What follows belongs to an exercise in optimizing a design on an open flow for small area, a short achievable clock period and few clock cycles; a production flow would make more cautious choices. Where RTL was checked, it was by simulation tests only, not by an equivalence proof against the original. Some runs may be left out. An edit can pass the tests and still lose a function that they never use. Function not checked in runs 3, 6 to 11 and 13 to 15: the RTL went through the layout flow alone.

Figure 1. Met4 routing (run 1).
Scale bar: 100 um.
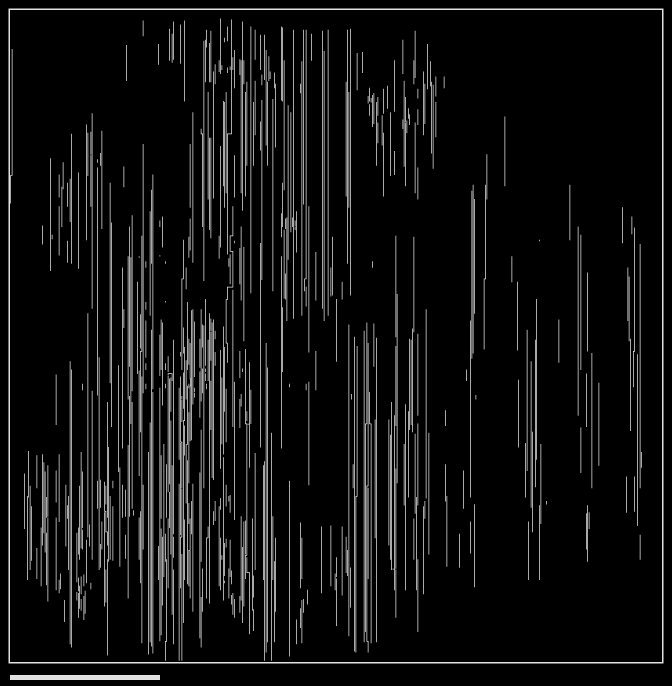
Figure 2. Routing view (run 1).
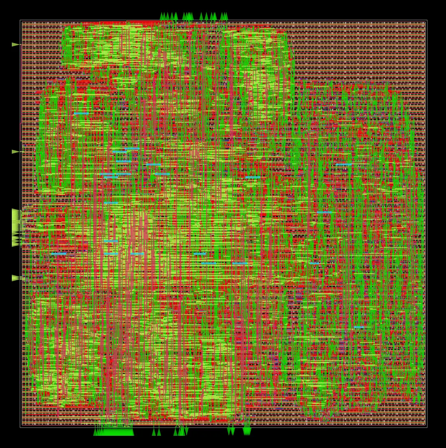
Figure 3. Sequential cells grouped by signal name (run 1).
Scale bar: 100 um. Other sequential cells in the stronger gray, the rest of the logic in the fainter gray.
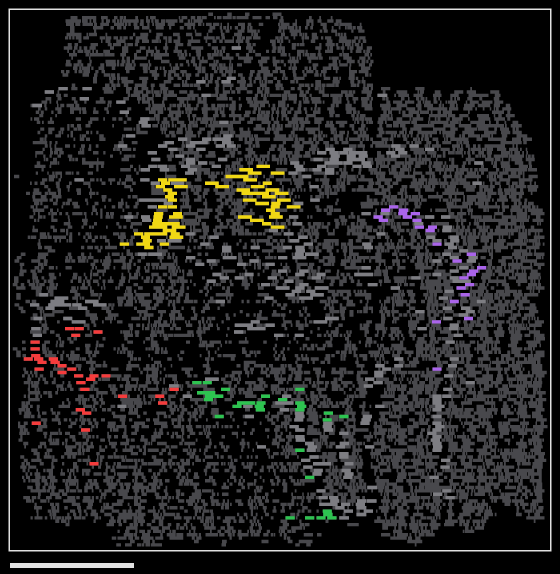
Figure 4. Hierarchy map of the flops (run 1).
Other sequential cells in the stronger gray, the rest of the logic in the fainter gray.
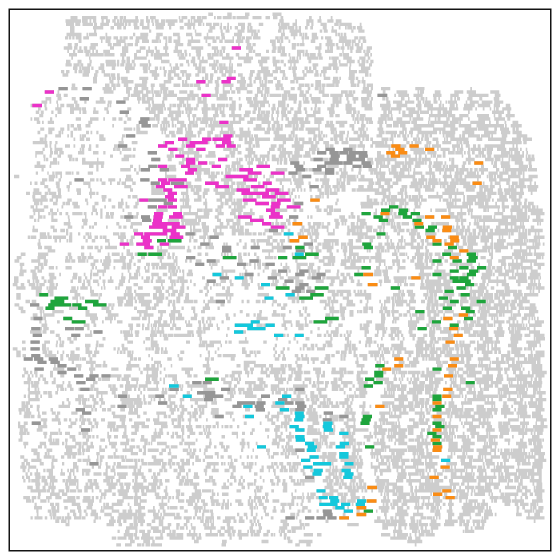
==> flow/design.v <==
module FPU(clk, rstn, ctl, x1, x2, y, ready, en);
    input clk, rstn;
    input [4:0] ctl;
    input [31:0] x1, x2;
    input en;
    output reg ready;
    output reg [31:0] y;
    reg [3:0] count;
    wire fadd = (ctl == 0);
    wire fsub = (ctl == 1);
    wire fmul = (ctl == 2);
    wire finv = (ctl == 3);
    wire fdiv = (ctl == 4);
    wire fhalf = (ctl == 5);
    wire ftoi = (ctl == 6);
    wire itof = (ctl == 7);
    wire floor = (ctl == 8);
    wire feq = (ctl == 9);
    wire fle = (ctl == 10);
    wire fabs = (ctl == 11);
    wire fneg = (ctl == 12);
    wire fless = (ctl == 13);
    wire fmin = (ctl == 14);
    wire fmax = (ctl == 15);
    wire fiszero = (ctl == 16);
    wire fispos = (ctl == 17);
    wire fisneg = (ctl == 18);
    wire sqrt = (ctl == 19);
    wire fsqr = (ctl == 20);
    wire [31:0] fadd_y, fsub_y, fmul_y, fhalf_y, fabs_y, fneg_y;
    wire [31:0] ftoi_y, itof_y, floor_y, fmin_y, fmax_y, fsqr_y;
    wire feq_y, fle_y, fiszero_y, fispos_y, fisneg_y, fless_y;
    wire ovf_add, ovf_sub, ovf_mul, ovf_sqr;
    fadd fadd_instance(x1, x2, fadd_y, ovf_add, clk, rstn);
    fsub fsub_instance(x1, x2, fsub_y, ovf_sub, clk, rstn);
    fmul fmul_instance(x1, x2, fmul_y, ovf_mul, clk, rstn);
    fhalf fhalf_instance(x1, fhalf_y, clk, rstn);
    ftoi ftoi_instance(x1, ftoi_y, clk, rstn);
    itof itof_instance(x1, itof_y, clk, rstn);
    floor floor_instance(x1, floor_y, clk, rstn);
    feq feq_instance(x1, x2, feq_y, clk, rstn);
    fle fle_instance(x1, x2, fle_y, clk, rstn);
    fabs fabs_instance(x1, fabs_y, clk, rstn);
    fneg fneg_instance(x1, fneg_y, clk, rstn);
    fless fless_instance(x1, x2, fless_y, clk, rstn);
    fmin fmin_instance(x1, x2, fmin_y, clk, rstn);
    fmax fmax_instance(x1, x2, fmax_y, clk, rstn);
    fiszero fiszero_instance(x1, fiszero_y, clk, rstn);
    fispos fis_instance(x1, fispos_y, clk, rstn);
    fisneg fisneg_instance(x1, fisneg_y, clk, rstn);
    fmul fsqr_instance(x1, x1, fsqr_y, ovf_sqr, clk, rstn);
    localparam FADD_NSTAGE = 2;
    localparam FSUB_NSTAGE = 2;
    localparam FMUL_NSTAGE = 2;
    localparam FINV_NSTAGE = 2;
    localparam FDIV_NSTAGE = 4;
    localparam FHALF_NSTAGE = 0;
    localparam FTOI_NSTAGE = 1;
    localparam ITOF_NSTAGE = 1;
    localparam FLOOR_NSTAGE = 1;
    localparam FEQ_NSTAGE = 0;
    localparam FLE_NSTAGE = 0;
    localparam FABS_NSTAGE = 0;
    localparam FNEG_NSTAGE = 0;
    localparam FLESS_NSTAGE = 0;
    localparam FMIN_NSTAGE = 0;
    localparam FMAX_NSTAGE = 0;
    localparam FISZERO_NSTAGE = 0;
    localparam FISPOS_NSTAGE = 0;
    localparam FISNEG_NSTAGE = 0;
    localparam SQRT_NSTAGE = 4;
    localparam FSQR_NSTAGE = FMUL_NSTAGE;
    always @(posedge clk) begin
        if(~rstn) begin
            ready <= 0;
            y <= 0;
            count <= 0;
        end else if (en) begin
            if(fadd) begin
                count <= FADD_NSTAGE;
                ready <= 0;
            end else if(fsub) begin
                count <= FSUB_NSTAGE;
                ready <= 0;
            end else if(fmul) begin
                count <= FMUL_NSTAGE;
                ready <= 0;
            end else if(fhalf) begin
                count <= FHALF_NSTAGE;
                y <= fhalf_y;
                ready <= 1;
            end else if(ftoi) begin
                count <= FTOI_NSTAGE;
                ready <= 0;
            end else if(itof) begin
                count <= ITOF_NSTAGE;
                ready <= 0;
            end else if(floor) begin
                count <= FLOOR_NSTAGE;
                ready <= 0;
            end else if(feq) begin
                count <= FEQ_NSTAGE;
                y <= {31'b0, feq_y};
                ready <= 1;
            end else if(fle) begin
                count <= FLE_NSTAGE;
                y <= {31'b0, fle_y};
                ready <= 1;
            end else if(fabs) begin
                count <= FABS_NSTAGE;
                y <= fabs_y;
                ready <= 1;
            end else if(fneg) begin
                count <= FNEG_NSTAGE;
                y <= fneg_y;
                ready <= 1;
            end else if(fless) begin
                count <= FLESS_NSTAGE;
                y <= {31'b0, fless_y};
                ready <= 1;
            end else if(fmin) begin
                count <= FMIN_NSTAGE;
                y <= fmin_y;
                ready <= 1;
            end else if(fmax) begin
                count <= FMAX_NSTAGE;
                y <= fmax_y;
                ready <= 1;
            end else if(fiszero) begin
                count <= FISZERO_NSTAGE;
                y <= {31'b0, fiszero_y};
                ready <= 1;
            end else if(fispos) begin
                count <= FISPOS_NSTAGE;
                y <= {31'b0, fispos_y};
                ready <= 1;
            end else if(fisneg) begin
                count <= FISNEG_NSTAGE;
                y <= {31'b0, fisneg_y};
                ready <= 1;
            end else if(fsqr) begin
                count <= FSQR_NSTAGE;
                ready <= 0;
            end
        end else if (count == 1) begin
            if(fadd) begin
                y <= fadd_y;
            end else if (fsub) begin
                y <= fsub_y;
            end else if (fmul) begin
                y <= fmul_y;
            end else if (ftoi) begin
                y <= ftoi_y;
            end else if (itof) begin
                y <= itof_y;
            end else if (floor) begin
                y <= floor_y;
            end else if (fsqr) begin
                y <= fsqr_y;
            end
            ready <= 1;
            count <= 0;
        end else if (count == 0) begin
            ready <= 0;
        end else begin
            count <= count - 1;
        end
    end
endmodule
`default_nettype none
module fadd #(NSTAGE = 2)(
    input wire [31:0] x1,
    input wire [31:0] x2,
    output wire [31:0] y,
    output wire ovf,
    input wire clk,
    input wire rstn); 
wire [31:0] lx = (x1[30:0] >= x2[30:0]) ? x1 : x2;
wire [31:0] sx = (x1[30:0] >= x2[30:0]) ? x2 : x1;
wire [7:0] shift = lx[30:23] - sx[30:23];
wire [25:0] lf25 = {1'b1, lx[22:0], 2'b00};
wire [23:0] sfp1 = (sx[30:23] == 8'b0) ? 0 : {1'b1, sx[22:0]};
wire [25:0] sf25 =  (shift == 0) ? {sfp1, 2'b00} :
                    (shift == 1) ? {1'b0, sfp1, 1'b0} :
                    (shift == 2) ? {2'b0, sfp1} :
                    (shift == 3) ? {3'b0, sfp1[23:1]} :
                    (shift == 4) ? {4'b0, sfp1[23:2]} :
                    (shift == 5) ? {5'b0, sfp1[23:3]} :
                    (shift == 6) ? {6'b0, sfp1[23:4]} :
                    (shift == 7) ? {7'b0, sfp1[23:5]} :
                    (shift == 8) ? {8'b0, sfp1[23:6]} :
                    (shift == 9) ? {9'b0, sfp1[23:7]} :
                    (shift == 10) ? {10'b0, sfp1[23:8]} :
                    (shift == 11) ? {11'b0, sfp1[23:9]} :
                    (shift == 12) ? {12'b0, sfp1[23:10]} :
                    (shift == 13) ? {13'b0, sfp1[23:11]} :
                    (shift == 14) ? {14'b0, sfp1[23:12]} :
                    (shift == 15) ? {15'b0, sfp1[23:13]} :
                    (shift == 16) ? {16'b0, sfp1[23:14]} :
                    (shift == 17) ? {17'b0, sfp1[23:15]} :
                    (shift == 18) ? {18'b0, sfp1[23:16]} :
                    (shift == 19) ? {19'b0, sfp1[23:17]} :
                    (shift == 20) ? {20'b0, sfp1[23:18]} :
                    (shift == 21) ? {21'b0, sfp1[23:19]} :
                    (shift == 22) ? {22'b0, sfp1[23:20]} :
                    (shift == 23) ? {23'b0, sfp1[23:21]} :
                    (shift == 24) ? {24'b0, sfp1[23:22]} :
                    (shift == 25) ? {25'b0, sfp1[23]} : 26'b0;
reg [31:0] lxr[1:0];
reg [31:0] sxr;
reg [25:0] lf25r, sf25r;
wire [26:0] af26 = (lxr[0][31]^sxr[31]) ? lf25r - sf25r : lf25r + sf25r;
wire inc =  (af26[26]) ? af26[2] :
            (af26[25]) ? af26[1] :
            (af26[24]) ? af26[0] : 0;
wire [23:0] afnc =  (af26[26]) ? af26[26:3] :
                    (af26[25]) ? af26[25:2] :
                    (af26[24]) ? af26[24:1] :
                    (af26[23]) ? af26[23:0] : 
                    (af26[22]) ? {af26[22:0], 1'b0} :
                    (af26[21]) ? {af26[21:0], 2'b0} :
                    (af26[20]) ? {af26[20:0], 3'b0} :
                    (af26[19]) ? {af26[19:0], 4'b0} :
                    (af26[18]) ? {af26[18:0], 5'b0} :
                    (af26[17]) ? {af26[17:0], 6'b0} :
                    (af26[16]) ? {af26[16:0], 7'b0} :
                    (af26[15]) ? {af26[15:0], 8'b0} :
                    (af26[14]) ? {af26[14:0], 9'b0} :
                    (af26[13]) ? {af26[13:0], 10'b0} :
                    (af26[12]) ? {af26[12:0], 11'b0} :
                    (af26[11]) ? {af26[11:0], 12'b0} :
                    (af26[10]) ? {af26[10:0], 13'b0} :
                    (af26[9]) ? {af26[9:0], 14'b0} :
                    (af26[8]) ? {af26[8:0], 15'b0} :
                    (af26[7]) ? {af26[7:0], 16'b0} :
                    (af26[6]) ? {af26[6:0], 17'b0} :
                    (af26[5]) ? {af26[5:0], 18'b0} :
                    (af26[4]) ? {af26[4:0], 19'b0} :
                    (af26[3]) ? {af26[3:0], 20'b0} :
                    (af26[2]) ? {af26[2:0], 21'b0} :
                    (af26[1]) ? {af26[1:0], 22'b0} :
                    (af26[0]) ? {af26[0], 23'b0} : 0;
wire [4:0] top =    (af26[26]) ? 26 :
                    (af26[25]) ? 25 :
                    (af26[24]) ? 24 :
                    (af26[23]) ? 23 : 
                    (af26[22]) ? 22 :
                    (af26[21]) ? 21 :
                    (af26[20]) ? 20 :
                    (af26[19]) ? 19 :
                    (af26[18]) ? 18 :
                    (af26[17]) ? 17 :
                    (af26[16]) ? 16 :
                    (af26[15]) ? 15 :
                    (af26[14]) ? 14 :
                    (af26[13]) ? 13 :
                    (af26[12]) ? 12 :
                    (af26[11]) ? 11 :
                    (af26[10]) ? 10 :
                    (af26[9]) ? 9 :
                    (af26[8]) ? 8 :
                    (af26[7]) ? 7 :
                    (af26[6]) ? 6 :
                    (af26[5]) ? 5 :
                    (af26[4]) ? 4 :
                    (af26[3]) ? 3 :
                    (af26[2]) ? 2 :
                    (af26[1]) ? 1 :
                    (af26[0]) ? 0 : 0;
reg [23:0] afncr;
reg incr;
reg [4:0] topr;
wire [24:0] af = afncr + incr;
wire [4:0] ttop = topr + af[24];
wire [8:0] ae = lxr[1][30:23] + ttop - 25;
wire ys = lxr[1][31];
wire [7:0] ye = (ae[8]) ? ((ttop >= 25) ? 8'b11111111 : 8'b0) : ae[7:0];
wire [22:0] yf = (ye == 8'b0 || ye == 8'b11111111) ? 23'b0 : af[22:0];
assign y = (&lxr[1][30:23]) ? lxr[1] : {ys, ye, yf};
assign ovf = (ye == 8'b0 || ye == 8'b11111111) && (|af[22:0]);
always @(posedge clk) begin
    if(~rstn) begin
        lxr[0] <= 'b0;
        sxr <= 'b0;
        lf25r <= 'b0;
        sf25r <= 'b0;
        afncr <= 'b0;
        incr <= 'b0;
        topr <= 'b0;
    end else begin
        lxr[0] <= lx;
        lxr[1] <= lxr[0];
        sxr <= sx;
        lf25r <= lf25;
        sf25r <= sf25;
        afncr <= afnc;
        incr <= inc;
        topr <= top;
    end
end
endmodule
`default_nettype wire
`default_nettype none
module fsub #(NSTAGE = 2)(
    input wire [31:0] x1,
    input wire [31:0] x2,
    output wire [31:0] y,
    output wire ovf,
    input wire clk,
    input wire rstn); 
wire [31:0] lx = (x1[30:0] >= x2[30:0]) ? x1 : {~x2[31], x2[30:0]};
wire [31:0] sx = (x1[30:0] >= x2[30:0]) ? {~x2[31], x2[30:0]} : x1;
wire [7:0] shift = lx[30:23] - sx[30:23];
wire [25:0] lf25 = {1'b1, lx[22:0], 2'b00};
wire [23:0] sfp1 = (sx[30:23] == 8'b0) ? 0 : {1'b1, sx[22:0]};
wire [25:0] sf25 =  (shift == 0) ? {sfp1, 2'b00} :
                    (shift == 1) ? {1'b0, sfp1, 1'b0} :
                    (shift == 2) ? {2'b0, sfp1} :
                    (shift == 3) ? {3'b0, sfp1[23:1]} :
                    (shift == 4) ? {4'b0, sfp1[23:2]} :
                    (shift == 5) ? {5'b0, sfp1[23:3]} :
                    (shift == 6) ? {6'b0, sfp1[23:4]} :
                    (shift == 7) ? {7'b0, sfp1[23:5]} :
                    (shift == 8) ? {8'b0, sfp1[23:6]} :
                    (shift == 9) ? {9'b0, sfp1[23:7]} :
                    (shift == 10) ? {10'b0, sfp1[23:8]} :
                    (shift == 11) ? {11'b0, sfp1[23:9]} :
                    (shift == 12) ? {12'b0, sfp1[23:10]} :
                    (shift == 13) ? {13'b0, sfp1[23:11]} :
                    (shift == 14) ? {14'b0, sfp1[23:12]} :
                    (shift == 15) ? {15'b0, sfp1[23:13]} :
                    (shift == 16) ? {16'b0, sfp1[23:14]} :
                    (shift == 17) ? {17'b0, sfp1[23:15]} :
                    (shift == 18) ? {18'b0, sfp1[23:16]} :
                    (shift == 19) ? {19'b0, sfp1[23:17]} :
                    (shift == 20) ? {20'b0, sfp1[23:18]} :
                    (shift == 21) ? {21'b0, sfp1[23:19]} :
                    (shift == 22) ? {22'b0, sfp1[23:20]} :
                    (shift == 23) ? {23'b0, sfp1[23:21]} :
                    (shift == 24) ? {24'b0, sfp1[23:22]} :
                    (shift == 25) ? {25'b0, sfp1[23]} : 26'b0;
reg [31:0] lxr[1:0];
reg [31:0] sxr;
reg [25:0] lf25r, sf25r;
wire [26:0] af26 = (lxr[0][31]^sxr[31]) ? lf25r - sf25r : lf25r + sf25r;
wire inc =  (af26[26]) ? af26[2] :
            (af26[25]) ? af26[1] :
            (af26[24]) ? af26[0] : 0;
wire [23:0] afnc =  (af26[26]) ? af26[26:3] :
                    (af26[25]) ? af26[25:2] :
                    (af26[24]) ? af26[24:1] :
                    (af26[23]) ? af26[23:0] : 
                    (af26[22]) ? {af26[22:0], 1'b0} :
                    (af26[21]) ? {af26[21:0], 2'b0} :
                    (af26[20]) ? {af26[20:0], 3'b0} :
                    (af26[19]) ? {af26[19:0], 4'b0} :
                    (af26[18]) ? {af26[18:0], 5'b0} :
                    (af26[17]) ? {af26[17:0], 6'b0} :
                    (af26[16]) ? {af26[16:0], 7'b0} :
                    (af26[15]) ? {af26[15:0], 8'b0} :
                    (af26[14]) ? {af26[14:0], 9'b0} :
                    (af26[13]) ? {af26[13:0], 10'b0} :
                    (af26[12]) ? {af26[12:0], 11'b0} :
                    (af26[11]) ? {af26[11:0], 12'b0} :
                    (af26[10]) ? {af26[10:0], 13'b0} :
                    (af26[9]) ? {af26[9:0], 14'b0} :
                    (af26[8]) ? {af26[8:0], 15'b0} :
                    (af26[7]) ? {af26[7:0], 16'b0} :
                    (af26[6]) ? {af26[6:0], 17'b0} :
                    (af26[5]) ? {af26[5:0], 18'b0} :
                    (af26[4]) ? {af26[4:0], 19'b0} :
                    (af26[3]) ? {af26[3:0], 20'b0} :
                    (af26[2]) ? {af26[2:0], 21'b0} :
                    (af26[1]) ? {af26[1:0], 22'b0} :
                    (af26[0]) ? {af26[0], 23'b0} : 0;
wire [4:0] top =    (af26[26]) ? 26 :
                    (af26[25]) ? 25 :
                    (af26[24]) ? 24 :
                    (af26[23]) ? 23 : 
                    (af26[22]) ? 22 :
                    (af26[21]) ? 21 :
                    (af26[20]) ? 20 :
                    (af26[19]) ? 19 :
                    (af26[18]) ? 18 :
                    (af26[17]) ? 17 :
                    (af26[16]) ? 16 :
                    (af26[15]) ? 15 :
                    (af26[14]) ? 14 :
                    (af26[13]) ? 13 :
                    (af26[12]) ? 12 :
                    (af26[11]) ? 11 :
                    (af26[10]) ? 10 :
                    (af26[9]) ? 9 :
                    (af26[8]) ? 8 :
                    (af26[7]) ? 7 :
                    (af26[6]) ? 6 :
                    (af26[5]) ? 5 :
                    (af26[4]) ? 4 :
                    (af26[3]) ? 3 :
                    (af26[2]) ? 2 :
                    (af26[1]) ? 1 :
                    (af26[0]) ? 0 : 0;
reg [23:0] afncr;
reg incr;
reg [4:0] topr;
wire [24:0] af = afncr + incr;
wire [4:0] ttop = topr + af[24];
wire [8:0] ae = lxr[1][30:23] + ttop - 25;
wire ys = lxr[1][31];
wire [7:0] ye = (ae[8]) ? ((ttop >= 25) ? 8'b11111111 : 8'b0) : ae[7:0];
wire [22:0] yf = (ye == 8'b0 || ye == 8'b11111111) ? 23'b0 : af[22:0];
assign y = (&lxr[1][30:23]) ? lxr[1] : {ys, ye, yf};
assign ovf = (ye == 8'b0 || ye == 8'b11111111) && (|af[22:0]);
always @(posedge clk) begin
    if(~rstn) begin
        lxr[0] <= 'b0;
        sxr <= 'b0;
        lf25r <= 'b0;
        sf25r <= 'b0;
        afncr <= 'b0;
        incr <= 'b0;
        topr <= 'b0;
    end else begin
        lxr[0] <= lx;
        lxr[1] <= lxr[0];
        sxr <= sx;
        lf25r <= lf25;
        sf25r <= sf25;
        afncr <= afnc;
        incr <= inc;
        topr <= top;
    end
end
endmodule
`default_nettype wire
`default_nettype none
module fmul #(parameter NSTAGE = 2)(
    input wire [31:0] x1,
    input wire [31:0] x2,
    output wire [31:0] y,
    output wire ovf,
    input wire clk,
    input wire rstn);
wire [22:0] m1 = x1[22:0];
wire [22:0] m2 = x2[22:0];
wire [12:0] hi1 = {1'b1, m1[22:11]};
wire [10:0] lo1 = m1[10:0];
wire [12:0] hi2 = {1'b1, m2[22:11]};
wire [10:0] lo2 = m2[10:0];
reg [31:0] x1r[2:0];
reg [31:0] x2r[2:0];
reg [12:0] hi1r, hi2r;
reg [10:0] lo1r, lo2r;
wire [25:0] hh = hi1r * hi2r;
wire [23:0] hl = hi1r * lo2r;
wire [23:0] lh = lo1r * hi2r;
reg [25:0] hhr;
reg [23:0] hlr;
reg [23:0] lhr;
wire [26:0] mmul = hhr + hlr[23:11] + lhr[23:11] + 2;
wire [22:0] ym0 =   (mmul[26] == 1) ? mmul[25:3] :
                    (mmul[25] == 1) ? mmul[24:2] :
                    (mmul[24] == 1) ? mmul[23:1] : mmul[22:0];
wire s1 = x1r[1][31];
wire s2 = x2r[1][31];
wire ys = s1 ^ s2;
wire [7:0] e1= x1r[1][30:23];
wire [7:0] e2= x2r[1][30:23];
wire [9:0] ye0 = e1 + e2 + 129;       
wire iszero = (~(|x1r[1][30:23]) | ~(|x2r[1][30:23]));
wire isinf = (&x1r[1][30:23]) | (&x2r[1][30:23]);
wire [8:0] ye1 =    (ye0[9] == 1) ? 255 :
                    (ye0[8] == 0) ? 0 :
                    (mmul[26] == 1) ? ye0[7:0] + 2 :
                    (mmul[25] == 1) ? ye0[7:0] + 1 : ye0[7:0];
wire [7:0] ye = (ye1[8]) ? 255 : ye1[7:0];
wire [22:0] ym = (ye == 255 || ye == 0) ? 0 : ym0;
assign y =  (iszero) ? {ys, 31'b0} :
            (isinf) ? {ys, 8'b11111111, 23'b0} : {ys, ye, ym};
assign ovf = (ye0[9] == 1) ? 1 : 0;
always @(posedge clk) begin
    if(~rstn) begin
        x1r[0] <= 'b0;
        x2r[0] <= 'b0;
        hhr <= 'b0;
        hlr <= 'b0;
        lhr <= 'b0;
        hi1r <= 'b0;
        hi2r <= 'b0;
        lo1r <= 'b0;
        lo2r <= 'b0;
    end else begin
        x1r[0] <= x1;
        x2r[0] <= x2;
        x1r[1] <= x1r[0];
        x2r[1] <= x2r[0];
        hi1r <= hi1;
        lo1r <= lo1;
        hi2r <= hi2;
        lo2r <= lo2;
        hhr <= hh;
        hlr <= hl;
        lhr <= lh;
    end
end
endmodule
`default_nettype wire
`default_nettype none
module fhalf (
    input wire [31:0] x,
    output wire [31:0] y,
    input wire clk,
    input wire rstn);
wire [7:0] e = x[30:23];
wire [22:0] m = x[22:0];
wire [7:0] xem1 =   (e == 8'b00000000) ? 8'b00000000 :
                    (e == 8'b11111111) ? 8'b11111111 : e - 1;
assign y = (e == 8'b00000001) ? ( (&m) ? {x[31], 8'b00000001, 23'b0} : {x[31], 8'b0, x[23:1]} + (x[0] & x[1])) :
            {x[31], xem1, x[22:0]};
endmodule
`default_nettype wire
`default_nettype none
module ftoi #(parameter NSTAGE = 1)(
    input wire [31:0] x,
    output wire [31:0] y,
    input wire clk,
    input wire rstn);
wire [7:0] e = x[30:23];
wire [22:0] m = x[22:0];
wire [31:0] absyni =(e < 8'b01111110) ? 32'b0 :
                    (e == 8'b01111110) ? 32'b1 :
                    (e == 8'b01111111) ? 32'b1 :
                    (e == 8'b10000000) ? {31'b1, m[22]}:
                    (e == 8'b10000001) ? {30'b1, m[22:21]} :
                    (e == 8'b10000010) ? {29'b1, m[22:20]} :
                    (e == 8'b10000011) ? {28'b1, m[22:19]} :
                    (e == 8'b10000100) ? {27'b1, m[22:18]} :
                    (e == 8'b10000101) ? {26'b1, m[22:17]} :
                    (e == 8'b10000110) ? {25'b1, m[22:16]} :
                    (e == 8'b10000111) ? {24'b1, m[22:15]} :
                    (e == 8'b10001000) ? {23'b1, m[22:14]} :
                    (e == 8'b10001001) ? {22'b1, m[22:13]} :
                    (e == 8'b10001010) ? {21'b1, m[22:12]} :
                    (e == 8'b10001011) ? {20'b1, m[22:11]} :
                    (e == 8'b10001100) ? {19'b1, m[22:10]} :
                    (e == 8'b10001101) ? {18'b1, m[22:9]} :
                    (e == 8'b10001110) ? {17'b1, m[22:8]} :
                    (e == 8'b10001111) ? {16'b1, m[22:7]} :
                    (e == 8'b10010000) ? {15'b1, m[22:6]} :
                    (e == 8'b10010001) ? {14'b1, m[22:5]} :
                    (e == 8'b10010010) ? {13'b1, m[22:4]} :
                    (e == 8'b10010011) ? {12'b1, m[22:3]} :
                    (e == 8'b10010100) ? {11'b1, m[22:2]} :
                    (e == 8'b10010101) ? {10'b1, m[22:1]} :
                    (e == 8'b10010110) ? {9'b1, m[22:0]} :
                    (e == 8'b10010111) ? {8'b1, m[22:0], 1'b0} :
                    (e == 8'b10011000) ? {7'b1, m[22:0], 2'b0} :
                    (e == 8'b10011001) ? {6'b1, m[22:0], 3'b0} :
                    (e == 8'b10011010) ? {5'b1, m[22:0], 4'b0} :
                    (e == 8'b10011011) ? {4'b1, m[22:0], 5'b0} :
                    (e == 8'b10011100) ? {3'b1, m[22:0], 6'b0} :
                    (e == 8'b10011101) ? {2'b1, m[22:0], 7'b0} :
                        {1'b1, 31'b0};
wire inc =  (e == 8'b01111111) ? m[22] :
            (e == 8'b10000000) ? m[21] :
            (e == 8'b10000001) ? m[20] :
            (e == 8'b10000010) ? m[19] :
            (e == 8'b10000011) ? m[18] :
            (e == 8'b10000100) ? m[17] :
            (e == 8'b10000101) ? m[16] :
            (e == 8'b10000110) ? m[15] :
            (e == 8'b10000111) ? m[14] :
            (e == 8'b10001000) ? m[13] :
            (e == 8'b10001001) ? m[12] :
            (e == 8'b10001010) ? m[11] :
            (e == 8'b10001011) ? m[10] :
            (e == 8'b10001100) ? m[9] :
            (e == 8'b10001101) ? m[8] :
            (e == 8'b10001110) ? m[7] :
            (e == 8'b10001111) ? m[6] :
            (e == 8'b10010000) ? m[5] :
            (e == 8'b10010001) ? m[4] :
            (e == 8'b10010010) ? m[3] :
            (e == 8'b10010011) ? m[2] :
            (e == 8'b10010100) ? m[1] :
            (e == 8'b10010101) ? m[0] : 1'b0;
reg [31:0] xr;
reg [31:0] absynir;
reg incr;
wire [31:0] absy = absynir + incr;
wire s = xr[31];
assign y = (s == 0) ? absy : (~absy) + 1'b1;
always @(posedge clk) begin
    if(~rstn) begin
        xr <= 'b0;
        absynir <= 'b0;
        incr <= 'b0;
    end else begin
        xr <= x;
        absynir <= absyni;
        incr <= inc;
    end
end
endmodule
`default_nettype wire
`default_nettype none
module itof #(parameter NSTAGE = 1) (
    input wire [31:0] x,
    output wire [31:0] y,
    input wire clk,
    input wire rstn);
wire s = x[31];      
wire [31:0] absx = (s == 0) ? x : (~x) + 1'b1;       
wire [31:0] yni =   (absx[30] == 1) ? {s, 8'b10011101, absx[29:7]} :
                    (absx[29] == 1) ? {s, 8'b10011100, absx[28:6]} :
                    (absx[28] == 1) ? {s, 8'b10011011, absx[27:5]} :
                    (absx[27] == 1) ? {s, 8'b10011010, absx[26:4]} :
                    (absx[26] == 1) ? {s, 8'b10011001, absx[25:3]} :
                    (absx[25] == 1) ? {s, 8'b10011000, absx[24:2]} :
                    (absx[24] == 1) ? {s, 8'b10010111, absx[23:1]} :
                    (absx[23] == 1) ? {s, 8'b10010110, absx[22:0]} :
                    (absx[22] == 1) ? {s, 8'b10010101, absx[21:0], 1'b0} :
                    (absx[21] == 1) ? {s, 8'b10010100, absx[20:0], 2'b0} :
                    (absx[20] == 1) ? {s, 8'b10010011, absx[19:0], 3'b0} :
                    (absx[19] == 1) ? {s, 8'b10010010, absx[18:0], 4'b0} :
                    (absx[18] == 1) ? {s, 8'b10010001, absx[17:0], 5'b0} :
                    (absx[17] == 1) ? {s, 8'b10010000, absx[16:0], 6'b0} :
                    (absx[16] == 1) ? {s, 8'b10001111, absx[15:0], 7'b0} :
                    (absx[15] == 1) ? {s, 8'b10001110, absx[14:0], 8'b0} :
                    (absx[14] == 1) ? {s, 8'b10001101, absx[13:0], 9'b0} :
                    (absx[13] == 1) ? {s, 8'b10001100, absx[12:0], 10'b0} :
                    (absx[12] == 1) ? {s, 8'b10001011, absx[11:0], 11'b0} :
                    (absx[11] == 1) ? {s, 8'b10001010, absx[10:0], 12'b0} :
                    (absx[10] == 1) ? {s, 8'b10001001, absx[9:0], 13'b0} :
                    (absx[9] == 1) ? {s, 8'b10001000, absx[8:0], 14'b0} :
                    (absx[8] == 1) ? {s, 8'b10000111, absx[7:0], 15'b0} :
                    (absx[7] == 1) ? {s, 8'b10000110, absx[6:0], 16'b0} :
                    (absx[6] == 1) ? {s, 8'b10000101, absx[5:0], 17'b0} :
                    (absx[5] == 1) ? {s, 8'b10000100, absx[4:0], 18'b0} :
                    (absx[4] == 1) ? {s, 8'b10000011, absx[3:0], 19'b0} :
                    (absx[3] == 1) ? {s, 8'b10000010, absx[2:0], 20'b0} :
                    (absx[2] == 1) ? {s, 8'b10000001, absx[1:0], 21'b0} :
                    (absx[1] == 1) ? {s, 8'b10000000, absx[0], 22'b0} :
                    (absx[0] == 1) ? {s, 8'b01111111, 23'b0} : 
                    (absx[31] == 1) ? {1'b1, 8'b10011110, 23'b0} : 32'b0;
wire inc =  (absx[30] == 1) ? absx[6] :
            (absx[29] == 1) ? absx[5] :
            (absx[28] == 1) ? absx[4] :
            (absx[27] == 1) ? absx[3] :
            (absx[26] == 1) ? absx[2] :
            (absx[25] == 1) ? absx[1] :
            (absx[24] == 1) ? absx[0] : 1'b0;
reg [31:0] ynir;
reg incr;
wire [23:0] mp = ynir[22:0] + incr;
wire [8:0] ep =  ynir[30:23] + mp[23];
wire ys = ynir[31];
wire [7:0] ye = ep[7:0];
wire [22:0] ym = (mp[23]) ? {1'b0, mp[22:1]} : mp[22:0];
assign y = {ys, ye, ym};
always @(posedge clk) begin
    if(~rstn) begin
        ynir <= 'b0;
        incr <= 'b0;
    end else begin
        ynir <= yni;
        incr <= inc;
    end
end
endmodule
`default_nettype wire
`default_nettype none
module floor #(parameter NSTAGE = 1)(
    input wire [31:0] x,
    output wire [31:0] y,
    input wire clk,
    input wire rstn);
wire s = x[31];
wire [7:0] e = x[30:23];
wire [22:0] m = x[22:0];
wire [23:0] mni =   (e <= 8'b01111111) ? 24'b0 :
                    (e == 8'b10000000) ? {1'b0, m[22], 22'b0} :
                    (e == 8'b10000001) ? {1'b0, m[22:21], 21'b0} :
                    (e == 8'b10000010) ? {1'b0, m[22:20], 20'b0} :
                    (e == 8'b10000011) ? {1'b0, m[22:19], 19'b0} :
                    (e == 8'b10000100) ? {1'b0, m[22:18], 18'b0} :
                    (e == 8'b10000101) ? {1'b0, m[22:17], 17'b0} :
                    (e == 8'b10000110) ? {1'b0, m[22:16], 16'b0} :
                    (e == 8'b10000111) ? {1'b0, m[22:15], 15'b0} :
                    (e == 8'b10001000) ? {1'b0, m[22:14], 14'b0} :
                    (e == 8'b10001001) ? {1'b0, m[22:13], 13'b0} :
                    (e == 8'b10001010) ? {1'b0, m[22:12], 12'b0} :
                    (e == 8'b10001011) ? {1'b0, m[22:11], 11'b0} :
                    (e == 8'b10001100) ? {1'b0, m[22:10], 10'b0} :
                    (e == 8'b10001101) ? {1'b0, m[22:9], 9'b0} :
                    (e == 8'b10001110) ? {1'b0, m[22:8], 8'b0} :
                    (e == 8'b10001111) ? {1'b0, m[22:7], 7'b0} :
                    (e == 8'b10010000) ? {1'b0, m[22:6], 6'b0} :
                    (e == 8'b10010001) ? {1'b0, m[22:5], 5'b0} :
                    (e == 8'b10010010) ? {1'b0, m[22:4], 4'b0} :
                    (e == 8'b10010011) ? {1'b0, m[22:3], 3'b0} :
                    (e == 8'b10010100) ? {1'b0, m[22:2], 2'b0} :
                    (e == 8'b10010101) ? {1'b0, m[22:1], 1'b0} : {1'b0, m};
wire [23:0] restbit =   (e < 8'b01111111) ? {|(x[30:0]), 23'b0} :
                        (e == 8'b01111111) ? {|(m[22:0]), 23'b0} :
                        (e == 8'b10000000) ? {1'b0, |(m[21:0]), 22'b0} :
                        (e == 8'b10000001) ? {2'b0, |(m[20:0]), 21'b0} :
                        (e == 8'b10000010) ? {3'b0, |(m[19:0]), 20'b0} :
                        (e == 8'b10000011) ? {4'b0, |(m[18:0]), 19'b0} :
                        (e == 8'b10000100) ? {5'b0, |(m[17:0]), 18'b0} :
                        (e == 8'b10000101) ? {6'b0, |(m[16:0]), 17'b0} :
                        (e == 8'b10000110) ? {7'b0, |(m[15:0]), 16'b0} :
                        (e == 8'b10000111) ? {8'b0, |(m[14:0]), 15'b0} :
                        (e == 8'b10001000) ? {9'b0, |(m[13:0]), 14'b0} :
                        (e == 8'b10001001) ? {10'b0, |(m[12:0]), 13'b0} :
                        (e == 8'b10001010) ? {11'b0, |(m[11:0]), 12'b0} :
                        (e == 8'b10001011) ? {12'b0, |(m[10:0]), 11'b0} :
                        (e == 8'b10001100) ? {13'b0, |(m[9:0]), 10'b0} :
                        (e == 8'b10001101) ? {14'b0, |(m[8:0]), 9'b0} :
                        (e == 8'b10001110) ? {15'b0, |(m[7:0]), 8'b0} :
                        (e == 8'b10001111) ? {16'b0, |(m[6:0]), 7'b0} :
                        (e == 8'b10010000) ? {17'b0, |(m[5:0]), 6'b0} :
                        (e == 8'b10010001) ? {18'b0, |(m[4:0]), 5'b0} :
                        (e == 8'b10010010) ? {19'b0, |(m[3:0]), 4'b0} :
                        (e == 8'b10010011) ? {20'b0, |(m[2:0]), 3'b0} :
                        (e == 8'b10010100) ? {21'b0, |(m[1:0]), 2'b0} :
                        (e == 8'b10010101) ? {22'b0, m[0], 1'b0} : 24'b0;
wire [7:0] xep = (e < 8'b01111111) ? 8'b0 : e;
reg [31:0] xr;
reg [31:0] mnir;
reg [23:0] restbitr;
reg [7:0] xepr;
wire ys = xr[31];
wire [23:0] mp = (ys) ? mnir + restbitr : mnir;
wire [8:0] ep = (xepr == 8'b0) ? ((mp[23]) ? 9'b001111111 : 9'b000000000) : xepr + mp[23];
wire [7:0] ye = ep[7:0];
wire [22:0] ym = (mp[23]) ? {1'b0, mp[22:1]} : mp[22:0];
always @(posedge clk) begin
    if(~rstn) begin
        xr <= 'b0;
        mnir <= 'b0;
        restbitr <= 'b0;
        xepr <= 'b0;
    end else begin
        xr <= x;
        mnir <= mni;
        restbitr <= restbit;
        xepr <= xep;
    end
end
assign y = {ys, ye, ym};
endmodule
`default_nettype wire
`default_nettype none
module feq (
    input wire [31:0] x1,
    input wire [31:0] x2,
    output wire y,
    input wire clk,
    input wire rstn);
assign y = (x1 == x2);
endmodule
`default_nettype wire
`default_nettype none
module fle (
    input wire [31:0] x1,
    input wire [31:0] x2,
    output wire y,
    input wire clk,
    input wire rstn);
wire s1 = x1[31];
wire [30:0] abs1 = x1[30:0];
wire s2 = x2[31];
wire [30:0] abs2 = x2[30:0];
wire absle, abseq;
assign absle = (abs1 <= abs2);
assign abseq = (abs1 == abs2);
assign y = (~s1 & ~s2 & absle) | (s1 & ~s2) | (s1 & s2 & (~absle | abseq));
endmodule
`default_nettype wire
`default_nettype none
module fabs (
    input wire [31:0] x,
    output wire [31:0] y,
    input wire clk,
    input wire rstn);
assign y = {1'b0, x[30:0]};
endmodule
module fneg (
    input wire [31:0] x,
    output wire [31:0] y,
    input wire clk,
    input wire rstn);
wire s = x[31];
assign y = {~s, x[30:0]};
endmodule
`default_nettype wire
`default_nettype none
module fless (
    input wire [31:0] x1,
    input wire [31:0] x2,
    output wire y,
    input wire clk,
    input wire rstn);
wire s1 = x1[31];
wire [30:0] abs1 = x1[30:0];
wire s2 = x2[31];
wire [30:0] abs2 = x2[30:0];
wire abslt, abseq;
assign abslt = (abs1 < abs2);
assign abseq = (abs1 == abs2);
assign y = (~s1 & ~s2 & abslt) | (s1 & ~s2 & ((|x1[30:0]) | (|x2[30:0]))) | (s1 & s2 & ~abslt & ~abseq);
endmodule
`default_nettype wire
`default_nettype none
module fmin (
    input wire [31:0] x1,
    input wire [31:0] x2,
    output wire [31:0] y,
    input wire clk,
    input wire rstn);
wire s1 = x1[31];
wire [30:0] abs1 = x1[30:0];
wire s2 = x2[31];
wire [30:0] abs2 = x2[30:0];
wire absle = (abs1 <= abs2);
wire abseq = (abs1 == abs2);
wire le = (~s1 & ~s2 & absle) | (s1 & ~s2) | (s1 & s2 & (~absle | abseq));
assign y = (le) ? x1 : x2;
endmodule
module fmax (
    input wire [31:0] x1,
    input wire [31:0] x2,
    output wire [31:0] y,
    input wire clk,
    input wire rstn);
wire s1 = x1[31];
wire [30:0] abs1 = x1[30:0];
wire s2 = x2[31];
wire [30:0] abs2 = x2[30:0];
wire absle = (abs1 <= abs2);
wire abseq = (abs1 == abs2);
wire le = (~s1 & ~s2 & absle) | (s1 & ~s2) | (s1 & s2 & (~absle | abseq));
assign y = (le) ? x2 : x1;
endmodule
`default_nettype wire
`default_nettype none
module fiszero (
    input wire [31:0] x,
    output wire y,
    input wire clk,
    input wire rstn);
assign y = ~(|x[30:0]);
endmodule
module fispos (
    input wire [31:0] x,
    output wire y,
    input wire clk,
    input wire rstn);
assign y = (~x[31] && |x);
endmodule
module fisneg (
    input wire [31:0] x,
    output wire y,
    input wire clk,
    input wire rstn);
assign y = (x[31] && |x[30:0]);
endmodule
`default_nettype wire
==> flow/run.sh <==
#!/bin/bash
# synth_recipe.tcl (not shown) runs the flow's synth.tcl, then flattens the netlist and writes it again
# the make line also repeats each setting of config.mk as NAME=value (left out here)
make -C /OpenROAD-flow-scripts/flow DESIGN_CONFIG=/design/flow/config.mk WORK_HOME=/design/flow/orfs CLKGATE_MAP_FILE= SYNTH_SCRIPT=/design/flow/synth_recipe.tcl finish
==> flow/config.mk <==
export PLATFORM = sky130hd
export DESIGN_NAME = FPU
export DESIGN_NICKNAME = FPU
export VERILOG_FILES = /design/flow/design.v
export SDC_FILE = /design/flow/constraint.sdc
export NUM_CORES = 4
export LEC_CHECK = 0
export CAP_MARGIN = 20
export CORE_MARGIN = 2
export CORE_UTILIZATION = 40
export SLEW_MARGIN = 20
==> flow/constraint.sdc <==
create_clock -name core_clock -period 10.0 [get_ports {clk}]
set_input_delay 2.0000 -clock core_clock [delete_from_list [all_inputs] [get_ports {clk}]]
set_output_delay 2.0000 -clock core_clock [all_outputs]
set_load 0.01 [all_outputs]
==> results.tsv, run 1 <==
stage	metric	value	unit
sta	Final Setup Violations	0	
layout	nets	10686	
synthesis	yosys warns	11	
clock_tree	# hold bufs at CTS	0	
clock_tree	CTS Sinks	483	
flow_run	MaxCap Viol Count	0	
synthesis	syn nets	10992	
worst_hold_path	Hold WC Path Type	register to register	
global_routing	vias in the first global route	74815	
synthesis	xor/xnor share of the synthesized area	5.81	%
drt	per-cell routed wire length	29.1	um
sta	Setup TNS	0	ns
placement	dpl ws	1.85	ns
global_routing	largest net degree at the start of global routing	123	
worst_setup_path	Worst Reg2Reg Path Length in Cells	22	
worst_setup_path	WP data arrival	8.29	ns
sta	minimum clock period	7.77	ns
drt	Vias per Instance	6.54	
worst_setup_path	CP Launch Point	fsub_instance.sf25r[2]	
layout	layout cells sized above 1	6.90	%
placement	PortBufs	104	
synthesis	Synth Instances	9856	
drt	DR pass1 iterations	9	
synthesis	Post-synth top flop	dfxtp_1	
worst_setup_path	critical-path cell list	nor3_1 > nand3_1 > nor3_1 > nor3b_1 > nand2_1 > nor3_1 > nor3b_1 > nor3b_1 > nor3b_1 > nor2_1 > xnor2_1 > ha_1 > inv_1 > nor2_1 > o41ai_1 > nand2_1 > xor2_1 > nor2_1 > nor4b_1 > a211oi_1 > o21ai_1 > a311oi_1	
sta	Fmax	129	MHz
worst_setup_path	CP delay by family, top	simple AND/OR/NAND/NOR gates	
worst_setup_path	worst path required time	10.52	ns
synthesis	Distinct cells, synth	126	
sta	RSZ-0062 raised after global routing	no	
clock_tree	setup bufs post-CTS	0	
synthesis	Synth Register Bits	483	
die	die width	435	um
clock_tree	H-tree Lvls	2	
placement	DP HPWL	262000	um
die	Die H	435	um
worst_setup_path	critical path type	register to register	
layout	final cell count without fillers	12102	
worst_hold_path	hold depth	0	
run_status	status	no timing/DRC/antenna violations	
synthesis	most common cell in the netlist	nand2_1	
synthesis	Simple-Gate Fraction of Synth Area	21.3	%
layout	Layout Utilization	43.4	%
clock_tree	root buf cell	clkbuf_16	
Testbench counts for the RTL of run 1, summed over its fixed seeds: cycles 53,950.
About Figure 1:
nets with wire on the layer = 402
wire length on this layer = 26.8 mm

About Figure 2:
met2 WL: 148000 um
routed wl met3: 37200 um
wl on met1: 140000 um

About Figure 3:
fmul_instance.hhr -> purple  # flops 26, where middle right
itof_instance.ynir -> red  # flops 31
ftoi_instance.absynir -> green  # flops 32, where bottom center
fadd_instance.lxr -> yellow  # flops 64
not colored = 330

About Figure 4:
fadd_instance -> magenta  # flops 98
floor_instance -> cyan  # flops 65, where bottom center
fsqr_instance -> orange  # flops 59, where a column on the right
fmul_instance -> green  # flops 102
not colored = 159

[run 1: cells in the final DEF (no fill, tap or decap), drive strengths merged, types with 51 or more instances in the layout]
| master | instances |
|---|---|
| dfxtp | 432 |
| or3 | 64 |
| inv | 778 |
| a31oi | 153 |
| ha | 537 |
| nor4 | 61 |
| a311oi | 58 |
| xnor2 | 305 |
| o311ai | 58 |
| nand2 | 1035 |
| edfxtp | 51 |
| nand4 | 82 |
| a21o | 72 |
| a21oi | 629 |
| a221oi | 131 |
| nand3 | 281 |
| a211oi | 188 |
| xor2 | 181 |
| nand2b | 53 |
| o21ai | 559 |
| o211ai | 158 |
| o31ai | 64 |
| nor2 | 801 |
| and3 | 95 |
| clkbuf | 74 |
| fa | 527 |
| o22ai | 106 |
| nor3 | 270 |
| mux2i | 90 |
| clkdlybuf4s50 | 93 |
| o221ai | 114 |
| and2 | 369 |
| buf | 324 |
[run 1: area by class of cell]
class                           instances  area (um2)
Multi-Input combinational cell       7810       58400
Clock buffer                           73        1640
Tap cell                             2480        3100
Timing Repair Buffer                  418        3370
Antenna cell                           22        55.1
Fill cell                           18950      105000
Clock inverter                         39         492
Sequential cell                       483       10200
Inverter                              777        2920
[run 1: flip-flops by register name (all words and copies together), names as in the netlist, 8 cells and up]
| name | cells |
|---|---|
| fadd_instance.afncr | 24 |
| fadd_instance.lxr | 64 |
| floor_instance.mnir | 23 |
| floor_instance.restbitr | 23 |
| floor_instance.xepr | 8 |
| floor_instance.xr | 11 |
| fmul_instance.hhr | 26 |
| fmul_instance.hi2r | 11 |
| fmul_instance.hlr | 13 |
| fmul_instance.lhr | 13 |
| fmul_instance.lo2r | 10 |
| fmul_instance.x1r | 9 |
| fmul_instance.x2r | 20 |
| fsqr_instance.hhr | 25 |
| fsqr_instance.hi1r | 11 |
| fsqr_instance.hlr | 13 |
| fsqr_instance.lo1r | 10 |
| fsub_instance.afncr | 24 |
| fsub_instance.sf25r | 23 |
| ftoi_instance.absynir | 32 |
| itof_instance.ynir | 31 |
| y | 32 |
[run 1: cells by family (layout without fill, tap and decap cells)]
logic type	count (synthesis)	count (layout)
and+or+nand+nor	3305	3305
AOI/OAI and AO/OA	2830	2830
buffers and inverters	1563	1307
adders and majority gates	1064	1064
xor gates and xnor gates	487	487
DFF	483	483
muxes	124	124
other	0	22
==> run 2: a larger rewrite; changed files in full <==
==> flow/design.v <==
module FPU(clk, rstn, ctl, x1, x2, y, ready, en);
    input clk, rstn;
    input [4:0] ctl;
    input [31:0] x1, x2;
    input en;
    output reg ready;
    output reg [31:0] y;
    wire op_add   = (ctl == 5'd0) | (ctl == 5'd1);
    wire op_mul   = (ctl == 5'd2) | (ctl == 5'd20);
    wire op_fhalf = (ctl == 5'd5);
    wire op_ftoi  = (ctl == 5'd6);
    wire op_itof  = (ctl == 5'd7);
    wire op_floor = (ctl == 5'd8);
    wire op_feq   = (ctl == 5'd9);
    wire op_fle   = (ctl == 5'd10);
    wire op_fabs  = (ctl == 5'd11);
    wire op_fneg  = (ctl == 5'd12);
    wire op_fless = (ctl == 5'd13);
    wire op_fmin  = (ctl == 5'd14);
    wire op_fmax  = (ctl == 5'd15);
    wire op_fisz  = (ctl == 5'd16);
    wire op_fisp  = (ctl == 5'd17);
    wire op_fisn  = (ctl == 5'd18);
    wire lt = (x1[30:0] <  x2[30:0]);
    wire eq = (x1[30:0] == x2[30:0]);
    wire [31:0] add_y, mul_y, half_y, ftoi_y, itof_y, floor_y, min_y, max_y;
    wire feq_y, fle_y, fless_y;
    fadd_u  u_add  (.x1(x1), .x2(x2), .sub(ctl[0]), .ge(~lt), .y(add_y));
    fmul_u  u_mul  (.a(x1), .b(ctl[4] ? x1 : x2), .y(mul_y));
    fhalf   u_half (.x(x1), .y(half_y), .clk(clk), .rstn(rstn));
    ftoi_u  u_ftoi (.x(x1), .y(ftoi_y));
    itof_u  u_itof (.x(x1), .y(itof_y));
    floor_u u_floor(.x(x1), .y(floor_y));
    fcmp_u  u_cmp  (.x1(x1), .x2(x2), .lt(lt), .eq(eq), .feq(feq_y), .fle(fle_y),
                    .fless(fless_y), .fmin(min_y), .fmax(max_y));
    wire nz1 = |x1[30:0];
    wire bit0 = (op_feq & feq_y) | (op_fle & fle_y) | (op_fless & fless_y) |
                (op_fisz & ~nz1) | (op_fisp & ~x1[31] & nz1) | (op_fisn & x1[31] & nz1);
    wire [31:0] res =
        ({32{op_add}}   & add_y)   |
        ({32{op_mul}}   & mul_y)   |
        ({32{op_fhalf}} & half_y)  |
        ({32{op_ftoi}}  & ftoi_y)  |
        ({32{op_itof}}  & itof_y)  |
        ({32{op_floor}} & floor_y) |
        ({32{op_fmin}}  & min_y)   |
        ({32{op_fmax}}  & max_y)   |
        ({32{op_fabs}}  & {1'b0, x1[30:0]}) |
        ({32{op_fneg}}  & {~x1[31], x1[30:0]}) |
        {31'b0, bit0};
    always @(posedge clk) begin
        ready <= rstn & en;
        y <= res;
    end
endmodule
`default_nettype none
module fadd_u (
    input  wire [31:0] x1,
    input  wire [31:0] x2,
    input  wire        sub,
    input  wire        ge,       
    output wire [31:0] y);
wire [31:0] b  = {x2[31] ^ sub, x2[30:0]};
wire [31:0] lx = ge ? x1 : b;
wire [31:0] sx = ge ? b : x1;
wire [7:0]  shift = lx[30:23] - sx[30:23];
wire [25:0] lf = {1'b1, lx[22:0], 2'b00};
wire [23:0] sfp1 = (sx[30:23] == 8'b0) ? 24'd0 : {1'b1, sx[22:0]};
wire [25:0] sf = (|shift[7:5]) ? 26'd0 : ({sfp1, 2'b00} >> shift[4:0]);
wire [26:0] af26 = (lx[31] ^ sx[31]) ? lf - sf : lf + sf;
reg [4:0] lz;
integer i;
always @* begin
    lz = 5'd26;
    for (i = 0; i <= 26; i = i + 1)
        if (af26[i]) lz = 5'd26 - i[4:0];
end
wire [4:0]  top  = 5'd26 - lz;
wire [26:0] norm = af26 << lz;
wire [23:0] afnc = norm[26:3];
wire        inc  = norm[2];
wire [24:0] af   = afnc + inc;
wire [4:0]  ttop = top + af[24];
wire [8:0]  ae   = lx[30:23] + ttop - 9'd25;
wire [7:0]  ye = ae[8] ? ((ttop >= 5'd25) ? 8'hff : 8'h00) : ae[7:0];
wire [22:0] yf = (ye == 8'h00 || ye == 8'hff) ? 23'd0 : af[22:0];
assign y = (&lx[30:23]) ? lx : {lx[31], ye, yf};
endmodule
`default_nettype wire
`default_nettype none
module fmul_u (
    input  wire [31:0] a,
    input  wire [31:0] b,
    output wire [31:0] y);
wire [12:0] hi1 = {1'b1, a[22:11]};
wire [10:0] lo1 = a[10:0];
wire [12:0] hi2 = {1'b1, b[22:11]};
wire [10:0] lo2 = b[10:0];
wire [25:0] hh = hi1 * hi2;
wire [23:0] hl = hi1 * lo2;
wire [23:0] lh = lo1 * hi2;
wire [26:0] mmul = hh + hl[23:11] + lh[23:11] + 27'd2;
wire [22:0] ym0 = mmul[26] ? mmul[25:3] :
                  mmul[25] ? mmul[24:2] : mmul[23:1];
wire [7:0] e1 = a[30:23];
wire [7:0] e2 = b[30:23];
wire ys = a[31] ^ b[31];
wire [9:0] ye0 = e1 + e2 + 10'd129;
wire [8:0] c0 = {1'b0, ye0[7:0]};
wire [8:0] c1 = {1'b0, ye0[7:0]} + 9'd1;
wire [8:0] c2 = {1'b0, ye0[7:0]} + 9'd2;
wire [8:0] ye1 = ye0[9] ? 9'd255 :
                 ~ye0[8] ? 9'd0 :
                 mmul[26] ? c2 : mmul[25] ? c1 : c0;
wire [7:0] ye = ye1[8] ? 8'd255 : ye1[7:0];
wire [22:0] ym = (ye == 8'd255 || ye == 8'd0) ? 23'd0 : ym0;
wire iszero = ~(|e1) | ~(|e2);
wire isinf  = (&e1) | (&e2);
assign y = iszero ? {ys, 31'b0} :
           isinf  ? {ys, 8'hff, 23'b0} : {ys, ye, ym};
endmodule
`default_nettype wire
`default_nettype none
module fhalf (
    input wire [31:0] x,
    output wire [31:0] y,
    input wire clk,
    input wire rstn);
wire [7:0] e = x[30:23];
wire [22:0] m = x[22:0];
wire [7:0] xem1 =   (e == 8'b00000000) ? 8'b00000000 :
                    (e == 8'b11111111) ? 8'b11111111 : e - 1;
assign y = (e == 8'b00000001) ? ( (&m) ? {x[31], 8'b00000001, 23'b0} : {x[31], 8'b0, x[23:1]} + (x[0] & x[1])) :
            {x[31], xem1, x[22:0]};
endmodule
`default_nettype wire
`default_nettype none
module ftoi_u (
    input  wire [31:0] x,
    output wire [31:0] y);
wire [7:0]  e = x[30:23];
wire [31:0] r = {1'b1, x[22:0], 8'b0};      
wire [7:0]  sh = 8'd157 - e;
wire [31:0] t = (e < 8'd126) ? 32'd0 : (r >> sh[4:0]);
wire [32:0] u = {1'b0, t} ^ {33{x[31]}};
wire [32:0] z = u + 33'd1;
assign y = (e > 8'd157) ? 32'h80000000 : z[32:1];
endmodule
`default_nettype wire
`default_nettype none
module itof_u (
    input  wire [31:0] x,
    output wire [31:0] y);
wire        s = x[31];
wire [31:0] absx = s ? (~x + 32'd1) : x;
reg [4:0] lz;
integer i;
always @* begin
    lz = 5'd30;
    for (i = 0; i <= 30; i = i + 1)
        if (absx[i]) lz = 5'd30 - i[4:0];
end
wire [30:0] norm = absx[30:0] << lz;
wire [7:0]  e = 8'd157 - {3'b0, lz};
wire [30:0] r = {e, norm[29:7]} + {30'd0, norm[6]};
assign y = absx[31] ? 32'hcf000000 :
           (absx[30:0] == 31'd0) ? 32'd0 : {s, r};
endmodule
`default_nettype wire
`default_nettype none
module floor_u (
    input  wire [31:0] x,
    output wire [31:0] y);
wire        s = x[31];
wire [7:0]  e = x[30:23];
wire [22:0] m = x[22:0];
wire [7:0]  k = e - 8'd127;
wire [22:0] low = 23'h7fffff >> k[4:0];
wire        frac = |(m & low);
wire [30:0] up = {e, m | low} + 31'd1;
assign y = (e < 8'd127) ? ((s & (|x[30:0])) ? 32'hbf800000 : {s, 31'b0}) :
           (e > 8'd149) ? x :
           (s & frac)   ? {s, up} : {s, e, m & ~low};
endmodule
`default_nettype wire
`default_nettype none
module fcmp_u (
    input  wire [31:0] x1,
    input  wire [31:0] x2,
    input  wire        lt,       
    input  wire        eq,       
    output wire        feq,
    output wire        fle,
    output wire        fless,
    output wire [31:0] fmin,
    output wire [31:0] fmax);
wire s1 = x1[31];
wire s2 = x2[31];
wire absle = lt | eq;
assign feq = eq & (s1 == s2);
assign fle = (~s1 & ~s2 & absle) | (s1 & ~s2) | (s1 & s2 & (~absle | eq));
assign fless = (~s1 & ~s2 & lt) | (s1 & ~s2 & ((|x1[30:0]) | (|x2[30:0]))) |
               (s1 & s2 & ~lt & ~eq);
assign fmin = fle ? x1 : x2;
assign fmax = fle ? x2 : x1;
endmodule
`default_nettype wire
Figure 5. Signal wires by layer (run 2).
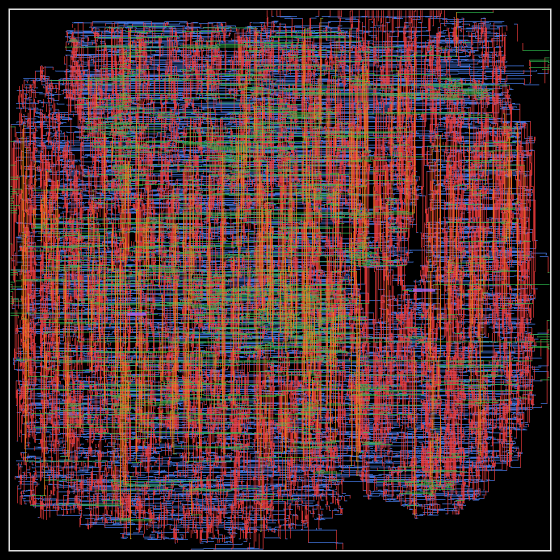
met2 -> red  # wire length 82.3 mm
met1 -> blue  # wire length 73.5 mm
met3 -> green  # wire length 17900 um
met4 -> orange  # wire length 12800 um
met5 -> purple  # wire length 20.2 um

Figure 6. Met4 routing (run 2).
Scale bar: 100 um.
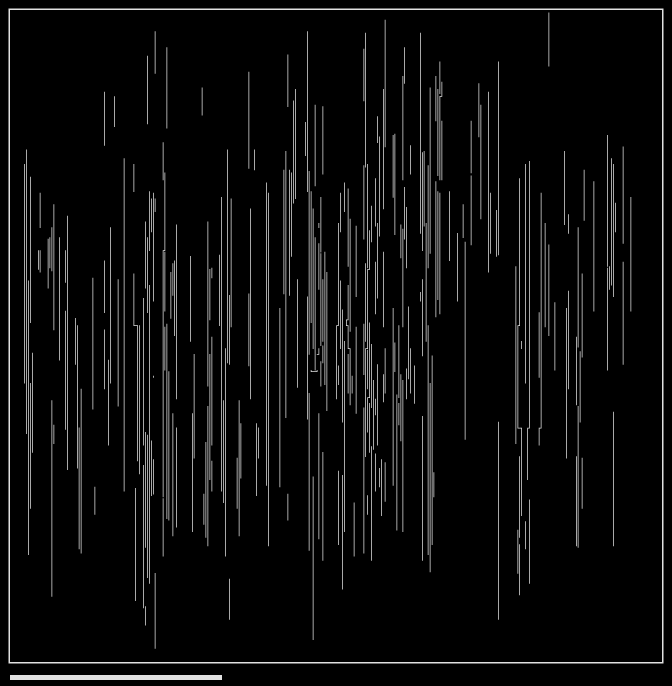
share of all routed wire = 6.9%
longest straight run = 167 um
main direction = vertical

Figure 7. Signal wires on met3 (run 2).
Scale bar: 100 um.
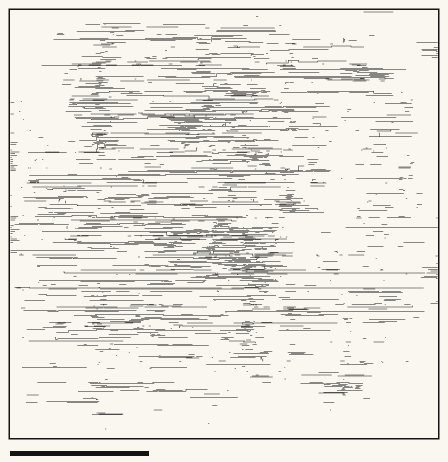
longest straight run = 167 um
share of all routed wire = 9.6%
wire length on this layer = 17900 um
nets with wire on the layer = 792
main direction = horizontal

==> run 2 against run 1 <==
  * Largest cell class unchanged
  * Die area shrank 50%
  * Wire length shrank 47%
  * Synthesized area shrank 50%
  * The layout now fails its checks (negative setup slack)
  * First-iteration DRC count shrank 53%
  * Sequential share of layout area shrank 11 points
  * Via count shrank 45%
  * Synthesized cell count shrank 49%
==> results.tsv, run 2 <==
stage	metric	value	unit	change
clock_tree	H-tree Lvls	2		unchanged
drt	Vias per Instance	6.03		-7.8%
synthesis	yosys warns	3		-8
layout	nets	6776		-37%
clock_tree	clock tree from TritonCTS	built		
die	Die H	308	um	-29%
synthesis	syn nets	5785		-47%
run_status	Failing Checks	negative setup slack		
worst_hold_path	Hold WC Path Type	input pin to register		
synthesis	Synth Instances	5030		-49%
layout	most frequent cells in the layout	buf_4 (1115), nand2_1 (567), inv_1 (506), nor2_1 (446), fa_1 (335)		
layout	layout cells sized above 1	28.4	%	+21 points
placement	DP HPWL	151000	um	-42%
clock_tree	# hold bufs at CTS	0		unchanged
layout	Largest regs	y (32), ready (1)		
synthesis	Post-synth top flop	dfxtp_1		
placement	area of placed instances	46700	um2	
drt	per-cell routed wire length	25.9	um	-11%
sta	Final Setup Violations	31		+31
layout	commonest non-fill, non-tap cell in the layout	buf_4		
sta	slew at the pin closest to its max-slew limit	1.20	ns	
clock_tree	root buf cell	clkbuf_16		
global_routing	largest net degree at the start of global routing	57		-54%
die	die width	308	um	-29%
drt	DR pass1 iterations	8		-1
placement	dpl ws	-6.29	ns	-8.14 ns
synthesis	most common cell in the netlist	nand2_1		
worst_setup_path	Critical Path End Type	register		
worst_setup_path	crit-path max FO	10		
worst_setup_path	WP data arrival	15.35	ns	+7.06 ns
synthesis	Distinct cells, synth	121		-4.0%
placement	PortBufs	104		unchanged
layout	filler cell count	8753		-54%
layout	largest register by flop count	y		
worst_setup_path	worst path required time	10.15	ns	-0.37 ns
sta	RSZ-0062 raised after global routing	yes		
run_status	status	finished with violations		
drt	drt total wl	186000	um	
sta	Fmax	65.8	MHz	-49%
sta	minimum clock period	15.19	ns	+7.43 ns
worst_setup_path	CP delay by family, top	adder cells		
worst_setup_path	critical path type	input pin to register		
synthesis	synthesized area per cell	7.34	um2	
flow_run	MaxCap Viol Count	0		unchanged
sta	Final WS setup	-5.19	ns	
synthesis	Synth Register Bits	33		-93%
clock_tree	CTS Sinks	33		-93%
layout	max reg flops	32		-50%
global_routing	vias in the first global route	42004		-44%
Testbench counts for the RTL of run 2, summed over its fixed seeds: cycles 24,008.
run 2: cell count changes after synthesis, sizes merged, moves of 119 or more:
cell    previous run  this run
nor2             801       463
fa               527       341
and2             369        86
nand3            281       109
clkbuf           695       254
dfxtp            432        33
ha               537       342
xnor2            305       186
inv              770       539
a211oi           188        57
a21oi            629       258
o21ai            559       289
nor3             270       112
nand2           1035       590
run 2: area by class of cell:
type	instances	area, um2	share of cell area (%)
Multi-Input combinational cell	4130	34700	69.7
Sequential cell	33	661	1.33
Clock buffer	5	125	0.251
Antenna cell	1	2.50	0.00503
Tap cell	1186	1480	2.98
Clock inverter	3	46.3	0.0930
Inverter	551	2080	4.18
Timing Repair Buffer	1300	10700	21.5
run 2: kinds of logic after synthesis:
family / share of synthesized area, %
AOI/OAI and AO/OA: 22.5
xor gates and xnor gates: 6.28
adders and majority gates: 30.1
buffers and inverters: 8.96
DFF: 1.79
muxes: 8.31
and+or+nand+nor: 22.1
run 2: per-layer routing:
layer / GRT usage, % / up-vias / wire length (um)
met4: 19.8 / 4 / 12800
met3: 5.98 / 593 / 17900
met5: 0 / - / 20
met1: 49.9 / 20983 / 73500
li1: - / 19540 / -
met2: 61.4 / 2339 / 82300
run 2: timing repair:
item	CTS	global route
setup buffers	46	89
pin swaps	81	129
endpoints found under the setup margin	31	31
gates resized for setup	174	335
cloned	5	5
run 2: worst paths after layout:
path               start  depth (start not counted)  slack [ns]    end
setup / recovery  x2[14]                         57       -5.19  y[19]
hold / removal        en                          2        2.31  ready
run 2: stage by stage:
step                util [%]  cells  TNS, ns
floorplan                  -   5030  -145.08
global placement        51.0   7066  -186.17
detailed placement      51.0   7066  -187.92
CTS                     52.3   7121  -158.72
global route            54.4   7208  -166.87
finish                  54.4   7209  -151.92
Figure 8. Routing view (run 2).
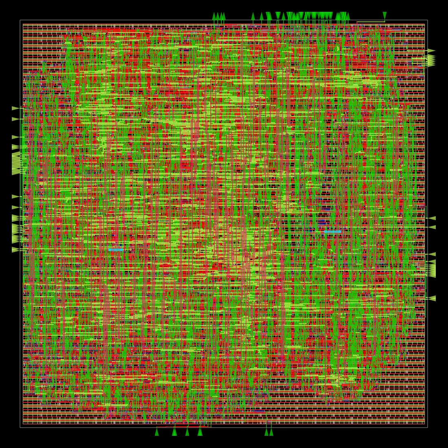

==> run 3: a larger rewrite; changed files in full <==
==> flow/design.v <==
module FPU(clk, rstn, ctl, x1, x2, y, ready, en);
    input clk, rstn;
    input [4:0] ctl;
    input [31:0] x1, x2;
    input en;
    output reg ready;
    output [31:0] y;
    wire op_add   = (ctl == 5'd0) | (ctl == 5'd1);
    wire op_mul   = (ctl == 5'd2) | (ctl == 5'd20);
    wire op_fhalf = (ctl == 5'd5);
    wire op_ftoi  = (ctl == 5'd6);
    wire op_itof  = (ctl == 5'd7);
    wire op_floor = (ctl == 5'd8);
    wire op_feq   = (ctl == 5'd9);
    wire op_fle   = (ctl == 5'd10);
    wire op_fabs  = (ctl == 5'd11);
    wire op_fneg  = (ctl == 5'd12);
    wire op_fless = (ctl == 5'd13);
    wire op_fmin  = (ctl == 5'd14);
    wire op_fmax  = (ctl == 5'd15);
    wire op_fisz  = (ctl == 5'd16);
    wire op_fisp  = (ctl == 5'd17);
    wire op_fisn  = (ctl == 5'd18);
    wire lt = (x1[30:0] <  x2[30:0]);
    wire eq = (x1[30:0] == x2[30:0]);
    wire [26:0] m_ra, m_rb;
    wire m_cin;
    wire [31:0] mb = ctl[4] ? x1 : x2;
    fmul_s1 u_mul1 (.a(x1[22:0]), .b(mb[22:0]), .ra(m_ra), .rb(m_rb), .cin(m_cin));
    wire [9:0] m_ye0 = x1[30:23] + mb[30:23] + 10'd129;
    wire m_zero = ~(|x1[30:23]) | ~(|mb[30:23]);
    wire m_inf  = (&x1[30:23]) | (&mb[30:23]);
    wire m_ys   = x1[31] ^ mb[31];
    wire [26:0] a_S;
    wire [24:0] a_R;
    wire [7:0]  a_le;
    wire a_effsub, a_bs, a_ls, a_near, a_spec;
    wire [31:0] a_spec_y;
    fadd_s1 u_add1 (.x1(x1), .x2(x2), .sub(ctl[0]), .ge(~lt), .S(a_S), .R(a_R), .le(a_le),
                    .effsub(a_effsub), .bs(a_bs), .ls(a_ls), .isnear(a_near),
                    .spec(a_spec), .spec_y(a_spec_y));
    wire [31:0] half_v, ftoi_v, itof_v, floor_v, min_y, max_y;
    wire half_i, ftoi_i, itof_i, floor_i;
    wire feq_y, fle_y, fless_y;
    fhalf_u u_half (.x(x1), .v(half_v), .inc(half_i));
    ftoi_u  u_ftoi (.x(x1), .v(ftoi_v), .inc(ftoi_i));
    itof_u  u_itof (.x(x1), .v(itof_v), .inc(itof_i));
    floor_u u_floor(.x(x1), .v(floor_v), .inc(floor_i));
    fcmp_u  u_cmp  (.x1(x1), .x2(x2), .lt(lt), .eq(eq), .feq(feq_y), .fle(fle_y),
                    .fless(fless_y), .fmin(min_y), .fmax(max_y));
    wire nz1 = |x1[30:0];
    wire bit0 = (op_feq & feq_y) | (op_fle & fle_y) | (op_fless & fless_y) |
                (op_fisz & ~nz1) | (op_fisp & ~x1[31] & nz1) | (op_fisn & x1[31] & nz1);
    wire add_spec = op_add & a_spec;
    wire [31:0] misc_v =
        ({32{add_spec}} & a_spec_y) |
        ({32{op_fhalf}} & half_v)  |
        ({32{op_ftoi}}  & ftoi_v)  |
        ({32{op_itof}}  & itof_v)  |
        ({32{op_floor}} & floor_v) |
        ({32{op_fmin}}  & min_y)   |
        ({32{op_fmax}}  & max_y)   |
        ({32{op_fabs}}  & {1'b0, x1[30:0]}) |
        ({32{op_fneg}}  & {~x1[31], x1[30:0]}) |
        {31'b0, bit0};
    wire misc_i = (op_fhalf & half_i) | (op_ftoi & ftoi_i) | (op_itof & itof_i) |
                  (op_floor & floor_i);
    reg sel_mul, sel_far, sel_near;
    reg [26:0] r_ra, r_rb, r_S;
    reg r_cin;
    reg [9:0] r_ye0;
    reg r_zero, r_inf, r_ys;
    reg [24:0] r_R;
    reg [7:0] r_le;
    reg r_effsub, r_bs, r_ls;
    reg [31:0] r_misc;
    reg r_inc;
    always @(posedge clk) begin
        ready <= rstn & en;
        sel_mul  <= op_mul;
        sel_far  <= op_add & ~a_spec & ~a_near;
        sel_near <= op_add & ~a_spec & a_near;
        r_ra <= m_ra; r_rb <= m_rb; r_cin <= m_cin;
        r_ye0 <= m_ye0; r_zero <= m_zero; r_inf <= m_inf; r_ys <= m_ys;
        r_S <= a_S; r_R <= a_R; r_le <= a_le;
        r_effsub <= a_effsub; r_bs <= a_bs; r_ls <= a_ls;
        r_misc <= misc_v; r_inc <= misc_i;
    end
    wire [31:0] mul_y, far_y, near_y;
    fmul_s2 u_mul2 (.ra(r_ra), .rb(r_rb), .cin(r_cin), .ye0(r_ye0), .iszero(r_zero),
                    .isinf(r_inf), .ys(r_ys), .y(mul_y));
    fadd_s2 u_add2 (.S(r_S), .R(r_R), .le(r_le), .effsub(r_effsub), .bs(r_bs), .ls(r_ls),
                    .far_y(far_y), .near_y(near_y));
    wire [31:0] misc_y = r_misc + {31'b0, r_inc};
    assign y = sel_mul ? mul_y : sel_far ? far_y : sel_near ? near_y : misc_y;
endmodule
`default_nettype none
module fadd_s1 (
    input  wire [31:0] x1,
    input  wire [31:0] x2,
    input  wire        sub,
    input  wire        ge,       
    output wire [26:0] S,        
    output wire [24:0] R,        
    output wire [7:0]  le,       
    output wire        effsub,
    output wire        bs,       
    output wire        ls,       
    output wire        isnear,
    output wire        spec,
    output wire [31:0] spec_y);
wire        s1 = x1[31];
wire        s2 = x2[31] ^ sub;
wire [7:0]  e1 = x1[30:23];
wire [7:0]  e2 = x2[30:23];
wire [22:0] m1 = x1[22:0];
wire [22:0] m2 = x2[22:0];
assign effsub = s1 ^ s2;
assign ls = ge ? s1 : s2;
wire [31:0] lx = ge ? x1 : {s2, x2[30:0]};
wire [8:0] d12 = {1'b0, e1} - {1'b0, e2};
wire [8:0] d21 = {1'b0, e2} - {1'b0, e1};
wire       e1lt = d12[8];
wire [7:0] shift = e1lt ? d21[7:0] : d12[7:0];
assign le = e1lt ? e2 : e1;
wire [22:0] bm = e1lt ? m2 : m1;
wire [22:0] sm = e1lt ? m1 : m2;
assign bs = e1lt ? s2 : s1;
wire [25:0] lf = {1'b1, bm, 2'b00};
wire [25:0] sf = (|shift[7:5]) ? 26'd0 : ({1'b1, sm, 2'b00} >> shift[4:0]);
assign S = effsub ? {1'b0, lf} - {1'b0, sf} : {1'b0, lf} + {1'b0, sf};
wire        neq = (shift == 8'd0);
wire [24:0] A = neq ? {1'b1, m1, 1'b0} : {1'b1, bm, 1'b0};
wire [24:0] B = neq ? {1'b1, m2, 1'b0} : {2'b01, sm};
wire [25:0] D  = {1'b0, A} - {1'b0, B};
wire [24:0] Dn = B - A;
assign R = D[25] ? Dn : D[24:0];
wire inf = (&e1) | (&e2);
wire z1 = ~(|e1);
wire z2 = ~(|e2);
assign spec = inf | z1 | z2;
assign spec_y = (~inf & z1 & z2) ? {ls, 31'b0} : lx;
assign isnear = effsub & (shift[7:1] == 7'd0);
endmodule
module fadd_s2 (
    input  wire [26:0] S,
    input  wire [24:0] R,
    input  wire [7:0]  le,
    input  wire        effsub,
    input  wire        bs,
    input  wire        ls,
    output wire [31:0] far_y,
    output wire [31:0] near_y);
wire t26 = ~effsub & S[26];
wire t24 = effsub & ~S[25];
wire [23:0] W = t26 ? S[26:3] : t24 ? S[24:1] : S[25:2];
wire        r = t26 ? S[2]    : t24 ? S[0]    : S[1];
wire [24:0] af = W + r;
wire [9:0]  fae = {2'b0, le} + {8'b0, t26, ~t26 & ~t24} + {9'b0, af[24]} - 10'd1;
wire [7:0]  fye = (fae[8]) ? 8'hff : fae[7:0];
wire        fflush = (fye == 8'hff) | (fye == 8'h00);
assign far_y = {bs, fye, fflush ? 23'd0 : af[22:0]};
wire [24:0] ar  = R[24:1] + R[0];
wire [7:0]  rye = le + ar[24];
wire [31:0] nr_y = {ls, rye, ar[22:0]};
reg  [4:0]  lz;
integer i;
always @* begin
    lz = 5'd24;
    for (i = 0; i <= 23; i = i + 1)
        if (R[i]) lz = 5'd23 - i[4:0];
end
wire [23:0] norm = R[23:0] << lz;
wire [8:0]  nae = {1'b0, le} - {4'b0, lz} - 9'd1;
wire        nzero = nae[8] | (nae[7:0] == 8'd0);
wire [31:0] nn_y = nzero ? {ls, 31'b0} : {ls, nae[7:0], norm[22:0]};
assign near_y = R[24] ? nr_y : nn_y;
endmodule
`default_nettype wire
`default_nettype none
module fmul_s1 (
    input  wire [22:0] a,
    input  wire [22:0] b,
    output wire [26:0] ra,
    output wire [26:0] rb,
    output wire        cin);
wire uone1 = b[0] ^ 1'b0;
wire utwo2 = (b[1] & ~b[0] & ~1'b0) | (~b[1] & b[0] & 1'b0);
wire upp3 = ((uone1 & a[11])) ^ b[1];
wire upp4 = ((uone1 & a[12]) | (utwo2 & a[11])) ^ b[1];
wire upp5 = ((uone1 & a[13]) | (utwo2 & a[12])) ^ b[1];
wire upp6 = ((uone1 & a[14]) | (utwo2 & a[13])) ^ b[1];
wire upp7 = ((uone1 & a[15]) | (utwo2 & a[14])) ^ b[1];
wire upp8 = ((uone1 & a[16]) | (utwo2 & a[15])) ^ b[1];
wire upp9 = ((uone1 & a[17]) | (utwo2 & a[16])) ^ b[1];
wire upp10 = ((uone1 & a[18]) | (utwo2 & a[17])) ^ b[1];
wire upp11 = ((uone1 & a[19]) | (utwo2 & a[18])) ^ b[1];
wire upp12 = ((uone1 & a[20]) | (utwo2 & a[19])) ^ b[1];
wire upp13 = ((uone1 & a[21]) | (utwo2 & a[20])) ^ b[1];
wire upp14 = ((uone1 & a[22]) | (utwo2 & a[21])) ^ b[1];
wire upp15 = (uone1 | (utwo2 & a[22])) ^ b[1];
wire upp16 = (utwo2) ^ b[1];
wire unn17 = ~b[1];
wire uone18 = b[2] ^ b[1];
wire utwo19 = (b[3] & ~b[2] & ~b[1]) | (~b[3] & b[2] & b[1]);
wire upp20 = ((uone18 & a[11])) ^ b[3];
wire upp21 = ((uone18 & a[12]) | (utwo19 & a[11])) ^ b[3];
wire upp22 = ((uone18 & a[13]) | (utwo19 & a[12])) ^ b[3];
wire upp23 = ((uone18 & a[14]) | (utwo19 & a[13])) ^ b[3];
wire upp24 = ((uone18 & a[15]) | (utwo19 & a[14])) ^ b[3];
wire upp25 = ((uone18 & a[16]) | (utwo19 & a[15])) ^ b[3];
wire upp26 = ((uone18 & a[17]) | (utwo19 & a[16])) ^ b[3];
wire upp27 = ((uone18 & a[18]) | (utwo19 & a[17])) ^ b[3];
wire upp28 = ((uone18 & a[19]) | (utwo19 & a[18])) ^ b[3];
wire upp29 = ((uone18 & a[20]) | (utwo19 & a[19])) ^ b[3];
wire upp30 = ((uone18 & a[21]) | (utwo19 & a[20])) ^ b[3];
wire upp31 = ((uone18 & a[22]) | (utwo19 & a[21])) ^ b[3];
wire upp32 = (uone18 | (utwo19 & a[22])) ^ b[3];
wire upp33 = (utwo19) ^ b[3];
wire unn34 = ~b[3];
wire uone35 = b[4] ^ b[3];
wire utwo36 = (b[5] & ~b[4] & ~b[3]) | (~b[5] & b[4] & b[3]);
wire upp37 = ((uone35 & a[11])) ^ b[5];
wire upp38 = ((uone35 & a[12]) | (utwo36 & a[11])) ^ b[5];
wire upp39 = ((uone35 & a[13]) | (utwo36 & a[12])) ^ b[5];
wire upp40 = ((uone35 & a[14]) | (utwo36 & a[13])) ^ b[5];
wire upp41 = ((uone35 & a[15]) | (utwo36 & a[14])) ^ b[5];
wire upp42 = ((uone35 & a[16]) | (utwo36 & a[15])) ^ b[5];
wire upp43 = ((uone35 & a[17]) | (utwo36 & a[16])) ^ b[5];
wire upp44 = ((uone35 & a[18]) | (utwo36 & a[17])) ^ b[5];
wire upp45 = ((uone35 & a[19]) | (utwo36 & a[18])) ^ b[5];
wire upp46 = ((uone35 & a[20]) | (utwo36 & a[19])) ^ b[5];
wire upp47 = ((uone35 & a[21]) | (utwo36 & a[20])) ^ b[5];
wire upp48 = ((uone35 & a[22]) | (utwo36 & a[21])) ^ b[5];
wire upp49 = (uone35 | (utwo36 & a[22])) ^ b[5];
wire upp50 = (utwo36) ^ b[5];
wire unn51 = ~b[5];
wire uone52 = b[6] ^ b[5];
wire utwo53 = (b[7] & ~b[6] & ~b[5]) | (~b[7] & b[6] & b[5]);
wire upp54 = ((uone52 & a[11])) ^ b[7];
wire upp55 = ((uone52 & a[12]) | (utwo53 & a[11])) ^ b[7];
wire upp56 = ((uone52 & a[13]) | (utwo53 & a[12])) ^ b[7];
wire upp57 = ((uone52 & a[14]) | (utwo53 & a[13])) ^ b[7];
wire upp58 = ((uone52 & a[15]) | (utwo53 & a[14])) ^ b[7];
wire upp59 = ((uone52 & a[16]) | (utwo53 & a[15])) ^ b[7];
wire upp60 = ((uone52 & a[17]) | (utwo53 & a[16])) ^ b[7];
wire upp61 = ((uone52 & a[18]) | (utwo53 & a[17])) ^ b[7];
wire upp62 = ((uone52 & a[19]) | (utwo53 & a[18])) ^ b[7];
wire upp63 = ((uone52 & a[20]) | (utwo53 & a[19])) ^ b[7];
wire upp64 = ((uone52 & a[21]) | (utwo53 & a[20])) ^ b[7];
wire upp65 = ((uone52 & a[22]) | (utwo53 & a[21])) ^ b[7];
wire upp66 = (uone52 | (utwo53 & a[22])) ^ b[7];
wire upp67 = (utwo53) ^ b[7];
wire unn68 = ~b[7];
wire uone69 = b[8] ^ b[7];
wire utwo70 = (b[9] & ~b[8] & ~b[7]) | (~b[9] & b[8] & b[7]);
wire upp71 = ((uone69 & a[11])) ^ b[9];
wire upp72 = ((uone69 & a[12]) | (utwo70 & a[11])) ^ b[9];
wire upp73 = ((uone69 & a[13]) | (utwo70 & a[12])) ^ b[9];
wire upp74 = ((uone69 & a[14]) | (utwo70 & a[13])) ^ b[9];
wire upp75 = ((uone69 & a[15]) | (utwo70 & a[14])) ^ b[9];
wire upp76 = ((uone69 & a[16]) | (utwo70 & a[15])) ^ b[9];
wire upp77 = ((uone69 & a[17]) | (utwo70 & a[16])) ^ b[9];
wire upp78 = ((uone69 & a[18]) | (utwo70 & a[17])) ^ b[9];
wire upp79 = ((uone69 & a[19]) | (utwo70 & a[18])) ^ b[9];
wire upp80 = ((uone69 & a[20]) | (utwo70 & a[19])) ^ b[9];
wire upp81 = ((uone69 & a[21]) | (utwo70 & a[20])) ^ b[9];
wire upp82 = ((uone69 & a[22]) | (utwo70 & a[21])) ^ b[9];
wire upp83 = (uone69 | (utwo70 & a[22])) ^ b[9];
wire upp84 = (utwo70) ^ b[9];
wire unn85 = ~b[9];
wire uone86 = b[10] ^ b[9];
wire utwo87 = (b[11] & ~b[10] & ~b[9]) | (~b[11] & b[10] & b[9]);
wire upp88 = ((uone86 & a[11])) ^ b[11];
wire upp89 = ((uone86 & a[12]) | (utwo87 & a[11])) ^ b[11];
wire upp90 = ((uone86 & a[13]) | (utwo87 & a[12])) ^ b[11];
wire upp91 = ((uone86 & a[14]) | (utwo87 & a[13])) ^ b[11];
wire upp92 = ((uone86 & a[15]) | (utwo87 & a[14])) ^ b[11];
wire upp93 = ((uone86 & a[16]) | (utwo87 & a[15])) ^ b[11];
wire upp94 = ((uone86 & a[17]) | (utwo87 & a[16])) ^ b[11];
wire upp95 = ((uone86 & a[18]) | (utwo87 & a[17])) ^ b[11];
wire upp96 = ((uone86 & a[19]) | (utwo87 & a[18])) ^ b[11];
wire upp97 = ((uone86 & a[20]) | (utwo87 & a[19])) ^ b[11];
wire upp98 = ((uone86 & a[21]) | (utwo87 & a[20])) ^ b[11];
wire upp99 = ((uone86 & a[22]) | (utwo87 & a[21])) ^ b[11];
wire upp100 = (uone86 | (utwo87 & a[22])) ^ b[11];
wire upp101 = (utwo87) ^ b[11];
wire unn102 = ~b[11];
wire uone103 = b[12] ^ b[11];
wire utwo104 = (b[13] & ~b[12] & ~b[11]) | (~b[13] & b[12] & b[11]);
wire upp105 = ((uone103 & a[11])) ^ b[13];
wire upp106 = ((uone103 & a[12]) | (utwo104 & a[11])) ^ b[13];
wire upp107 = ((uone103 & a[13]) | (utwo104 & a[12])) ^ b[13];
wire upp108 = ((uone103 & a[14]) | (utwo104 & a[13])) ^ b[13];
wire upp109 = ((uone103 & a[15]) | (utwo104 & a[14])) ^ b[13];
wire upp110 = ((uone103 & a[16]) | (utwo104 & a[15])) ^ b[13];
wire upp111 = ((uone103 & a[17]) | (utwo104 & a[16])) ^ b[13];
wire upp112 = ((uone103 & a[18]) | (utwo104 & a[17])) ^ b[13];
wire upp113 = ((uone103 & a[19]) | (utwo104 & a[18])) ^ b[13];
wire upp114 = ((uone103 & a[20]) | (utwo104 & a[19])) ^ b[13];
wire upp115 = ((uone103 & a[21]) | (utwo104 & a[20])) ^ b[13];
wire upp116 = ((uone103 & a[22]) | (utwo104 & a[21])) ^ b[13];
wire upp117 = (uone103 | (utwo104 & a[22])) ^ b[13];
wire upp118 = (utwo104) ^ b[13];
wire unn119 = ~b[13];
wire uone120 = b[14] ^ b[13];
wire utwo121 = (b[15] & ~b[14] & ~b[13]) | (~b[15] & b[14] & b[13]);
wire upp122 = ((uone120 & a[11])) ^ b[15];
wire upp123 = ((uone120 & a[12]) | (utwo121 & a[11])) ^ b[15];
wire upp124 = ((uone120 & a[13]) | (utwo121 & a[12])) ^ b[15];
wire upp125 = ((uone120 & a[14]) | (utwo121 & a[13])) ^ b[15];
wire upp126 = ((uone120 & a[15]) | (utwo121 & a[14])) ^ b[15];
wire upp127 = ((uone120 & a[16]) | (utwo121 & a[15])) ^ b[15];
wire upp128 = ((uone120 & a[17]) | (utwo121 & a[16])) ^ b[15];
wire upp129 = ((uone120 & a[18]) | (utwo121 & a[17])) ^ b[15];
wire upp130 = ((uone120 & a[19]) | (utwo121 & a[18])) ^ b[15];
wire upp131 = ((uone120 & a[20]) | (utwo121 & a[19])) ^ b[15];
wire upp132 = ((uone120 & a[21]) | (utwo121 & a[20])) ^ b[15];
wire upp133 = ((uone120 & a[22]) | (utwo121 & a[21])) ^ b[15];
wire upp134 = (uone120 | (utwo121 & a[22])) ^ b[15];
wire upp135 = (utwo121) ^ b[15];
wire unn136 = ~b[15];
wire uone137 = b[16] ^ b[15];
wire utwo138 = (b[17] & ~b[16] & ~b[15]) | (~b[17] & b[16] & b[15]);
wire upp139 = ((uone137 & a[11])) ^ b[17];
wire upp140 = ((uone137 & a[12]) | (utwo138 & a[11])) ^ b[17];
wire upp141 = ((uone137 & a[13]) | (utwo138 & a[12])) ^ b[17];
wire upp142 = ((uone137 & a[14]) | (utwo138 & a[13])) ^ b[17];
wire upp143 = ((uone137 & a[15]) | (utwo138 & a[14])) ^ b[17];
wire upp144 = ((uone137 & a[16]) | (utwo138 & a[15])) ^ b[17];
wire upp145 = ((uone137 & a[17]) | (utwo138 & a[16])) ^ b[17];
wire upp146 = ((uone137 & a[18]) | (utwo138 & a[17])) ^ b[17];
wire upp147 = ((uone137 & a[19]) | (utwo138 & a[18])) ^ b[17];
wire upp148 = ((uone137 & a[20]) | (utwo138 & a[19])) ^ b[17];
wire upp149 = ((uone137 & a[21]) | (utwo138 & a[20])) ^ b[17];
wire upp150 = ((uone137 & a[22]) | (utwo138 & a[21])) ^ b[17];
wire upp151 = (uone137 | (utwo138 & a[22])) ^ b[17];
wire upp152 = (utwo138) ^ b[17];
wire unn153 = ~b[17];
wire uone154 = b[18] ^ b[17];
wire utwo155 = (b[19] & ~b[18] & ~b[17]) | (~b[19] & b[18] & b[17]);
wire upp156 = ((uone154 & a[11])) ^ b[19];
wire upp157 = ((uone154 & a[12]) | (utwo155 & a[11])) ^ b[19];
wire upp158 = ((uone154 & a[13]) | (utwo155 & a[12])) ^ b[19];
wire upp159 = ((uone154 & a[14]) | (utwo155 & a[13])) ^ b[19];
wire upp160 = ((uone154 & a[15]) | (utwo155 & a[14])) ^ b[19];
wire upp161 = ((uone154 & a[16]) | (utwo155 & a[15])) ^ b[19];
wire upp162 = ((uone154 & a[17]) | (utwo155 & a[16])) ^ b[19];
wire upp163 = ((uone154 & a[18]) | (utwo155 & a[17])) ^ b[19];
wire upp164 = ((uone154 & a[19]) | (utwo155 & a[18])) ^ b[19];
wire upp165 = ((uone154 & a[20]) | (utwo155 & a[19])) ^ b[19];
wire upp166 = ((uone154 & a[21]) | (utwo155 & a[20])) ^ b[19];
wire upp167 = ((uone154 & a[22]) | (utwo155 & a[21])) ^ b[19];
wire upp168 = (uone154 | (utwo155 & a[22])) ^ b[19];
wire upp169 = (utwo155) ^ b[19];
wire unn170 = ~b[19];
wire uone171 = b[20] ^ b[19];
wire utwo172 = (b[21] & ~b[20] & ~b[19]) | (~b[21] & b[20] & b[19]);
wire upp173 = ((uone171 & a[11])) ^ b[21];
wire upp174 = ((uone171 & a[12]) | (utwo172 & a[11])) ^ b[21];
wire upp175 = ((uone171 & a[13]) | (utwo172 & a[12])) ^ b[21];
wire upp176 = ((uone171 & a[14]) | (utwo172 & a[13])) ^ b[21];
wire upp177 = ((uone171 & a[15]) | (utwo172 & a[14])) ^ b[21];
wire upp178 = ((uone171 & a[16]) | (utwo172 & a[15])) ^ b[21];
wire upp179 = ((uone171 & a[17]) | (utwo172 & a[16])) ^ b[21];
wire upp180 = ((uone171 & a[18]) | (utwo172 & a[17])) ^ b[21];
wire upp181 = ((uone171 & a[19]) | (utwo172 & a[18])) ^ b[21];
wire upp182 = ((uone171 & a[20]) | (utwo172 & a[19])) ^ b[21];
wire upp183 = ((uone171 & a[21]) | (utwo172 & a[20])) ^ b[21];
wire upp184 = ((uone171 & a[22]) | (utwo172 & a[21])) ^ b[21];
wire upp185 = (uone171 | (utwo172 & a[22])) ^ b[21];
wire upp186 = (utwo172) ^ b[21];
wire unn187 = ~b[21];
wire uone188 = b[22] ^ b[21];
wire utwo189 = (1'b1 & ~b[22] & ~b[21]) | (~1'b1 & b[22] & b[21]);
wire upp190 = ((uone188 & a[11])) ^ 1'b1;
wire upp191 = ((uone188 & a[12]) | (utwo189 & a[11])) ^ 1'b1;
wire upp192 = ((uone188 & a[13]) | (utwo189 & a[12])) ^ 1'b1;
wire upp193 = ((uone188 & a[14]) | (utwo189 & a[13])) ^ 1'b1;
wire upp194 = ((uone188 & a[15]) | (utwo189 & a[14])) ^ 1'b1;
wire upp195 = ((uone188 & a[16]) | (utwo189 & a[15])) ^ 1'b1;
wire upp196 = ((uone188 & a[17]) | (utwo189 & a[16])) ^ 1'b1;
wire upp197 = ((uone188 & a[18]) | (utwo189 & a[17])) ^ 1'b1;
wire upp198 = ((uone188 & a[19]) | (utwo189 & a[18])) ^ 1'b1;
wire upp199 = ((uone188 & a[20]) | (utwo189 & a[19])) ^ 1'b1;
wire upp200 = ((uone188 & a[21]) | (utwo189 & a[20])) ^ 1'b1;
wire upp201 = ((uone188 & a[22]) | (utwo189 & a[21])) ^ 1'b1;
wire upp202 = (uone188 | (utwo189 & a[22])) ^ 1'b1;
wire upp203 = (utwo189) ^ 1'b1;
wire unn204 = ~1'b1;
wire vone205 = a[0] ^ 1'b0;
wire vtwo206 = (a[1] & ~a[0] & ~1'b0) | (~a[1] & a[0] & 1'b0);
wire vpp207 = ((vone205 & b[11])) ^ a[1];
wire vpp208 = ((vone205 & b[12]) | (vtwo206 & b[11])) ^ a[1];
wire vpp209 = ((vone205 & b[13]) | (vtwo206 & b[12])) ^ a[1];
wire vpp210 = ((vone205 & b[14]) | (vtwo206 & b[13])) ^ a[1];
wire vpp211 = ((vone205 & b[15]) | (vtwo206 & b[14])) ^ a[1];
wire vpp212 = ((vone205 & b[16]) | (vtwo206 & b[15])) ^ a[1];
wire vpp213 = ((vone205 & b[17]) | (vtwo206 & b[16])) ^ a[1];
wire vpp214 = ((vone205 & b[18]) | (vtwo206 & b[17])) ^ a[1];
wire vpp215 = ((vone205 & b[19]) | (vtwo206 & b[18])) ^ a[1];
wire vpp216 = ((vone205 & b[20]) | (vtwo206 & b[19])) ^ a[1];
wire vpp217 = ((vone205 & b[21]) | (vtwo206 & b[20])) ^ a[1];
wire vpp218 = ((vone205 & b[22]) | (vtwo206 & b[21])) ^ a[1];
wire vpp219 = (vone205 | (vtwo206 & b[22])) ^ a[1];
wire vpp220 = (vtwo206) ^ a[1];
wire vnn221 = ~a[1];
wire vone222 = a[2] ^ a[1];
wire vtwo223 = (a[3] & ~a[2] & ~a[1]) | (~a[3] & a[2] & a[1]);
wire vpp224 = ((vone222 & b[11])) ^ a[3];
wire vpp225 = ((vone222 & b[12]) | (vtwo223 & b[11])) ^ a[3];
wire vpp226 = ((vone222 & b[13]) | (vtwo223 & b[12])) ^ a[3];
wire vpp227 = ((vone222 & b[14]) | (vtwo223 & b[13])) ^ a[3];
wire vpp228 = ((vone222 & b[15]) | (vtwo223 & b[14])) ^ a[3];
wire vpp229 = ((vone222 & b[16]) | (vtwo223 & b[15])) ^ a[3];
wire vpp230 = ((vone222 & b[17]) | (vtwo223 & b[16])) ^ a[3];
wire vpp231 = ((vone222 & b[18]) | (vtwo223 & b[17])) ^ a[3];
wire vpp232 = ((vone222 & b[19]) | (vtwo223 & b[18])) ^ a[3];
wire vpp233 = ((vone222 & b[20]) | (vtwo223 & b[19])) ^ a[3];
wire vpp234 = ((vone222 & b[21]) | (vtwo223 & b[20])) ^ a[3];
wire vpp235 = ((vone222 & b[22]) | (vtwo223 & b[21])) ^ a[3];
wire vpp236 = (vone222 | (vtwo223 & b[22])) ^ a[3];
wire vpp237 = (vtwo223) ^ a[3];
wire vnn238 = ~a[3];
wire vone239 = a[4] ^ a[3];
wire vtwo240 = (a[5] & ~a[4] & ~a[3]) | (~a[5] & a[4] & a[3]);
wire vpp241 = ((vone239 & b[11])) ^ a[5];
wire vpp242 = ((vone239 & b[12]) | (vtwo240 & b[11])) ^ a[5];
wire vpp243 = ((vone239 & b[13]) | (vtwo240 & b[12])) ^ a[5];
wire vpp244 = ((vone239 & b[14]) | (vtwo240 & b[13])) ^ a[5];
wire vpp245 = ((vone239 & b[15]) | (vtwo240 & b[14])) ^ a[5];
wire vpp246 = ((vone239 & b[16]) | (vtwo240 & b[15])) ^ a[5];
wire vpp247 = ((vone239 & b[17]) | (vtwo240 & b[16])) ^ a[5];
wire vpp248 = ((vone239 & b[18]) | (vtwo240 & b[17])) ^ a[5];
wire vpp249 = ((vone239 & b[19]) | (vtwo240 & b[18])) ^ a[5];
wire vpp250 = ((vone239 & b[20]) | (vtwo240 & b[19])) ^ a[5];
wire vpp251 = ((vone239 & b[21]) | (vtwo240 & b[20])) ^ a[5];
wire vpp252 = ((vone239 & b[22]) | (vtwo240 & b[21])) ^ a[5];
wire vpp253 = (vone239 | (vtwo240 & b[22])) ^ a[5];
wire vpp254 = (vtwo240) ^ a[5];
wire vnn255 = ~a[5];
wire vone256 = a[6] ^ a[5];
wire vtwo257 = (a[7] & ~a[6] & ~a[5]) | (~a[7] & a[6] & a[5]);
wire vpp258 = ((vone256 & b[11])) ^ a[7];
wire vpp259 = ((vone256 & b[12]) | (vtwo257 & b[11])) ^ a[7];
wire vpp260 = ((vone256 & b[13]) | (vtwo257 & b[12])) ^ a[7];
wire vpp261 = ((vone256 & b[14]) | (vtwo257 & b[13])) ^ a[7];
wire vpp262 = ((vone256 & b[15]) | (vtwo257 & b[14])) ^ a[7];
wire vpp263 = ((vone256 & b[16]) | (vtwo257 & b[15])) ^ a[7];
wire vpp264 = ((vone256 & b[17]) | (vtwo257 & b[16])) ^ a[7];
wire vpp265 = ((vone256 & b[18]) | (vtwo257 & b[17])) ^ a[7];
wire vpp266 = ((vone256 & b[19]) | (vtwo257 & b[18])) ^ a[7];
wire vpp267 = ((vone256 & b[20]) | (vtwo257 & b[19])) ^ a[7];
wire vpp268 = ((vone256 & b[21]) | (vtwo257 & b[20])) ^ a[7];
wire vpp269 = ((vone256 & b[22]) | (vtwo257 & b[21])) ^ a[7];
wire vpp270 = (vone256 | (vtwo257 & b[22])) ^ a[7];
wire vpp271 = (vtwo257) ^ a[7];
wire vnn272 = ~a[7];
wire vone273 = a[8] ^ a[7];
wire vtwo274 = (a[9] & ~a[8] & ~a[7]) | (~a[9] & a[8] & a[7]);
wire vpp275 = ((vone273 & b[11])) ^ a[9];
wire vpp276 = ((vone273 & b[12]) | (vtwo274 & b[11])) ^ a[9];
wire vpp277 = ((vone273 & b[13]) | (vtwo274 & b[12])) ^ a[9];
wire vpp278 = ((vone273 & b[14]) | (vtwo274 & b[13])) ^ a[9];
wire vpp279 = ((vone273 & b[15]) | (vtwo274 & b[14])) ^ a[9];
wire vpp280 = ((vone273 & b[16]) | (vtwo274 & b[15])) ^ a[9];
wire vpp281 = ((vone273 & b[17]) | (vtwo274 & b[16])) ^ a[9];
wire vpp282 = ((vone273 & b[18]) | (vtwo274 & b[17])) ^ a[9];
wire vpp283 = ((vone273 & b[19]) | (vtwo274 & b[18])) ^ a[9];
wire vpp284 = ((vone273 & b[20]) | (vtwo274 & b[19])) ^ a[9];
wire vpp285 = ((vone273 & b[21]) | (vtwo274 & b[20])) ^ a[9];
wire vpp286 = ((vone273 & b[22]) | (vtwo274 & b[21])) ^ a[9];
wire vpp287 = (vone273 | (vtwo274 & b[22])) ^ a[9];
wire vpp288 = (vtwo274) ^ a[9];
wire vnn289 = ~a[9];
wire vone290 = a[10] ^ a[9];
wire vtwo291 = (1'b0 & ~a[10] & ~a[9]) | (~1'b0 & a[10] & a[9]);
wire vpp292 = (vone290 & b[11]);
wire vpp293 = (vone290 & b[12]) | (vtwo291 & b[11]);
wire vpp294 = (vone290 & b[13]) | (vtwo291 & b[12]);
wire vpp295 = (vone290 & b[14]) | (vtwo291 & b[13]);
wire vpp296 = (vone290 & b[15]) | (vtwo291 & b[14]);
wire vpp297 = (vone290 & b[16]) | (vtwo291 & b[15]);
wire vpp298 = (vone290 & b[17]) | (vtwo291 & b[16]);
wire vpp299 = (vone290 & b[18]) | (vtwo291 & b[17]);
wire vpp300 = (vone290 & b[19]) | (vtwo291 & b[18]);
wire vpp301 = (vone290 & b[20]) | (vtwo291 & b[19]);
wire vpp302 = (vone290 & b[21]) | (vtwo291 & b[20]);
wire vpp303 = (vone290 & b[22]) | (vtwo291 & b[21]);
wire vpp304 = vone290 | (vtwo291 & b[22]);
wire vpp305 = vtwo291;
wire s306 = b[11] ^ upp13;
wire c307 = b[11] & upp13;
wire s308 = b[7] ^ upp9;
wire c309 = b[7] & upp9;
wire s310 = upp10 ^ upp25;
wire c311 = upp10 & upp25;
wire s312 = b[9] ^ upp11 ^ upp26;
wire c313 = (b[9] & upp11) | (b[9] & upp26) | (upp11 & upp26);
wire s314 = upp41 ^ upp56;
wire c315 = upp41 & upp56;
wire s316 = upp12 ^ upp27 ^ upp42;
wire c317 = (upp12 & upp27) | (upp12 & upp42) | (upp27 & upp42);
wire s318 = upp57 ^ upp72;
wire c319 = upp57 & upp72;
wire s320 = upp28 ^ upp43 ^ upp58;
wire c321 = (upp28 & upp43) | (upp28 & upp58) | (upp43 & upp58);
wire s322 = upp73 ^ upp88 ^ s306;
wire c323 = (upp73 & upp88) | (upp73 & s306) | (upp88 & s306);
wire s324 = b[5] ^ upp7;
wire c325 = b[5] & upp7;
wire s326 = upp8 ^ upp23;
wire c327 = upp8 & upp23;
wire s328 = upp24 ^ upp39 ^ upp54;
wire c329 = (upp24 & upp39) | (upp24 & upp54) | (upp39 & upp54);
wire s330 = upp40 ^ upp55 ^ c309;
wire c331 = (upp40 & upp55) | (upp40 & c309) | (upp55 & c309);
wire s332 = upp71 ^ c311 ^ s314;
wire c333 = (upp71 & c311) | (upp71 & s314) | (c311 & s314);
wire s334 = c315 ^ s318 ^ c313;
wire c335 = (c315 & s318) | (c315 & c313) | (s318 & c313);
wire s336 = c319 ^ c317 ^ s320;
wire c337 = (c319 & c317) | (c319 & s320) | (c317 & s320);
wire s338 = b[3] ^ upp5;
wire c339 = b[3] & upp5;
wire s340 = upp6 ^ upp21;
wire c341 = upp6 & upp21;
wire s342 = upp22 ^ upp37 ^ s324;
wire c343 = (upp22 & upp37) | (upp22 & s324) | (upp37 & s324);
wire s344 = upp38 ^ c325 ^ s326;
wire c345 = (upp38 & c325) | (upp38 & s326) | (c325 & s326);
wire s346 = c327 ^ s308 ^ s328;
wire c347 = (c327 & s308) | (c327 & s328) | (s308 & s328);
wire s348 = s310 ^ c329 ^ s330;
wire c349 = (s310 & c329) | (s310 & s330) | (c329 & s330);
wire s350 = s312 ^ c331 ^ s332;
wire c351 = (s312 & c331) | (s312 & s332) | (c331 & s332);
wire s352 = s316 ^ c333 ^ s334;
wire c353 = (s316 & c333) | (s316 & s334) | (c333 & s334);
wire s354 = s322 ^ c335 ^ s336;
wire c355 = (s322 & c335) | (s322 & s336) | (c335 & s336);
wire g356 = b[1] & upp3;
wire g357 = upp4 & 1'b0;
wire g358 = upp20 & s338;
wire g359 = s340 & c339;
wire g360 = s342 & c341;
wire g361 = s344 & c343;
wire g362 = s346 & c345;
wire g363 = s348 & c347;
wire g364 = s350 & c349;
wire g365 = s352 & c351;
wire g366 = s354 & c353;
wire p367 = b[1] ^ upp3;
wire p368 = upp4 ^ 1'b0;
wire p369 = upp20 ^ s338;
wire p370 = s340 ^ c339;
wire p371 = s342 ^ c341;
wire p372 = s344 ^ c343;
wire p373 = s346 ^ c345;
wire p374 = s348 ^ c347;
wire p375 = s350 ^ c349;
wire p376 = s352 ^ c351;
wire p377 = s354 ^ c353;
wire g378 = g357 | (p368 & g356);
wire q379 = p368 & p367;
wire g380 = g359 | (p370 & g358);
wire q381 = p370 & p369;
wire g382 = g361 | (p372 & g360);
wire q383 = p372 & p371;
wire g384 = g363 | (p374 & g362);
wire q385 = p374 & p373;
wire g386 = g365 | (p376 & g364);
wire q387 = p376 & p375;
wire g388 = g358 | (p369 & g378);
wire q389 = p369 & q379;
wire g390 = g380 | (q381 & g378);
wire q391 = q381 & q379;
wire g392 = g362 | (p373 & g382);
wire q393 = p373 & q383;
wire g394 = g384 | (q385 & g382);
wire q395 = q385 & q383;
wire g396 = g366 | (p377 & g386);
wire q397 = p377 & q387;
wire g398 = g360 | (p371 & g390);
wire q399 = p371 & q391;
wire g400 = g382 | (q383 & g390);
wire q401 = q383 & q391;
wire g402 = g392 | (q393 & g390);
wire q403 = q393 & q391;
wire g404 = g394 | (q395 & g390);
wire q405 = q395 & q391;
wire g406 = g364 | (p375 & g404);
wire q407 = p375 & q405;
wire g408 = g386 | (q387 & g404);
wire q409 = q387 & q405;
wire g410 = g396 | (q397 & g404);
wire q411 = q397 & q405;
wire z412 = p367 ^ 1'b0;
wire z413 = p368 ^ g356;
wire z414 = p369 ^ g378;
wire z415 = p370 ^ g388;
wire z416 = p371 ^ g390;
wire z417 = p372 ^ g398;
wire z418 = p373 ^ g400;
wire z419 = p374 ^ g402;
wire z420 = p375 ^ g404;
wire z421 = p376 ^ g406;
wire z422 = p377 ^ g408;
wire s423 = a[7] ^ vpp213;
wire c424 = a[7] & vpp213;
wire s425 = vpp214 ^ vpp229;
wire c426 = vpp214 & vpp229;
wire s427 = a[9] ^ vpp215 ^ vpp230;
wire c428 = (a[9] & vpp215) | (a[9] & vpp230) | (vpp215 & vpp230);
wire s429 = vpp245 ^ vpp260;
wire c430 = vpp245 & vpp260;
wire s431 = vpp216 ^ vpp231 ^ vpp246;
wire c432 = (vpp216 & vpp231) | (vpp216 & vpp246) | (vpp231 & vpp246);
wire s433 = vpp261 ^ vpp276;
wire c434 = vpp261 & vpp276;
wire s435 = vpp217 ^ vpp232 ^ vpp247;
wire c436 = (vpp217 & vpp232) | (vpp217 & vpp247) | (vpp232 & vpp247);
wire s437 = vpp262 ^ vpp277 ^ vpp292;
wire c438 = (vpp262 & vpp277) | (vpp262 & vpp292) | (vpp277 & vpp292);
wire s439 = a[5] ^ vpp211;
wire c440 = a[5] & vpp211;
wire s441 = vpp212 ^ vpp227;
wire c442 = vpp212 & vpp227;
wire s443 = vpp228 ^ vpp243 ^ vpp258;
wire c444 = (vpp228 & vpp243) | (vpp228 & vpp258) | (vpp243 & vpp258);
wire s445 = vpp244 ^ vpp259 ^ c424;
wire c446 = (vpp244 & vpp259) | (vpp244 & c424) | (vpp259 & c424);
wire s447 = vpp275 ^ c426 ^ s429;
wire c448 = (vpp275 & c426) | (vpp275 & s429) | (c426 & s429);
wire s449 = c430 ^ s433 ^ c428;
wire c450 = (c430 & s433) | (c430 & c428) | (s433 & c428);
wire s451 = c434 ^ c432 ^ s435;
wire c452 = (c434 & c432) | (c434 & s435) | (c432 & s435);
wire s453 = a[3] ^ vpp209;
wire c454 = a[3] & vpp209;
wire s455 = vpp210 ^ vpp225;
wire c456 = vpp210 & vpp225;
wire s457 = vpp226 ^ vpp241 ^ s439;
wire c458 = (vpp226 & vpp241) | (vpp226 & s439) | (vpp241 & s439);
wire s459 = vpp242 ^ c440 ^ s441;
wire c460 = (vpp242 & c440) | (vpp242 & s441) | (c440 & s441);
wire s461 = c442 ^ s423 ^ s443;
wire c462 = (c442 & s423) | (c442 & s443) | (s423 & s443);
wire s463 = s425 ^ c444 ^ s445;
wire c464 = (s425 & c444) | (s425 & s445) | (c444 & s445);
wire s465 = s427 ^ c446 ^ s447;
wire c466 = (s427 & c446) | (s427 & s447) | (c446 & s447);
wire s467 = s431 ^ c448 ^ s449;
wire c468 = (s431 & c448) | (s431 & s449) | (c448 & s449);
wire s469 = s437 ^ c450 ^ s451;
wire c470 = (s437 & c450) | (s437 & s451) | (c450 & s451);
wire g471 = a[1] & vpp207;
wire g472 = vpp208 & 1'b0;
wire g473 = vpp224 & s453;
wire g474 = s455 & c454;
wire g475 = s457 & c456;
wire g476 = s459 & c458;
wire g477 = s461 & c460;
wire g478 = s463 & c462;
wire g479 = s465 & c464;
wire g480 = s467 & c466;
wire g481 = s469 & c468;
wire p482 = a[1] ^ vpp207;
wire p483 = vpp208 ^ 1'b0;
wire p484 = vpp224 ^ s453;
wire p485 = s455 ^ c454;
wire p486 = s457 ^ c456;
wire p487 = s459 ^ c458;
wire p488 = s461 ^ c460;
wire p489 = s463 ^ c462;
wire p490 = s465 ^ c464;
wire p491 = s467 ^ c466;
wire p492 = s469 ^ c468;
wire g493 = g472 | (p483 & g471);
wire q494 = p483 & p482;
wire g495 = g474 | (p485 & g473);
wire q496 = p485 & p484;
wire g497 = g476 | (p487 & g475);
wire q498 = p487 & p486;
wire g499 = g478 | (p489 & g477);
wire q500 = p489 & p488;
wire g501 = g480 | (p491 & g479);
wire q502 = p491 & p490;
wire g503 = g473 | (p484 & g493);
wire q504 = p484 & q494;
wire g505 = g495 | (q496 & g493);
wire q506 = q496 & q494;
wire g507 = g477 | (p488 & g497);
wire q508 = p488 & q498;
wire g509 = g499 | (q500 & g497);
wire q510 = q500 & q498;
wire g511 = g481 | (p492 & g501);
wire q512 = p492 & q502;
wire g513 = g475 | (p486 & g505);
wire q514 = p486 & q506;
wire g515 = g497 | (q498 & g505);
wire q516 = q498 & q506;
wire g517 = g507 | (q508 & g505);
wire q518 = q508 & q506;
wire g519 = g509 | (q510 & g505);
wire q520 = q510 & q506;
wire g521 = g479 | (p490 & g519);
wire q522 = p490 & q520;
wire g523 = g501 | (q502 & g519);
wire q524 = q502 & q520;
wire g525 = g511 | (q512 & g519);
wire q526 = q512 & q520;
wire z527 = p482 ^ 1'b0;
wire z528 = p483 ^ g471;
wire z529 = p484 ^ g493;
wire z530 = p485 ^ g503;
wire z531 = p486 ^ g505;
wire z532 = p487 ^ g513;
wire z533 = p488 ^ g515;
wire z534 = p489 ^ g517;
wire z535 = p490 ^ g519;
wire z536 = p491 ^ g521;
wire z537 = p492 ^ g523;
wire s538 = upp14 ^ upp29 ^ upp44;
wire c539 = (upp14 & upp29) | (upp14 & upp44) | (upp29 & upp44);
wire s540 = upp59 ^ upp74 ^ upp89;
wire c541 = (upp59 & upp74) | (upp59 & upp89) | (upp74 & upp89);
wire s542 = vpp218 ^ vpp233 ^ vpp248;
wire c543 = (vpp218 & vpp233) | (vpp218 & vpp248) | (vpp233 & vpp248);
wire s544 = vpp263 ^ vpp278 ^ vpp293;
wire c545 = (vpp263 & vpp278) | (vpp263 & vpp293) | (vpp278 & vpp293);
wire s546 = b[13] ^ 1'b1 ^ upp15;
wire c547 = (b[13] & 1'b1) | (b[13] & upp15) | (1'b1 & upp15);
wire s548 = upp30 ^ upp45 ^ upp60;
wire c549 = (upp30 & upp45) | (upp30 & upp60) | (upp45 & upp60);
wire s550 = upp75 ^ upp90 ^ upp105;
wire c551 = (upp75 & upp90) | (upp75 & upp105) | (upp90 & upp105);
wire s552 = upp16 ^ upp31 ^ upp46;
wire c553 = (upp16 & upp31) | (upp16 & upp46) | (upp31 & upp46);
wire s554 = upp61 ^ upp76;
wire c555 = upp61 & upp76;
wire s556 = b[15] ^ unn17 ^ vnn221;
wire c557 = (b[15] & unn17) | (b[15] & vnn221) | (unn17 & vnn221);
wire s558 = upp32 ^ upp47 ^ upp62;
wire c559 = (upp32 & upp47) | (upp32 & upp62) | (upp47 & upp62);
wire s560 = 1'b1 ^ upp33 ^ upp48;
wire c561 = (1'b1 & upp33) | (1'b1 & upp48) | (upp33 & upp48);
wire s562 = b[17] ^ 1'b1 ^ unn34;
wire c563 = (b[17] & 1'b1) | (b[17] & unn34) | (1'b1 & unn34);
wire s564 = vnn238 ^ upp49;
wire c565 = vnn238 & upp49;
wire s566 = b[19] ^ 1'b1;
wire c567 = b[19] & 1'b1;
wire s568 = c307 ^ c321 ^ c436;
wire c569 = (c307 & c321) | (c307 & c436) | (c321 & c436);
wire s570 = c438 ^ s538 ^ s540;
wire c571 = (c438 & s538) | (c438 & s540) | (s538 & s540);
wire s572 = vpp219 ^ vpp234 ^ vpp249;
wire c573 = (vpp219 & vpp234) | (vpp219 & vpp249) | (vpp234 & vpp249);
wire s574 = vpp264 ^ vpp279 ^ vpp294;
wire c575 = (vpp264 & vpp279) | (vpp264 & vpp294) | (vpp279 & vpp294);
wire s576 = c539 ^ c541 ^ c543;
wire c577 = (c539 & c541) | (c539 & c543) | (c541 & c543);
wire s578 = upp91 ^ upp106 ^ vpp220;
wire c579 = (upp91 & upp106) | (upp91 & vpp220) | (upp106 & vpp220);
wire s580 = vpp235 ^ vpp250 ^ vpp265;
wire c581 = (vpp235 & vpp250) | (vpp235 & vpp265) | (vpp250 & vpp265);
wire s582 = vpp280 ^ vpp295 ^ s554;
wire c583 = (vpp280 & vpp295) | (vpp280 & s554) | (vpp295 & s554);
wire s584 = c547 ^ c549;
wire c585 = c547 & c549;
wire s586 = upp77 ^ upp92 ^ upp107;
wire c587 = (upp77 & upp92) | (upp77 & upp107) | (upp92 & upp107);
wire s588 = upp122 ^ vpp236 ^ vpp251;
wire c589 = (upp122 & vpp236) | (upp122 & vpp251) | (vpp236 & vpp251);
wire s590 = vpp266 ^ vpp281 ^ vpp296;
wire c591 = (vpp266 & vpp281) | (vpp266 & vpp296) | (vpp281 & vpp296);
wire s592 = s556 ^ c555 ^ c553;
wire c593 = (s556 & c555) | (s556 & c553) | (c555 & c553);
wire s594 = c557 ^ upp63 ^ upp78;
wire c595 = (c557 & upp63) | (c557 & upp78) | (upp63 & upp78);
wire s596 = upp93 ^ upp108 ^ upp123;
wire c597 = (upp93 & upp108) | (upp93 & upp123) | (upp108 & upp123);
wire s598 = vpp237 ^ vpp252 ^ vpp267;
wire c599 = (vpp237 & vpp252) | (vpp237 & vpp267) | (vpp252 & vpp267);
wire s600 = vpp282 ^ vpp297 ^ c559;
wire c601 = (vpp282 & vpp297) | (vpp282 & c559) | (vpp297 & c559);
wire s602 = upp64 ^ upp79 ^ upp94;
wire c603 = (upp64 & upp79) | (upp64 & upp94) | (upp79 & upp94);
wire s604 = upp109 ^ upp124 ^ upp139;
wire c605 = (upp109 & upp124) | (upp109 & upp139) | (upp124 & upp139);
wire s606 = vpp253 ^ vpp268 ^ vpp283;
wire c607 = (vpp253 & vpp268) | (vpp253 & vpp283) | (vpp268 & vpp283);
wire s608 = vpp298 ^ s562 ^ s564;
wire c609 = (vpp298 & s562) | (vpp298 & s564) | (s562 & s564);
wire s610 = c563 ^ upp50 ^ upp65;
wire c611 = (c563 & upp50) | (c563 & upp65) | (upp50 & upp65);
wire s612 = upp80 ^ upp95 ^ upp110;
wire c613 = (upp80 & upp95) | (upp80 & upp110) | (upp95 & upp110);
wire s614 = upp125 ^ upp140 ^ vpp254;
wire c615 = (upp125 & upp140) | (upp125 & vpp254) | (upp140 & vpp254);
wire s616 = vpp269 ^ vpp284 ^ vpp299;
wire c617 = (vpp269 & vpp284) | (vpp269 & vpp299) | (vpp284 & vpp299);
wire s618 = unn51 ^ vnn255 ^ s566;
wire c619 = (unn51 & vnn255) | (unn51 & s566) | (vnn255 & s566);
wire s620 = upp66 ^ upp81 ^ upp96;
wire c621 = (upp66 & upp81) | (upp66 & upp96) | (upp81 & upp96);
wire s622 = upp111 ^ upp126 ^ upp141;
wire c623 = (upp111 & upp126) | (upp111 & upp141) | (upp126 & upp141);
wire s624 = upp156 ^ vpp270 ^ vpp285;
wire c625 = (upp156 & vpp270) | (upp156 & vpp285) | (vpp270 & vpp285);
wire s626 = c567 ^ upp67 ^ upp82;
wire c627 = (c567 & upp67) | (c567 & upp82) | (upp67 & upp82);
wire s628 = upp97 ^ upp112 ^ upp127;
wire c629 = (upp97 & upp112) | (upp97 & upp127) | (upp112 & upp127);
wire s630 = upp142 ^ upp157 ^ vpp271;
wire c631 = (upp142 & upp157) | (upp142 & vpp271) | (upp157 & vpp271);
wire s632 = b[21] ^ 1'b1 ^ unn68;
wire c633 = (b[21] & 1'b1) | (b[21] & unn68) | (1'b1 & unn68);
wire s634 = vnn272 ^ upp83 ^ upp98;
wire c635 = (vnn272 & upp83) | (vnn272 & upp98) | (upp83 & upp98);
wire s636 = upp113 ^ upp128 ^ upp143;
wire c637 = (upp113 & upp128) | (upp113 & upp143) | (upp128 & upp143);
wire s638 = upp158 ^ upp173;
wire c639 = upp158 & upp173;
wire s640 = upp84 ^ upp99 ^ upp114;
wire c641 = (upp84 & upp99) | (upp84 & upp114) | (upp99 & upp114);
wire s642 = upp129 ^ upp144 ^ upp159;
wire c643 = (upp129 & upp144) | (upp129 & upp159) | (upp144 & upp159);
wire s644 = 1'b1 ^ 1'b1 ^ unn85;
wire c645 = (1'b1 & 1'b1) | (1'b1 & unn85) | (1'b1 & unn85);
wire s646 = vnn289 ^ upp100 ^ upp115;
wire c647 = (vnn289 & upp100) | (vnn289 & upp115) | (upp100 & upp115);
wire s648 = upp130 ^ upp145;
wire c649 = upp130 & upp145;
wire s650 = upp101 ^ upp116 ^ upp131;
wire c651 = (upp101 & upp116) | (upp101 & upp131) | (upp116 & upp131);
wire s652 = s542 ^ s544 ^ c323;
wire c653 = (s542 & s544) | (s542 & c323) | (s544 & c323);
wire s654 = c337 ^ c452;
wire c655 = c337 & c452;
wire s656 = c545 ^ s546 ^ s548;
wire c657 = (c545 & s546) | (c545 & s548) | (s546 & s548);
wire s658 = s550 ^ s572 ^ s574;
wire c659 = (s550 & s572) | (s550 & s574) | (s572 & s574);
wire s660 = c569 ^ s576;
wire c661 = c569 & s576;
wire s662 = c551 ^ c573 ^ c575;
wire c663 = (c551 & c573) | (c551 & c575) | (c573 & c575);
wire s664 = s552 ^ s578 ^ s580;
wire c665 = (s552 & s578) | (s552 & s580) | (s578 & s580);
wire s666 = s584 ^ s582 ^ c577;
wire c667 = (s584 & s582) | (s584 & c577) | (s582 & c577);
wire s668 = c579 ^ c581 ^ s558;
wire c669 = (c579 & c581) | (c579 & s558) | (c581 & s558);
wire s670 = s586 ^ s588 ^ s590;
wire c671 = (s586 & s588) | (s586 & s590) | (s588 & s590);
wire s672 = c585 ^ c583 ^ s592;
wire c673 = (c585 & c583) | (c585 & s592) | (c583 & s592);
wire s674 = c587 ^ c589 ^ c591;
wire c675 = (c587 & c589) | (c587 & c591) | (c589 & c591);
wire s676 = s560 ^ s594 ^ s596;
wire c677 = (s560 & s594) | (s560 & s596) | (s594 & s596);
wire s678 = s598 ^ c593 ^ s600;
wire c679 = (s598 & c593) | (s598 & s600) | (c593 & s600);
wire s680 = c561 ^ c595 ^ c597;
wire c681 = (c561 & c595) | (c561 & c597) | (c595 & c597);
wire s682 = c599 ^ s602 ^ s604;
wire c683 = (c599 & s602) | (c599 & s604) | (s602 & s604);
wire s684 = s606 ^ s608 ^ c601;
wire c685 = (s606 & s608) | (s606 & c601) | (s608 & c601);
wire s686 = c565 ^ c603 ^ c605;
wire c687 = (c565 & c603) | (c565 & c605) | (c603 & c605);
wire s688 = c607 ^ s610 ^ s612;
wire c689 = (c607 & s610) | (c607 & s612) | (s610 & s612);
wire s690 = s614 ^ s616 ^ c609;
wire c691 = (s614 & s616) | (s614 & c609) | (s616 & c609);
wire s692 = vpp300 ^ s618 ^ c611;
wire c693 = (vpp300 & s618) | (vpp300 & c611) | (s618 & c611);
wire s694 = c613 ^ c615 ^ c617;
wire c695 = (c613 & c615) | (c613 & c617) | (c615 & c617);
wire s696 = s620 ^ s622 ^ s624;
wire c697 = (s620 & s622) | (s620 & s624) | (s622 & s624);
wire s698 = vpp286 ^ vpp301 ^ c619;
wire c699 = (vpp286 & vpp301) | (vpp286 & c619) | (vpp301 & c619);
wire s700 = c621 ^ c623 ^ c625;
wire c701 = (c621 & c623) | (c621 & c625) | (c623 & c625);
wire s702 = s626 ^ s628 ^ s630;
wire c703 = (s626 & s628) | (s626 & s630) | (s628 & s630);
wire s704 = vpp287 ^ vpp302 ^ s632;
wire c705 = (vpp287 & vpp302) | (vpp287 & s632) | (vpp302 & s632);
wire s706 = s638 ^ c627 ^ c629;
wire c707 = (s638 & c627) | (s638 & c629) | (c627 & c629);
wire s708 = c631 ^ s634 ^ s636;
wire c709 = (c631 & s634) | (c631 & s636) | (s634 & s636);
wire s710 = c633 ^ upp174 ^ vpp288;
wire c711 = (c633 & upp174) | (c633 & vpp288) | (upp174 & vpp288);
wire s712 = vpp303 ^ c639 ^ c635;
wire c713 = (vpp303 & c639) | (vpp303 & c635) | (c639 & c635);
wire s714 = c637 ^ s640 ^ s642;
wire c715 = (c637 & s640) | (c637 & s642) | (s640 & s642);
wire s716 = upp160 ^ upp175 ^ upp190;
wire c717 = (upp160 & upp175) | (upp160 & upp190) | (upp175 & upp190);
wire s718 = vpp304 ^ s644 ^ s648;
wire c719 = (vpp304 & s644) | (vpp304 & s648) | (s644 & s648);
wire s720 = c641 ^ c643 ^ s646;
wire c721 = (c641 & c643) | (c641 & s646) | (c643 & s646);
wire s722 = c645 ^ upp146 ^ upp161;
wire c723 = (c645 & upp146) | (c645 & upp161) | (upp146 & upp161);
wire s724 = upp176 ^ upp191 ^ vpp305;
wire c725 = (upp176 & upp191) | (upp176 & vpp305) | (upp191 & vpp305);
wire s726 = c649 ^ c647 ^ s650;
wire c727 = (c649 & c647) | (c649 & s650) | (c647 & s650);
wire s728 = a[11] ^ unn102 ^ upp117;
wire c729 = (a[11] & unn102) | (a[11] & upp117) | (unn102 & upp117);
wire s730 = upp132 ^ upp147 ^ upp162;
wire c731 = (upp132 & upp147) | (upp132 & upp162) | (upp147 & upp162);
wire s732 = upp177 ^ upp192 ^ c651;
wire c733 = (upp177 & upp192) | (upp177 & c651) | (upp192 & c651);
wire s734 = a[12] ^ 1'b1 ^ upp118;
wire c735 = (a[12] & 1'b1) | (a[12] & upp118) | (1'b1 & upp118);
wire s736 = upp133 ^ upp148 ^ upp163;
wire c737 = (upp133 & upp148) | (upp133 & upp163) | (upp148 & upp163);
wire s738 = upp178 ^ upp193;
wire c739 = upp178 & upp193;
wire s740 = a[13] ^ unn119 ^ upp134;
wire c741 = (a[13] & unn119) | (a[13] & upp134) | (unn119 & upp134);
wire s742 = upp149 ^ upp164 ^ upp179;
wire c743 = (upp149 & upp164) | (upp149 & upp179) | (upp164 & upp179);
wire s744 = a[14] ^ 1'b1 ^ upp135;
wire c745 = (a[14] & 1'b1) | (a[14] & upp135) | (1'b1 & upp135);
wire s746 = upp150 ^ upp165;
wire c747 = upp150 & upp165;
wire s748 = a[15] ^ unn136 ^ upp151;
wire c749 = (a[15] & unn136) | (a[15] & upp151) | (unn136 & upp151);
wire s750 = a[16] ^ 1'b1;
wire c751 = a[16] & 1'b1;
wire s752 = s568 ^ s570 ^ s652;
wire c753 = (s568 & s570) | (s568 & s652) | (s570 & s652);
wire s754 = c571 ^ s656 ^ s658;
wire c755 = (c571 & s656) | (c571 & s658) | (s656 & s658);
wire s756 = c655 ^ c653;
wire c757 = c655 & c653;
wire s758 = s662 ^ c657 ^ c659;
wire c759 = (s662 & c657) | (s662 & c659) | (c657 & c659);
wire s760 = s664 ^ c661 ^ s666;
wire c761 = (s664 & c661) | (s664 & s666) | (c661 & s666);
wire s762 = c663 ^ c665 ^ s668;
wire c763 = (c663 & c665) | (c663 & s668) | (c665 & s668);
wire s764 = s670 ^ c667 ^ s672;
wire c765 = (s670 & c667) | (s670 & s672) | (c667 & s672);
wire s766 = s674 ^ c669 ^ c671;
wire c767 = (s674 & c669) | (s674 & c671) | (c669 & c671);
wire s768 = s676 ^ c673 ^ s678;
wire c769 = (s676 & c673) | (s676 & s678) | (c673 & s678);
wire s770 = c675 ^ s680 ^ c677;
wire c771 = (c675 & s680) | (c675 & c677) | (s680 & c677);
wire s772 = s682 ^ s684 ^ c679;
wire c773 = (s682 & s684) | (s682 & c679) | (s684 & c679);
wire s774 = c681 ^ s686 ^ c683;
wire c775 = (c681 & s686) | (c681 & c683) | (s686 & c683);
wire s776 = s688 ^ s690 ^ c685;
wire c777 = (s688 & s690) | (s688 & c685) | (s690 & c685);
wire s778 = c687 ^ s692 ^ s694;
wire c779 = (c687 & s692) | (c687 & s694) | (s692 & s694);
wire s780 = c689 ^ s696 ^ c691;
wire c781 = (c689 & s696) | (c689 & c691) | (s696 & c691);
wire s782 = s698 ^ c693 ^ c695;
wire c783 = (s698 & c693) | (s698 & c695) | (c693 & c695);
wire s784 = s700 ^ c697 ^ s702;
wire c785 = (s700 & c697) | (s700 & s702) | (c697 & s702);
wire s786 = s704 ^ c699 ^ c701;
wire c787 = (s704 & c699) | (s704 & c701) | (c699 & c701);
wire s788 = s706 ^ c703 ^ s708;
wire c789 = (s706 & c703) | (s706 & s708) | (c703 & s708);
wire s790 = c705 ^ s710 ^ c707;
wire c791 = (c705 & s710) | (c705 & c707) | (s710 & c707);
wire s792 = s712 ^ c709 ^ s714;
wire c793 = (s712 & c709) | (s712 & s714) | (c709 & s714);
wire s794 = c711 ^ s716 ^ s718;
wire c795 = (c711 & s716) | (c711 & s718) | (s716 & s718);
wire s796 = c713 ^ c715 ^ s720;
wire c797 = (c713 & c715) | (c713 & s720) | (c715 & s720);
wire s798 = c717 ^ s722 ^ s724;
wire c799 = (c717 & s722) | (c717 & s724) | (s722 & s724);
wire s800 = c719 ^ c721 ^ s726;
wire c801 = (c719 & c721) | (c719 & s726) | (c721 & s726);
wire s802 = c723 ^ c725 ^ s728;
wire c803 = (c723 & c725) | (c723 & s728) | (c725 & s728);
wire s804 = s730 ^ s732 ^ c727;
wire c805 = (s730 & s732) | (s730 & c727) | (s732 & c727);
wire s806 = s738 ^ c729 ^ c731;
wire c807 = (s738 & c729) | (s738 & c731) | (c729 & c731);
wire s808 = s734 ^ s736 ^ c733;
wire c809 = (s734 & s736) | (s734 & c733) | (s736 & c733);
wire s810 = upp194 ^ c739 ^ c735;
wire c811 = (upp194 & c739) | (upp194 & c735) | (c739 & c735);
wire s812 = c737 ^ s740 ^ s742;
wire c813 = (c737 & s740) | (c737 & s742) | (s740 & s742);
wire s814 = upp180 ^ upp195 ^ s746;
wire c815 = (upp180 & upp195) | (upp180 & s746) | (upp195 & s746);
wire s816 = c741 ^ c743 ^ s744;
wire c817 = (c741 & c743) | (c741 & s744) | (c743 & s744);
wire s818 = upp166 ^ upp181 ^ upp196;
wire c819 = (upp166 & upp181) | (upp166 & upp196) | (upp181 & upp196);
wire s820 = c747 ^ c745 ^ s748;
wire c821 = (c747 & c745) | (c747 & s748) | (c745 & s748);
wire s822 = s750 ^ upp152 ^ upp167;
wire c823 = (s750 & upp152) | (s750 & upp167) | (upp152 & upp167);
wire s824 = upp182 ^ upp197 ^ c749;
wire c825 = (upp182 & upp197) | (upp182 & c749) | (upp197 & c749);
wire s826 = a[17] ^ unn153 ^ c751;
wire c827 = (a[17] & unn153) | (a[17] & c751) | (unn153 & c751);
wire s828 = upp168 ^ upp183 ^ upp198;
wire c829 = (upp168 & upp183) | (upp168 & upp198) | (upp183 & upp198);
wire s830 = a[18] ^ 1'b1 ^ upp169;
wire c831 = (a[18] & 1'b1) | (a[18] & upp169) | (1'b1 & upp169);
wire s832 = upp184 ^ upp199;
wire c833 = upp184 & upp199;
wire s834 = a[19] ^ unn170 ^ upp185;
wire c835 = (a[19] & unn170) | (a[19] & upp185) | (unn170 & upp185);
wire s836 = a[20] ^ 1'b1;
wire c837 = a[20] & 1'b1;
wire s838 = s654 ^ c355;
wire c839 = s654 & c355;
wire s840 = s660 ^ s756 ^ s754;
wire c841 = (s660 & s756) | (s660 & s754) | (s756 & s754);
wire s842 = c757 ^ s758 ^ c755;
wire c843 = (c757 & s758) | (c757 & c755) | (s758 & c755);
wire s844 = c759 ^ s762 ^ c761;
wire c845 = (c759 & s762) | (c759 & c761) | (s762 & c761);
wire s846 = s766 ^ c763 ^ c765;
wire c847 = (s766 & c763) | (s766 & c765) | (c763 & c765);
wire s848 = c767 ^ s770 ^ s772;
wire c849 = (c767 & s770) | (c767 & s772) | (s770 & s772);
wire s850 = c771 ^ s774 ^ s776;
wire c851 = (c771 & s774) | (c771 & s776) | (s774 & s776);
wire s852 = c775 ^ s778 ^ s780;
wire c853 = (c775 & s778) | (c775 & s780) | (s778 & s780);
wire s854 = s782 ^ c779 ^ s784;
wire c855 = (s782 & c779) | (s782 & s784) | (c779 & s784);
wire s856 = c783 ^ s786 ^ c785;
wire c857 = (c783 & s786) | (c783 & c785) | (s786 & c785);
wire s858 = c787 ^ s790 ^ c789;
wire c859 = (c787 & s790) | (c787 & c789) | (s790 & c789);
wire s860 = s794 ^ c791 ^ c793;
wire c861 = (s794 & c791) | (s794 & c793) | (c791 & c793);
wire s862 = s798 ^ c795 ^ c797;
wire c863 = (s798 & c795) | (s798 & c797) | (c795 & c797);
wire s864 = c799 ^ s802 ^ s804;
wire c865 = (c799 & s802) | (c799 & s804) | (s802 & s804);
wire s866 = s806 ^ c803 ^ s808;
wire c867 = (s806 & c803) | (s806 & s808) | (c803 & s808);
wire s868 = c807 ^ s810 ^ s812;
wire c869 = (c807 & s810) | (c807 & s812) | (s810 & s812);
wire s870 = s814 ^ c811 ^ c813;
wire c871 = (s814 & c811) | (s814 & c813) | (c811 & c813);
wire s872 = s818 ^ c815 ^ c817;
wire c873 = (s818 & c815) | (s818 & c817) | (c815 & c817);
wire s874 = c819 ^ s822 ^ s824;
wire c875 = (c819 & s822) | (c819 & s824) | (s822 & s824);
wire s876 = s826 ^ c823 ^ s828;
wire c877 = (s826 & c823) | (s826 & s828) | (c823 & s828);
wire s878 = c827 ^ s832 ^ c829;
wire c879 = (c827 & s832) | (c827 & c829) | (s832 & c829);
wire s880 = upp200 ^ c833 ^ c831;
wire c881 = (upp200 & c833) | (upp200 & c831) | (c833 & c831);
wire s882 = s836 ^ upp186 ^ upp201;
wire c883 = (s836 & upp186) | (s836 & upp201) | (upp186 & upp201);
wire s884 = a[21] ^ unn187 ^ c837;
wire c885 = (a[21] & unn187) | (a[21] & c837) | (unn187 & c837);
wire s886 = a[22] ^ 1'b1;
wire c887 = a[22] & 1'b1;
wire s888 = c470 ^ s752 ^ s838;
wire c889 = (c470 & s752) | (c470 & s838) | (s752 & s838);
wire s890 = c839 ^ c753 ^ s840;
wire c891 = (c839 & c753) | (c839 & s840) | (c753 & s840);
wire s892 = s760 ^ s842 ^ c841;
wire c893 = (s760 & s842) | (s760 & c841) | (s842 & c841);
wire s894 = c843 ^ s764 ^ s844;
wire c895 = (c843 & s764) | (c843 & s844) | (s764 & s844);
wire s896 = s768 ^ c845 ^ s846;
wire c897 = (s768 & c845) | (s768 & s846) | (c845 & s846);
wire s898 = c769 ^ c847 ^ s848;
wire c899 = (c769 & c847) | (c769 & s848) | (c847 & s848);
wire s900 = c773 ^ s850 ^ c849;
wire c901 = (c773 & s850) | (c773 & c849) | (s850 & c849);
wire s902 = c777 ^ s852 ^ c851;
wire c903 = (c777 & s852) | (c777 & c851) | (s852 & c851);
wire s904 = c781 ^ s854 ^ c853;
wire c905 = (c781 & s854) | (c781 & c853) | (s854 & c853);
wire s906 = s788 ^ s856 ^ c855;
wire c907 = (s788 & s856) | (s788 & c855) | (s856 & c855);
wire s908 = s792 ^ c857 ^ s858;
wire c909 = (s792 & c857) | (s792 & s858) | (c857 & s858);
wire s910 = s796 ^ c859 ^ s860;
wire c911 = (s796 & c859) | (s796 & s860) | (c859 & s860);
wire s912 = s800 ^ c861 ^ s862;
wire c913 = (s800 & c861) | (s800 & s862) | (c861 & s862);
wire s914 = c801 ^ c863 ^ s864;
wire c915 = (c801 & c863) | (c801 & s864) | (c863 & s864);
wire s916 = c805 ^ s866 ^ c865;
wire c917 = (c805 & s866) | (c805 & c865) | (s866 & c865);
wire s918 = c809 ^ s868 ^ c867;
wire c919 = (c809 & s868) | (c809 & c867) | (s868 & c867);
wire s920 = s816 ^ s870 ^ c869;
wire c921 = (s816 & s870) | (s816 & c869) | (s870 & c869);
wire s922 = s820 ^ c871 ^ s872;
wire c923 = (s820 & c871) | (s820 & s872) | (c871 & s872);
wire s924 = c821 ^ c873 ^ s874;
wire c925 = (c821 & c873) | (c821 & s874) | (c873 & s874);
wire s926 = c825 ^ s876 ^ c875;
wire c927 = (c825 & s876) | (c825 & c875) | (s876 & c875);
wire s928 = s830 ^ s878 ^ c877;
wire c929 = (s830 & s878) | (s830 & c877) | (s878 & c877);
wire s930 = s834 ^ c879 ^ s880;
wire c931 = (s834 & c879) | (s834 & s880) | (c879 & s880);
wire s932 = c835 ^ s882 ^ c881;
wire c933 = (c835 & s882) | (c835 & c881) | (s882 & c881);
wire s934 = upp202 ^ s884 ^ c883;
wire c935 = (upp202 & s884) | (upp202 & c883) | (s884 & c883);
wire s936 = s886 ^ upp203 ^ c885;
wire c937 = (s886 & upp203) | (s886 & c885) | (upp203 & c885);
wire s938 = 1'b1 ^ unn204 ^ c887;
wire c939 = (1'b1 & unn204) | (1'b1 & c887) | (unn204 & c887);
assign ra = {1'b1, s938, s936, s934, s932, s930, s928, s926, s924, s922, s920, s918, s916, s914, s912, s910, s908, s906, s904, s902, s900, s898, s896, s894, s892, s890, s888};
assign rb = {c939, c937, c935, c933, c931, c929, c927, c925, c923, c921, c919, c917, c915, c913, c911, c909, c907, c905, c903, c901, c899, c897, c895, c893, c891, c889, g410};
assign cin = g525;
endmodule
module fmul_s2 (
    input  wire [26:0] ra,
    input  wire [26:0] rb,
    input  wire        cin,
    input  wire [9:0]  ye0,      
    input  wire        iszero,
    input  wire        isinf,
    input  wire        ys,
    output wire [31:0] y);
wire [26:0] mmul = ra + rb + {26'd0, cin};
wire [8:0] c0 = {1'b0, ye0[7:0]};
wire [8:0] c1 = {1'b0, ye0[7:0]} + 9'd1;
wire [8:0] c2 = {1'b0, ye0[7:0]} + 9'd2;
function [8:0] fin;    
    input [9:0] y0;
    input [8:0] c;
    input zero, inf;
    reg [8:0] y1;
    reg [7:0] e;
    begin
        y1 = y0[9] ? 9'd255 : ~y0[8] ? 9'd0 : c;
        e = y1[8] ? 8'd255 : y1[7:0];
        fin = zero ? 9'h100 : inf ? {1'b1, 8'hff} : {(e == 8'd255) | (e == 8'd0), e};
    end
endfunction
wire [8:0] f0 = fin(ye0, c0, iszero, isinf);
wire [8:0] f1 = fin(ye0, c1, iszero, isinf);
wire [8:0] f2 = fin(ye0, c2, iszero, isinf);
wire [8:0]  fs  = mmul[26] ? f2 : mmul[25] ? f1 : f0;
wire [22:0] ym0 = mmul[26] ? mmul[25:3] : mmul[25] ? mmul[24:2] : mmul[23:1];
assign y = {ys, fs[7:0], fs[8] ? 23'd0 : ym0};
endmodule
`default_nettype wire
`default_nettype none
module fhalf_u (
    input  wire [31:0] x,
    output wire [31:0] v,
    output wire        inc);
wire [7:0] e = x[30:23];
wire [7:0] xem1 = (e == 8'd0) ? 8'd0 : (e == 8'hff) ? 8'hff : e - 8'd1;
wire e1 = (e == 8'd1);
assign v = e1 ? {x[31], 8'b0, x[23:1]} : {x[31], xem1, x[22:0]};
assign inc = e1 & x[0] & x[1];
endmodule
`default_nettype wire
`default_nettype none
module ftoi_u (
    input  wire [31:0] x,
    output wire [31:0] v,
    output wire        inc);
wire [7:0]  e = x[30:23];
wire [31:0] r = {1'b1, x[22:0], 8'b0};      
wire [7:0]  sh = 8'd157 - e;
wire [31:0] t = (e < 8'd126) ? 32'd0 : (r >> sh[4:0]);
wire [32:0] u = {1'b0, t} ^ {33{x[31]}};
wire        big = (e > 8'd157);
assign v = big ? 32'h80000000 : u[32:1];
assign inc = ~big & u[0];
endmodule
`default_nettype wire
`default_nettype none
module itof_u (
    input  wire [31:0] x,
    output wire [31:0] v,
    output wire        inc);
wire        s = x[31];
wire [31:0] absx = s ? (~x + 32'd1) : x;
reg [4:0] lz;
integer i;
always @* begin
    lz = 5'd30;
    for (i = 0; i <= 30; i = i + 1)
        if (absx[i]) lz = 5'd30 - i[4:0];
end
wire [30:0] norm = absx[30:0] << lz;
wire [7:0]  e = 8'd157 - {3'b0, lz};
wire        zero = (absx[30:0] == 31'd0);
assign v = absx[31] ? 32'hcf000000 : zero ? 32'd0 : {s, e, norm[29:7]};
assign inc = ~absx[31] & ~zero & norm[6];
endmodule
`default_nettype wire
`default_nettype none
module floor_u (
    input  wire [31:0] x,
    output wire [31:0] v,
    output wire        inc);
wire        s = x[31];
wire [7:0]  e = x[30:23];
wire [22:0] m = x[22:0];
wire [7:0]  k = e - 8'd127;
wire [22:0] low = 23'h7fffff >> k[4:0];
wire        frac = |(m & low);
wire        lo = (e < 8'd127);
wire        hi = (e > 8'd149);
wire        up = ~lo & ~hi & s & frac;
assign v = lo ? ((s & (|x[30:0])) ? 32'hbf800000 : {s, 31'b0}) :
           hi ? x :
           up ? {s, e, m | low} : {s, e, m & ~low};
assign inc = up;
endmodule
`default_nettype wire
`default_nettype none
module fcmp_u (
    input  wire [31:0] x1,
    input  wire [31:0] x2,
    input  wire        lt,       
    input  wire        eq,       
    output wire        feq,
    output wire        fle,
    output wire        fless,
    output wire [31:0] fmin,
    output wire [31:0] fmax);
wire s1 = x1[31];
wire s2 = x2[31];
wire absle = lt | eq;
assign feq = eq & (s1 == s2);
assign fle = (~s1 & ~s2 & absle) | (s1 & ~s2) | (s1 & s2 & (~absle | eq));
assign fless = (~s1 & ~s2 & lt) | (s1 & ~s2 & ((|x1[30:0]) | (|x2[30:0]))) |
               (s1 & s2 & ~lt & ~eq);
assign fmin = fle ? x1 : x2;
assign fmax = fle ? x2 : x1;
endmodule
`default_nettype wire
==> flow/config.mk <==
export PLATFORM = sky130hd
export DESIGN_NAME = FPU
export DESIGN_NICKNAME = FPU
export VERILOG_FILES = /design/flow/design.v
export SDC_FILE = /design/flow/constraint.sdc
export NUM_CORES = 4
export LEC_CHECK = 0
export ABC_CLOCK_PERIOD_IN_PS = 6000
export CAP_MARGIN = 20
export CORE_MARGIN = 2
export CORE_UTILIZATION = 40
export SETUP_SLACK_MARGIN = 3
export SLEW_MARGIN = 20
Figure 9. Routing view (run 3).
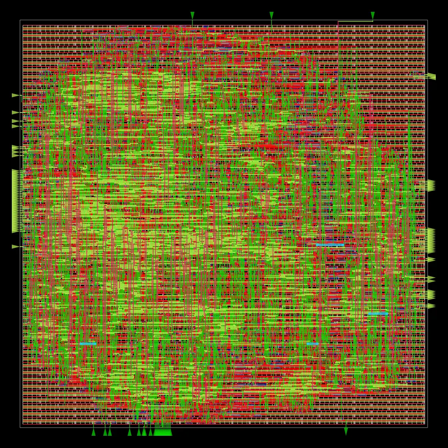
Vias: 46356
per-cell routed wire length: 27.4 um

Figure 10. Close-up of the layout (run 3).
Region (222, 61) to (262, 101) um. Cells in gray, sequential cells in the stronger gray; small squares are vias.
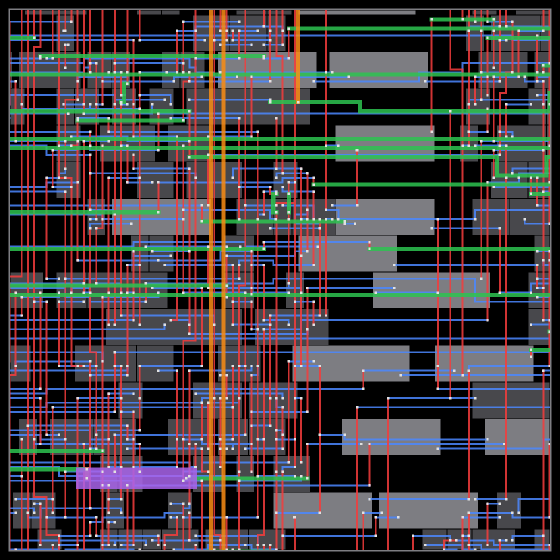
met2 -> red
met5 -> purple
met1 -> blue
met4 -> orange
met3 -> green
sequential cells in the window = 13
netlist names of flops here include = r_S (12), r_le (1)
cells with their middle in the window = 94
most frequent = nor2_1 (13), dfxtp_1 (11), a21oi_1 (8)

==> run 3 against run 2 <==
  * Now clean on timing, DRC and antenna
  * Die area rose by 9.8%
  * Fmax grew 88%
  * Synthesized cell count rose by 14%
  * Setup slack improved by 7.1 ns
  * Synthesized area rose by 9.9%
  * Clock-buffer cell count up 14
  * Final cell count is 0.85% lower
  * Non-clock buffer count decreased by 820
  * Largest cell class unchanged
  * Highest routed layer unchanged
==> results.tsv, run 3 <==
stage	metric	value	unit	change
clock_tree	root buf cell	clkbuf_16		
run_status	status	no timing/DRC/antenna violations		
drt	DR pass1 iterations	8		unchanged
worst_setup_path	CP Launch Point	r_effsub		
worst_hold_path	min-delay src	x2[30]		
die	Die H	322	um	+4.8%
synthesis	Synth Register Bits	167		+410%
synthesis	most common cell in the netlist	nand2_1		
placement	dpl ws	1.03	ns	+7.32 ns
layout	Largest regs	r_misc (32), r_S (27), r_rb (27)		
worst_hold_path	Hold WC Path Type	input pin to register		
layout	Layout Utilization	48.0	%	-6.4 points
worst_setup_path	crit-path max FO	5		-5
worst_setup_path	Critical Path End Type	output port		
clock_tree	# hold bufs at CTS	0		unchanged
worst_setup_path	critical path type	register to output port		
layout	commonest non-fill, non-tap cell in the layout	nand2_1		
layout	nets	6354		-6.2%
synthesis	yosys warns	4		+1
sta	Fmax	124	MHz	+88%
synthesis	Distinct cells, synth	109		-9.9%
worst_setup_path	worst path required time	8.00	ns	-2.15 ns
worst_setup_path	WP data arrival	6.09	ns	-9.26 ns
placement	DP HPWL	144000	um	-4.5%
drt	Vias per Instance	6.49		+7.6%
global_routing	largest net degree at the start of global routing	64		+12%
die	die width	322	um	+4.8%
sta	RSZ-0062 raised after global routing	yes		
layout	area occupied by multi-input gates	36000	um2	+3.7%
layout	largest register by flop count	r_misc		
sta	Setup TNS	0	ns	+151.92 ns
layout	filler cell count	9957		+14%
sta	Final WS setup	1.91	ns	+7.11 ns
placement	PortBufs	104		unchanged
synthesis	Post-synth top flop	dfxtp_1		
sta	slew at the pin closest to its max-slew limit	1.14	ns	-0.0561 ns
layout	max reg flops	32		unchanged
flow_run	MaxCap Viol Count	0		unchanged
layout	most frequent cells in the layout	nand2_1 (526), a21oi_1 (459), inv_1 (457), nor2_1 (453), o21ai_0 (396)		
layout	Sequential cell area	3360	um2	+410%
synthesis	Synth Instances	5743		+14%
Figure 11. Signal wires by layer (run 3).
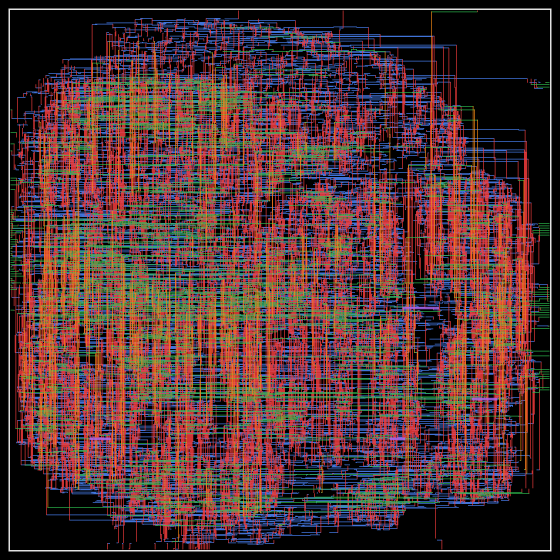
met2 -> red  # wire length 83.0 mm
met3 -> green  # wire length 22.6 mm
met1 -> blue  # wire length 77.8 mm
met4 -> orange  # wire length 12300 um
met5 -> purple  # wire length 52.4 um

[run 3: cells by family (layout without fill, tap and decap cells)]
logic type	count (synthesis)	after routing	synth area share, %
AO/OA/AOI/OAI	1899	1900	30.3
multiplexers	240	240	6.95
other	0	2	0
adder cells (fa/ha/maj)	508	508	19.7
buffers and inverters	974	1014	9.27
XOR/XNOR	336	336	7.26
flip-flops	167	167	8.24
AND/OR/NAND/NOR	1619	1624	18.3
[run 3: final timing paths]
| kind | to | slack [ns] | depth (start not counted) |
|---|---|---|---|
| max | y[20] | 1.91 | 31 |
| min | r_misc[30] | 1.97 | 2 |
[run 3: layer usage]
layer | share of wire, % | global-route usage (%)
met1 | 40 | 47.6
met2 | 42 | 53.9
met3 | 12 | 8.69
met4 | 6.3 | 18.9
met5 | 0.027 | 0
[run 3: through the flow]
step,hold slack (ns),instances,area [um2]
after global placement,2.58,6879,43000
after floorplan,2.03,5743,41300
after global routing,1.94,7146,48100
after detailed placement,2.57,6879,43000
final,1.97,7148,48100
after CTS,1.93,7045,45900
[run 3: worst max-delay path, delay by kind of cell, from the launching register on]
kind            cells  cell delay, ns
simple gates       14            2.83
compound gates      8            1.04
fa+ha+maj           4            0.71
buf+inv             4            0.48
flops               1            0.38
xor+xnor            1            0.17
[run 3: cell type report]
| cell class | instances | area share (%) |
|---|---|---|
| Multi-Input combinational cell | 4608 | 74.8 |
| Timing Repair Buffer | 480 | 9.33 |
| Sequential cell | 167 | 6.98 |
| Inverter | 501 | 4.11 |
| Tap cell | 1357 | 3.53 |
| Clock buffer | 19 | 0.921 |
| Clock inverter | 13 | 0.328 |
| Timing Repair inverter | 1 | 0.0156 |
| Antenna cell | 2 | 0.0104 |
[run 3: repair_timing]
item                                    in CTS  in global routing
pin swaps                                   99                122
endpoints found under the setup margin     131                123
gates cloned                                15                 10
setup buffers                              119                 91
resized for setup                          482                310
Figure 12. Met4 routing (run 3).
Scale bar: 100 um.
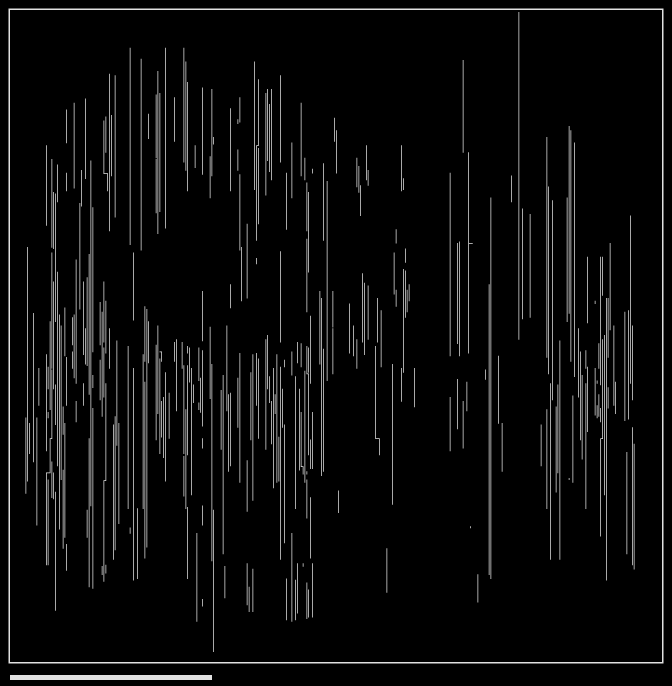

--- run 4 (diff from run 3) ---
--- a/flow/design.v
+++ b/flow/design.v
@@ -67,3 +67,3 @@
                   (op_floor & floor_i);
-    reg sel_mul, sel_far, sel_near;
+    reg sel_mul, sel_far, sel_near, sel_misc;
     reg [26:0] r_ra, r_rb, r_S;
@@ -82,2 +82,3 @@
         sel_near <= op_add & ~a_spec & a_near;
+        sel_misc <= ~op_mul & ~(op_add & ~a_spec);
         r_ra <= m_ra; r_rb <= m_rb; r_cin <= m_cin;
@@ -94,3 +95,4 @@
     wire [31:0] misc_y = r_misc + {31'b0, r_inc};
-    assign y = sel_mul ? mul_y : sel_far ? far_y : sel_near ? near_y : misc_y;
+    assign y = ({32{sel_mul}}  & mul_y)  | ({32{sel_far}}  & far_y) |
+               ({32{sel_near}} & near_y) | ({32{sel_misc}} & misc_y);
 endmodule
@@ -131,3 +133,3 @@
 assign S = effsub ? {1'b0, lf} - {1'b0, sf} : {1'b0, lf} + {1'b0, sf};
-wire        neq = (shift == 8'd0);
+wire        neq = (e1 == e2);
 wire [24:0] A = neq ? {1'b1, m1, 1'b0} : {1'b1, bm, 1'b0};
@@ -153,14 +155,29 @@
     output wire [31:0] near_y);
-wire t26 = ~effsub & S[26];
-wire t24 = effsub & ~S[25];
-wire [23:0] W = t26 ? S[26:3] : t24 ? S[24:1] : S[25:2];
-wire        r = t26 ? S[2]    : t24 ? S[0]    : S[1];
-wire [24:0] af = W + r;
-wire [9:0]  fae = {2'b0, le} + {8'b0, t26, ~t26 & ~t24} + {9'b0, af[24]} - 10'd1;
-wire [7:0]  fye = (fae[8]) ? 8'hff : fae[7:0];
-wire        fflush = (fye == 8'hff) | (fye == 8'h00);
-assign far_y = {bs, fye, fflush ? 23'd0 : af[22:0]};
-wire [24:0] ar  = R[24:1] + R[0];
-wire [7:0]  rye = le + ar[24];
-wire [31:0] nr_y = {ls, rye, ar[22:0]};
+function [8:0] fexp;   
+    input [9:0] e;
+    begin
+        fexp = e[8] ? {1'b1, 8'hff} : {(e[7:0] == 8'hff) | (e[7:0] == 8'h00), e[7:0]};
+    end
+endfunction
+wire [8:0] em1 = fexp({2'b0, le} - 10'd1);
+wire [8:0] e0  = fexp({2'b0, le});
+wire [8:0] ep1 = fexp({2'b0, le} + 10'd1);
+wire [8:0] ep2 = fexp({2'b0, le} + 10'd2);
+wire [23:0] w25 = S[25:2];
+wire [23:0] wx  = effsub ? S[24:1] : S[26:3];
+wire        r25 = S[1];
+wire        rx  = effsub ? S[0] : S[2];
+wire [23:0] i25 = w25 + r25;
+wire [23:0] ix  = wx + rx;
+wire        o25 = r25 & (&w25);      
+wire        ox  = rx & (&wx);
+wire        tx  = effsub ? ~S[25] : S[26];        
+wire [8:0]  fe25 = o25 ? ep1 : e0;
+wire [8:0]  fex  = effsub ? (ox ? e0 : em1) : (ox ? ep2 : ep1);
+wire [8:0]  fe   = tx ? fex : fe25;
+wire [22:0] fm   = tx ? ix[22:0] : i25[22:0];
+assign far_y = {bs, fe[7:0], fe[8] ? 23'd0 : fm};
+wire [23:0] ar  = R[24:1] + R[0];
+wire        ro  = R[0] & (&R[24:1]);
+wire [31:0] nr_y = {ls, ro ? ep1[7:0] : le, ar[22:0]};
 reg  [4:0]  lz;
Figure 13. Met4 routing (run 4).
Scale bar: 100 um.
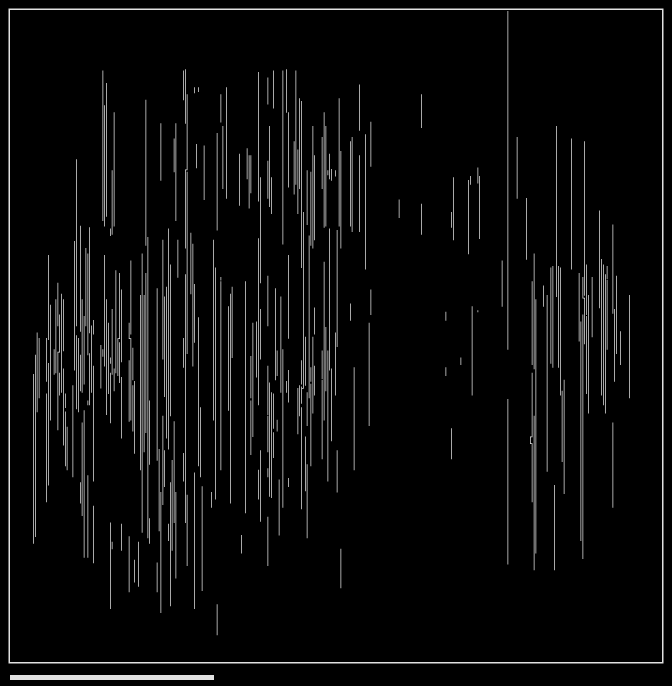
share of all routed wire = 6.3%
wire length on this layer = 11500 um
main direction = vertical
longest straight run = 166 um
nets with wire on the layer = 217

Figure 14. Sequential cells grouped by signal name (run 4).
Scale bar: 100 um. Other sequential cells in the stronger gray, the rest of the logic in the fainter gray.
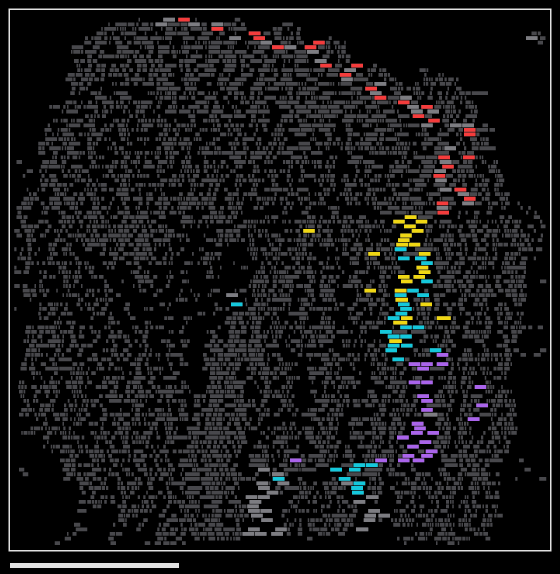
r_ra -> red  # flops 26
r_R -> yellow  # flops 25, where middle right
r_misc -> cyan  # flops 32
r_S -> purple  # flops 27, where lower right
not colored = 58

Figure 15. Signal wires by layer (run 4).
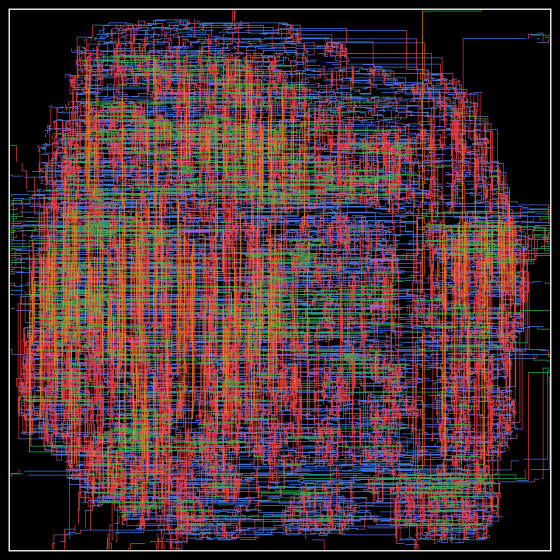
met5 -> purple  # wire length 36.8 um
met4 -> orange  # wire length 11500 um
met2 -> red  # wire length 74.0 mm
met1 -> blue  # wire length 76.9 mm
met3 -> green  # wire length 20.9 mm

==> run 4 against run 3 <==
  * Still clean
  * Critical path depth decreased by 5
  * Clock-buffer cell count fell by 1
  * Global-route usage is 1.6 points lower
  * Critical endpoint is now y[2]
  * Synthesized cell count decreased by 1.4%
==> results.tsv, run 4 <==
stage	metric	value	unit	change
worst_setup_path	Critical Path End Type	output port		
sta	Setup TNS	0	ns	unchanged
drt	Vias per Instance	6.41		-1.1%
drt	per-cell routed wire length	26.4	um	-3.6%
drt	DR pass1 iterations	10		+2
clock_tree	root buf cell	clkbuf_16		
placement	dpl cells	6749		-1.9%
synthesis	xor/xnor share of the synthesized area	7.54	%	+0.28 points
synthesis	largest family of logic cells by synthesized area	compound AO/OA/AOI/OAI gates		
worst_hold_path	hold depth	3		+1
synthesis	multiplexer share of the synthesized area	7.38	%	+0.43 points
run_status	status	no timing/DRC/antenna violations		
sta	Fmax	136	MHz	+9.9%
global_routing	largest net degree at the start of global routing	52		-19%
drt	Vias	44548		-3.9%
synthesis	Synth Instances	5662		-1.4%
layout	most frequent cells in the layout	nand2_1 (578), a21oi_1 (487), inv_1 (444), o21ai_0 (440), nor2_1 (398)		
die	die width	320	um	-0.78%
synthesis	yosys warns	4		unchanged
layout	nets	6216		-2.2%
layout	final cell count without fillers	6945		-2.8%
sta	hold_ws	1.97	ns	+0.00376 ns
flow_run	MaxCap Viol Count	0		unchanged
worst_setup_path	worst path required time	8.00	ns	about the same
sta	slew at the pin closest to its max-slew limit	1.09	ns	-0.0525 ns
Testbench counts for the RTL of run 4, summed over its fixed seeds: cycles 24,008.
==> run 4: changes by cell type after synthesis, sizes merged, moves of 16 or more <==
| cell | before | now |
|---|---|---|
| a211oi | 101 | 70 |
| a222oi | 24 | 49 |
| and3 | 40 | 58 |
| mux2i | 178 | 230 |
| mux4 | 30 | 11 |
| nand2 | 540 | 591 |
| nand3 | 139 | 121 |
| nor2 | 497 | 426 |
| o21a | 59 | 40 |
| o21ai | 459 | 524 |
| xor2 | 69 | 85 |
==> run 4: layout make-up <==
class / instances / area [um2]
inverter: 487 / 1910
multi-input combinational: 4556 / 34700
clock buffer: 18 / 429
clock inverter: 9 / 108
sequential: 168 / 3380
tap: 1287 / 1610
antenna: 2 / 5.00
fill: 9998 / 52900
timing repair buffer: 417 / 3710
timing repair inverter: 1 / 6.26
==> run 4: metrics by stage <==
step	setup slack, ns	utilization, %	area, um2
5_1_grt	2.48	46.4	45800
6_report	2.64	46.4	45800
3_5_place_dp	0.916	42.7	42100
3_3_place_gp	1.09	42.7	42100
2_1_floorplan	2.67	-	40300
4_1_cts	2.56	44.9	44300
==> run 4: layer usage <==
layer / wire, um / share of wire (%) / GRT usage (%)
met5: 36 / 0.020 / 0
met3: 20900 / 11 / 7.61
met2: 74000 / 40 / 49.7
met4: 11500 / 6.3 / 17.8
met1: 76900 / 42 / 47.6
==> run 4: repair_timing <==
item,4_1_cts,5_1_grt
setup endpoints to repair,131,115
pin swaps,72,104
gates cloned,13,1
resized for setup,366,259
endpoints found under the hold margin,0,0
buffers inserted,87,66
==> run 4: critical path: cells and delay by family, from the launching register on <==
| kind | cells | cell delay, ns |
|---|---|---|
| AOI/OAI and AO/OA | 10 | 2.14 |
| adders and majority gates | 2 | 0.56 |
| and+or+nand+nor | 10 | 1.26 |
| buffers and inverters | 4 | 0.56 |
| DFF | 1 | 0.39 |
==> run 4: worst paths after layout <==
path / start / to
setup / recovery: r_R[1] / y[2]
hold / removal: x2[27] / r_misc[27]
--- run 5 (diff from run 4) ---
--- a/flow/config.mk
+++ b/flow/config.mk
@@ -7,3 +7,2 @@
 export LEC_CHECK = 0
-export ABC_CLOCK_PERIOD_IN_PS = 6000
 export CAP_MARGIN = 20
Figure 16. Close-up of the layout (run 5).
Region (220, 60) to (260, 100) um. Cells in gray, sequential cells in the stronger gray; small squares are vias.
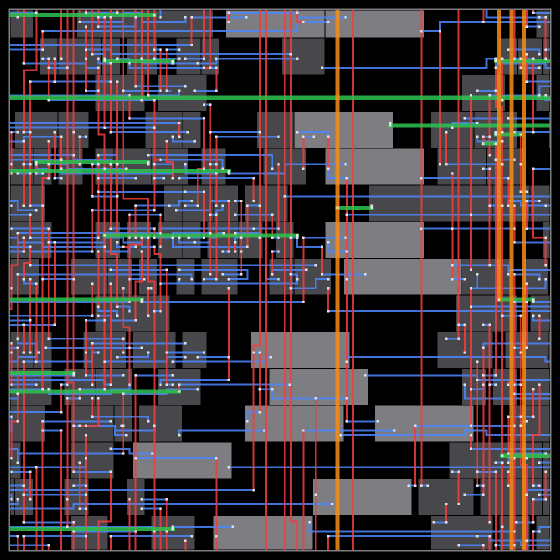
met3 -> green
met1 -> blue
met2 -> red
met4 -> orange
cells with their middle in the window = 106
netlist names of flops here include = r_S (12), r_effsub (1)
most frequent = dfxtp_1 (12), a21oi_1 (8), xnor2_1 (8)
sequential cells in the window = 13

Figure 17. Routing view (run 5).
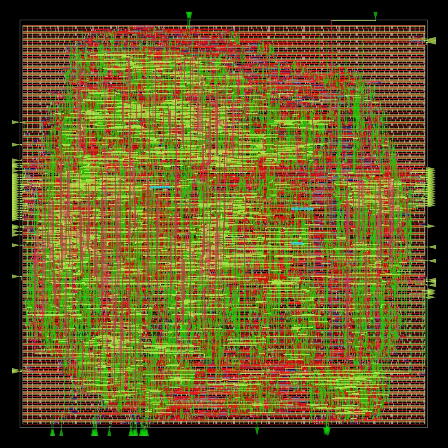
Vias: 44548
drt total wl: 183000 um
per-cell routed wire length: 26.4 um
routed wl met3: 20900 um

==> run 5 against run 4 <==
  * Fmax is the same
  * Utilization stayed put
  * Sequential share of layout area did not move
  * Critical path depth unchanged
  * Via count unchanged
  * Synthesized area unchanged
  * Clock-buffer cell count unchanged
==> results.tsv, run 5 <==
stage	metric	value	unit	change
sta	Final Setup Violations	0		
layout	nets	6216		unchanged
worst_setup_path	Critical Path End Type	output port		
flow_run	MaxCap Viol Count	0		unchanged
layout	most frequent cells in the layout	nand2_1 (578), a21oi_1 (487), inv_1 (444), o21ai_0 (440), nor2_1 (398)		
sta	Final WS setup	2.64	ns	unchanged
layout	max reg flops	32		
die	die width	320	um	unchanged
synthesis	Synth Instances	5662		unchanged
global_routing	largest net degree at the start of global routing	52		unchanged
sta	Fmax	136	MHz	unchanged
placement	dpl ws	0.916	ns	unchanged
layout	Layout Utilization	46.4	%	unchanged
run_status	status	no timing/DRC/antenna violations		
sta	Setup TNS	0	ns	unchanged
layout	cell area after layout	45800	um2	unchanged
placement	area of placed instances	42100	um2	unchanged
drt	DRT iter0 DRCs	6199		
clock_tree	root buf cell	clkbuf_16		
drt	Vias per Instance	6.41		unchanged
synthesis	yosys warns	4		unchanged
drt	DR pass1 iterations	10		unchanged
## run 5: layer usage
metal	up-vias	track usage (%)	routed length [um]	part of all wire, %
met1	21016	47.6	76900	42
met3	628	7.61	20900	11
met2	2888	49.7	74000	40
li1	20010	-	-	-
met4	6	17.8	11500	6.3
met5	-	0	36	0.020
## run 5: layout make-up
type / instances / area (um2)
fill: 9998 / 52900
multi-input combinational: 4556 / 34700
timing repair buffer: 417 / 3710
sequential: 168 / 3380
inverter: 487 / 1910
tap: 1287 / 1610
clock buffer: 18 / 429
clock inverter: 9 / 108
timing repair inverter: 1 / 6.26
antenna: 2 / 5.00
## run 5: kinds of logic after synthesis
kind of cell | count (synthesis) | synth area share [%]
adders and majority gates | 498 | 19.6
xor gates and xnor gates | 342 | 7.54
buffers and inverters | 947 | 9.15
and+or+nand+nor | 1582 | 18.3
AOI/OAI and AO/OA | 1849 | 29.6
muxes | 276 | 7.38
DFF | 168 | 8.43
## run 5: critical path: cells and delay by family (launching register included)
family / cells / cell delay, ns
flops: 1 / 0.39
fa+ha+maj: 2 / 0.56
compound gates: 10 / 2.14
simple gates: 10 / 1.26
buf+inv: 4 / 0.56
## run 5: through the flow
step / hold slack [ns] / std cells
3_5_place_dp: 2.58 / 6749
3_3_place_gp: 2.58 / 6749
5_1_grt: 1.99 / 6943
4_1_cts: 1.96 / 6876
2_1_floorplan: 2.03 / 5662
6_report: 1.97 / 6945
## run 5: timing repair
item	in CTS	in global routing
gates cloned	13	1
hold buffers	0	0
resized for setup	366	259
endpoints found under the setup margin	131	115
buffers inserted	87	66
pin swaps	72	104
## run 5: path summary, 6_finish.rpt
check,slack [ns],depth (start not counted),startpoint,to
min,1.97,3,x2[27],r_misc[27]
max,2.64,26,r_R[1],y[2]
--- run 6 (diff from run 5) ---
--- a/flow/design.v
+++ b/flow/design.v
@@ -38,6 +38,10 @@
     wire [31:0] a_spec_y;
-    fadd_s1 u_add1 (.x1(x1), .x2(x2), .sub(ctl[0]), .ge(~lt), .S(a_S), .R(a_R), .le(a_le),
+    wire [31:0] tsh;
+    wire [31:0] mx;
+    fadd_s1 u_add1 (.x1(x1), .x2(x2), .sub(ctl[0]), .ge(~lt), .is_ftoi(op_ftoi), .mx(mx[30:0]),
+                    .tsh(tsh), .S(a_S), .R(a_R), .le(a_le),
                     .effsub(a_effsub), .bs(a_bs), .ls(a_ls), .isnear(a_near),
                     .spec(a_spec), .spec_y(a_spec_y));
-    wire [31:0] half_v, ftoi_v, itof_v, floor_v, min_y, max_y;
+    wire [31:0] half_v, ftoi_v, itof_v, floor_v;
+    wire fmin_x1;
     wire half_i, ftoi_i, itof_i, floor_i;
@@ -45,3 +49,3 @@
     fhalf_u u_half (.x(x1), .v(half_v), .inc(half_i));
-    ftoi_u  u_ftoi (.x(x1), .v(ftoi_v), .inc(ftoi_i));
+    ftoi_u  u_ftoi (.x(x1), .t(tsh), .v(ftoi_v), .inc(ftoi_i));
     itof_u  u_itof (.x(x1), .v(itof_v), .inc(itof_i));
@@ -49,3 +53,5 @@
     fcmp_u  u_cmp  (.x1(x1), .x2(x2), .lt(lt), .eq(eq), .feq(feq_y), .fle(fle_y),
-                    .fless(fless_y), .fmin(min_y), .fmax(max_y));
+                    .fless(fless_y), .fmin_x1(fmin_x1));
+    wire pick_x1 = op_add ? ~lt : (fmin_x1 ^ op_fmax);
+    assign mx = pick_x1 ? x1 : x2;
     wire nz1 = |x1[30:0];
@@ -60,4 +66,3 @@
         ({32{op_floor}} & floor_v) |
-        ({32{op_fmin}}  & min_y)   |
-        ({32{op_fmax}}  & max_y)   |
+        ({32{op_fmin | op_fmax}} & mx) |
         ({32{op_fabs}}  & {1'b0, x1[30:0]}) |
@@ -104,2 +109,5 @@
     input  wire        ge,       
+    input  wire        is_ftoi,  
+    input  wire [30:0] mx,       
+    output wire [31:0] tsh,      
     output wire [26:0] S,        
@@ -121,20 +129,21 @@
 assign ls = ge ? s1 : s2;
-wire [31:0] lx = ge ? x1 : {s2, x2[30:0]};
-wire [8:0] d12 = {1'b0, e1} - {1'b0, e2};
-wire [8:0] d21 = {1'b0, e2} - {1'b0, e1};
-wire       e1lt = d12[8];
-wire [7:0] shift = e1lt ? d21[7:0] : d12[7:0];
-assign le = e1lt ? e2 : e1;
-wire [22:0] bm = e1lt ? m2 : m1;
-wire [22:0] sm = e1lt ? m1 : m2;
-assign bs = e1lt ? s2 : s1;
+wire [7:0]  d12 = e1 - e2;
+wire [7:0]  d21 = e2 - e1;
+wire [7:0]  shift = ge ? d12 : d21;
+assign le = mx[30:23];
+wire [22:0] bm = mx[22:0];
+wire [22:0] sm = (ge & ~is_ftoi) ? m2 : m1;
+assign bs = ls;
 wire [25:0] lf = {1'b1, bm, 2'b00};
-wire [25:0] sf = (|shift[7:5]) ? 26'd0 : ({1'b1, sm, 2'b00} >> shift[4:0]);
+wire [7:0]  fsh = 8'd157 - e1;
+wire [4:0]  sa = is_ftoi ? fsh[4:0] : shift[4:0];
+wire        sz = is_ftoi ? (e1 < 8'd126) : (|shift[7:5]);
+wire [31:0] sh32 = sz ? 32'd0 : ({1'b1, sm, 8'b0} >> sa);
+wire [25:0] sf = sh32[31:6];
+assign tsh = sh32;
 assign S = effsub ? {1'b0, lf} - {1'b0, sf} : {1'b0, lf} + {1'b0, sf};
 wire        neq = (e1 == e2);
-wire [24:0] A = neq ? {1'b1, m1, 1'b0} : {1'b1, bm, 1'b0};
-wire [24:0] B = neq ? {1'b1, m2, 1'b0} : {2'b01, sm};
-wire [25:0] D  = {1'b0, A} - {1'b0, B};
-wire [24:0] Dn = B - A;
-assign R = D[25] ? Dn : D[24:0];
+wire [24:0] A = {1'b1, bm, 1'b0};
+wire [24:0] B = neq ? {1'b1, sm, 1'b0} : {2'b01, sm};
+assign R = A - B;
 wire inf = (&e1) | (&e2);
@@ -143,3 +152,3 @@
 assign spec = inf | z1 | z2;
-assign spec_y = (~inf & z1 & z2) ? {ls, 31'b0} : lx;
+assign spec_y = {ls, (~inf & z1 & z2) ? 31'b0 : mx};
 assign isnear = effsub & (shift[7:1] == 7'd0);
@@ -182,10 +191,7 @@
 wire [31:0] nr_y = {ls, ro ? ep1[7:0] : le, ar[22:0]};
-reg  [4:0]  lz;
-integer i;
-always @* begin
-    lz = 5'd24;
-    for (i = 0; i <= 23; i = i + 1)
-        if (R[i]) lz = 5'd23 - i[4:0];
-end
-wire [23:0] norm = R[23:0] << lz;
+wire [4:0]  lz;
+wire [31:0] nv;
+lzc32 u_lzc (.v({R[23:0], 8'h80}), .n(lz));
+shl32 u_shl (.v({R[23:0], 8'h00}), .n(lz), .y(nv));
+wire [23:0] norm = nv[31:8];
 wire [8:0]  nae = {1'b0, le} - {4'b0, lz} - 9'd1;
@@ -1194,2 +1200,3 @@
     input  wire [31:0] x,
+    input  wire [31:0] t,        
     output wire [31:0] v,
@@ -1197,5 +1204,2 @@
 wire [7:0]  e = x[30:23];
-wire [31:0] r = {1'b1, x[22:0], 8'b0};      
-wire [7:0]  sh = 8'd157 - e;
-wire [31:0] t = (e < 8'd126) ? 32'd0 : (r >> sh[4:0]);
 wire [32:0] u = {1'b0, t} ^ {33{x[31]}};
@@ -1213,10 +1217,7 @@
 wire [31:0] absx = s ? (~x + 32'd1) : x;
-reg [4:0] lz;
-integer i;
-always @* begin
-    lz = 5'd30;
-    for (i = 0; i <= 30; i = i + 1)
-        if (absx[i]) lz = 5'd30 - i[4:0];
-end
-wire [30:0] norm = absx[30:0] << lz;
+wire [4:0]  lz;
+wire [31:0] nv;
+lzc32 u_lzc (.v({absx[30:0], 1'b1}), .n(lz));
+shl32 u_shl (.v({absx[30:0], 1'b0}), .n(lz), .y(nv));
+wire [30:0] norm = nv[31:1];
 wire [7:0]  e = 8'd157 - {3'b0, lz};
@@ -1256,4 +1257,3 @@
     output wire        fless,
-    output wire [31:0] fmin,
-    output wire [31:0] fmax);
+    output wire        fmin_x1);   
 wire s1 = x1[31];
@@ -1265,4 +1265,43 @@
                (s1 & s2 & ~lt & ~eq);
-assign fmin = fle ? x1 : x2;
-assign fmax = fle ? x2 : x1;
+assign fmin_x1 = fle;
+endmodule
+`default_nettype wire
+`default_nettype none
+module lzc32 (
+    input  wire [31:0] v,
+    output wire [4:0]  n);
+wire [15:0] z1;  wire [15:0] c1;
+wire [7:0]  z2;  wire [15:0] c2;
+wire [3:0]  z3;  wire [11:0] c3;
+wire [1:0]  z4;  wire [7:0]  c4;
+genvar i;
+generate
+    for (i = 0; i < 16; i = i + 1) begin : l1
+        assign z1[i] = ~v[2*i+1] & ~v[2*i];
+        assign c1[i] = ~v[2*i+1];
+    end
+    for (i = 0; i < 8; i = i + 1) begin : l2
+        assign z2[i] = z1[2*i+1] & z1[2*i];
+        assign c2[2*i+1:2*i] = z1[2*i+1] ? {1'b1, c1[2*i]} : {1'b0, c1[2*i+1]};
+    end
+    for (i = 0; i < 4; i = i + 1) begin : l3
+        assign z3[i] = z2[2*i+1] & z2[2*i];
+        assign c3[3*i+2:3*i] = z2[2*i+1] ? {1'b1, c2[4*i+1:4*i]} : {1'b0, c2[4*i+3:4*i+2]};
+    end
+    for (i = 0; i < 2; i = i + 1) begin : l4
+        assign z4[i] = z3[2*i+1] & z3[2*i];
+        assign c4[4*i+3:4*i] = z3[2*i+1] ? {1'b1, c3[6*i+2:6*i]} : {1'b0, c3[6*i+5:6*i+3]};
+    end
+endgenerate
+assign n = z4[1] ? {1'b1, c4[3:0]} : {1'b0, c4[7:4]};
+endmodule
+module shl32 (
+    input  wire [31:0] v,
+    input  wire [4:0]  n,
+    output wire [31:0] y);
+wire [31:0] s4 = n[4] ? {v[15:0], 16'b0} : v;
+wire [31:0] s3 = n[3] ? {s4[23:0], 8'b0} : s4;
+wire [31:0] s2 = n[2] ? {s3[27:0], 4'b0} : s3;
+wire [31:0] s1 = n[1] ? {s2[29:0], 2'b0} : s2;
+assign y = n[0] ? {s1[30:0], 1'b0} : s1;
 endmodule
--- a/flow/config.mk
+++ b/flow/config.mk
@@ -7,2 +7,3 @@
 export LEC_CHECK = 0
+export ABC_CLOCK_PERIOD_IN_PS = 6000
 export CAP_MARGIN = 20
Figure 18. Routing view (run 6).
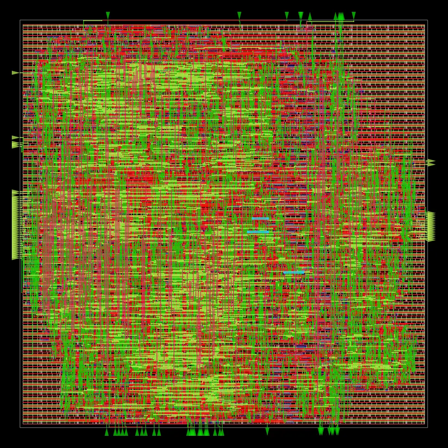
per-cell routed wire length: 26.7 um
drt total wl: 178000 um
Vias: 42622
highest metal used: met5

Figure 19. Close-up of the layout (run 6).
Region (211, 57) to (251, 97) um. Cells in gray, sequential cells in the stronger gray; small squares are vias.
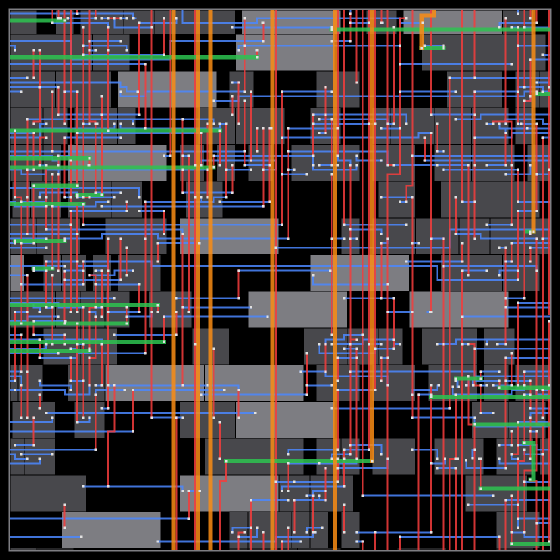
met3 -> green
met4 -> orange
met1 -> blue
met2 -> red
sequential cells in the window = 14
cells with their middle in the window = 117
most frequent = dfxtp_1 (14), xnor2_1 (11)
netlist names of flops here include = r_misc (7), r_S (6)

Figure 20. Met4 routing (run 6).
Scale bar: 100 um.
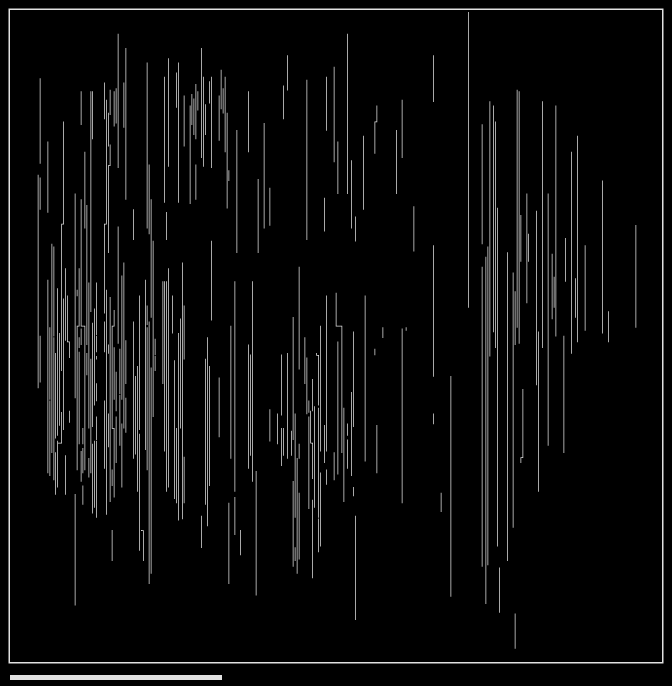
main direction = vertical
wire length on this layer = 11600 um

==> run 6 against run 5 <==
  * Utilization grew 3.3 points
  * Highest routed layer unchanged
  * Still clean
  * Via count shrank 4.3%
  * Sequential cell count fell by 1
  * Setup slack got worse by 0.53 ns
  * Clock-buffer cell count decreased by 1
  * Hold slack better by 0.063 ns
  * Critical path depth is 7 higher
==> results.tsv, run 6 <==
stage	metric	value	unit	change
run_status	status	no timing/DRC/antenna violations		
worst_setup_path	CP Launch Point	x2[20]		
drt	Vias per Instance	6.37		-0.65%
layout	max reg flops	32		unchanged
layout	Sequential cell area	3370	um2	-0.37%
global_routing	gr usage total	36.3	%	
synthesis	yosys warns	3		-1
layout	filler cell count	9092		-9.1%
sta	Setup TNS	0	ns	unchanged
layout	area occupied by multi-input gates	33000	um2	-5.0%
worst_setup_path	Critical Path End Type	register		
clock_tree	root buf cell	clkbuf_16		
layout	nets	6026		-3.1%
layout	Layout Utilization	49.7	%	+3.3 points
synthesis	Synth Instances	5262		-7.1%
layout	most frequent cells in the layout	nand2_1 (555), o21ai_0 (463), a21oi_1 (402), inv_1 (398), buf_4 (396)		
die	die width	308	um	-3.7%
synthesis	syn nets	5800		
drt	met2 WL	72700	um	-1.8%
clock_tree	# hold bufs at CTS	0		unchanged
drt	DR pass1 iterations	7		-3
global_routing	global-route wire length before repair	260000	um	
drt	routed wl met3	19600	um	-6.2%
placement	dpl ws	0.451	ns	-0.465 ns
global_routing	largest net degree at the start of global routing	67		+29%
drt	wl on met1	74300	um	-3.4%
drt	DRT iter0 DRCs	5857		-5.5%
sta	Final WS setup	2.11	ns	-0.533 ns
layout	commonest non-fill, non-tap cell in the layout	nand2_1		
sta	slew at the pin closest to its max-slew limit	1.16	ns	
[run 6: critical path, delay by kind of cell]
| family | cells | cell delay [ns] |
|---|---|---|
| mux | 2 | 0.70 |
| simple gates | 3 | 0.41 |
| buf+inv | 3 | 0.38 |
| xor+xnor | 1 | 0.13 |
| fa+ha+maj | 2 | 0.56 |
| compound gates | 22 | 4.06 |
[run 6: stage by stage]
step           area (um2)  hold WS, ns  instances
2_1_floorplan       37300         2.03       5262
3_5_place_dp        39800         2.54       6350
5_1_grt             45600         2.05       6687
6_report            45600         2.04       6688
3_3_place_gp        39800         2.53       6349
4_1_cts             44200         2.00       6614
[run 6: per-layer routing]
| layer | global-route usage, % | up-vias |
|---|---|---|
| met5 | 0 | - |
| met4 | 20.1 | 6 |
| met3 | 7.73 | 554 |
| met2 | 52.0 | 2729 |
| met1 | 50.3 | 20284 |
| li1 | - | 19049 |
[run 6: cells by family (layout without fill, tap and decap cells)]
group | count (synthesis) | count (layout) | synth area share, %
other | 0 | 1 | 0
buffers and inverters | 846 | 1082 | 8.73
xor gates and xnor gates | 345 | 345 | 8.22
AOI/OAI and AO/OA | 1719 | 1719 | 29.3
and+or+nand+nor | 1517 | 1518 | 18.9
adders and majority gates | 468 | 468 | 20.2
DFF | 167 | 167 | 9.03
muxes | 200 | 202 | 5.64
[run 6: worst min path at each step]
stage                       from         end  slack (ns)  cells past startpoint
after detailed placement  ctl[4]    sel_misc        2.54                      4
after CTS                 x2[27]     r_le[4]        2.00                      3
after global routing      x2[27]     r_le[4]        2.05                      3
final                     x1[27]  r_misc[27]        2.04                      6
after global placement    ctl[4]    sel_misc        2.53                      3
after floorplan           x1[22]    r_rb[26]        2.03                      0
[run 6: final cells by class]
class	instances	area share, %
inverters	445	3.81
clock inverters	15	0.349
well taps	1186	3.26
clock buffers	17	0.934
flip-flops and latches	167	7.39
diodes	1	0.00549
repair buffers	605	11.9
multi-input cells	4252	72.3
[run 6: repair_timing]
action | in CTS | in global routing
cloned | 14 | 0
gates resized for setup | 809 | 210
pin swaps | 197 | 141
endpoints found under the setup margin | 133 | 102
buffers inserted | 218 | 73
--- run 7 (diff from run 6) ---
--- a/flow/config.mk
+++ b/flow/config.mk
@@ -7,3 +7,3 @@
 export LEC_CHECK = 0
-export ABC_CLOCK_PERIOD_IN_PS = 6000
+export ABC_CLOCK_PERIOD_IN_PS = 3500
 export CAP_MARGIN = 20
@@ -11,3 +11,3 @@
 export CORE_UTILIZATION = 40
-export SETUP_SLACK_MARGIN = 3
+export SETUP_SLACK_MARGIN = 2.5
 export SLEW_MARGIN = 20
Figure 21. Sequential cells grouped by signal name (run 7).
Scale bar: 100 um. Other sequential cells in the stronger gray, the rest of the logic in the fainter gray.
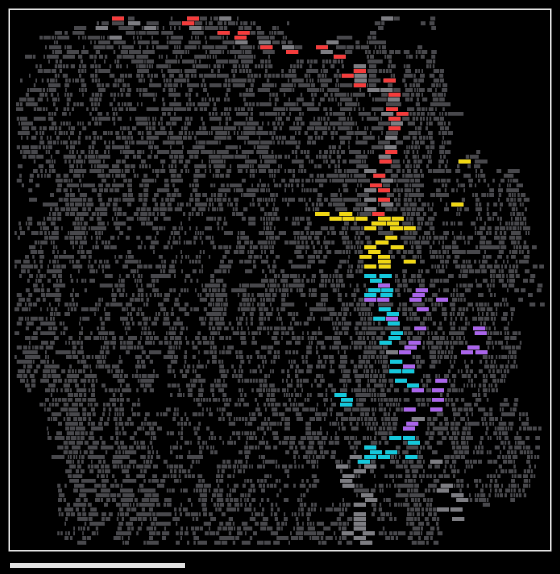
r_ra -> red  # flops 26
r_misc -> cyan  # flops 32
r_S -> purple  # flops 27
r_R -> yellow  # flops 25
not colored = 57

Figure 22. Signal wires by layer (run 7).
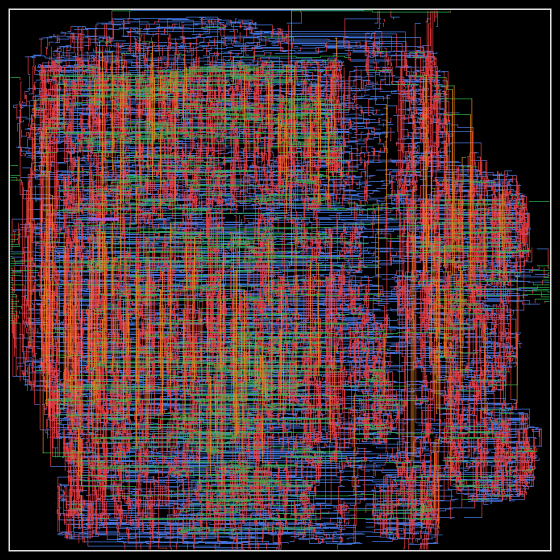
met4 -> orange  # wire length 10800 um
met5 -> purple  # wire length 15.6 um
met3 -> green  # wire length 18700 um
met2 -> red  # wire length 71.1 mm
met1 -> blue  # wire length 73.8 mm

Figure 23. Close-up of the layout (run 7).
Region (211, 57) to (251, 97) um. Cells in gray, sequential cells in the stronger gray; small squares are vias.
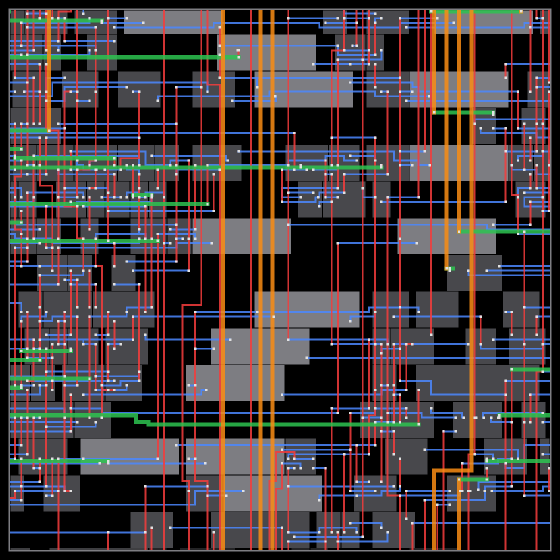
met1 -> blue
met2 -> red
met3 -> green
met4 -> orange
netlist names of flops here include = r_S (8), r_misc (5)
sequential cells in the window = 14
most frequent = dfxtp_1 (13), xnor2_1 (12), nand2_1 (7)
cells with their middle in the window = 103

==> run 7 against run 6 <==
  * Still clean on timing, DRC and antenna
  * Non-clock buffer count decreased by 91
  * Fmax shrank 0.36%
  * Die area unchanged
  * Synthesized area unchanged
  * Final cell count decreased by 1.3%
  * Synthesized cell count unchanged
  * Critical endpoint is now r_S[18]
==> results.tsv, run 7 <==
stage	metric	value	unit	change
worst_hold_path	Worst Hold Path EP	r_le[5]		
drt	Vias per Instance	6.31		-0.97%
clock_tree	CTS Sinks	167		
global_routing	largest net degree at the start of global routing	69		+3.0%
synthesis	sequential fraction of the synthesis area	9.03	%	
clock_tree	setup bufs post-CTS	131		-40%
layout	filler cell count	9405		+3.4%
drt	DRT iter0 DRCs	5952		+1.6%
global_routing	most used routing layer	met2		
layout	area grow syn2layout	17.9	%	
clock_tree	clock tree from TritonCTS	built		
layout	nets	5936		-1.5%
drt	wl on met1	73800	um	-0.61%
global_routing	GRT overflow	0		
layout	final cell count without fillers	6601		-1.3%
synthesis	yosys warns	3		unchanged
global_routing	M2 GR Usage	51.6	%	-0.37 points
placement	dpl ws	0.377	ns	-0.0748 ns
global_routing	gr usage total	35.6	%	-0.73 points
global_routing	global-route wire length before repair	254000	um	-2.1%
layout	layout cells sized above 1	15.9	%	
drt	per-cell routed wire length	26.4	um	-0.77%
layout	commonest non-fill, non-tap cell in the layout	nand2_1		
layout	most frequent cells in the layout	nand2_1 (559), o21ai_0 (479), a21oi_1 (427), inv_1 (404), buf_4 (373)		
drt	drt total wl	175000	um	-2.1%
global_routing	GR met3 Demand/Resource	7.26	%	-0.47 points
drt	met2 WL	71100	um	-2.1%
drt	DRC	0		
synthesis	Synth Instances	5262		unchanged
drt	Vias	41659		-2.3%
worst_hold_path	min-delay src	x2[28]		
drt	DR pass1 iterations	9		+2
clock_tree	clock buffer count from CTS	17		
layout	Layout Utilization	47.6	%	-2.1 points
sta	Final Setup Violations	0		
clock_tree	# hold bufs at CTS	0		unchanged
worst_hold_path	hold depth	4		-2
drt	routed wl met3	18700	um	-4.3%
placement	dpl cells	6379		+0.46%
sta	slew at the pin closest to its max-slew limit	1.20	ns	+0.0358 ns
sta	Setup TNS	0	ns	unchanged
drt	highest metal used	met5		
worst_setup_path	Critical Path End Type	register		
die	starting density of the core	40.4	%	
run_status	status	no timing/DRC/antenna violations		
clock_tree	root buf cell	clkbuf_16		
global_routing	met1 usage	49.4	%	-0.84 points
clock_tree	CTS clk-pin slew, worst paths	0.08	ns	
die	die width	308	um	unchanged
layout	max reg flops	32		unchanged
-- run 7: cell count changes in the layout (fill, tap and decap cells not counted), moves of 13 or more --
cell / before / now
buf_2: 44 / 23
a21oi_2: 56 / 30
mux2i_1: 149 / 164
dlygate4sd2_1: 8 / 38
buf_6: 95 / 30
o21ai_0: 463 / 479
a21oi_1: 402 / 427
buf_4: 396 / 373
ha_1: 211 / 224
-- run 7: critical path, delay by kind of cell --
kind / cells / cell delay (ns)
and+or+nand+nor: 1 / 0.11
muxes: 1 / 0.21
adders and majority gates: 2 / 0.44
buffers and inverters: 8 / 0.99
xor gates and xnor gates: 2 / 0.49
AOI/OAI and AO/OA: 22 / 4.03
-- run 7: cell type report --
type / instances / area, um2 / area share [%]
multi-input combinational: 4253 / 32100 / 73.6
timing repair buffer: 514 / 4330 / 9.92
sequential: 167 / 3360 / 7.70
inverter: 445 / 1730 / 3.96
tap: 1186 / 1480 / 3.40
clock buffer: 17 / 425 / 0.975
clock inverter: 15 / 174 / 0.399
antenna: 4 / 10.0 / 0.0229
-- run 7: how the worst max path moves through the flow --
stage / start / endpoint / slack (ns) / cells after the start
detailed placement: x2[10] / r_S[24] / 0.38 / 35
CTS: x1[29] / r_S[24] / 2.26 / 35
finish: x2[10] / r_S[18] / 2.08 / 36
global route: x2[10] / r_S[18] / 1.91 / 36
global placement: x2[10] / r_S[24] / 0.42 / 36
floorplan: x1[23] / r_S[24] / 1.84 / 39
-- run 7: kinds of logic (layout without fill, tap and decap cells) --
kind of cell	count (synthesis)	in the layout	share of synthesized area, %
flip-flops	167	167	9.03
multiplexers	200	201	5.64
buffers and inverters	846	991	8.73
AND/OR/NAND/NOR	1517	1519	18.9
adder cells (fa/ha/maj)	468	468	20.2
other	0	4	0
AO/OA/AOI/OAI	1719	1720	29.3
XOR/XNOR	345	345	8.22
-- run 7: per-stage QoR --
step / instance area (um2) / hold WS [ns]
floorplan: 37300 / 2.03
global placement: 40000 / 2.57
detailed placement: 40000 / 2.57
CTS: 42800 / 2.03
global route: 43600 / 2.04
finish: 43600 / 2.04
Figure 24. Routing view (run 7).
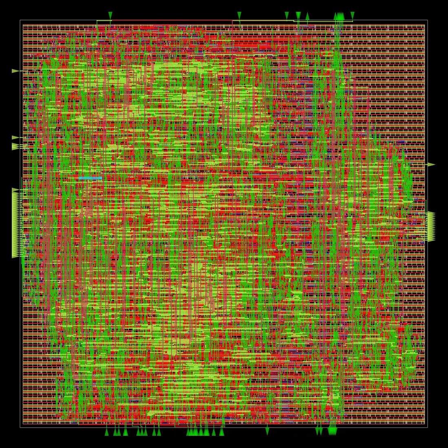

--- run 8 (diff from run 7) ---
--- a/flow/design.v
+++ b/flow/design.v
@@ -129,10 +129,11 @@
 assign ls = ge ? s1 : s2;
-wire [7:0]  d12 = e1 - e2;
+wire [8:0]  d12 = {1'b0, e1} - {1'b0, e2};
 wire [7:0]  d21 = e2 - e1;
-wire [7:0]  shift = ge ? d12 : d21;
-assign le = mx[30:23];
-wire [22:0] bm = mx[22:0];
-wire [22:0] sm = (ge & ~is_ftoi) ? m2 : m1;
+wire        e1lt = d12[8];
+wire [7:0]  shift = e1lt ? d21 : d12[7:0];
+assign le = e1lt ? e2 : e1;
+wire [22:0] fbm = e1lt ? m2 : m1;
+wire [22:0] fsm = (e1lt | is_ftoi) ? m1 : m2;
 assign bs = ls;
-wire [25:0] lf = {1'b1, bm, 2'b00};
+wire [26:0] lf = {2'b01, fbm, 2'b00};
 wire [7:0]  fsh = 8'd157 - e1;
@@ -140,9 +141,11 @@
 wire        sz = is_ftoi ? (e1 < 8'd126) : (|shift[7:5]);
-wire [31:0] sh32 = sz ? 32'd0 : ({1'b1, sm, 8'b0} >> sa);
-wire [25:0] sf = sh32[31:6];
+wire [31:0] sh32 = sz ? 32'd0 : ({1'b1, fsm, 8'b0} >> sa);
+wire [26:0] sf = {1'b0, sh32[31:6]};
 assign tsh = sh32;
-assign S = effsub ? {1'b0, lf} - {1'b0, sf} : {1'b0, lf} + {1'b0, sf};
+assign S = lf + (sf ^ {27{effsub}}) + {26'd0, effsub};
 wire        neq = (e1 == e2);
-wire [24:0] A = {1'b1, bm, 1'b0};
-wire [24:0] B = neq ? {1'b1, sm, 1'b0} : {2'b01, sm};
+wire [22:0] nbm = mx[22:0];
+wire [22:0] nsm = ge ? m2 : m1;
+wire [24:0] A = {1'b1, nbm, 1'b0};
+wire [24:0] B = neq ? {1'b1, nsm, 1'b0} : {2'b01, nsm};
 assign R = A - B;
--- a/flow/config.mk
+++ b/flow/config.mk
@@ -7,3 +7,2 @@
 export LEC_CHECK = 0
-export ABC_CLOCK_PERIOD_IN_PS = 3500
 export CAP_MARGIN = 20
Figure 25. Routing view (run 8).
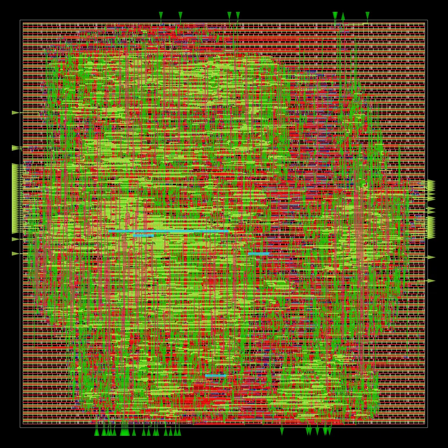
wl on met1: 70500 um
routed wl met3: 20700 um

Figure 26. Signal wires by layer (run 8).
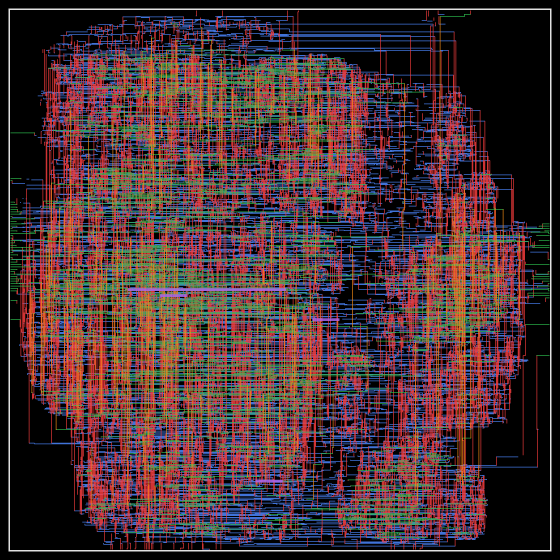
met5 -> purple  # wire length 130 um
met3 -> green  # wire length 20.7 mm
met2 -> red  # wire length 68.5 mm
met4 -> orange  # wire length 8860 um
met1 -> blue  # wire length 70.5 mm

Figure 27. Met4 routing (run 8).
Scale bar: 100 um.
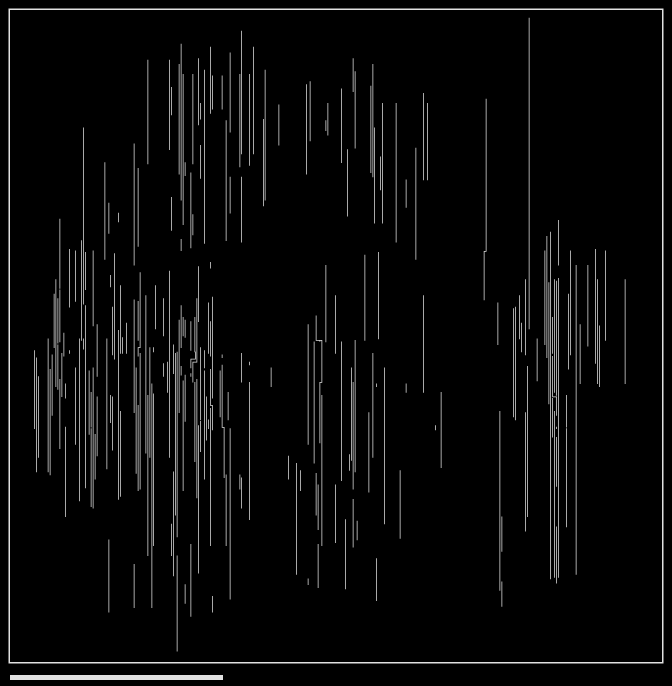
nets with wire on the layer = 184
wire length on this layer = 8860 um
share of all routed wire = 5.3%

==> run 8 against run 7 <==
  * Still clean
  * Sequential share of layout area is 0.38 points higher
  * Via count down 2.4%
  * Utilization decreased by 2.0 points
  * Critical path type unchanged
  * Highest routed layer unchanged
==> results.tsv, run 8 <==
stage	metric	value	unit	change
clock_tree	clock buffer count from CTS	17		unchanged
synthesis	Simple-Gate Fraction of Synth Area	17.5	%	-1.4 points
worst_setup_path	CP delay by family, top	compound AO/OA/AOI/OAI gates		
worst_hold_path	hold depth	3		-1
synthesis	yosys warns	3		unchanged
run_status	status	no timing/DRC/antenna violations		
sta	Final Setup Violations	0		unchanged
die	die width	307	um	-0.47%
layout	Sequential cell area	3370	um2	+0.19%
drt	DRT iter0 DRCs	6325		+6.3%
drt	per-cell routed wire length	26.7	um	+1.1%
global_routing	vias in the first global route	36867		
layout	commonest non-fill, non-tap cell in the layout	nand2_1		
synthesis	xor/xnor share of the synthesized area	9.17	%	+0.96 points
layout	Layout Utilization	45.6	%	-2.0 points
layout	area grow syn2layout	13.6	%	
worst_hold_path	Worst Hold Path EP	r_misc[30]		
drt	Vias	40673		-2.4%
synthesis	Compound-Gate Fraction of Synth Area	28.9	%	-0.39 points
sta	slew at the pin closest to its max-slew limit	1.23	ns	+0.0357 ns
drt	DRC	0		unchanged
clock_tree	H-tree Lvls	4		
synthesis	Synth Area in Adders	19.5	%	-0.68 points
global_routing	GRT overflow	0		unchanged
clock_tree	root buf cell	clkbuf_16		
worst_setup_path	Critical Path End Type	register		
drt	drt total wl	169000	um	-3.3%
synthesis	largest family of logic cells by synthesized area	compound AO/OA/AOI/OAI gates		
layout	nets	5618		-5.4%
layout	area occupied by multi-input gates	31300	um2	-2.5%
synthesis	Post-synth EDFFs	0		
worst_setup_path	Worst Path Buf+Inv	8		unchanged
synthesis	multiplexer share of the synthesized area	7.42	%	+1.8 points
synthesis	Synth Instances	5090		-3.3%
sta	Setup TNS	0	ns	unchanged
global_routing	global-route wire length before repair	246000	um	-3.1%
synthesis	sequential fraction of the synthesis area	9.12	%	+0.086 points
clock_tree	clock tree from TritonCTS	built		
drt	Vias per Instance	6.44		+2.1%
global_routing	gr usage total	34.5	%	-1.1 points
worst_hold_path	min-delay src	x2[30]		
drt	DR pass1 iterations	8		-1
global_routing	initial antenna violation count	6		
global_routing	largest net degree at the start of global routing	55		-20%
clock_tree	# hold bufs at CTS	0		unchanged
layout	layout cells sized above 1	13.0	%	-2.9 points
clock_tree	CTS Sinks	167		unchanged
run 8: worst max-delay path by stage:
stage                     startpoint         to  depth (start not counted)
after floorplan               x1[23]    r_S[26]                         34
after global placement        x1[25]    r_S[26]                         32
after detailed placement      x1[25]    r_S[26]                         32
after CTS                    r_ra[0]      y[14]                         19
after global routing          x2[25]    r_S[26]                         33
final                          x1[9]  r_misc[1]                         22
run 8: area by class of cell:
class                           instances  area share, %
Antenna cell                            4         0.0240
Clock buffer                           20           1.07
Clock inverter                         12          0.283
Inverter                              402           3.71
Multi-Input combinational cell       4123           75.2
Sequential cell                       167           8.09
Tap cell                             1186           3.56
Timing Repair Buffer                  396           8.02
Timing Repair inverter                  1         0.0120
run 8: cell families after synthesis:
group / Yosys count
flops: 167
buf+inv: 804
fa+ha+maj: 444
xor+xnor: 384
mux: 251
compound gates: 1656
simple gates: 1384
run 8: stage by stage:
| stage | cells | instance area (um2) | setup slack [ns] | hold slack [ns] |
|---|---|---|---|---|
| 6_report | 6311 | 41600 | 2.50 | 2.02 |
| 5_1_grt | 6308 | 41600 | 2.46 | 2.02 |
| 4_1_cts | 6251 | 40800 | 2.50 | 2.08 |
| 3_5_place_dp | 6126 | 38900 | 0.860 | 2.57 |
| 3_3_place_gp | 6126 | 38900 | 0.972 | 2.57 |
| 2_1_floorplan | 5090 | 36800 | 2.50 | 2.03 |
run 8: repair_timing:
item,4_1_cts,5_1_grt
cloned,7,1
gates resized for setup,181,165
pin swaps,71,74
endpoints found under the setup margin,104,92
buffers inserted,86,55
run 8: layer usage:
layer	vias to the layer above	part of all wire [%]	global-route usage (%)
li1	18161	-	-
met1	19266	42	48.3
met2	2727	41	49.7
met5	-	0.076	0
met3	511	12	8.68
met4	8	5.3	15.2
--- run 9 (diff from run 8) ---
--- a/flow/design.v
+++ b/flow/design.v
@@ -77,3 +77,2 @@
     reg r_zero, r_inf, r_ys;
-    reg [24:0] r_R;
     reg [7:0] r_le;
@@ -90,3 +89,3 @@
         r_ye0 <= m_ye0; r_zero <= m_zero; r_inf <= m_inf; r_ys <= m_ys;
-        r_S <= a_S; r_R <= a_R; r_le <= a_le;
+        r_S <= a_S; r_le <= a_le;
         r_effsub <= a_effsub; r_bs <= a_bs; r_ls <= a_ls;
@@ -97,3 +96,3 @@
                     .isinf(r_inf), .ys(r_ys), .y(mul_y));
-    fadd_s2 u_add2 (.S(r_S), .R(r_R), .le(r_le), .effsub(r_effsub), .bs(r_bs), .ls(r_ls),
+    fadd_s2 u_add2 (.S(r_S), .R(r_S[25:1]), .le(r_le), .effsub(r_effsub), .bs(r_bs), .ls(r_ls),
                     .far_y(far_y), .near_y(near_y));
@@ -144,9 +143,8 @@
 assign tsh = sh32;
-assign S = lf + (sf ^ {27{effsub}}) + {26'd0, effsub};
 wire        neq = (e1 == e2);
-wire [22:0] nbm = mx[22:0];
-wire [22:0] nsm = ge ? m2 : m1;
-wire [24:0] A = {1'b1, nbm, 1'b0};
-wire [24:0] B = neq ? {1'b1, nsm, 1'b0} : {2'b01, nsm};
-assign R = A - B;
+wire        swap = neq & ~ge;
+wire [26:0] opa = swap ? sf : lf;
+wire [26:0] opb = swap ? lf : sf;
+assign S = opa + (opb ^ {27{effsub}}) + {26'd0, effsub};
+assign R = S[25:1];
 wire inf = (&e1) | (&e2);
Figure 28. Met4 routing (run 9).
Scale bar: 100 um.
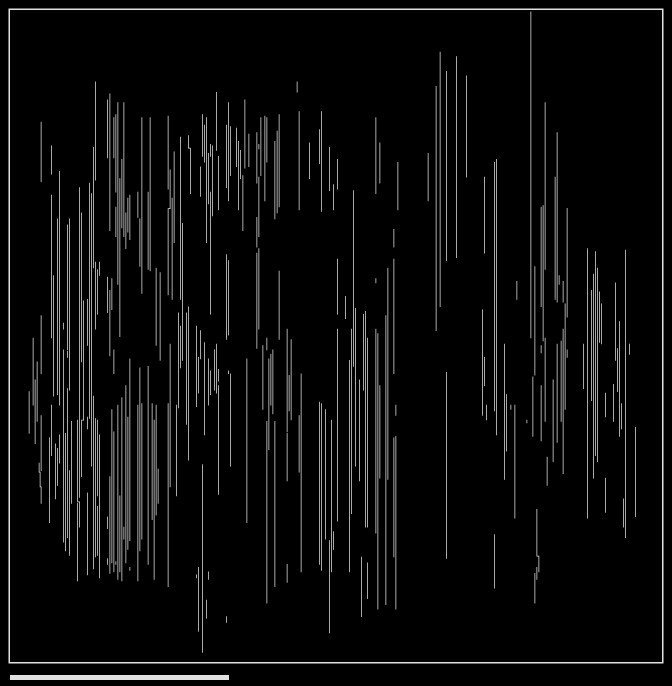
share of all routed wire = 7.3%
main direction = vertical

Figure 29. Sequential cells grouped by signal name (run 9).
Scale bar: 100 um. Other sequential cells in the stronger gray, the rest of the logic in the fainter gray.
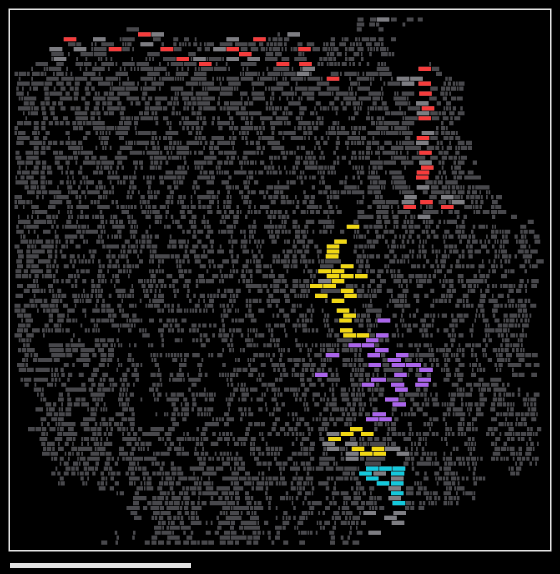
r_ra -> red  # flops 26
r_ye0 -> cyan  # flops 10
r_misc -> yellow  # flops 32
r_S -> purple  # flops 27

==> run 9 against run 8 <==
  * Global-route usage increased by 0.76 points
  * Critical endpoint is now r_S[26]
  * Setup slack about the same
  * Sequential cell count is 25 lower
  * Synthesized area shrank 5.9%
  * Die area fell by 5.8%
  * Clock-buffer cell count fell by 3
  * Still clean
  * Largest cell class unchanged
  * Fmax is essentially flat
  * Utilization is 0.10 points higher
  * Critical path depth is 5 higher
  * Via count shrank 5.2%
  * Final area down 6.3%
==> results.tsv, run 9 <==
stage	metric	value	unit	change
run_status	status	no timing/DRC/antenna violations		
drt	DR pass1 iterations	9		+1
synthesis	Synth Instances	4837		-5.0%
layout	antenna fix cells	4		unchanged
clock_tree	clock buffer count from CTS	17		unchanged
die	die width	298	um	-3.0%
sta	Setup TNS	0	ns	unchanged
worst_setup_path	Critical path destination	r_S[26]		
global_routing	global-route wire length before repair	238000	um	-3.5%
sta	hold_ws	1.89	ns	-0.129 ns
layout	Data buffer area share	7.86	%	-0.16 points
worst_hold_path	min-delay src	x2[30]		
layout	area occupied by multi-input gates	29400	um2	-6.1%
clock_tree	H-tree Lvls	4		unchanged
global_routing	vias in the first global route	35745		-3.0%
layout	Non-clk invs	404		+0.25%
layout	Clock Buffer Count	17		-15%
layout	area grow syn2layout	13.0	%	
layout	nets	5308		-5.5%
worst_hold_path	hold depth	3		unchanged
sta	slew at the pin closest to its max-slew limit	1.17	ns	-0.0652 ns
worst_hold_path	Worst Hold Path EP	r_le[7]		
drt	Vias	38546		-5.2%
drt	Vias per Instance	6.45		about the same
global_routing	gr usage total	35.3	%	+0.76 points
layout	layout cells sized above 1	12.1	%	-0.91 points
layout	ClkCell Share	1.62	%	+0.27 points
synthesis	Post-synth EDFFs	0		unchanged
drt	drt total wl	161000	um	-4.4%
synthesis	yosys warns	3		unchanged
layout	multi-input combinational area share	75.4	%	+0.21 points
global_routing	initial antenna violation count	6		unchanged
global_routing	GRT overflow	0		unchanged
die	Well Taps	1144		-3.5%
layout	commonest non-fill, non-tap cell in the layout	o21ai_0		
drt	DRT iter0 DRCs	5977		-5.5%
drt	per-cell routed wire length	27.0	um	+0.95%
clock_tree	root buf cell	clkbuf_16		
drt	DRC	0		unchanged
layout	Sequential cell area	2870	um2	-15%
global_routing	largest net degree at the start of global routing	65		+18%
worst_setup_path	CP Launch Point	ctl[1]		
worst_setup_path	Critical Path End Type	register		
Figure 30. Signal wires by layer (run 9).
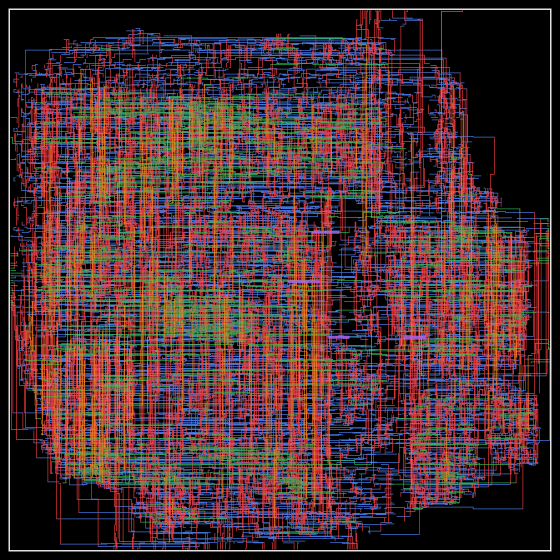
met5 -> purple  # wire length 50.6 um
met2 -> red  # wire length 66.1 mm
met3 -> green  # wire length 17800 um
met1 -> blue  # wire length 65.7 mm
met4 -> orange  # wire length 11700 um

-- run 9: cell count changes in the layout (fill, tap and decap cells not counted), moves of 17 or more --
| cell | change |
|---|---|
| a22oi_1 | +18 |
| ha_1 | -17 |
| dlymetal6s2s_1 | -18 |
| mux2i_1 | -25 |
| o21ai_0 | +21 |
| buf_4 | -30 |
| dfxtp_1 | -30 |
| clkdlybuf4s50_1 | +20 |
| mux2_2 | -20 |
| xnor2_1 | -29 |
| xor2_1 | -31 |
| nand2_1 | -76 |
| a21oi_1 | -32 |
-- run 9: through the flow --
step / cell area [um2] / instances / worst slack (ns) / utilization, %
6_report: 39000 / 5976 / 2.50 / 45.7
3_3_place_gp: 36700 / 5849 / 1.08 / 43.0
5_1_grt: 39000 / 5972 / 2.28 / 45.7
3_5_place_dp: 36700 / 5850 / 1.09 / 43.1
4_1_cts: 38500 / 5939 / 2.44 / 45.1
2_1_floorplan: 34600 / 4837 / 2.38 / -
-- run 9: what timing repair did --
action	CTS	global route
pin swaps	59	32
setup endpoints to repair	81	80
cloned	4	2
gates resized for setup	206	88
buffers inserted	53	29
hold buffers	0	0
endpoints found under the hold margin	0	0
-- run 9: metal layers --
metal,GRT usage (%),share of wire [%],vias up
li1,-,-,17198
met1,47.7,41,18170
met2,51.4,41,2574
met3,7.07,11,596
met4,21.4,7.3,8
met5,0,0.031,-
-- run 9: logic make-up (layout without fill, tap and decap cells) --
kind of cell               after synthesis  in the layout  synth area share (%)
other                                    0              4                     0
muxes                                  200            200                  6.43
buffers and inverters                  810            798                  9.15
AOI/OAI and AO/OA                     1646           1648                  30.4
xor gates and xnor gates               324            324                  8.27
DFF                                    142            142                  8.24
and+or+nand+nor                       1294           1295                  17.6
adders and majority gates              421            421                  19.9
-- run 9: critical path: cells and delay by family --
family / cells / cell delay [ns]
muxes: 4 / 1.08
xor gates and xnor gates: 1 / 0.13
adders and majority gates: 1 / 0.38
buffers and inverters: 2 / 0.76
AOI/OAI and AO/OA: 14 / 2.23
and+or+nand+nor: 5 / 1.29
--- run 10 (diff from run 9) ---
==> flow/flow/run.sh (new file) <==
#!/bin/bash
# The standard layout (standard.sh: ORFS synthesis to finish, same
# constraints and settings), with two changes to how it is made:
#  - MATCH_CELL_FOOTPRINT=0: the resizer may swap a cell for any drive
#    strength of the same function (sky130hd's platform file limits it to
#    cells of the same footprint, so most gates cannot be upsized);
#  - the port buffers that buffer_ports puts on every input and output start
#    as buf_4 instead of a delay buffer.
# The whole make output goes to make.log; ORFS's per-step logs stay under
# orfs/logs.
set -euo pipefail
bash standard.sh MATCH_CELL_FOOTPRINT=0 \
    "BUFFER_PORTS_ARGS=-buffer_cell sky130_fd_sc_hd__buf_4" finish > make.log 2>&1
==> flow/standard.sh (new file) <==
#!/bin/bash
# synth_recipe.tcl (not shown) runs the flow's synth.tcl, then flattens the netlist and writes it again
# the make line also repeats each setting of config.mk as NAME=value (left out here)
make -C /OpenROAD-flow-scripts/flow DESIGN_CONFIG=/design/flow/config.mk WORK_HOME=/design/flow/orfs CLKGATE_MAP_FILE= SYNTH_SCRIPT=/design/flow/synth_recipe.tcl "${@:-finish}"
removed: flow/run.sh
==> run 10 against run 9 <==
  * Still clean on timing, DRC and antenna
  * Setup slack worse by 0.17 ns
  * Hold slack worse by 0.15 ns
  * Utilization is 1.0 points lower
  * Global-route usage is 0.62 points lower
  * Fmax is 2.2% lower
  * Sequential share of layout area is 0.18 points higher
==> results.tsv, run 10 <==
stage	metric	value	unit	change
sta	slew at the pin closest to its max-slew limit	1.26	ns	+0.0894 ns
global_routing	global-route wire length before repair	233000	um	-1.9%
global_routing	gr usage total	34.6	%	-0.62 points
worst_setup_path	Critical Path End Type	output port		
synthesis	synthesized area per cell	7.13	um2	
synthesis	Compound-Gate Fraction of Synth Area	30.4	%	unchanged
worst_setup_path	CP Launch Point	r_S[2]		
global_routing	GRT overflow	0		unchanged
synthesis	yosys warns	3		unchanged
synthesis	Synth Area in Adders	19.9	%	unchanged
placement	area of placed instances	36100	um2	-1.8%
global_routing	vias in the first global route	35123		-1.7%
layout	area grow syn2layout	10.6	%	
synthesis	multiplexer share of the synthesized area	6.43	%	unchanged
layout	cell area after layout	38100	um2	-2.2%
worst_setup_path	CP delay by family, top	compound AO/OA/AOI/OAI gates		
layout	commonest non-fill, non-tap cell in the layout	o21ai_0		
clock_tree	clock buffer count from CTS	17		unchanged
global_routing	largest net degree at the start of global routing	62		-4.6%
die	die width	298	um	unchanged
worst_hold_path	min-delay src	en		
worst_setup_path	Worst Path Buf+Inv	5		+3
drt	per-cell routed wire length	27.1	um	+0.24%
run_status	status	no timing/DRC/antenna violations		
layout	filler cell count	8826		
drt	drt total wl	160000	um	-0.99%
synthesis	Post-synth EDFFs	0		unchanged
synthesis	largest family of logic cells by synthesized area	compound AO/OA/AOI/OAI gates		
worst_hold_path	Worst Hold Path EP	ready		
clock_tree	CTS Sinks	142		
clock_tree	H-tree Lvls	4		unchanged
layout	nets	5238		-1.3%
layout	layout cells sized above 1	12.2	%	+0.16 points
sta	Fmax	130	MHz	
drt	DRC	0		unchanged
worst_hold_path	hold depth	2		-1
synthesis	xor/xnor share of the synthesized area	8.27	%	unchanged
synthesis	Synth Instances	4837		unchanged
sta	Setup TNS	0	ns	unchanged
global_routing	initial antenna violation count	5		-1
drt	DR pass1 iterations	11		+2
## run 10: cell counts after synthesis
Identical to the previous run, type by type.
## run 10: metrics by stage
stage	hold slack, ns	setup WS [ns]	instances	utilization [%]
3_3_place_gp	2.20	0.835	5784	42.3
2_1_floorplan	2.03	2.41	4837	-
5_1_grt	1.72	2.22	5902	44.7
3_5_place_dp	2.21	0.830	5784	42.3
6_report	1.74	2.33	5903	44.7
4_1_cts	1.70	2.47	5847	43.7
## run 10: how the worst max path moves through the flow
stage                   end  slack, ns  cells past startpoint
floorplan           r_S[26]       2.41                     31
detailed placement  r_S[26]       0.83                     30
global placement    r_S[26]       0.84                     30
finish                 y[2]       2.33                     21
global route           y[2]       2.22                     19
CTS                    y[0]       2.47                     18
## run 10: layout make-up
class                      instances  area, um2  share of cell area [%]
tap                             1144       1430                    3.75
sequential                       142       2880                    7.54
multi-input combinational       3891      29400                    77.0
timing repair buffer             289       2310                    6.06
clock buffer                      18        439                    1.15
inverter                         404       1540                    4.05
antenna                            1       2.50                 0.00656
clock inverter                    14        160                   0.420
## run 10: layer usage
| metal | up-vias | track usage (%) | share of wire [%] |
|---|---|---|---|
| met2 | 2470 | 51.3 | 42 |
| met3 | 526 | 8.01 | 11 |
| met1 | 18067 | 46.5 | 41 |
| li1 | 17083 | - | - |
| met4 | 8 | 18.6 | 6.3 |
| met5 | - | 0 | 0.024 |
## run 10: kinds of logic (layout without fill, tap and decap cells)
| family | Yosys count | in the layout |
|---|---|---|
| AO/OA/AOI/OAI | 1646 | 1649 |
| AND/OR/NAND/NOR | 1294 | 1297 |
| buffers and inverters | 810 | 725 |
| adder cells (fa/ha/maj) | 421 | 421 |
| XOR/XNOR | 324 | 324 |
| multiplexers | 200 | 200 |
| flip-flops | 142 | 142 |
| other | 0 | 1 |
## run 10: timing repair
item / in CTS / in global routing
gates resized for setup: 93 / 114
gates cloned: 4 / 4
pin swaps: 26 / 57
hold buffers: 0 / 0
setup buffers: 27 / 51
setup endpoints to repair: 53 / 63
Figure 31. Signal wires by layer (run 10).
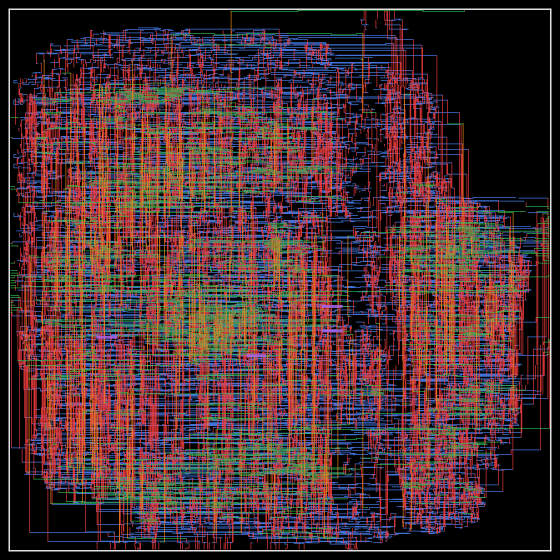
met2 -> red  # wire length 67.0 mm
met4 -> orange  # wire length 10000 um
met1 -> blue  # wire length 65.3 mm
met3 -> green  # wire length 17300 um
met5 -> purple  # wire length 39.6 um

Figure 32. Routing view (run 10).
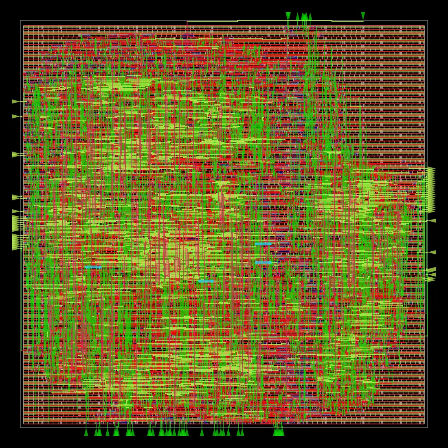
Vias: 38154
wl on met1: 65300 um

Figure 33. Close-up of the layout (run 10).
Region (203, 54) to (243, 94) um. Cells in gray, sequential cells in the stronger gray; small squares are vias.
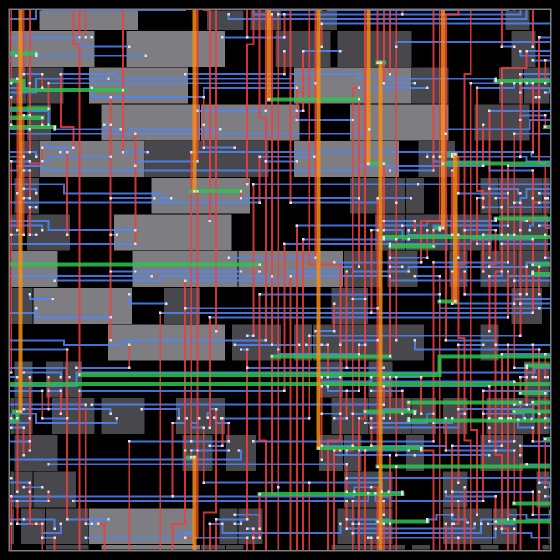
met1 -> blue
met3 -> green
met4 -> orange
met2 -> red
cells with their middle in the window = 93
sequential cells in the window = 17
netlist names of flops here include = r_S (16), r_effsub (1)
most frequent = nand2_1 (9), dfxtp_1 (9), o21ai_0 (8)

--- run 11 (diff from run 10) ---
--- a/flow/config.mk
+++ b/flow/config.mk
@@ -10,3 +10,3 @@
 export CORE_UTILIZATION = 40
-export SETUP_SLACK_MARGIN = 2.5
+export SETUP_SLACK_MARGIN = 3
 export SLEW_MARGIN = 20
Figure 34. Sequential cells grouped by signal name (run 11).
Scale bar: 100 um. Other sequential cells in the stronger gray, the rest of the logic in the fainter gray.
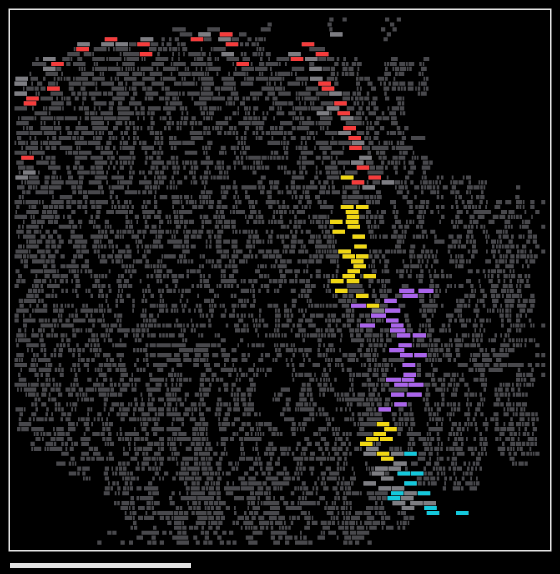
r_misc -> yellow  # flops 32
r_ra -> red  # flops 26
r_S -> purple  # flops 27
r_ye0 -> cyan  # flops 10, where lower right
not colored = 47

Figure 35. Met4 routing (run 11).
Scale bar: 100 um.
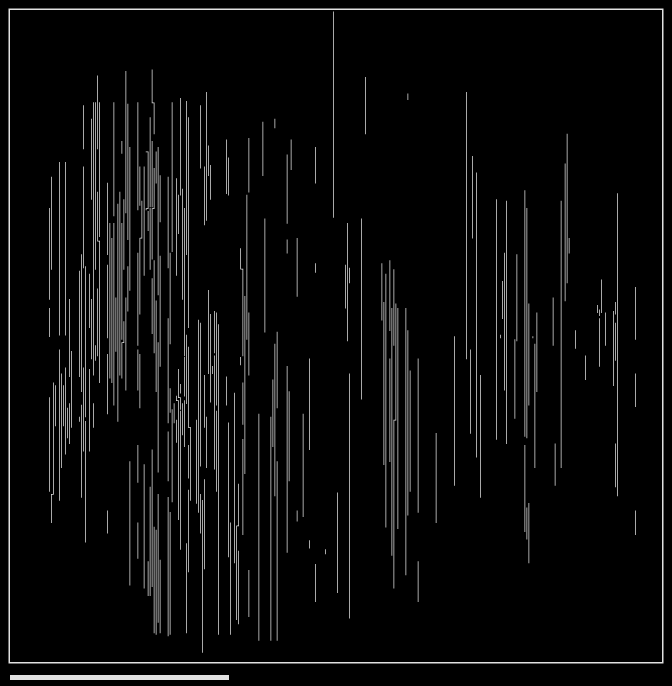
longest straight run = 141 um
main direction = vertical
share of all routed wire = 6.8%
nets with wire on the layer = 185

Figure 36. Signal wires by layer (run 11).
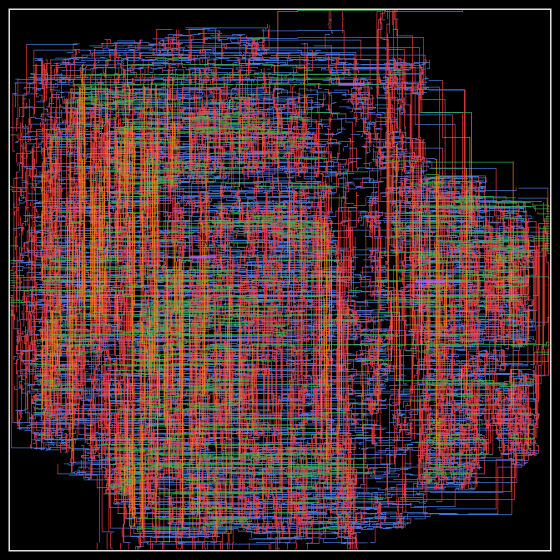
met3 -> green  # wire length 16800 um
met5 -> purple  # wire length 40.5 um
met1 -> blue  # wire length 63.8 mm
met4 -> orange  # wire length 10800 um
met2 -> red  # wire length 67.8 mm

==> run 11 against run 10 <==
  * Sequential cell count is the same
  * Via count grew 0.44%
  * Non-clock buffer count grew 58
  * Global-route usage grew 0.11 points
  * Final area grew 2.2%
  * First-iteration DRC count shrank 5.5%
  * Synthesized cell count is the same
  * Clock-buffer cell count shrank 1
  * Utilization grew 0.99 points
  * Critical path depth grew 12
==> results.tsv, run 11 <==
stage	metric	value	unit	change
synthesis	most common cell in the netlist	o21ai_0		
worst_hold_path	Worst Hold Path EP	ready		
die	# IOs	105		
sta	Fmax	140	MHz	+7.2%
drt	DR pass1 iterations	10		-1
synthesis	Yosys top cell by area	fa_1		
worst_setup_path	Worst Path Buf+Inv	6		+1
layout	filler cell count	8782		-0.50%
die	die width	298	um	unchanged
sta	Setup TNS	0	ns	unchanged
sta	Max Slew Vio Count	0		
global_routing	GRT overflow	0		unchanged
layout	most frequent cells in the layout	o21ai_0 (458), nand2_1 (428), a21oi_1 (369), nor2_1 (369), inv_1 (364)		
synthesis	yosys warns	3		unchanged
worst_setup_path	cell depth of the worst setup path	33		+57%
drt	per-cell routed wire length	26.7	um	-1.3%
worst_hold_path	hold depth	2		unchanged
global_routing	largest net degree at the start of global routing	75		+21%
global_routing	vias in the first global route	35581		+1.3%
global_routing	gr usage total	34.7	%	+0.11 points
layout	Layout Utilization	45.7	%	+0.99 points
synthesis	Mapped Area	34500	um2	
layout	largest register by flop count	r_misc		
drt	drt total wl	159000	um	-0.29%
worst_hold_path	min-delay src	en		
drt	Vias	38322		+0.44%
global_routing	initial antenna violation count	5		unchanged
sta	slew at the pin closest to its max-slew limit	1.25	ns	-0.00984 ns
layout	commonest non-fill, non-tap cell in the layout	o21ai_0		
worst_setup_path	Critical Path End Type	register		
run_status	status	no timing/DRC/antenna violations		
layout	Sequential cell area	2900	um2	+0.70%
worst_setup_path	CP delay by family, top	compound AO/OA/AOI/OAI gates		
synthesis	Post-synth top flop	dfxtp_1		
layout	nets	5295		+1.1%
clock_tree	H-tree Lvls	4		unchanged
synthesis	Async SR Flop Fraction	0	%	
synthesis	Synth Instances	4837		unchanged
flow_run	MaxCap Viol Count	0		
clock_tree	CTS Sinks	142		unchanged
sta	Final Setup Violations	0		
worst_setup_path	worst path required time	10.41	ns	
clock_tree	CTS clk-pin slew, worst paths	0.07	ns	
layout	area occupied by multi-input gates	29600	um2	+0.73%
layout	area grow syn2layout	13.0	%	
drt	DRC	0		unchanged
synthesis	synthesized area per cell	7.13	um2	unchanged
worst_setup_path	slowest CP cell	fa_2		
layout	layout cells sized above 1	14.3	%	+2.1 points
global_routing	global-route wire length before repair	235000	um	+0.75%
clock_tree	clock buffer count from CTS	17		unchanged
layout	Largest regs	r_misc (32), r_S (27), r_rb (27)		
synthesis	Post-synth EDFFs	0		unchanged
drt	Vias per Instance	6.43		
worst_setup_path	critical path type	input pin to register		
die	Die H	298	um	
## run 11: changes by cell type in the layout (fill, tap and decap cells not counted), sizes merged, moves of 2 or more
cell	before	now
clkinvlp	5	11
inv	395	389
buf	287	345
diode	1	3
## run 11: how the worst max path moves through the flow
stage	startpoint	end
2_1_floorplan	x1[23]	r_S[26]
3_3_place_gp	x1[26]	r_S[26]
3_5_place_dp	x1[26]	r_S[26]
4_1_cts	x1[27]	r_S[26]
5_1_grt	x2[24]	r_S[26]
6_report	x2[24]	r_S[26]
## run 11: logic make-up after synthesis
| kind of cell | after synthesis | synth area share (%) |
|---|---|---|
| compound gates | 1646 | 30.4 |
| xor+xnor | 324 | 8.27 |
| fa+ha+maj | 421 | 19.9 |
| buf+inv | 810 | 9.15 |
| flops | 142 | 8.24 |
| mux | 200 | 6.43 |
| simple gates | 1294 | 17.6 |
## run 11: metrics by stage
stage               setup WS, ns  area [um2]  instances  hold WS, ns
finish                      2.84       39000       5962         1.73
CTS                         2.87       38100       5907         1.71
global placement            1.08       36100       5784         2.20
global route                2.61       39000       5959         1.72
detailed placement         0.999       36100       5785         2.21
floorplan                   2.42       34700       4837         2.03
## run 11: layout make-up
type	count	area share (%)
clock inverter	15	0.485
antenna	3	0.0193
inverter	404	4.05
tap	1144	3.67
clock buffer	17	1.09
multi-input combinational	3890	75.9
timing repair buffer	347	7.35
sequential	142	7.43
## run 11: per-layer routing
metal | up-vias | global-route usage, % | part of all wire (%)
met2 | 2515 | 53.2 | 43
met3 | 552 | 7.02 | 11
li1 | 17170 | - | -
met5 | - | 0 | 0.025
met1 | 18079 | 45.7 | 40
met4 | 6 | 19.2 | 6.8
## run 11: what timing repair did
item                                    4_1_cts  5_1_grt
hold buffers                                  0        0
pin swaps                                    61       56
setup buffers                                84       50
cloned                                        6        1
gates resized for setup                     187      126
endpoints found under the setup margin       89       94
--- run 12 (diff from run 11) ---
--- a/flow/design.v
+++ b/flow/design.v
@@ -40,3 +40,3 @@
     wire [31:0] mx;
-    fadd_s1 u_add1 (.x1(x1), .x2(x2), .sub(ctl[0]), .ge(~lt), .is_ftoi(op_ftoi), .mx(mx[30:0]),
+    fadd_s1 u_add1 (.x1(x1), .x2(x2), .sub(ctl[0]), .ge(~lt), .is_ftoi(ctl[2]), .mx(mx[30:0]),
                     .tsh(tsh), .S(a_S), .R(a_R), .le(a_le),
@@ -54,3 +54,3 @@
                     .fless(fless_y), .fmin_x1(fmin_x1));
-    wire pick_x1 = op_add ? ~lt : (fmin_x1 ^ op_fmax);
+    wire pick_x1 = ctl[3] ? (fmin_x1 ^ ctl[0]) : ~lt;
     assign mx = pick_x1 ? x1 : x2;
Figure 37. Sequential cells grouped by signal name (run 12).
Scale bar: 100 um. Other sequential cells in the stronger gray, the rest of the logic in the fainter gray.
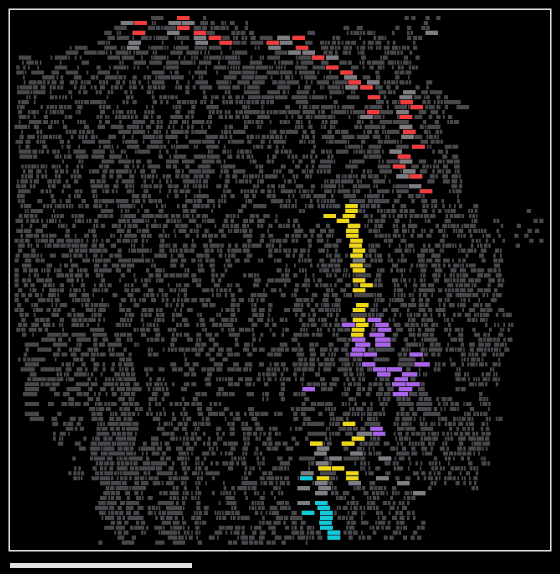
r_misc -> yellow  # flops 32
r_ye0 -> cyan  # flops 10, where bottom center
r_ra -> red  # flops 26
r_S -> purple  # flops 27
not colored = 47

Figure 38. Met4 routing (run 12).
Scale bar: 100 um.
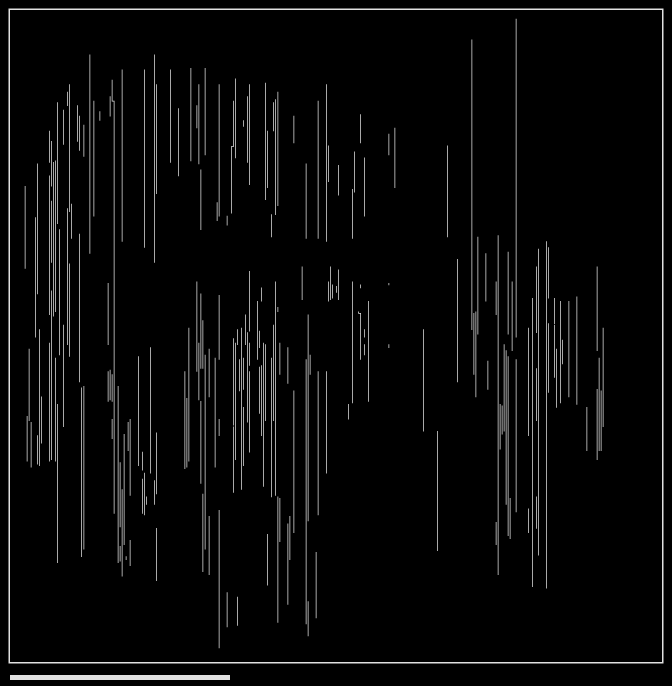
share of all routed wire = 5.4%
main direction = vertical
wire length on this layer = 8140 um
nets with wire on the layer = 177

==> run 12 against run 11 <==
  * Global-route usage is 2.0 points lower
  * Non-clock buffer count decreased by 52
  * Via count down 3.3%
  * Die area decreased by 0.56%
  * Setup slack gained 0.042 ns
  * Wire length fell by 5.4%
  * Fmax is 0.59% higher
  * Hold slack better by 0.016 ns
  * Largest cell class unchanged
==> results.tsv, run 12 <==
stage	metric	value	unit	change
worst_setup_path	critical path type	input pin to register		
clock_tree	CTS Sinks	142		unchanged
layout	Largest regs	r_misc (32), r_S (27), r_rb (27)		
synthesis	yosys warns	3		unchanged
synthesis	Post-synth top flop	dfxtp_1		
die	Die H	297	um	-0.28%
worst_setup_path	slowest CP cell	or3_1		
sta	Fmax	141	MHz	+0.59%
layout	largest register by flop count	r_misc		
drt	DRC	0		unchanged
global_routing	largest net degree at the start of global routing	66		-12%
layout	nets	5135		-3.0%
synthesis	most common cell in the netlist	o21ai_0		
sta	hold_ws	1.75	ns	+0.0156 ns
drt	DR pass1 iterations	12		+2
layout	area grow syn2layout	12.4	%	
synthesis	Async SR Flop Fraction	0	%	unchanged
synthesis	synthesized area per cell	7.29	um2	+2.2%
drt	Vias per Instance	6.39		-0.62%
clock_tree	H-tree Lvls	4		unchanged
layout	Sequential cell area	2900	um2	unchanged
clock_tree	post-CTS resize count	193		+3.2%
worst_setup_path	CP Launch Point	x1[28]		
run_status	status	no timing/DRC/antenna violations		
synthesis	Synth Instances	4708		-2.7%
layout	layout cells sized above 1	13.5	%	-0.82 points
drt	drt total wl	151000	um	-5.4%
synthesis	Yosys top cell by area	fa_1		
layout	area occupied by multi-input gates	29600	um2	about the same
global_routing	global-route wire length before repair	224000	um	-4.5%
worst_hold_path	min-delay src	en		
global_routing	vias in the first global route	34520		-3.0%
synthesis	Mapped Area	34300	um2	-0.57%
layout	most frequent cells in the layout	o21ai_0 (390), nand2_1 (382), inv_1 (366), a21oi_1 (363), nor2_1 (334)		
die	# IOs	105		unchanged
Testbench counts for the RTL of run 12, summed over its fixed seeds: cycles 24,008.
Figure 39. Signal wires by layer (run 12).
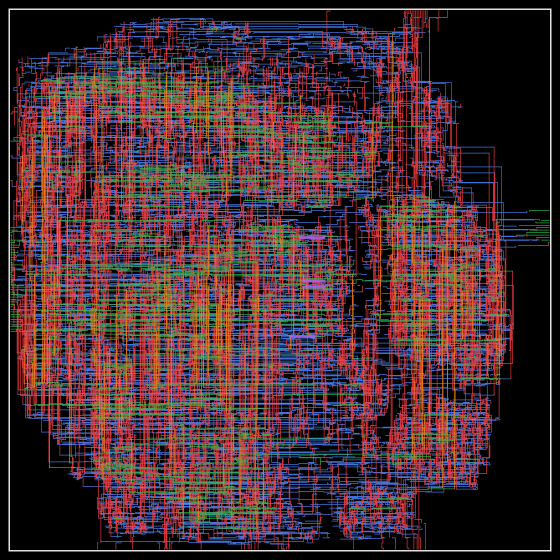
met3 -> green  # wire length 15500 um
met5 -> purple  # wire length 47.8 um
met1 -> blue  # wire length 63.2 mm
met4 -> orange  # wire length 8140 um
met2 -> red  # wire length 63.7 mm

run 12: cell types whose count changed after synthesis, moves of 12 or more:
cell      previous run  this run
nand2_1            432       386
o22ai_1             20        41
o21bai_1             9        21
a221oi_1            61        40
o221ai_1            15        32
o21ai_0            502       423
o21ai_1             27        15
mux2_2              21        33
nor2_1             385       349
mux2i_1            163       238
a21o_1              39        53
a22oi_1            165       119
o21a_1              24        42
run 12: metrics by stage:
| step | cells | setup slack (ns) | area, um2 | util, % |
|---|---|---|---|---|
| floorplan | 4708 | 2.52 | 34500 | - |
| global placement | 5650 | 1.28 | 35800 | 42.2 |
| detailed placement | 5650 | 1.23 | 35800 | 42.2 |
| CTS | 5772 | 2.98 | 38100 | 44.8 |
| global route | 5799 | 2.65 | 38600 | 45.4 |
| finish | 5800 | 2.88 | 38600 | 45.4 |
run 12: per-layer routing:
metal | up-vias | global-route usage (%) | routed length (um)
li1 | 16686 | - | -
met1 | 17630 | 45.8 | 63200
met2 | 2257 | 49.1 | 63700
met3 | 469 | 5.24 | 15500
met4 | 8 | 15.6 | 8140
met5 | - | 0 | 47
run 12: cells by family after synthesis:
| family | count (synthesis) | share of synthesized area, % |
|---|---|---|
| flip-flops | 142 | 8.29 |
| adder cells (fa/ha/maj) | 423 | 20.1 |
| buffers and inverters | 782 | 8.78 |
| AND/OR/NAND/NOR | 1208 | 16.4 |
| AO/OA/AOI/OAI | 1524 | 28.4 |
| XOR/XNOR | 338 | 8.70 |
| multiplexers | 291 | 9.34 |
run 12: final cells by class:
type	instances	share of cell area, %
multi-input combinational	3790	76.8
timing repair buffer	295	6.47
inverter	396	3.96
antenna	1	0.00649
clock buffer	18	1.11
clock inverter	14	0.467
sequential	142	7.51
tap	1144	3.71
run 12: critical path: cells and delay by family:
family          cells  cell delay (ns)
compound gates     16             2.60
xor+xnor            1             0.14
fa+ha+maj           2             0.55
buf+inv             5             0.61
mux                 2             0.45
simple gates        6             1.05
run 12: how the worst min path moves through the flow:
stage | depth (start not counted) | end
after global routing | 2 | ready
after global placement | 2 | ready
after floorplan | 0 | r_rb[26]
after CTS | 2 | ready
final | 2 | ready
after detailed placement | 2 | ready
--- run 13 (diff from run 12) ---
--- a/flow/design.v
+++ b/flow/design.v
@@ -1237,11 +1237,19 @@
 wire [22:0] m = x[22:0];
-wire [7:0]  k = e - 8'd127;
-wire [22:0] low = 23'h7fffff >> k[4:0];
-wire        frac = |(m & low);
+wire [22:0] low;
+genvar i;
+generate
+    for (i = 0; i < 23; i = i + 1) begin : g_low
+        assign low[i] = (e < 8'd150 - i);
+    end
+endgenerate
 wire        lo = (e < 8'd127);
-wire        hi = (e > 8'd149);
-wire        up = ~lo & ~hi & s & frac;
-assign v = lo ? ((s & (|x[30:0])) ? 32'hbf800000 : {s, 31'b0}) :
-           hi ? x :
-           up ? {s, e, m | low} : {s, e, m & ~low};
+wire        frac = |(m & low);
+wire        up = ~lo & s & frac;       
+wire [22:0] mv;
+generate
+    for (i = 0; i < 23; i = i + 1) begin : g_mv
+        assign mv[i] = low[i] ? up : m[i];
+    end
+endgenerate
+assign v = lo ? ((s & (|x[30:0])) ? 32'hbf800000 : {s, 31'b0}) : {s, e, mv};
 assign inc = up;
Figure 40. Sequential cells grouped by signal name (run 13).
Scale bar: 100 um. Other sequential cells in the stronger gray, the rest of the logic in the fainter gray.
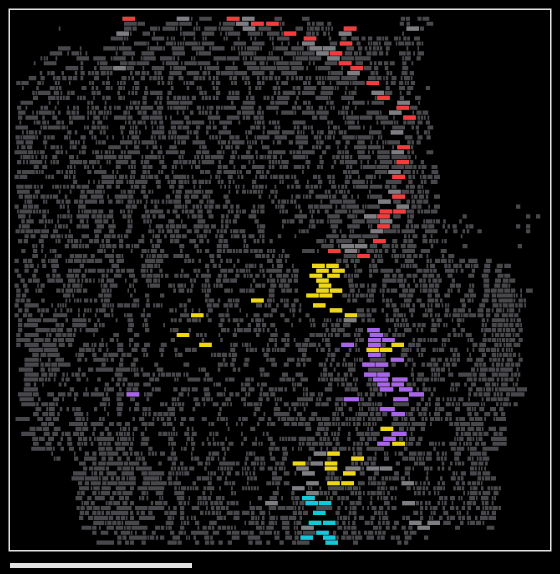
r_misc -> yellow  # flops 32
r_S -> purple  # flops 27
r_ra -> red  # flops 26
r_ye0 -> cyan  # flops 10, where bottom center
not colored = 47

Figure 41. Routing view (run 13).
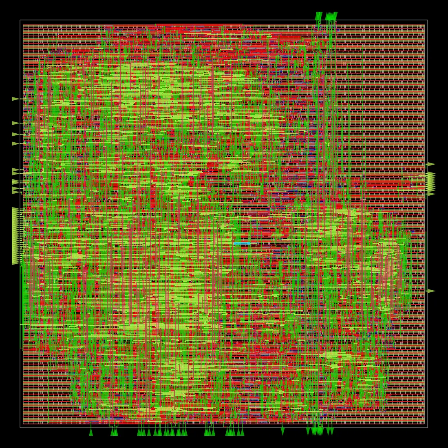
routed wl met3: 18800 um
met2 WL: 67300 um
drt total wl: 160000 um
Vias: 37940
gr usage total: 34.5%

Figure 42. Signal wires by layer (run 13).
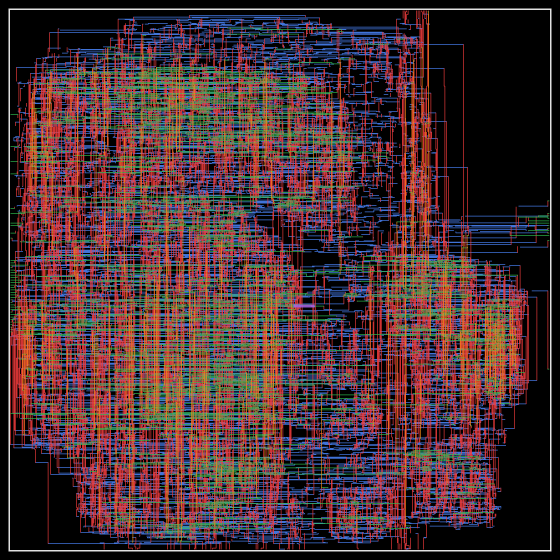
met2 -> red  # wire length 67.3 mm
met3 -> green  # wire length 18800 um
met4 -> orange  # wire length 8720 um
met5 -> purple  # wire length 10.1 um
met1 -> blue  # wire length 65.2 mm

==> run 13 against run 12 <==
  * Non-clock buffer count grew 36
  * Sequential cell count is the same
  * Global-route usage grew 1.7 points
  * Final area grew 1.2%
  * Die area grew 0.28%
  * Hold slack is essentially flat
  * Setup slack lost 0.19 ns
  * Final cell count grew 0.76%
  * First-iteration DRC count grew 3.1%
==> results.tsv, run 13 <==
stage	metric	value	unit	change
run_status	status	no timing/DRC/antenna violations		
layout	layout cells sized above 1	14.1	%	+0.62 points
layout	antenna fix cells	0		-1
global_routing	global-route wire length before repair	233000	um	+3.9%
global_routing	vias in the first global route	35175		+1.9%
global_routing	initial antenna violation count	3		
placement	PortBufs	104		
placement	gpl congestion	1.08		
worst_hold_path	min-delay src	en		
worst_hold_path	hold depth	2		unchanged
synthesis	Mapped Area	34400	um2	+0.28%
clock_tree	CTS Sinks	142		unchanged
sta	hold_ws	1.75	ns	-0.000180 ns
synthesis	most common cell in the netlist	nand2_1		
synthesis	yosys warns	3		unchanged
worst_setup_path	CP delay by family, top	simple AND/OR/NAND/NOR gates		
sta	Final WS setup	2.69	ns	-0.194 ns
drt	DRC	0		unchanged
synthesis	Yosys top cell by area	fa_1		
global_routing	met1 usage	47.2	%	+1.3 points
die	# IOs	105		unchanged
worst_setup_path	slowest CP cell	a222oi_1		
layout	cell area after layout	39000	um2	+1.2%
clock_tree	root buf cell	clkbuf_16		
global_routing	M2 GR Usage	51.2	%	+2.1 points
layout	largest register by flop count	r_misc		
layout	most frequent cells in the layout	nand2_1 (396), a21oi_1 (373), o21ai_0 (368), inv_1 (350), nor2_1 (330)		
layout	Largest regs	r_misc (32), r_S (27), r_rb (27)		
worst_setup_path	Critical Path End Type	output port		
synthesis	top cells by count, synth	nand2_1 (409), a21oi_1 (395), o21ai_0 (392), inv_1 (363)		
drt	DRT iter0 DRCs	5165		
sta	Fmax	137	MHz	-2.7%
drt	Vias per Instance	6.49		+1.6%
layout	area grow syn2layout	13.5	%	
worst_hold_path	Worst Hold Path EP	ready		
layout	nets	5176		+0.80%
worst_setup_path	Worst Path Buf+Inv	5		unchanged
die	starting density of the core	40.4	%	
placement	dpl cells	5667		+0.30%
placement	area of placed instances	36000	um2	+0.38%
synthesis	Distinct cells, synth	99		
synthesis	Synth Instances	4733		+0.53%
synthesis	Async SR Flop Fraction	0	%	unchanged
synthesis	Post-synth top flop	dfxtp_1		
worst_setup_path	critical path type	register to output port		
clock_tree	H-tree Lvls	4		unchanged
global_routing	most used routing layer	met2		
clock_tree	CTS clk-pin slew, worst paths	0.06	ns	
placement	dpl ws	1.55	ns	+0.328 ns
worst_hold_path	Hold WC Path Type	input pin to register		
layout	final cell count without fillers	5844		+0.76%
global_routing	largest net degree at the start of global routing	60		-9.1%
die	Die H	297	um	+0.14%
synthesis	synthesized area per cell	7.27	um2	-0.25%
global_routing	GR met3 Demand/Resource	8.38	%	+3.1 points
drt	DR pass1 iterations	8		-4
## run 13: metal layers
metal,up-vias,wire length (um)
met5,-,10
met3,489,18800
met4,2,8720
met2,2496,67300
met1,18090,65200
li1,16863,-
## run 13: how the worst max path moves through the flow
| stage | start | endpoint | slack, ns | depth (start not counted) |
|---|---|---|---|---|
| final | r_S[21] | y[3] | 2.69 | 16 |
| after global routing | r_S[21] | y[3] | 2.56 | 19 |
| after CTS | r_S[20] | y[3] | 2.72 | 19 |
| after detailed placement | x1[26] | r_S[24] | 1.55 | 27 |
| after global placement | x1[26] | r_S[24] | 1.68 | 26 |
| after floorplan | x1[23] | r_S[24] | 2.97 | 30 |
## run 13: logic make-up (layout without fill, tap and decap cells)
kind of cell / count (synthesis) / after routing / synth area share, %
muxes: 278 / 278 / 9.04
and+or+nand+nor: 1235 / 1235 / 16.8
adders and majority gates: 420 / 420 / 19.9
AOI/OAI and AO/OA: 1537 / 1541 / 28.8
DFF: 142 / 142 / 8.27
xor gates and xnor gates: 330 / 330 / 8.40
buffers and inverters: 791 / 754 / 8.80
## run 13: cell type report
type,count,area (um2),area share [%]
tap,1144,1430,3.67
timing repair inverter,2,10.0,0.0256
inverter,389,1540,3.95
sequential,142,2880,7.38
timing repair buffer,331,2840,7.28
clock buffer,18,429,1.10
clock inverter,14,128,0.327
multi-input combinational,3804,29800,76.3
## run 13: repair_timing
action                                 in CTS  in global routing
pin swaps                                  53                102
setup endpoints to repair                  78                 84
resized for setup                         145                166
cloned                                      6                  3
endpoints found under the hold margin       0                  0
buffers inserted                           53                 82
## run 13: metrics by stage
step	utilization [%]
4_1_cts	44.2
6_report	45.8
5_1_grt	45.8
3_5_place_dp	42.3
2_1_floorplan	-
3_3_place_gp	42.2
--- run 14 (diff from run 13) ---
--- a/flow/config.mk
+++ b/flow/config.mk
@@ -10,3 +10,3 @@
 export CORE_UTILIZATION = 40
-export SETUP_SLACK_MARGIN = 3
+export SETUP_SLACK_MARGIN = 3.5
 export SLEW_MARGIN = 20
Figure 43. Met4 routing (run 14).
Scale bar: 100 um.
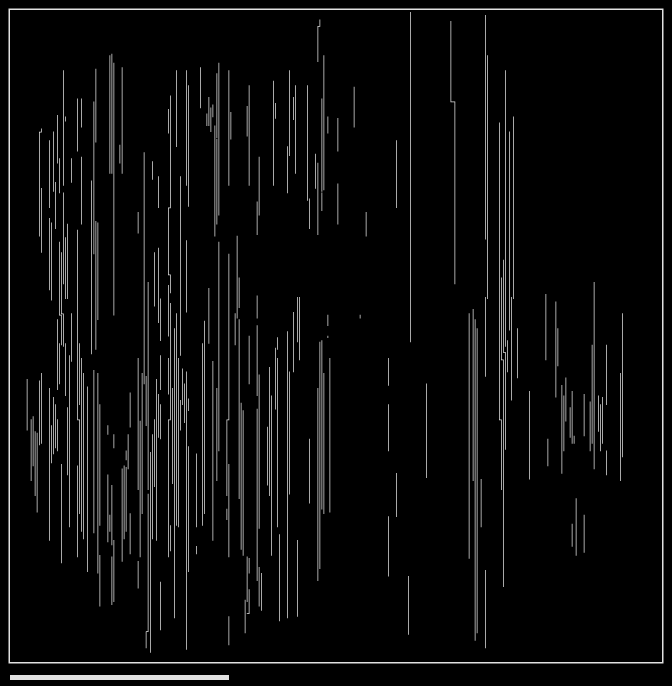
nets with wire on the layer = 204
wire length on this layer = 10600 um

Figure 44. Sequential cells grouped by signal name (run 14).
Scale bar: 100 um. Other sequential cells in the stronger gray, the rest of the logic in the fainter gray.
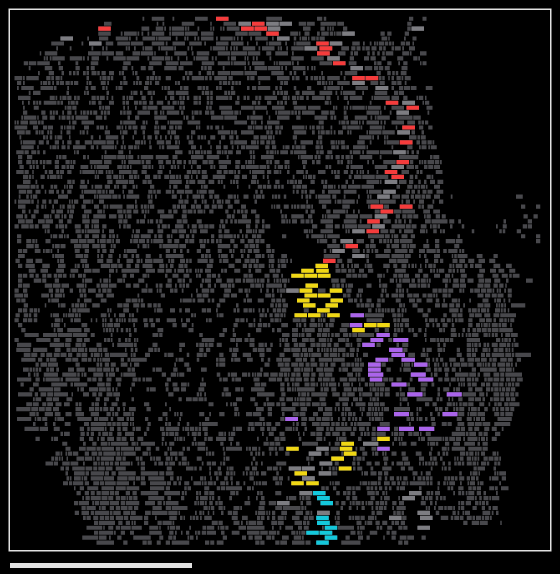
r_misc -> yellow  # flops 32
r_S -> purple  # flops 27
r_ye0 -> cyan  # flops 10, where bottom center
r_ra -> red  # flops 26

Figure 45. Close-up of the layout (run 14).
Region (203, 54) to (243, 94) um. Cells in gray, sequential cells in the stronger gray; small squares are vias.
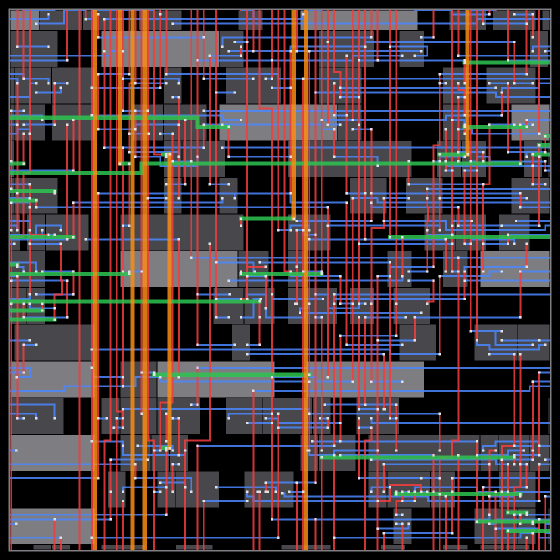
met3 -> green
met4 -> orange
met2 -> red
met1 -> blue
most frequent = nand2_1 (13), buf_4 (10)
sequential cells in the window = 10
netlist names of flops here include = r_S (9), r_misc (1)
cells with their middle in the window = 100

==> run 14 against run 13 <==
  * Highest routed layer unchanged
  * Final cell count increased by 2.2%
  * Non-clock buffer count increased by 126
  * Wire length increased by 2.5%
  * Final area increased by 5.4%
  * Hold slack got worse by 0.016 ns
  * Via count increased by 2.8%
  * Largest cell class unchanged
  * Critical endpoint is now y[0]
  * Critical path type unchanged
==> results.tsv, run 14 <==
stage	metric	value	unit	change
synthesis	Post-synth top flop	dfxtp_1		
global_routing	vias in the first global route	35945		+2.2%
synthesis	yosys warns	3		unchanged
worst_hold_path	Hold WC Path Type	input pin to register		
drt	Vias per Instance	6.53		+0.63%
clock_tree	CTS clk-pin slew, worst paths	0.06	ns	about the same
global_routing	global-route wire length before repair	238000	um	+1.9%
synthesis	Async SR Flop Fraction	0	%	unchanged
global_routing	gr usage total	35.0	%	+0.49 points
worst_setup_path	critical path type	register to output port		
global_routing	met1 usage	47.7	%	+0.50 points
drt	DRT iter0 DRCs	5907		+14%
clock_tree	root buf cell	clkbuf_16		
drt	DR pass1 iterations	11		+3
clock_tree	CTS Sinks	142		unchanged
placement	gpl congestion	1.02		-5.2%
run_status	status	no timing/DRC/antenna violations		
clock_tree	H-tree Lvls	4		unchanged
layout	nets	5304		+2.5%
synthesis	top cells by count, synth	nand2_1 (409), a21oi_1 (395), o21ai_0 (392), inv_1 (363)		
layout	largest register by flop count	r_misc		
layout	cell area after layout	41200	um2	+5.4%
layout	area grow syn2layout	19.7	%	
synthesis	synthesized area per cell	7.27	um2	unchanged
drt	Vias	39009		+2.8%
global_routing	most used routing layer	met2		
synthesis	Distinct cells, synth	99		unchanged
global_routing	largest net degree at the start of global routing	62		+3.3%
global_routing	M2 GR Usage	51.3	%	+0.14 points
layout	antenna fix cells	0		unchanged
die	starting density of the core	40.4	%	unchanged
-- run 14: cell counts after synthesis --
No cell type changed its count.
-- run 14: final cells by class --
type	instances	area, um2
Clock buffer	19	443
Sequential cell	142	2900
Multi-Input combinational cell	3806	30500
Fill cell	8416	44000
Inverter	389	1550
Tap cell	1144	1430
Timing Repair inverter	2	10.0
Timing Repair Buffer	457	4200
Clock inverter	12	159
-- run 14: final timing paths --
path / from / to / slack (ns) / cells past startpoint
max: r_S[23] / y[0] / 2.63 / 21
min: en / ready / 1.73 / 2
-- run 14: per-stage QoR --
step	hold WS (ns)	std cells	util, %
global placement	2.20	5657	42.2
global route	1.73	5971	48.3
detailed placement	2.21	5657	42.2
finish	1.73	5971	48.3
floorplan	2.03	4733	-
CTS	1.70	5879	46.4
-- run 14: routing by layer --
metal | vias up | part of all wire, % | wire (um)
met4 | 6 | 6.5 | 10600
met3 | 535 | 11 | 18500
met5 | - | 0.028 | 46
li1 | 17125 | - | -
met1 | 18688 | 41 | 66900
met2 | 2655 | 41 | 68000
-- run 14: cell families (layout without fill, tap and decap cells) --
| logic type | Yosys count | after routing | share of synthesized area, % |
|---|---|---|---|
| and+or+nand+nor | 1235 | 1238 | 16.8 |
| DFF | 142 | 142 | 8.27 |
| buffers and inverters | 791 | 879 | 8.80 |
| AOI/OAI and AO/OA | 1537 | 1540 | 28.8 |
| xor gates and xnor gates | 330 | 330 | 8.40 |
| adders and majority gates | 420 | 420 | 19.9 |
| muxes | 278 | 278 | 9.04 |
-- run 14: worst max-delay path: cells and delay by family (launching register included) --
family,cells,cell delay [ns]
adders and majority gates,1,0.38
buffers and inverters,5,0.83
and+or+nand+nor,5,1.42
AOI/OAI and AO/OA,10,1.90
DFF,1,0.37
-- run 14: what timing repair did --
item / 4_1_cts / 5_1_grt
gates cloned: 16 / 5
gates resized for setup: 310 / 216
pin swaps: 129 / 138
setup buffers: 175 / 86
endpoints found under the setup margin: 119 / 96
--- run 15 (diff from run 14) ---
--- a/flow/config.mk
+++ b/flow/config.mk
@@ -10,3 +10,3 @@
 export CORE_UTILIZATION = 40
-export SETUP_SLACK_MARGIN = 3.5
+export SETUP_SLACK_MARGIN = 3.25
 export SLEW_MARGIN = 20
Figure 46. Met4 routing (run 15).
Scale bar: 100 um.
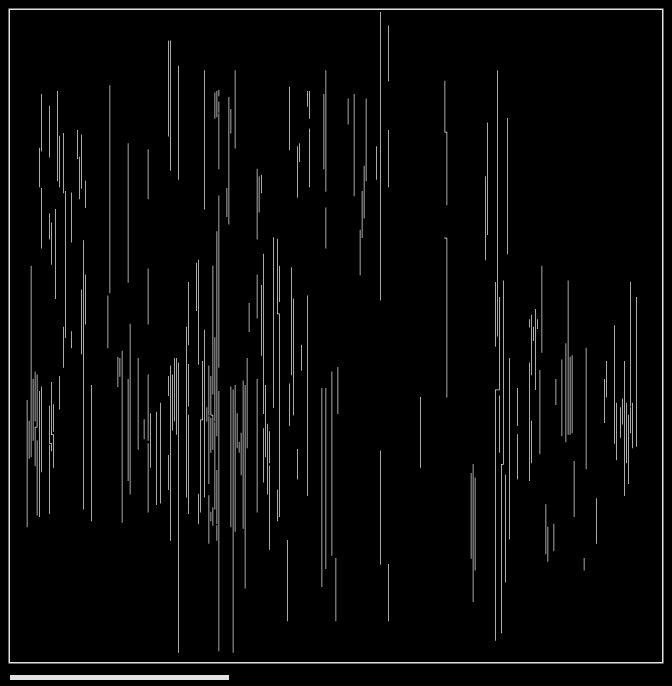
wire length on this layer = 8070 um
longest straight run = 132 um
share of all routed wire = 5.0%

Figure 47. Routing view (run 15).
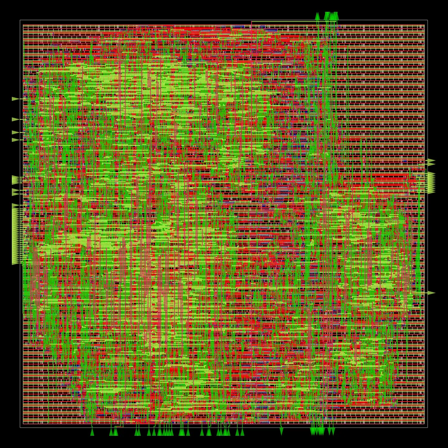
per-cell routed wire length: 27.4 um
gr usage total: 34.8%
routed wl met3: 18700 um
drt total wl: 160000 um
Vias: 38000

Figure 48. Signal wires by layer (run 15).
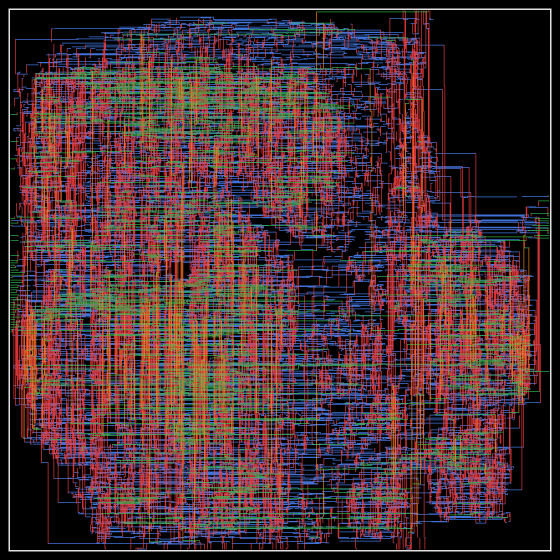
met1 -> blue  # wire length 66.3 mm
met3 -> green  # wire length 18700 um
met4 -> orange  # wire length 8070 um
met2 -> red  # wire length 67.2 mm

==> run 15 against run 14 <==
  * Critical path type unchanged
  * Synthesized area stayed put
  * Critical endpoint is now y[3]
  * Sequential share of layout area is 0.33 points higher
  * Final cell count is 2.0% lower
  * Final area is 4.9% lower
  * Still clean on timing, DRC and antenna
  * Via count is 2.6% lower
  * Wire length is 2.3% lower
  * Utilization is 2.4 points lower
  * Setup slack better by 0.14 ns
==> results.tsv, run 15 <==
stage	metric	value	unit	change
drt	DR pass1 iterations	9		-2
drt	DRT iter0 DRCs	4816		-18%
synthesis	synthesized area per cell	7.27	um2	unchanged
placement	gpl congestion	1.03		+0.54%
synthesis	top cells by count, synth	nand2_1 (409), a21oi_1 (395), o21ai_0 (392), inv_1 (363)		
clock_tree	H-tree Lvls	4		unchanged
worst_setup_path	CP delay by family, top	compound AO/OA/AOI/OAI gates		
layout	area grow syn2layout	13.8	%	
run_status	status	no timing/DRC/antenna violations		
drt	highest metal used	met4		
layout	largest register by flop count	r_misc		
drt	met2 WL	67200	um	-1.1%
sta	period utilization	72.2	%	
clock_tree	CTS Sinks	142		unchanged
layout	nets	5183		-2.3%
layout	cell area after layout	39200	um2	-4.9%
worst_hold_path	Worst Hold Path EP	ready		
synthesis	yosys warns	3		unchanged
synthesis	Post-synth top flop	dfxtp_1		
clock_tree	root buf cell	clkbuf_16		
worst_hold_path	min-delay src	en		
clock_tree	clock buffer count from CTS	17		
worst_setup_path	Worst Path Buf+Inv	4		-1
global_routing	vias in the first global route	35358		-1.6%
synthesis	Async SR Flop Fraction	0	%	unchanged
synthesis	Distinct cells, synth	99		unchanged
global_routing	global-route wire length before repair	235000	um	-1.3%
global_routing	largest net degree at the start of global routing	62		unchanged
run 15: cell counts after synthesis:
Identical to the previous run, type by type.
run 15: layout make-up:
type	instances	area, um2
multi-input combinational	3802	29800
clock buffer	18	439
timing repair buffer	340	2870
inverter	389	1550
sequential	142	2880
tap	1144	1430
antenna	1	2.50
timing repair inverter	2	10.0
clock inverter	14	143
fill	8688	46000
run 15: worst max-delay path by stage:
stage | endpoint | cells after the start | start
floorplan | r_S[24] | 30 | x1[23]
global placement | r_S[24] | 28 | x1[29]
detailed placement | r_S[24] | 28 | x1[26]
CTS | y[3] | 15 | r_S[20]
global route | y[3] | 19 | r_S[22]
finish | y[3] | 19 | r_S[22]
run 15: cells by family after synthesis:
group	synth area share, %
flops	8.27
compound gates	28.8
buf+inv	8.80
mux	9.04
fa+ha+maj	19.9
simple gates	16.8
xor+xnor	8.40
run 15: routing by layer:
layer	vias to the layer above	global-route usage [%]
li1	16873	-
met1	18219	47.1
met2	2459	52.3
met3	449	8.67
met4	0	15.0
met5	-	0
run 15: repair_timing:
action,in CTS,in global routing
resized for setup,218,121
cloned,4,1
hold buffers,0,0
setup buffers,109,53
hold endpoints to repair,0,0
setup endpoints to repair,108,97
pin swaps,96,88
run 15: metrics by stage:
step | cells | util, % | setup slack [ns]
floorplan | 4733 | - | 3.01
global placement | 5652 | 42.1 | 1.56
detailed placement | 5652 | 42.1 | 1.50
CTS | 5797 | 44.9 | 2.97
global route | 5851 | 46.0 | 2.75
finish | 5852 | 46.0 | 2.78

## Gallery

Close-up of the layout.
Plate I
Region (203, 54) to (243, 94) um. Cells in gray, sequential cells in the stronger gray; small squares are vias.
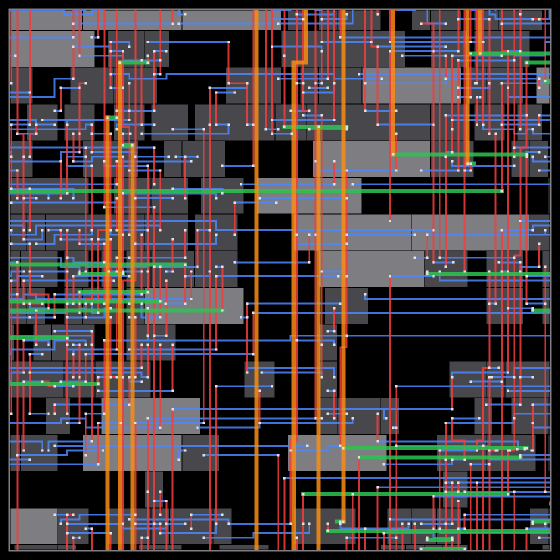
Plate II
Region (306, 89) to (346, 129) um. Cells in gray, sequential cells in the stronger gray; small squares are vias.
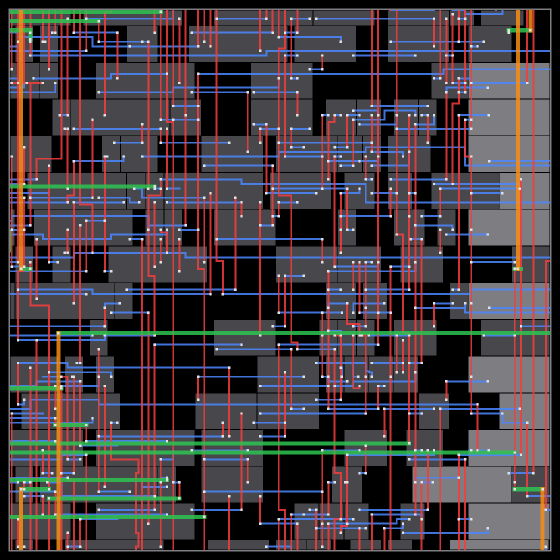
Plate III
Region (203, 54) to (243, 94) um. Cells in gray, sequential cells in the stronger gray; small squares are vias.
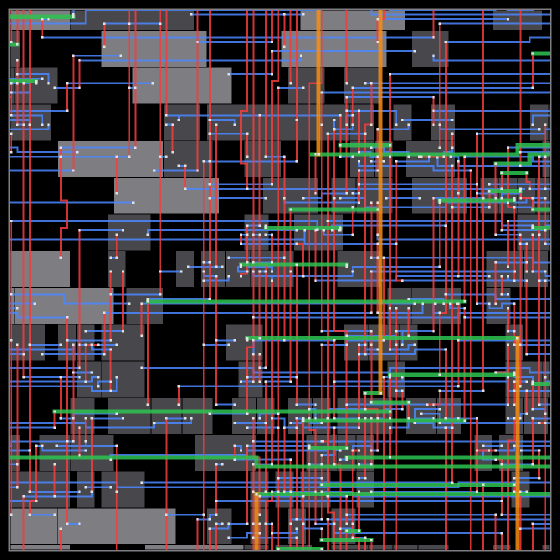
Plate IV
Region (203, 54) to (243, 94) um. Cells in gray, sequential cells in the stronger gray; small squares are vias.
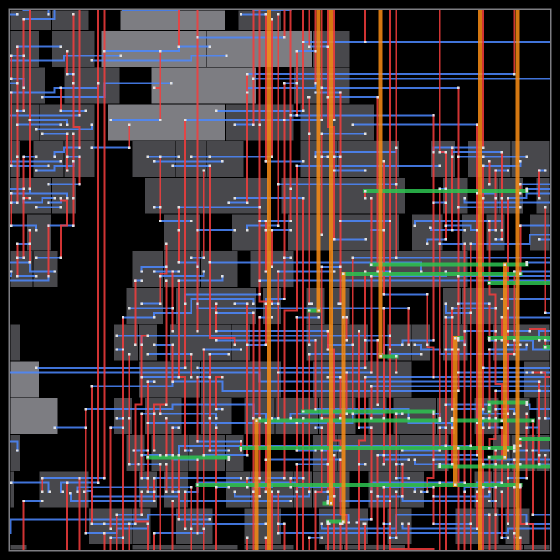
Plate V
Region (203, 54) to (243, 94) um. Cells in gray, sequential cells in the stronger gray; small squares are vias.
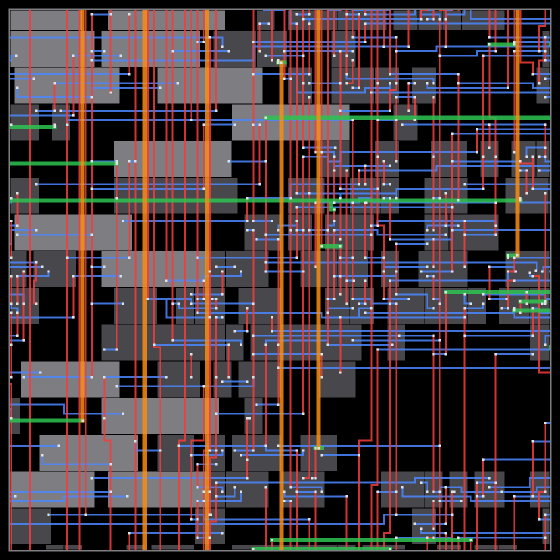
Plate VI
Region (203, 54) to (243, 94) um. Cells in gray, sequential cells in the stronger gray; small squares are vias.
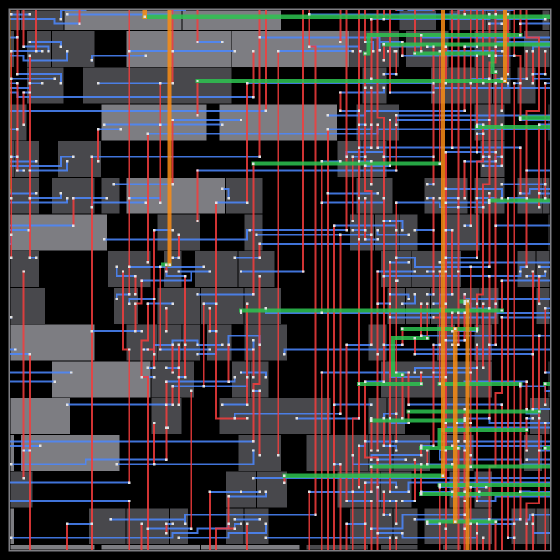
- run 12 = Plate IV
- run 11 = Plate VI
- run 13 = Plate V
- run 9 = Plate III
- run 1 = Plate II
- run 15 = Plate I

Key to Plate V:
met3 -> green
met1 -> blue
met4 -> orange
met2 -> red
cells with their middle in the window = 94
sequential cells in the window = 15
most frequent = nand2_1 (10), nand3_1 (8)
netlist names of flops here include = r_S (13), r_misc (2)

-- port drivers added, routing unchanged --
The results above use ideal ports. As a check the final layouts listed here were re-extracted and re-timed, cells and wires unchanged. Step 1, drivers: a clkbuf_16 drives clk and a buf_2 each remaining input, both assumed. Step 2 adds t to the input delays and takes it off the output delays; t is the mean of the earliest and latest rising clock arrival at the registers after step 1. Input paths then give back, and output paths get back, about the clock's delay inside the block. a / b / c = ideal / step 1 / step 2; a / b = the first two.
run | shift t [ns] | setup WS [ns] | worst register clock-pin slew, ns | worst slew at a driven data input, ns | cell pins on the clock port's net
run 1 | 0.766 | 2.234 / 2.234 / 1.527 | 0.08 / 0.08 | 0.16 | 1
run 2 | 0.327 | -5.194 / -5.306 / -5.632 | 0.07 / 0.07 | 0.22 | 1
run 3 | 0.550 | 1.913 / 1.844 / 1.976 | 0.08 / 0.08 | 0.05 | 1
run 4 | 0.527 | 2.644 / 2.580 / 2.397 | 0.08 / 0.08 | 0.17 | 1
run 5 | 0.527 | 2.644 / 2.580 / 2.397 | 0.08 / 0.08 | 0.17 | 1
run 6 | 0.534 | 2.111 / 2.137 / 1.604 | 0.08 / 0.08 | 0.09 | 1
run 7 | 0.528 | 2.083 / 2.092 / 1.565 | 0.08 / 0.08 | 0.09 | 1
run 8 | 0.519 | 2.499 / 2.484 / 2.026 | 0.07 / 0.07 | 0.11 | 1
run 9 | 0.541 | 2.499 / 2.497 / 1.956 | 0.08 / 0.08 | 0.18 | 1
run 10 | 0.525 | 2.329 / 2.265 / 2.016 | 0.07 / 0.07 | 0.21 | 1
run 11 | 0.533 | 2.841 / 2.807 / 2.327 | 0.08 / 0.08 | 0.28 | 1
run 12 | 0.510 | 2.883 / 2.881 / 2.378 | 0.07 / 0.07 | 0.07 | 1
run 13 | 0.528 | 2.689 / 2.625 / 2.383 | 0.10 / 0.10 | 0.17 | 1
run 14 | 0.529 | 2.633 / 2.569 / 2.415 | 0.07 / 0.07 | 0.17 | 1
run 15 | 0.535 | 2.777 / 2.721 / 2.432 | 0.09 / 0.09 | 0.08 | 1
The setup slack of run 1, which loses most, moves by 0.000 ns with the drivers and by -0.707 ns with both steps.
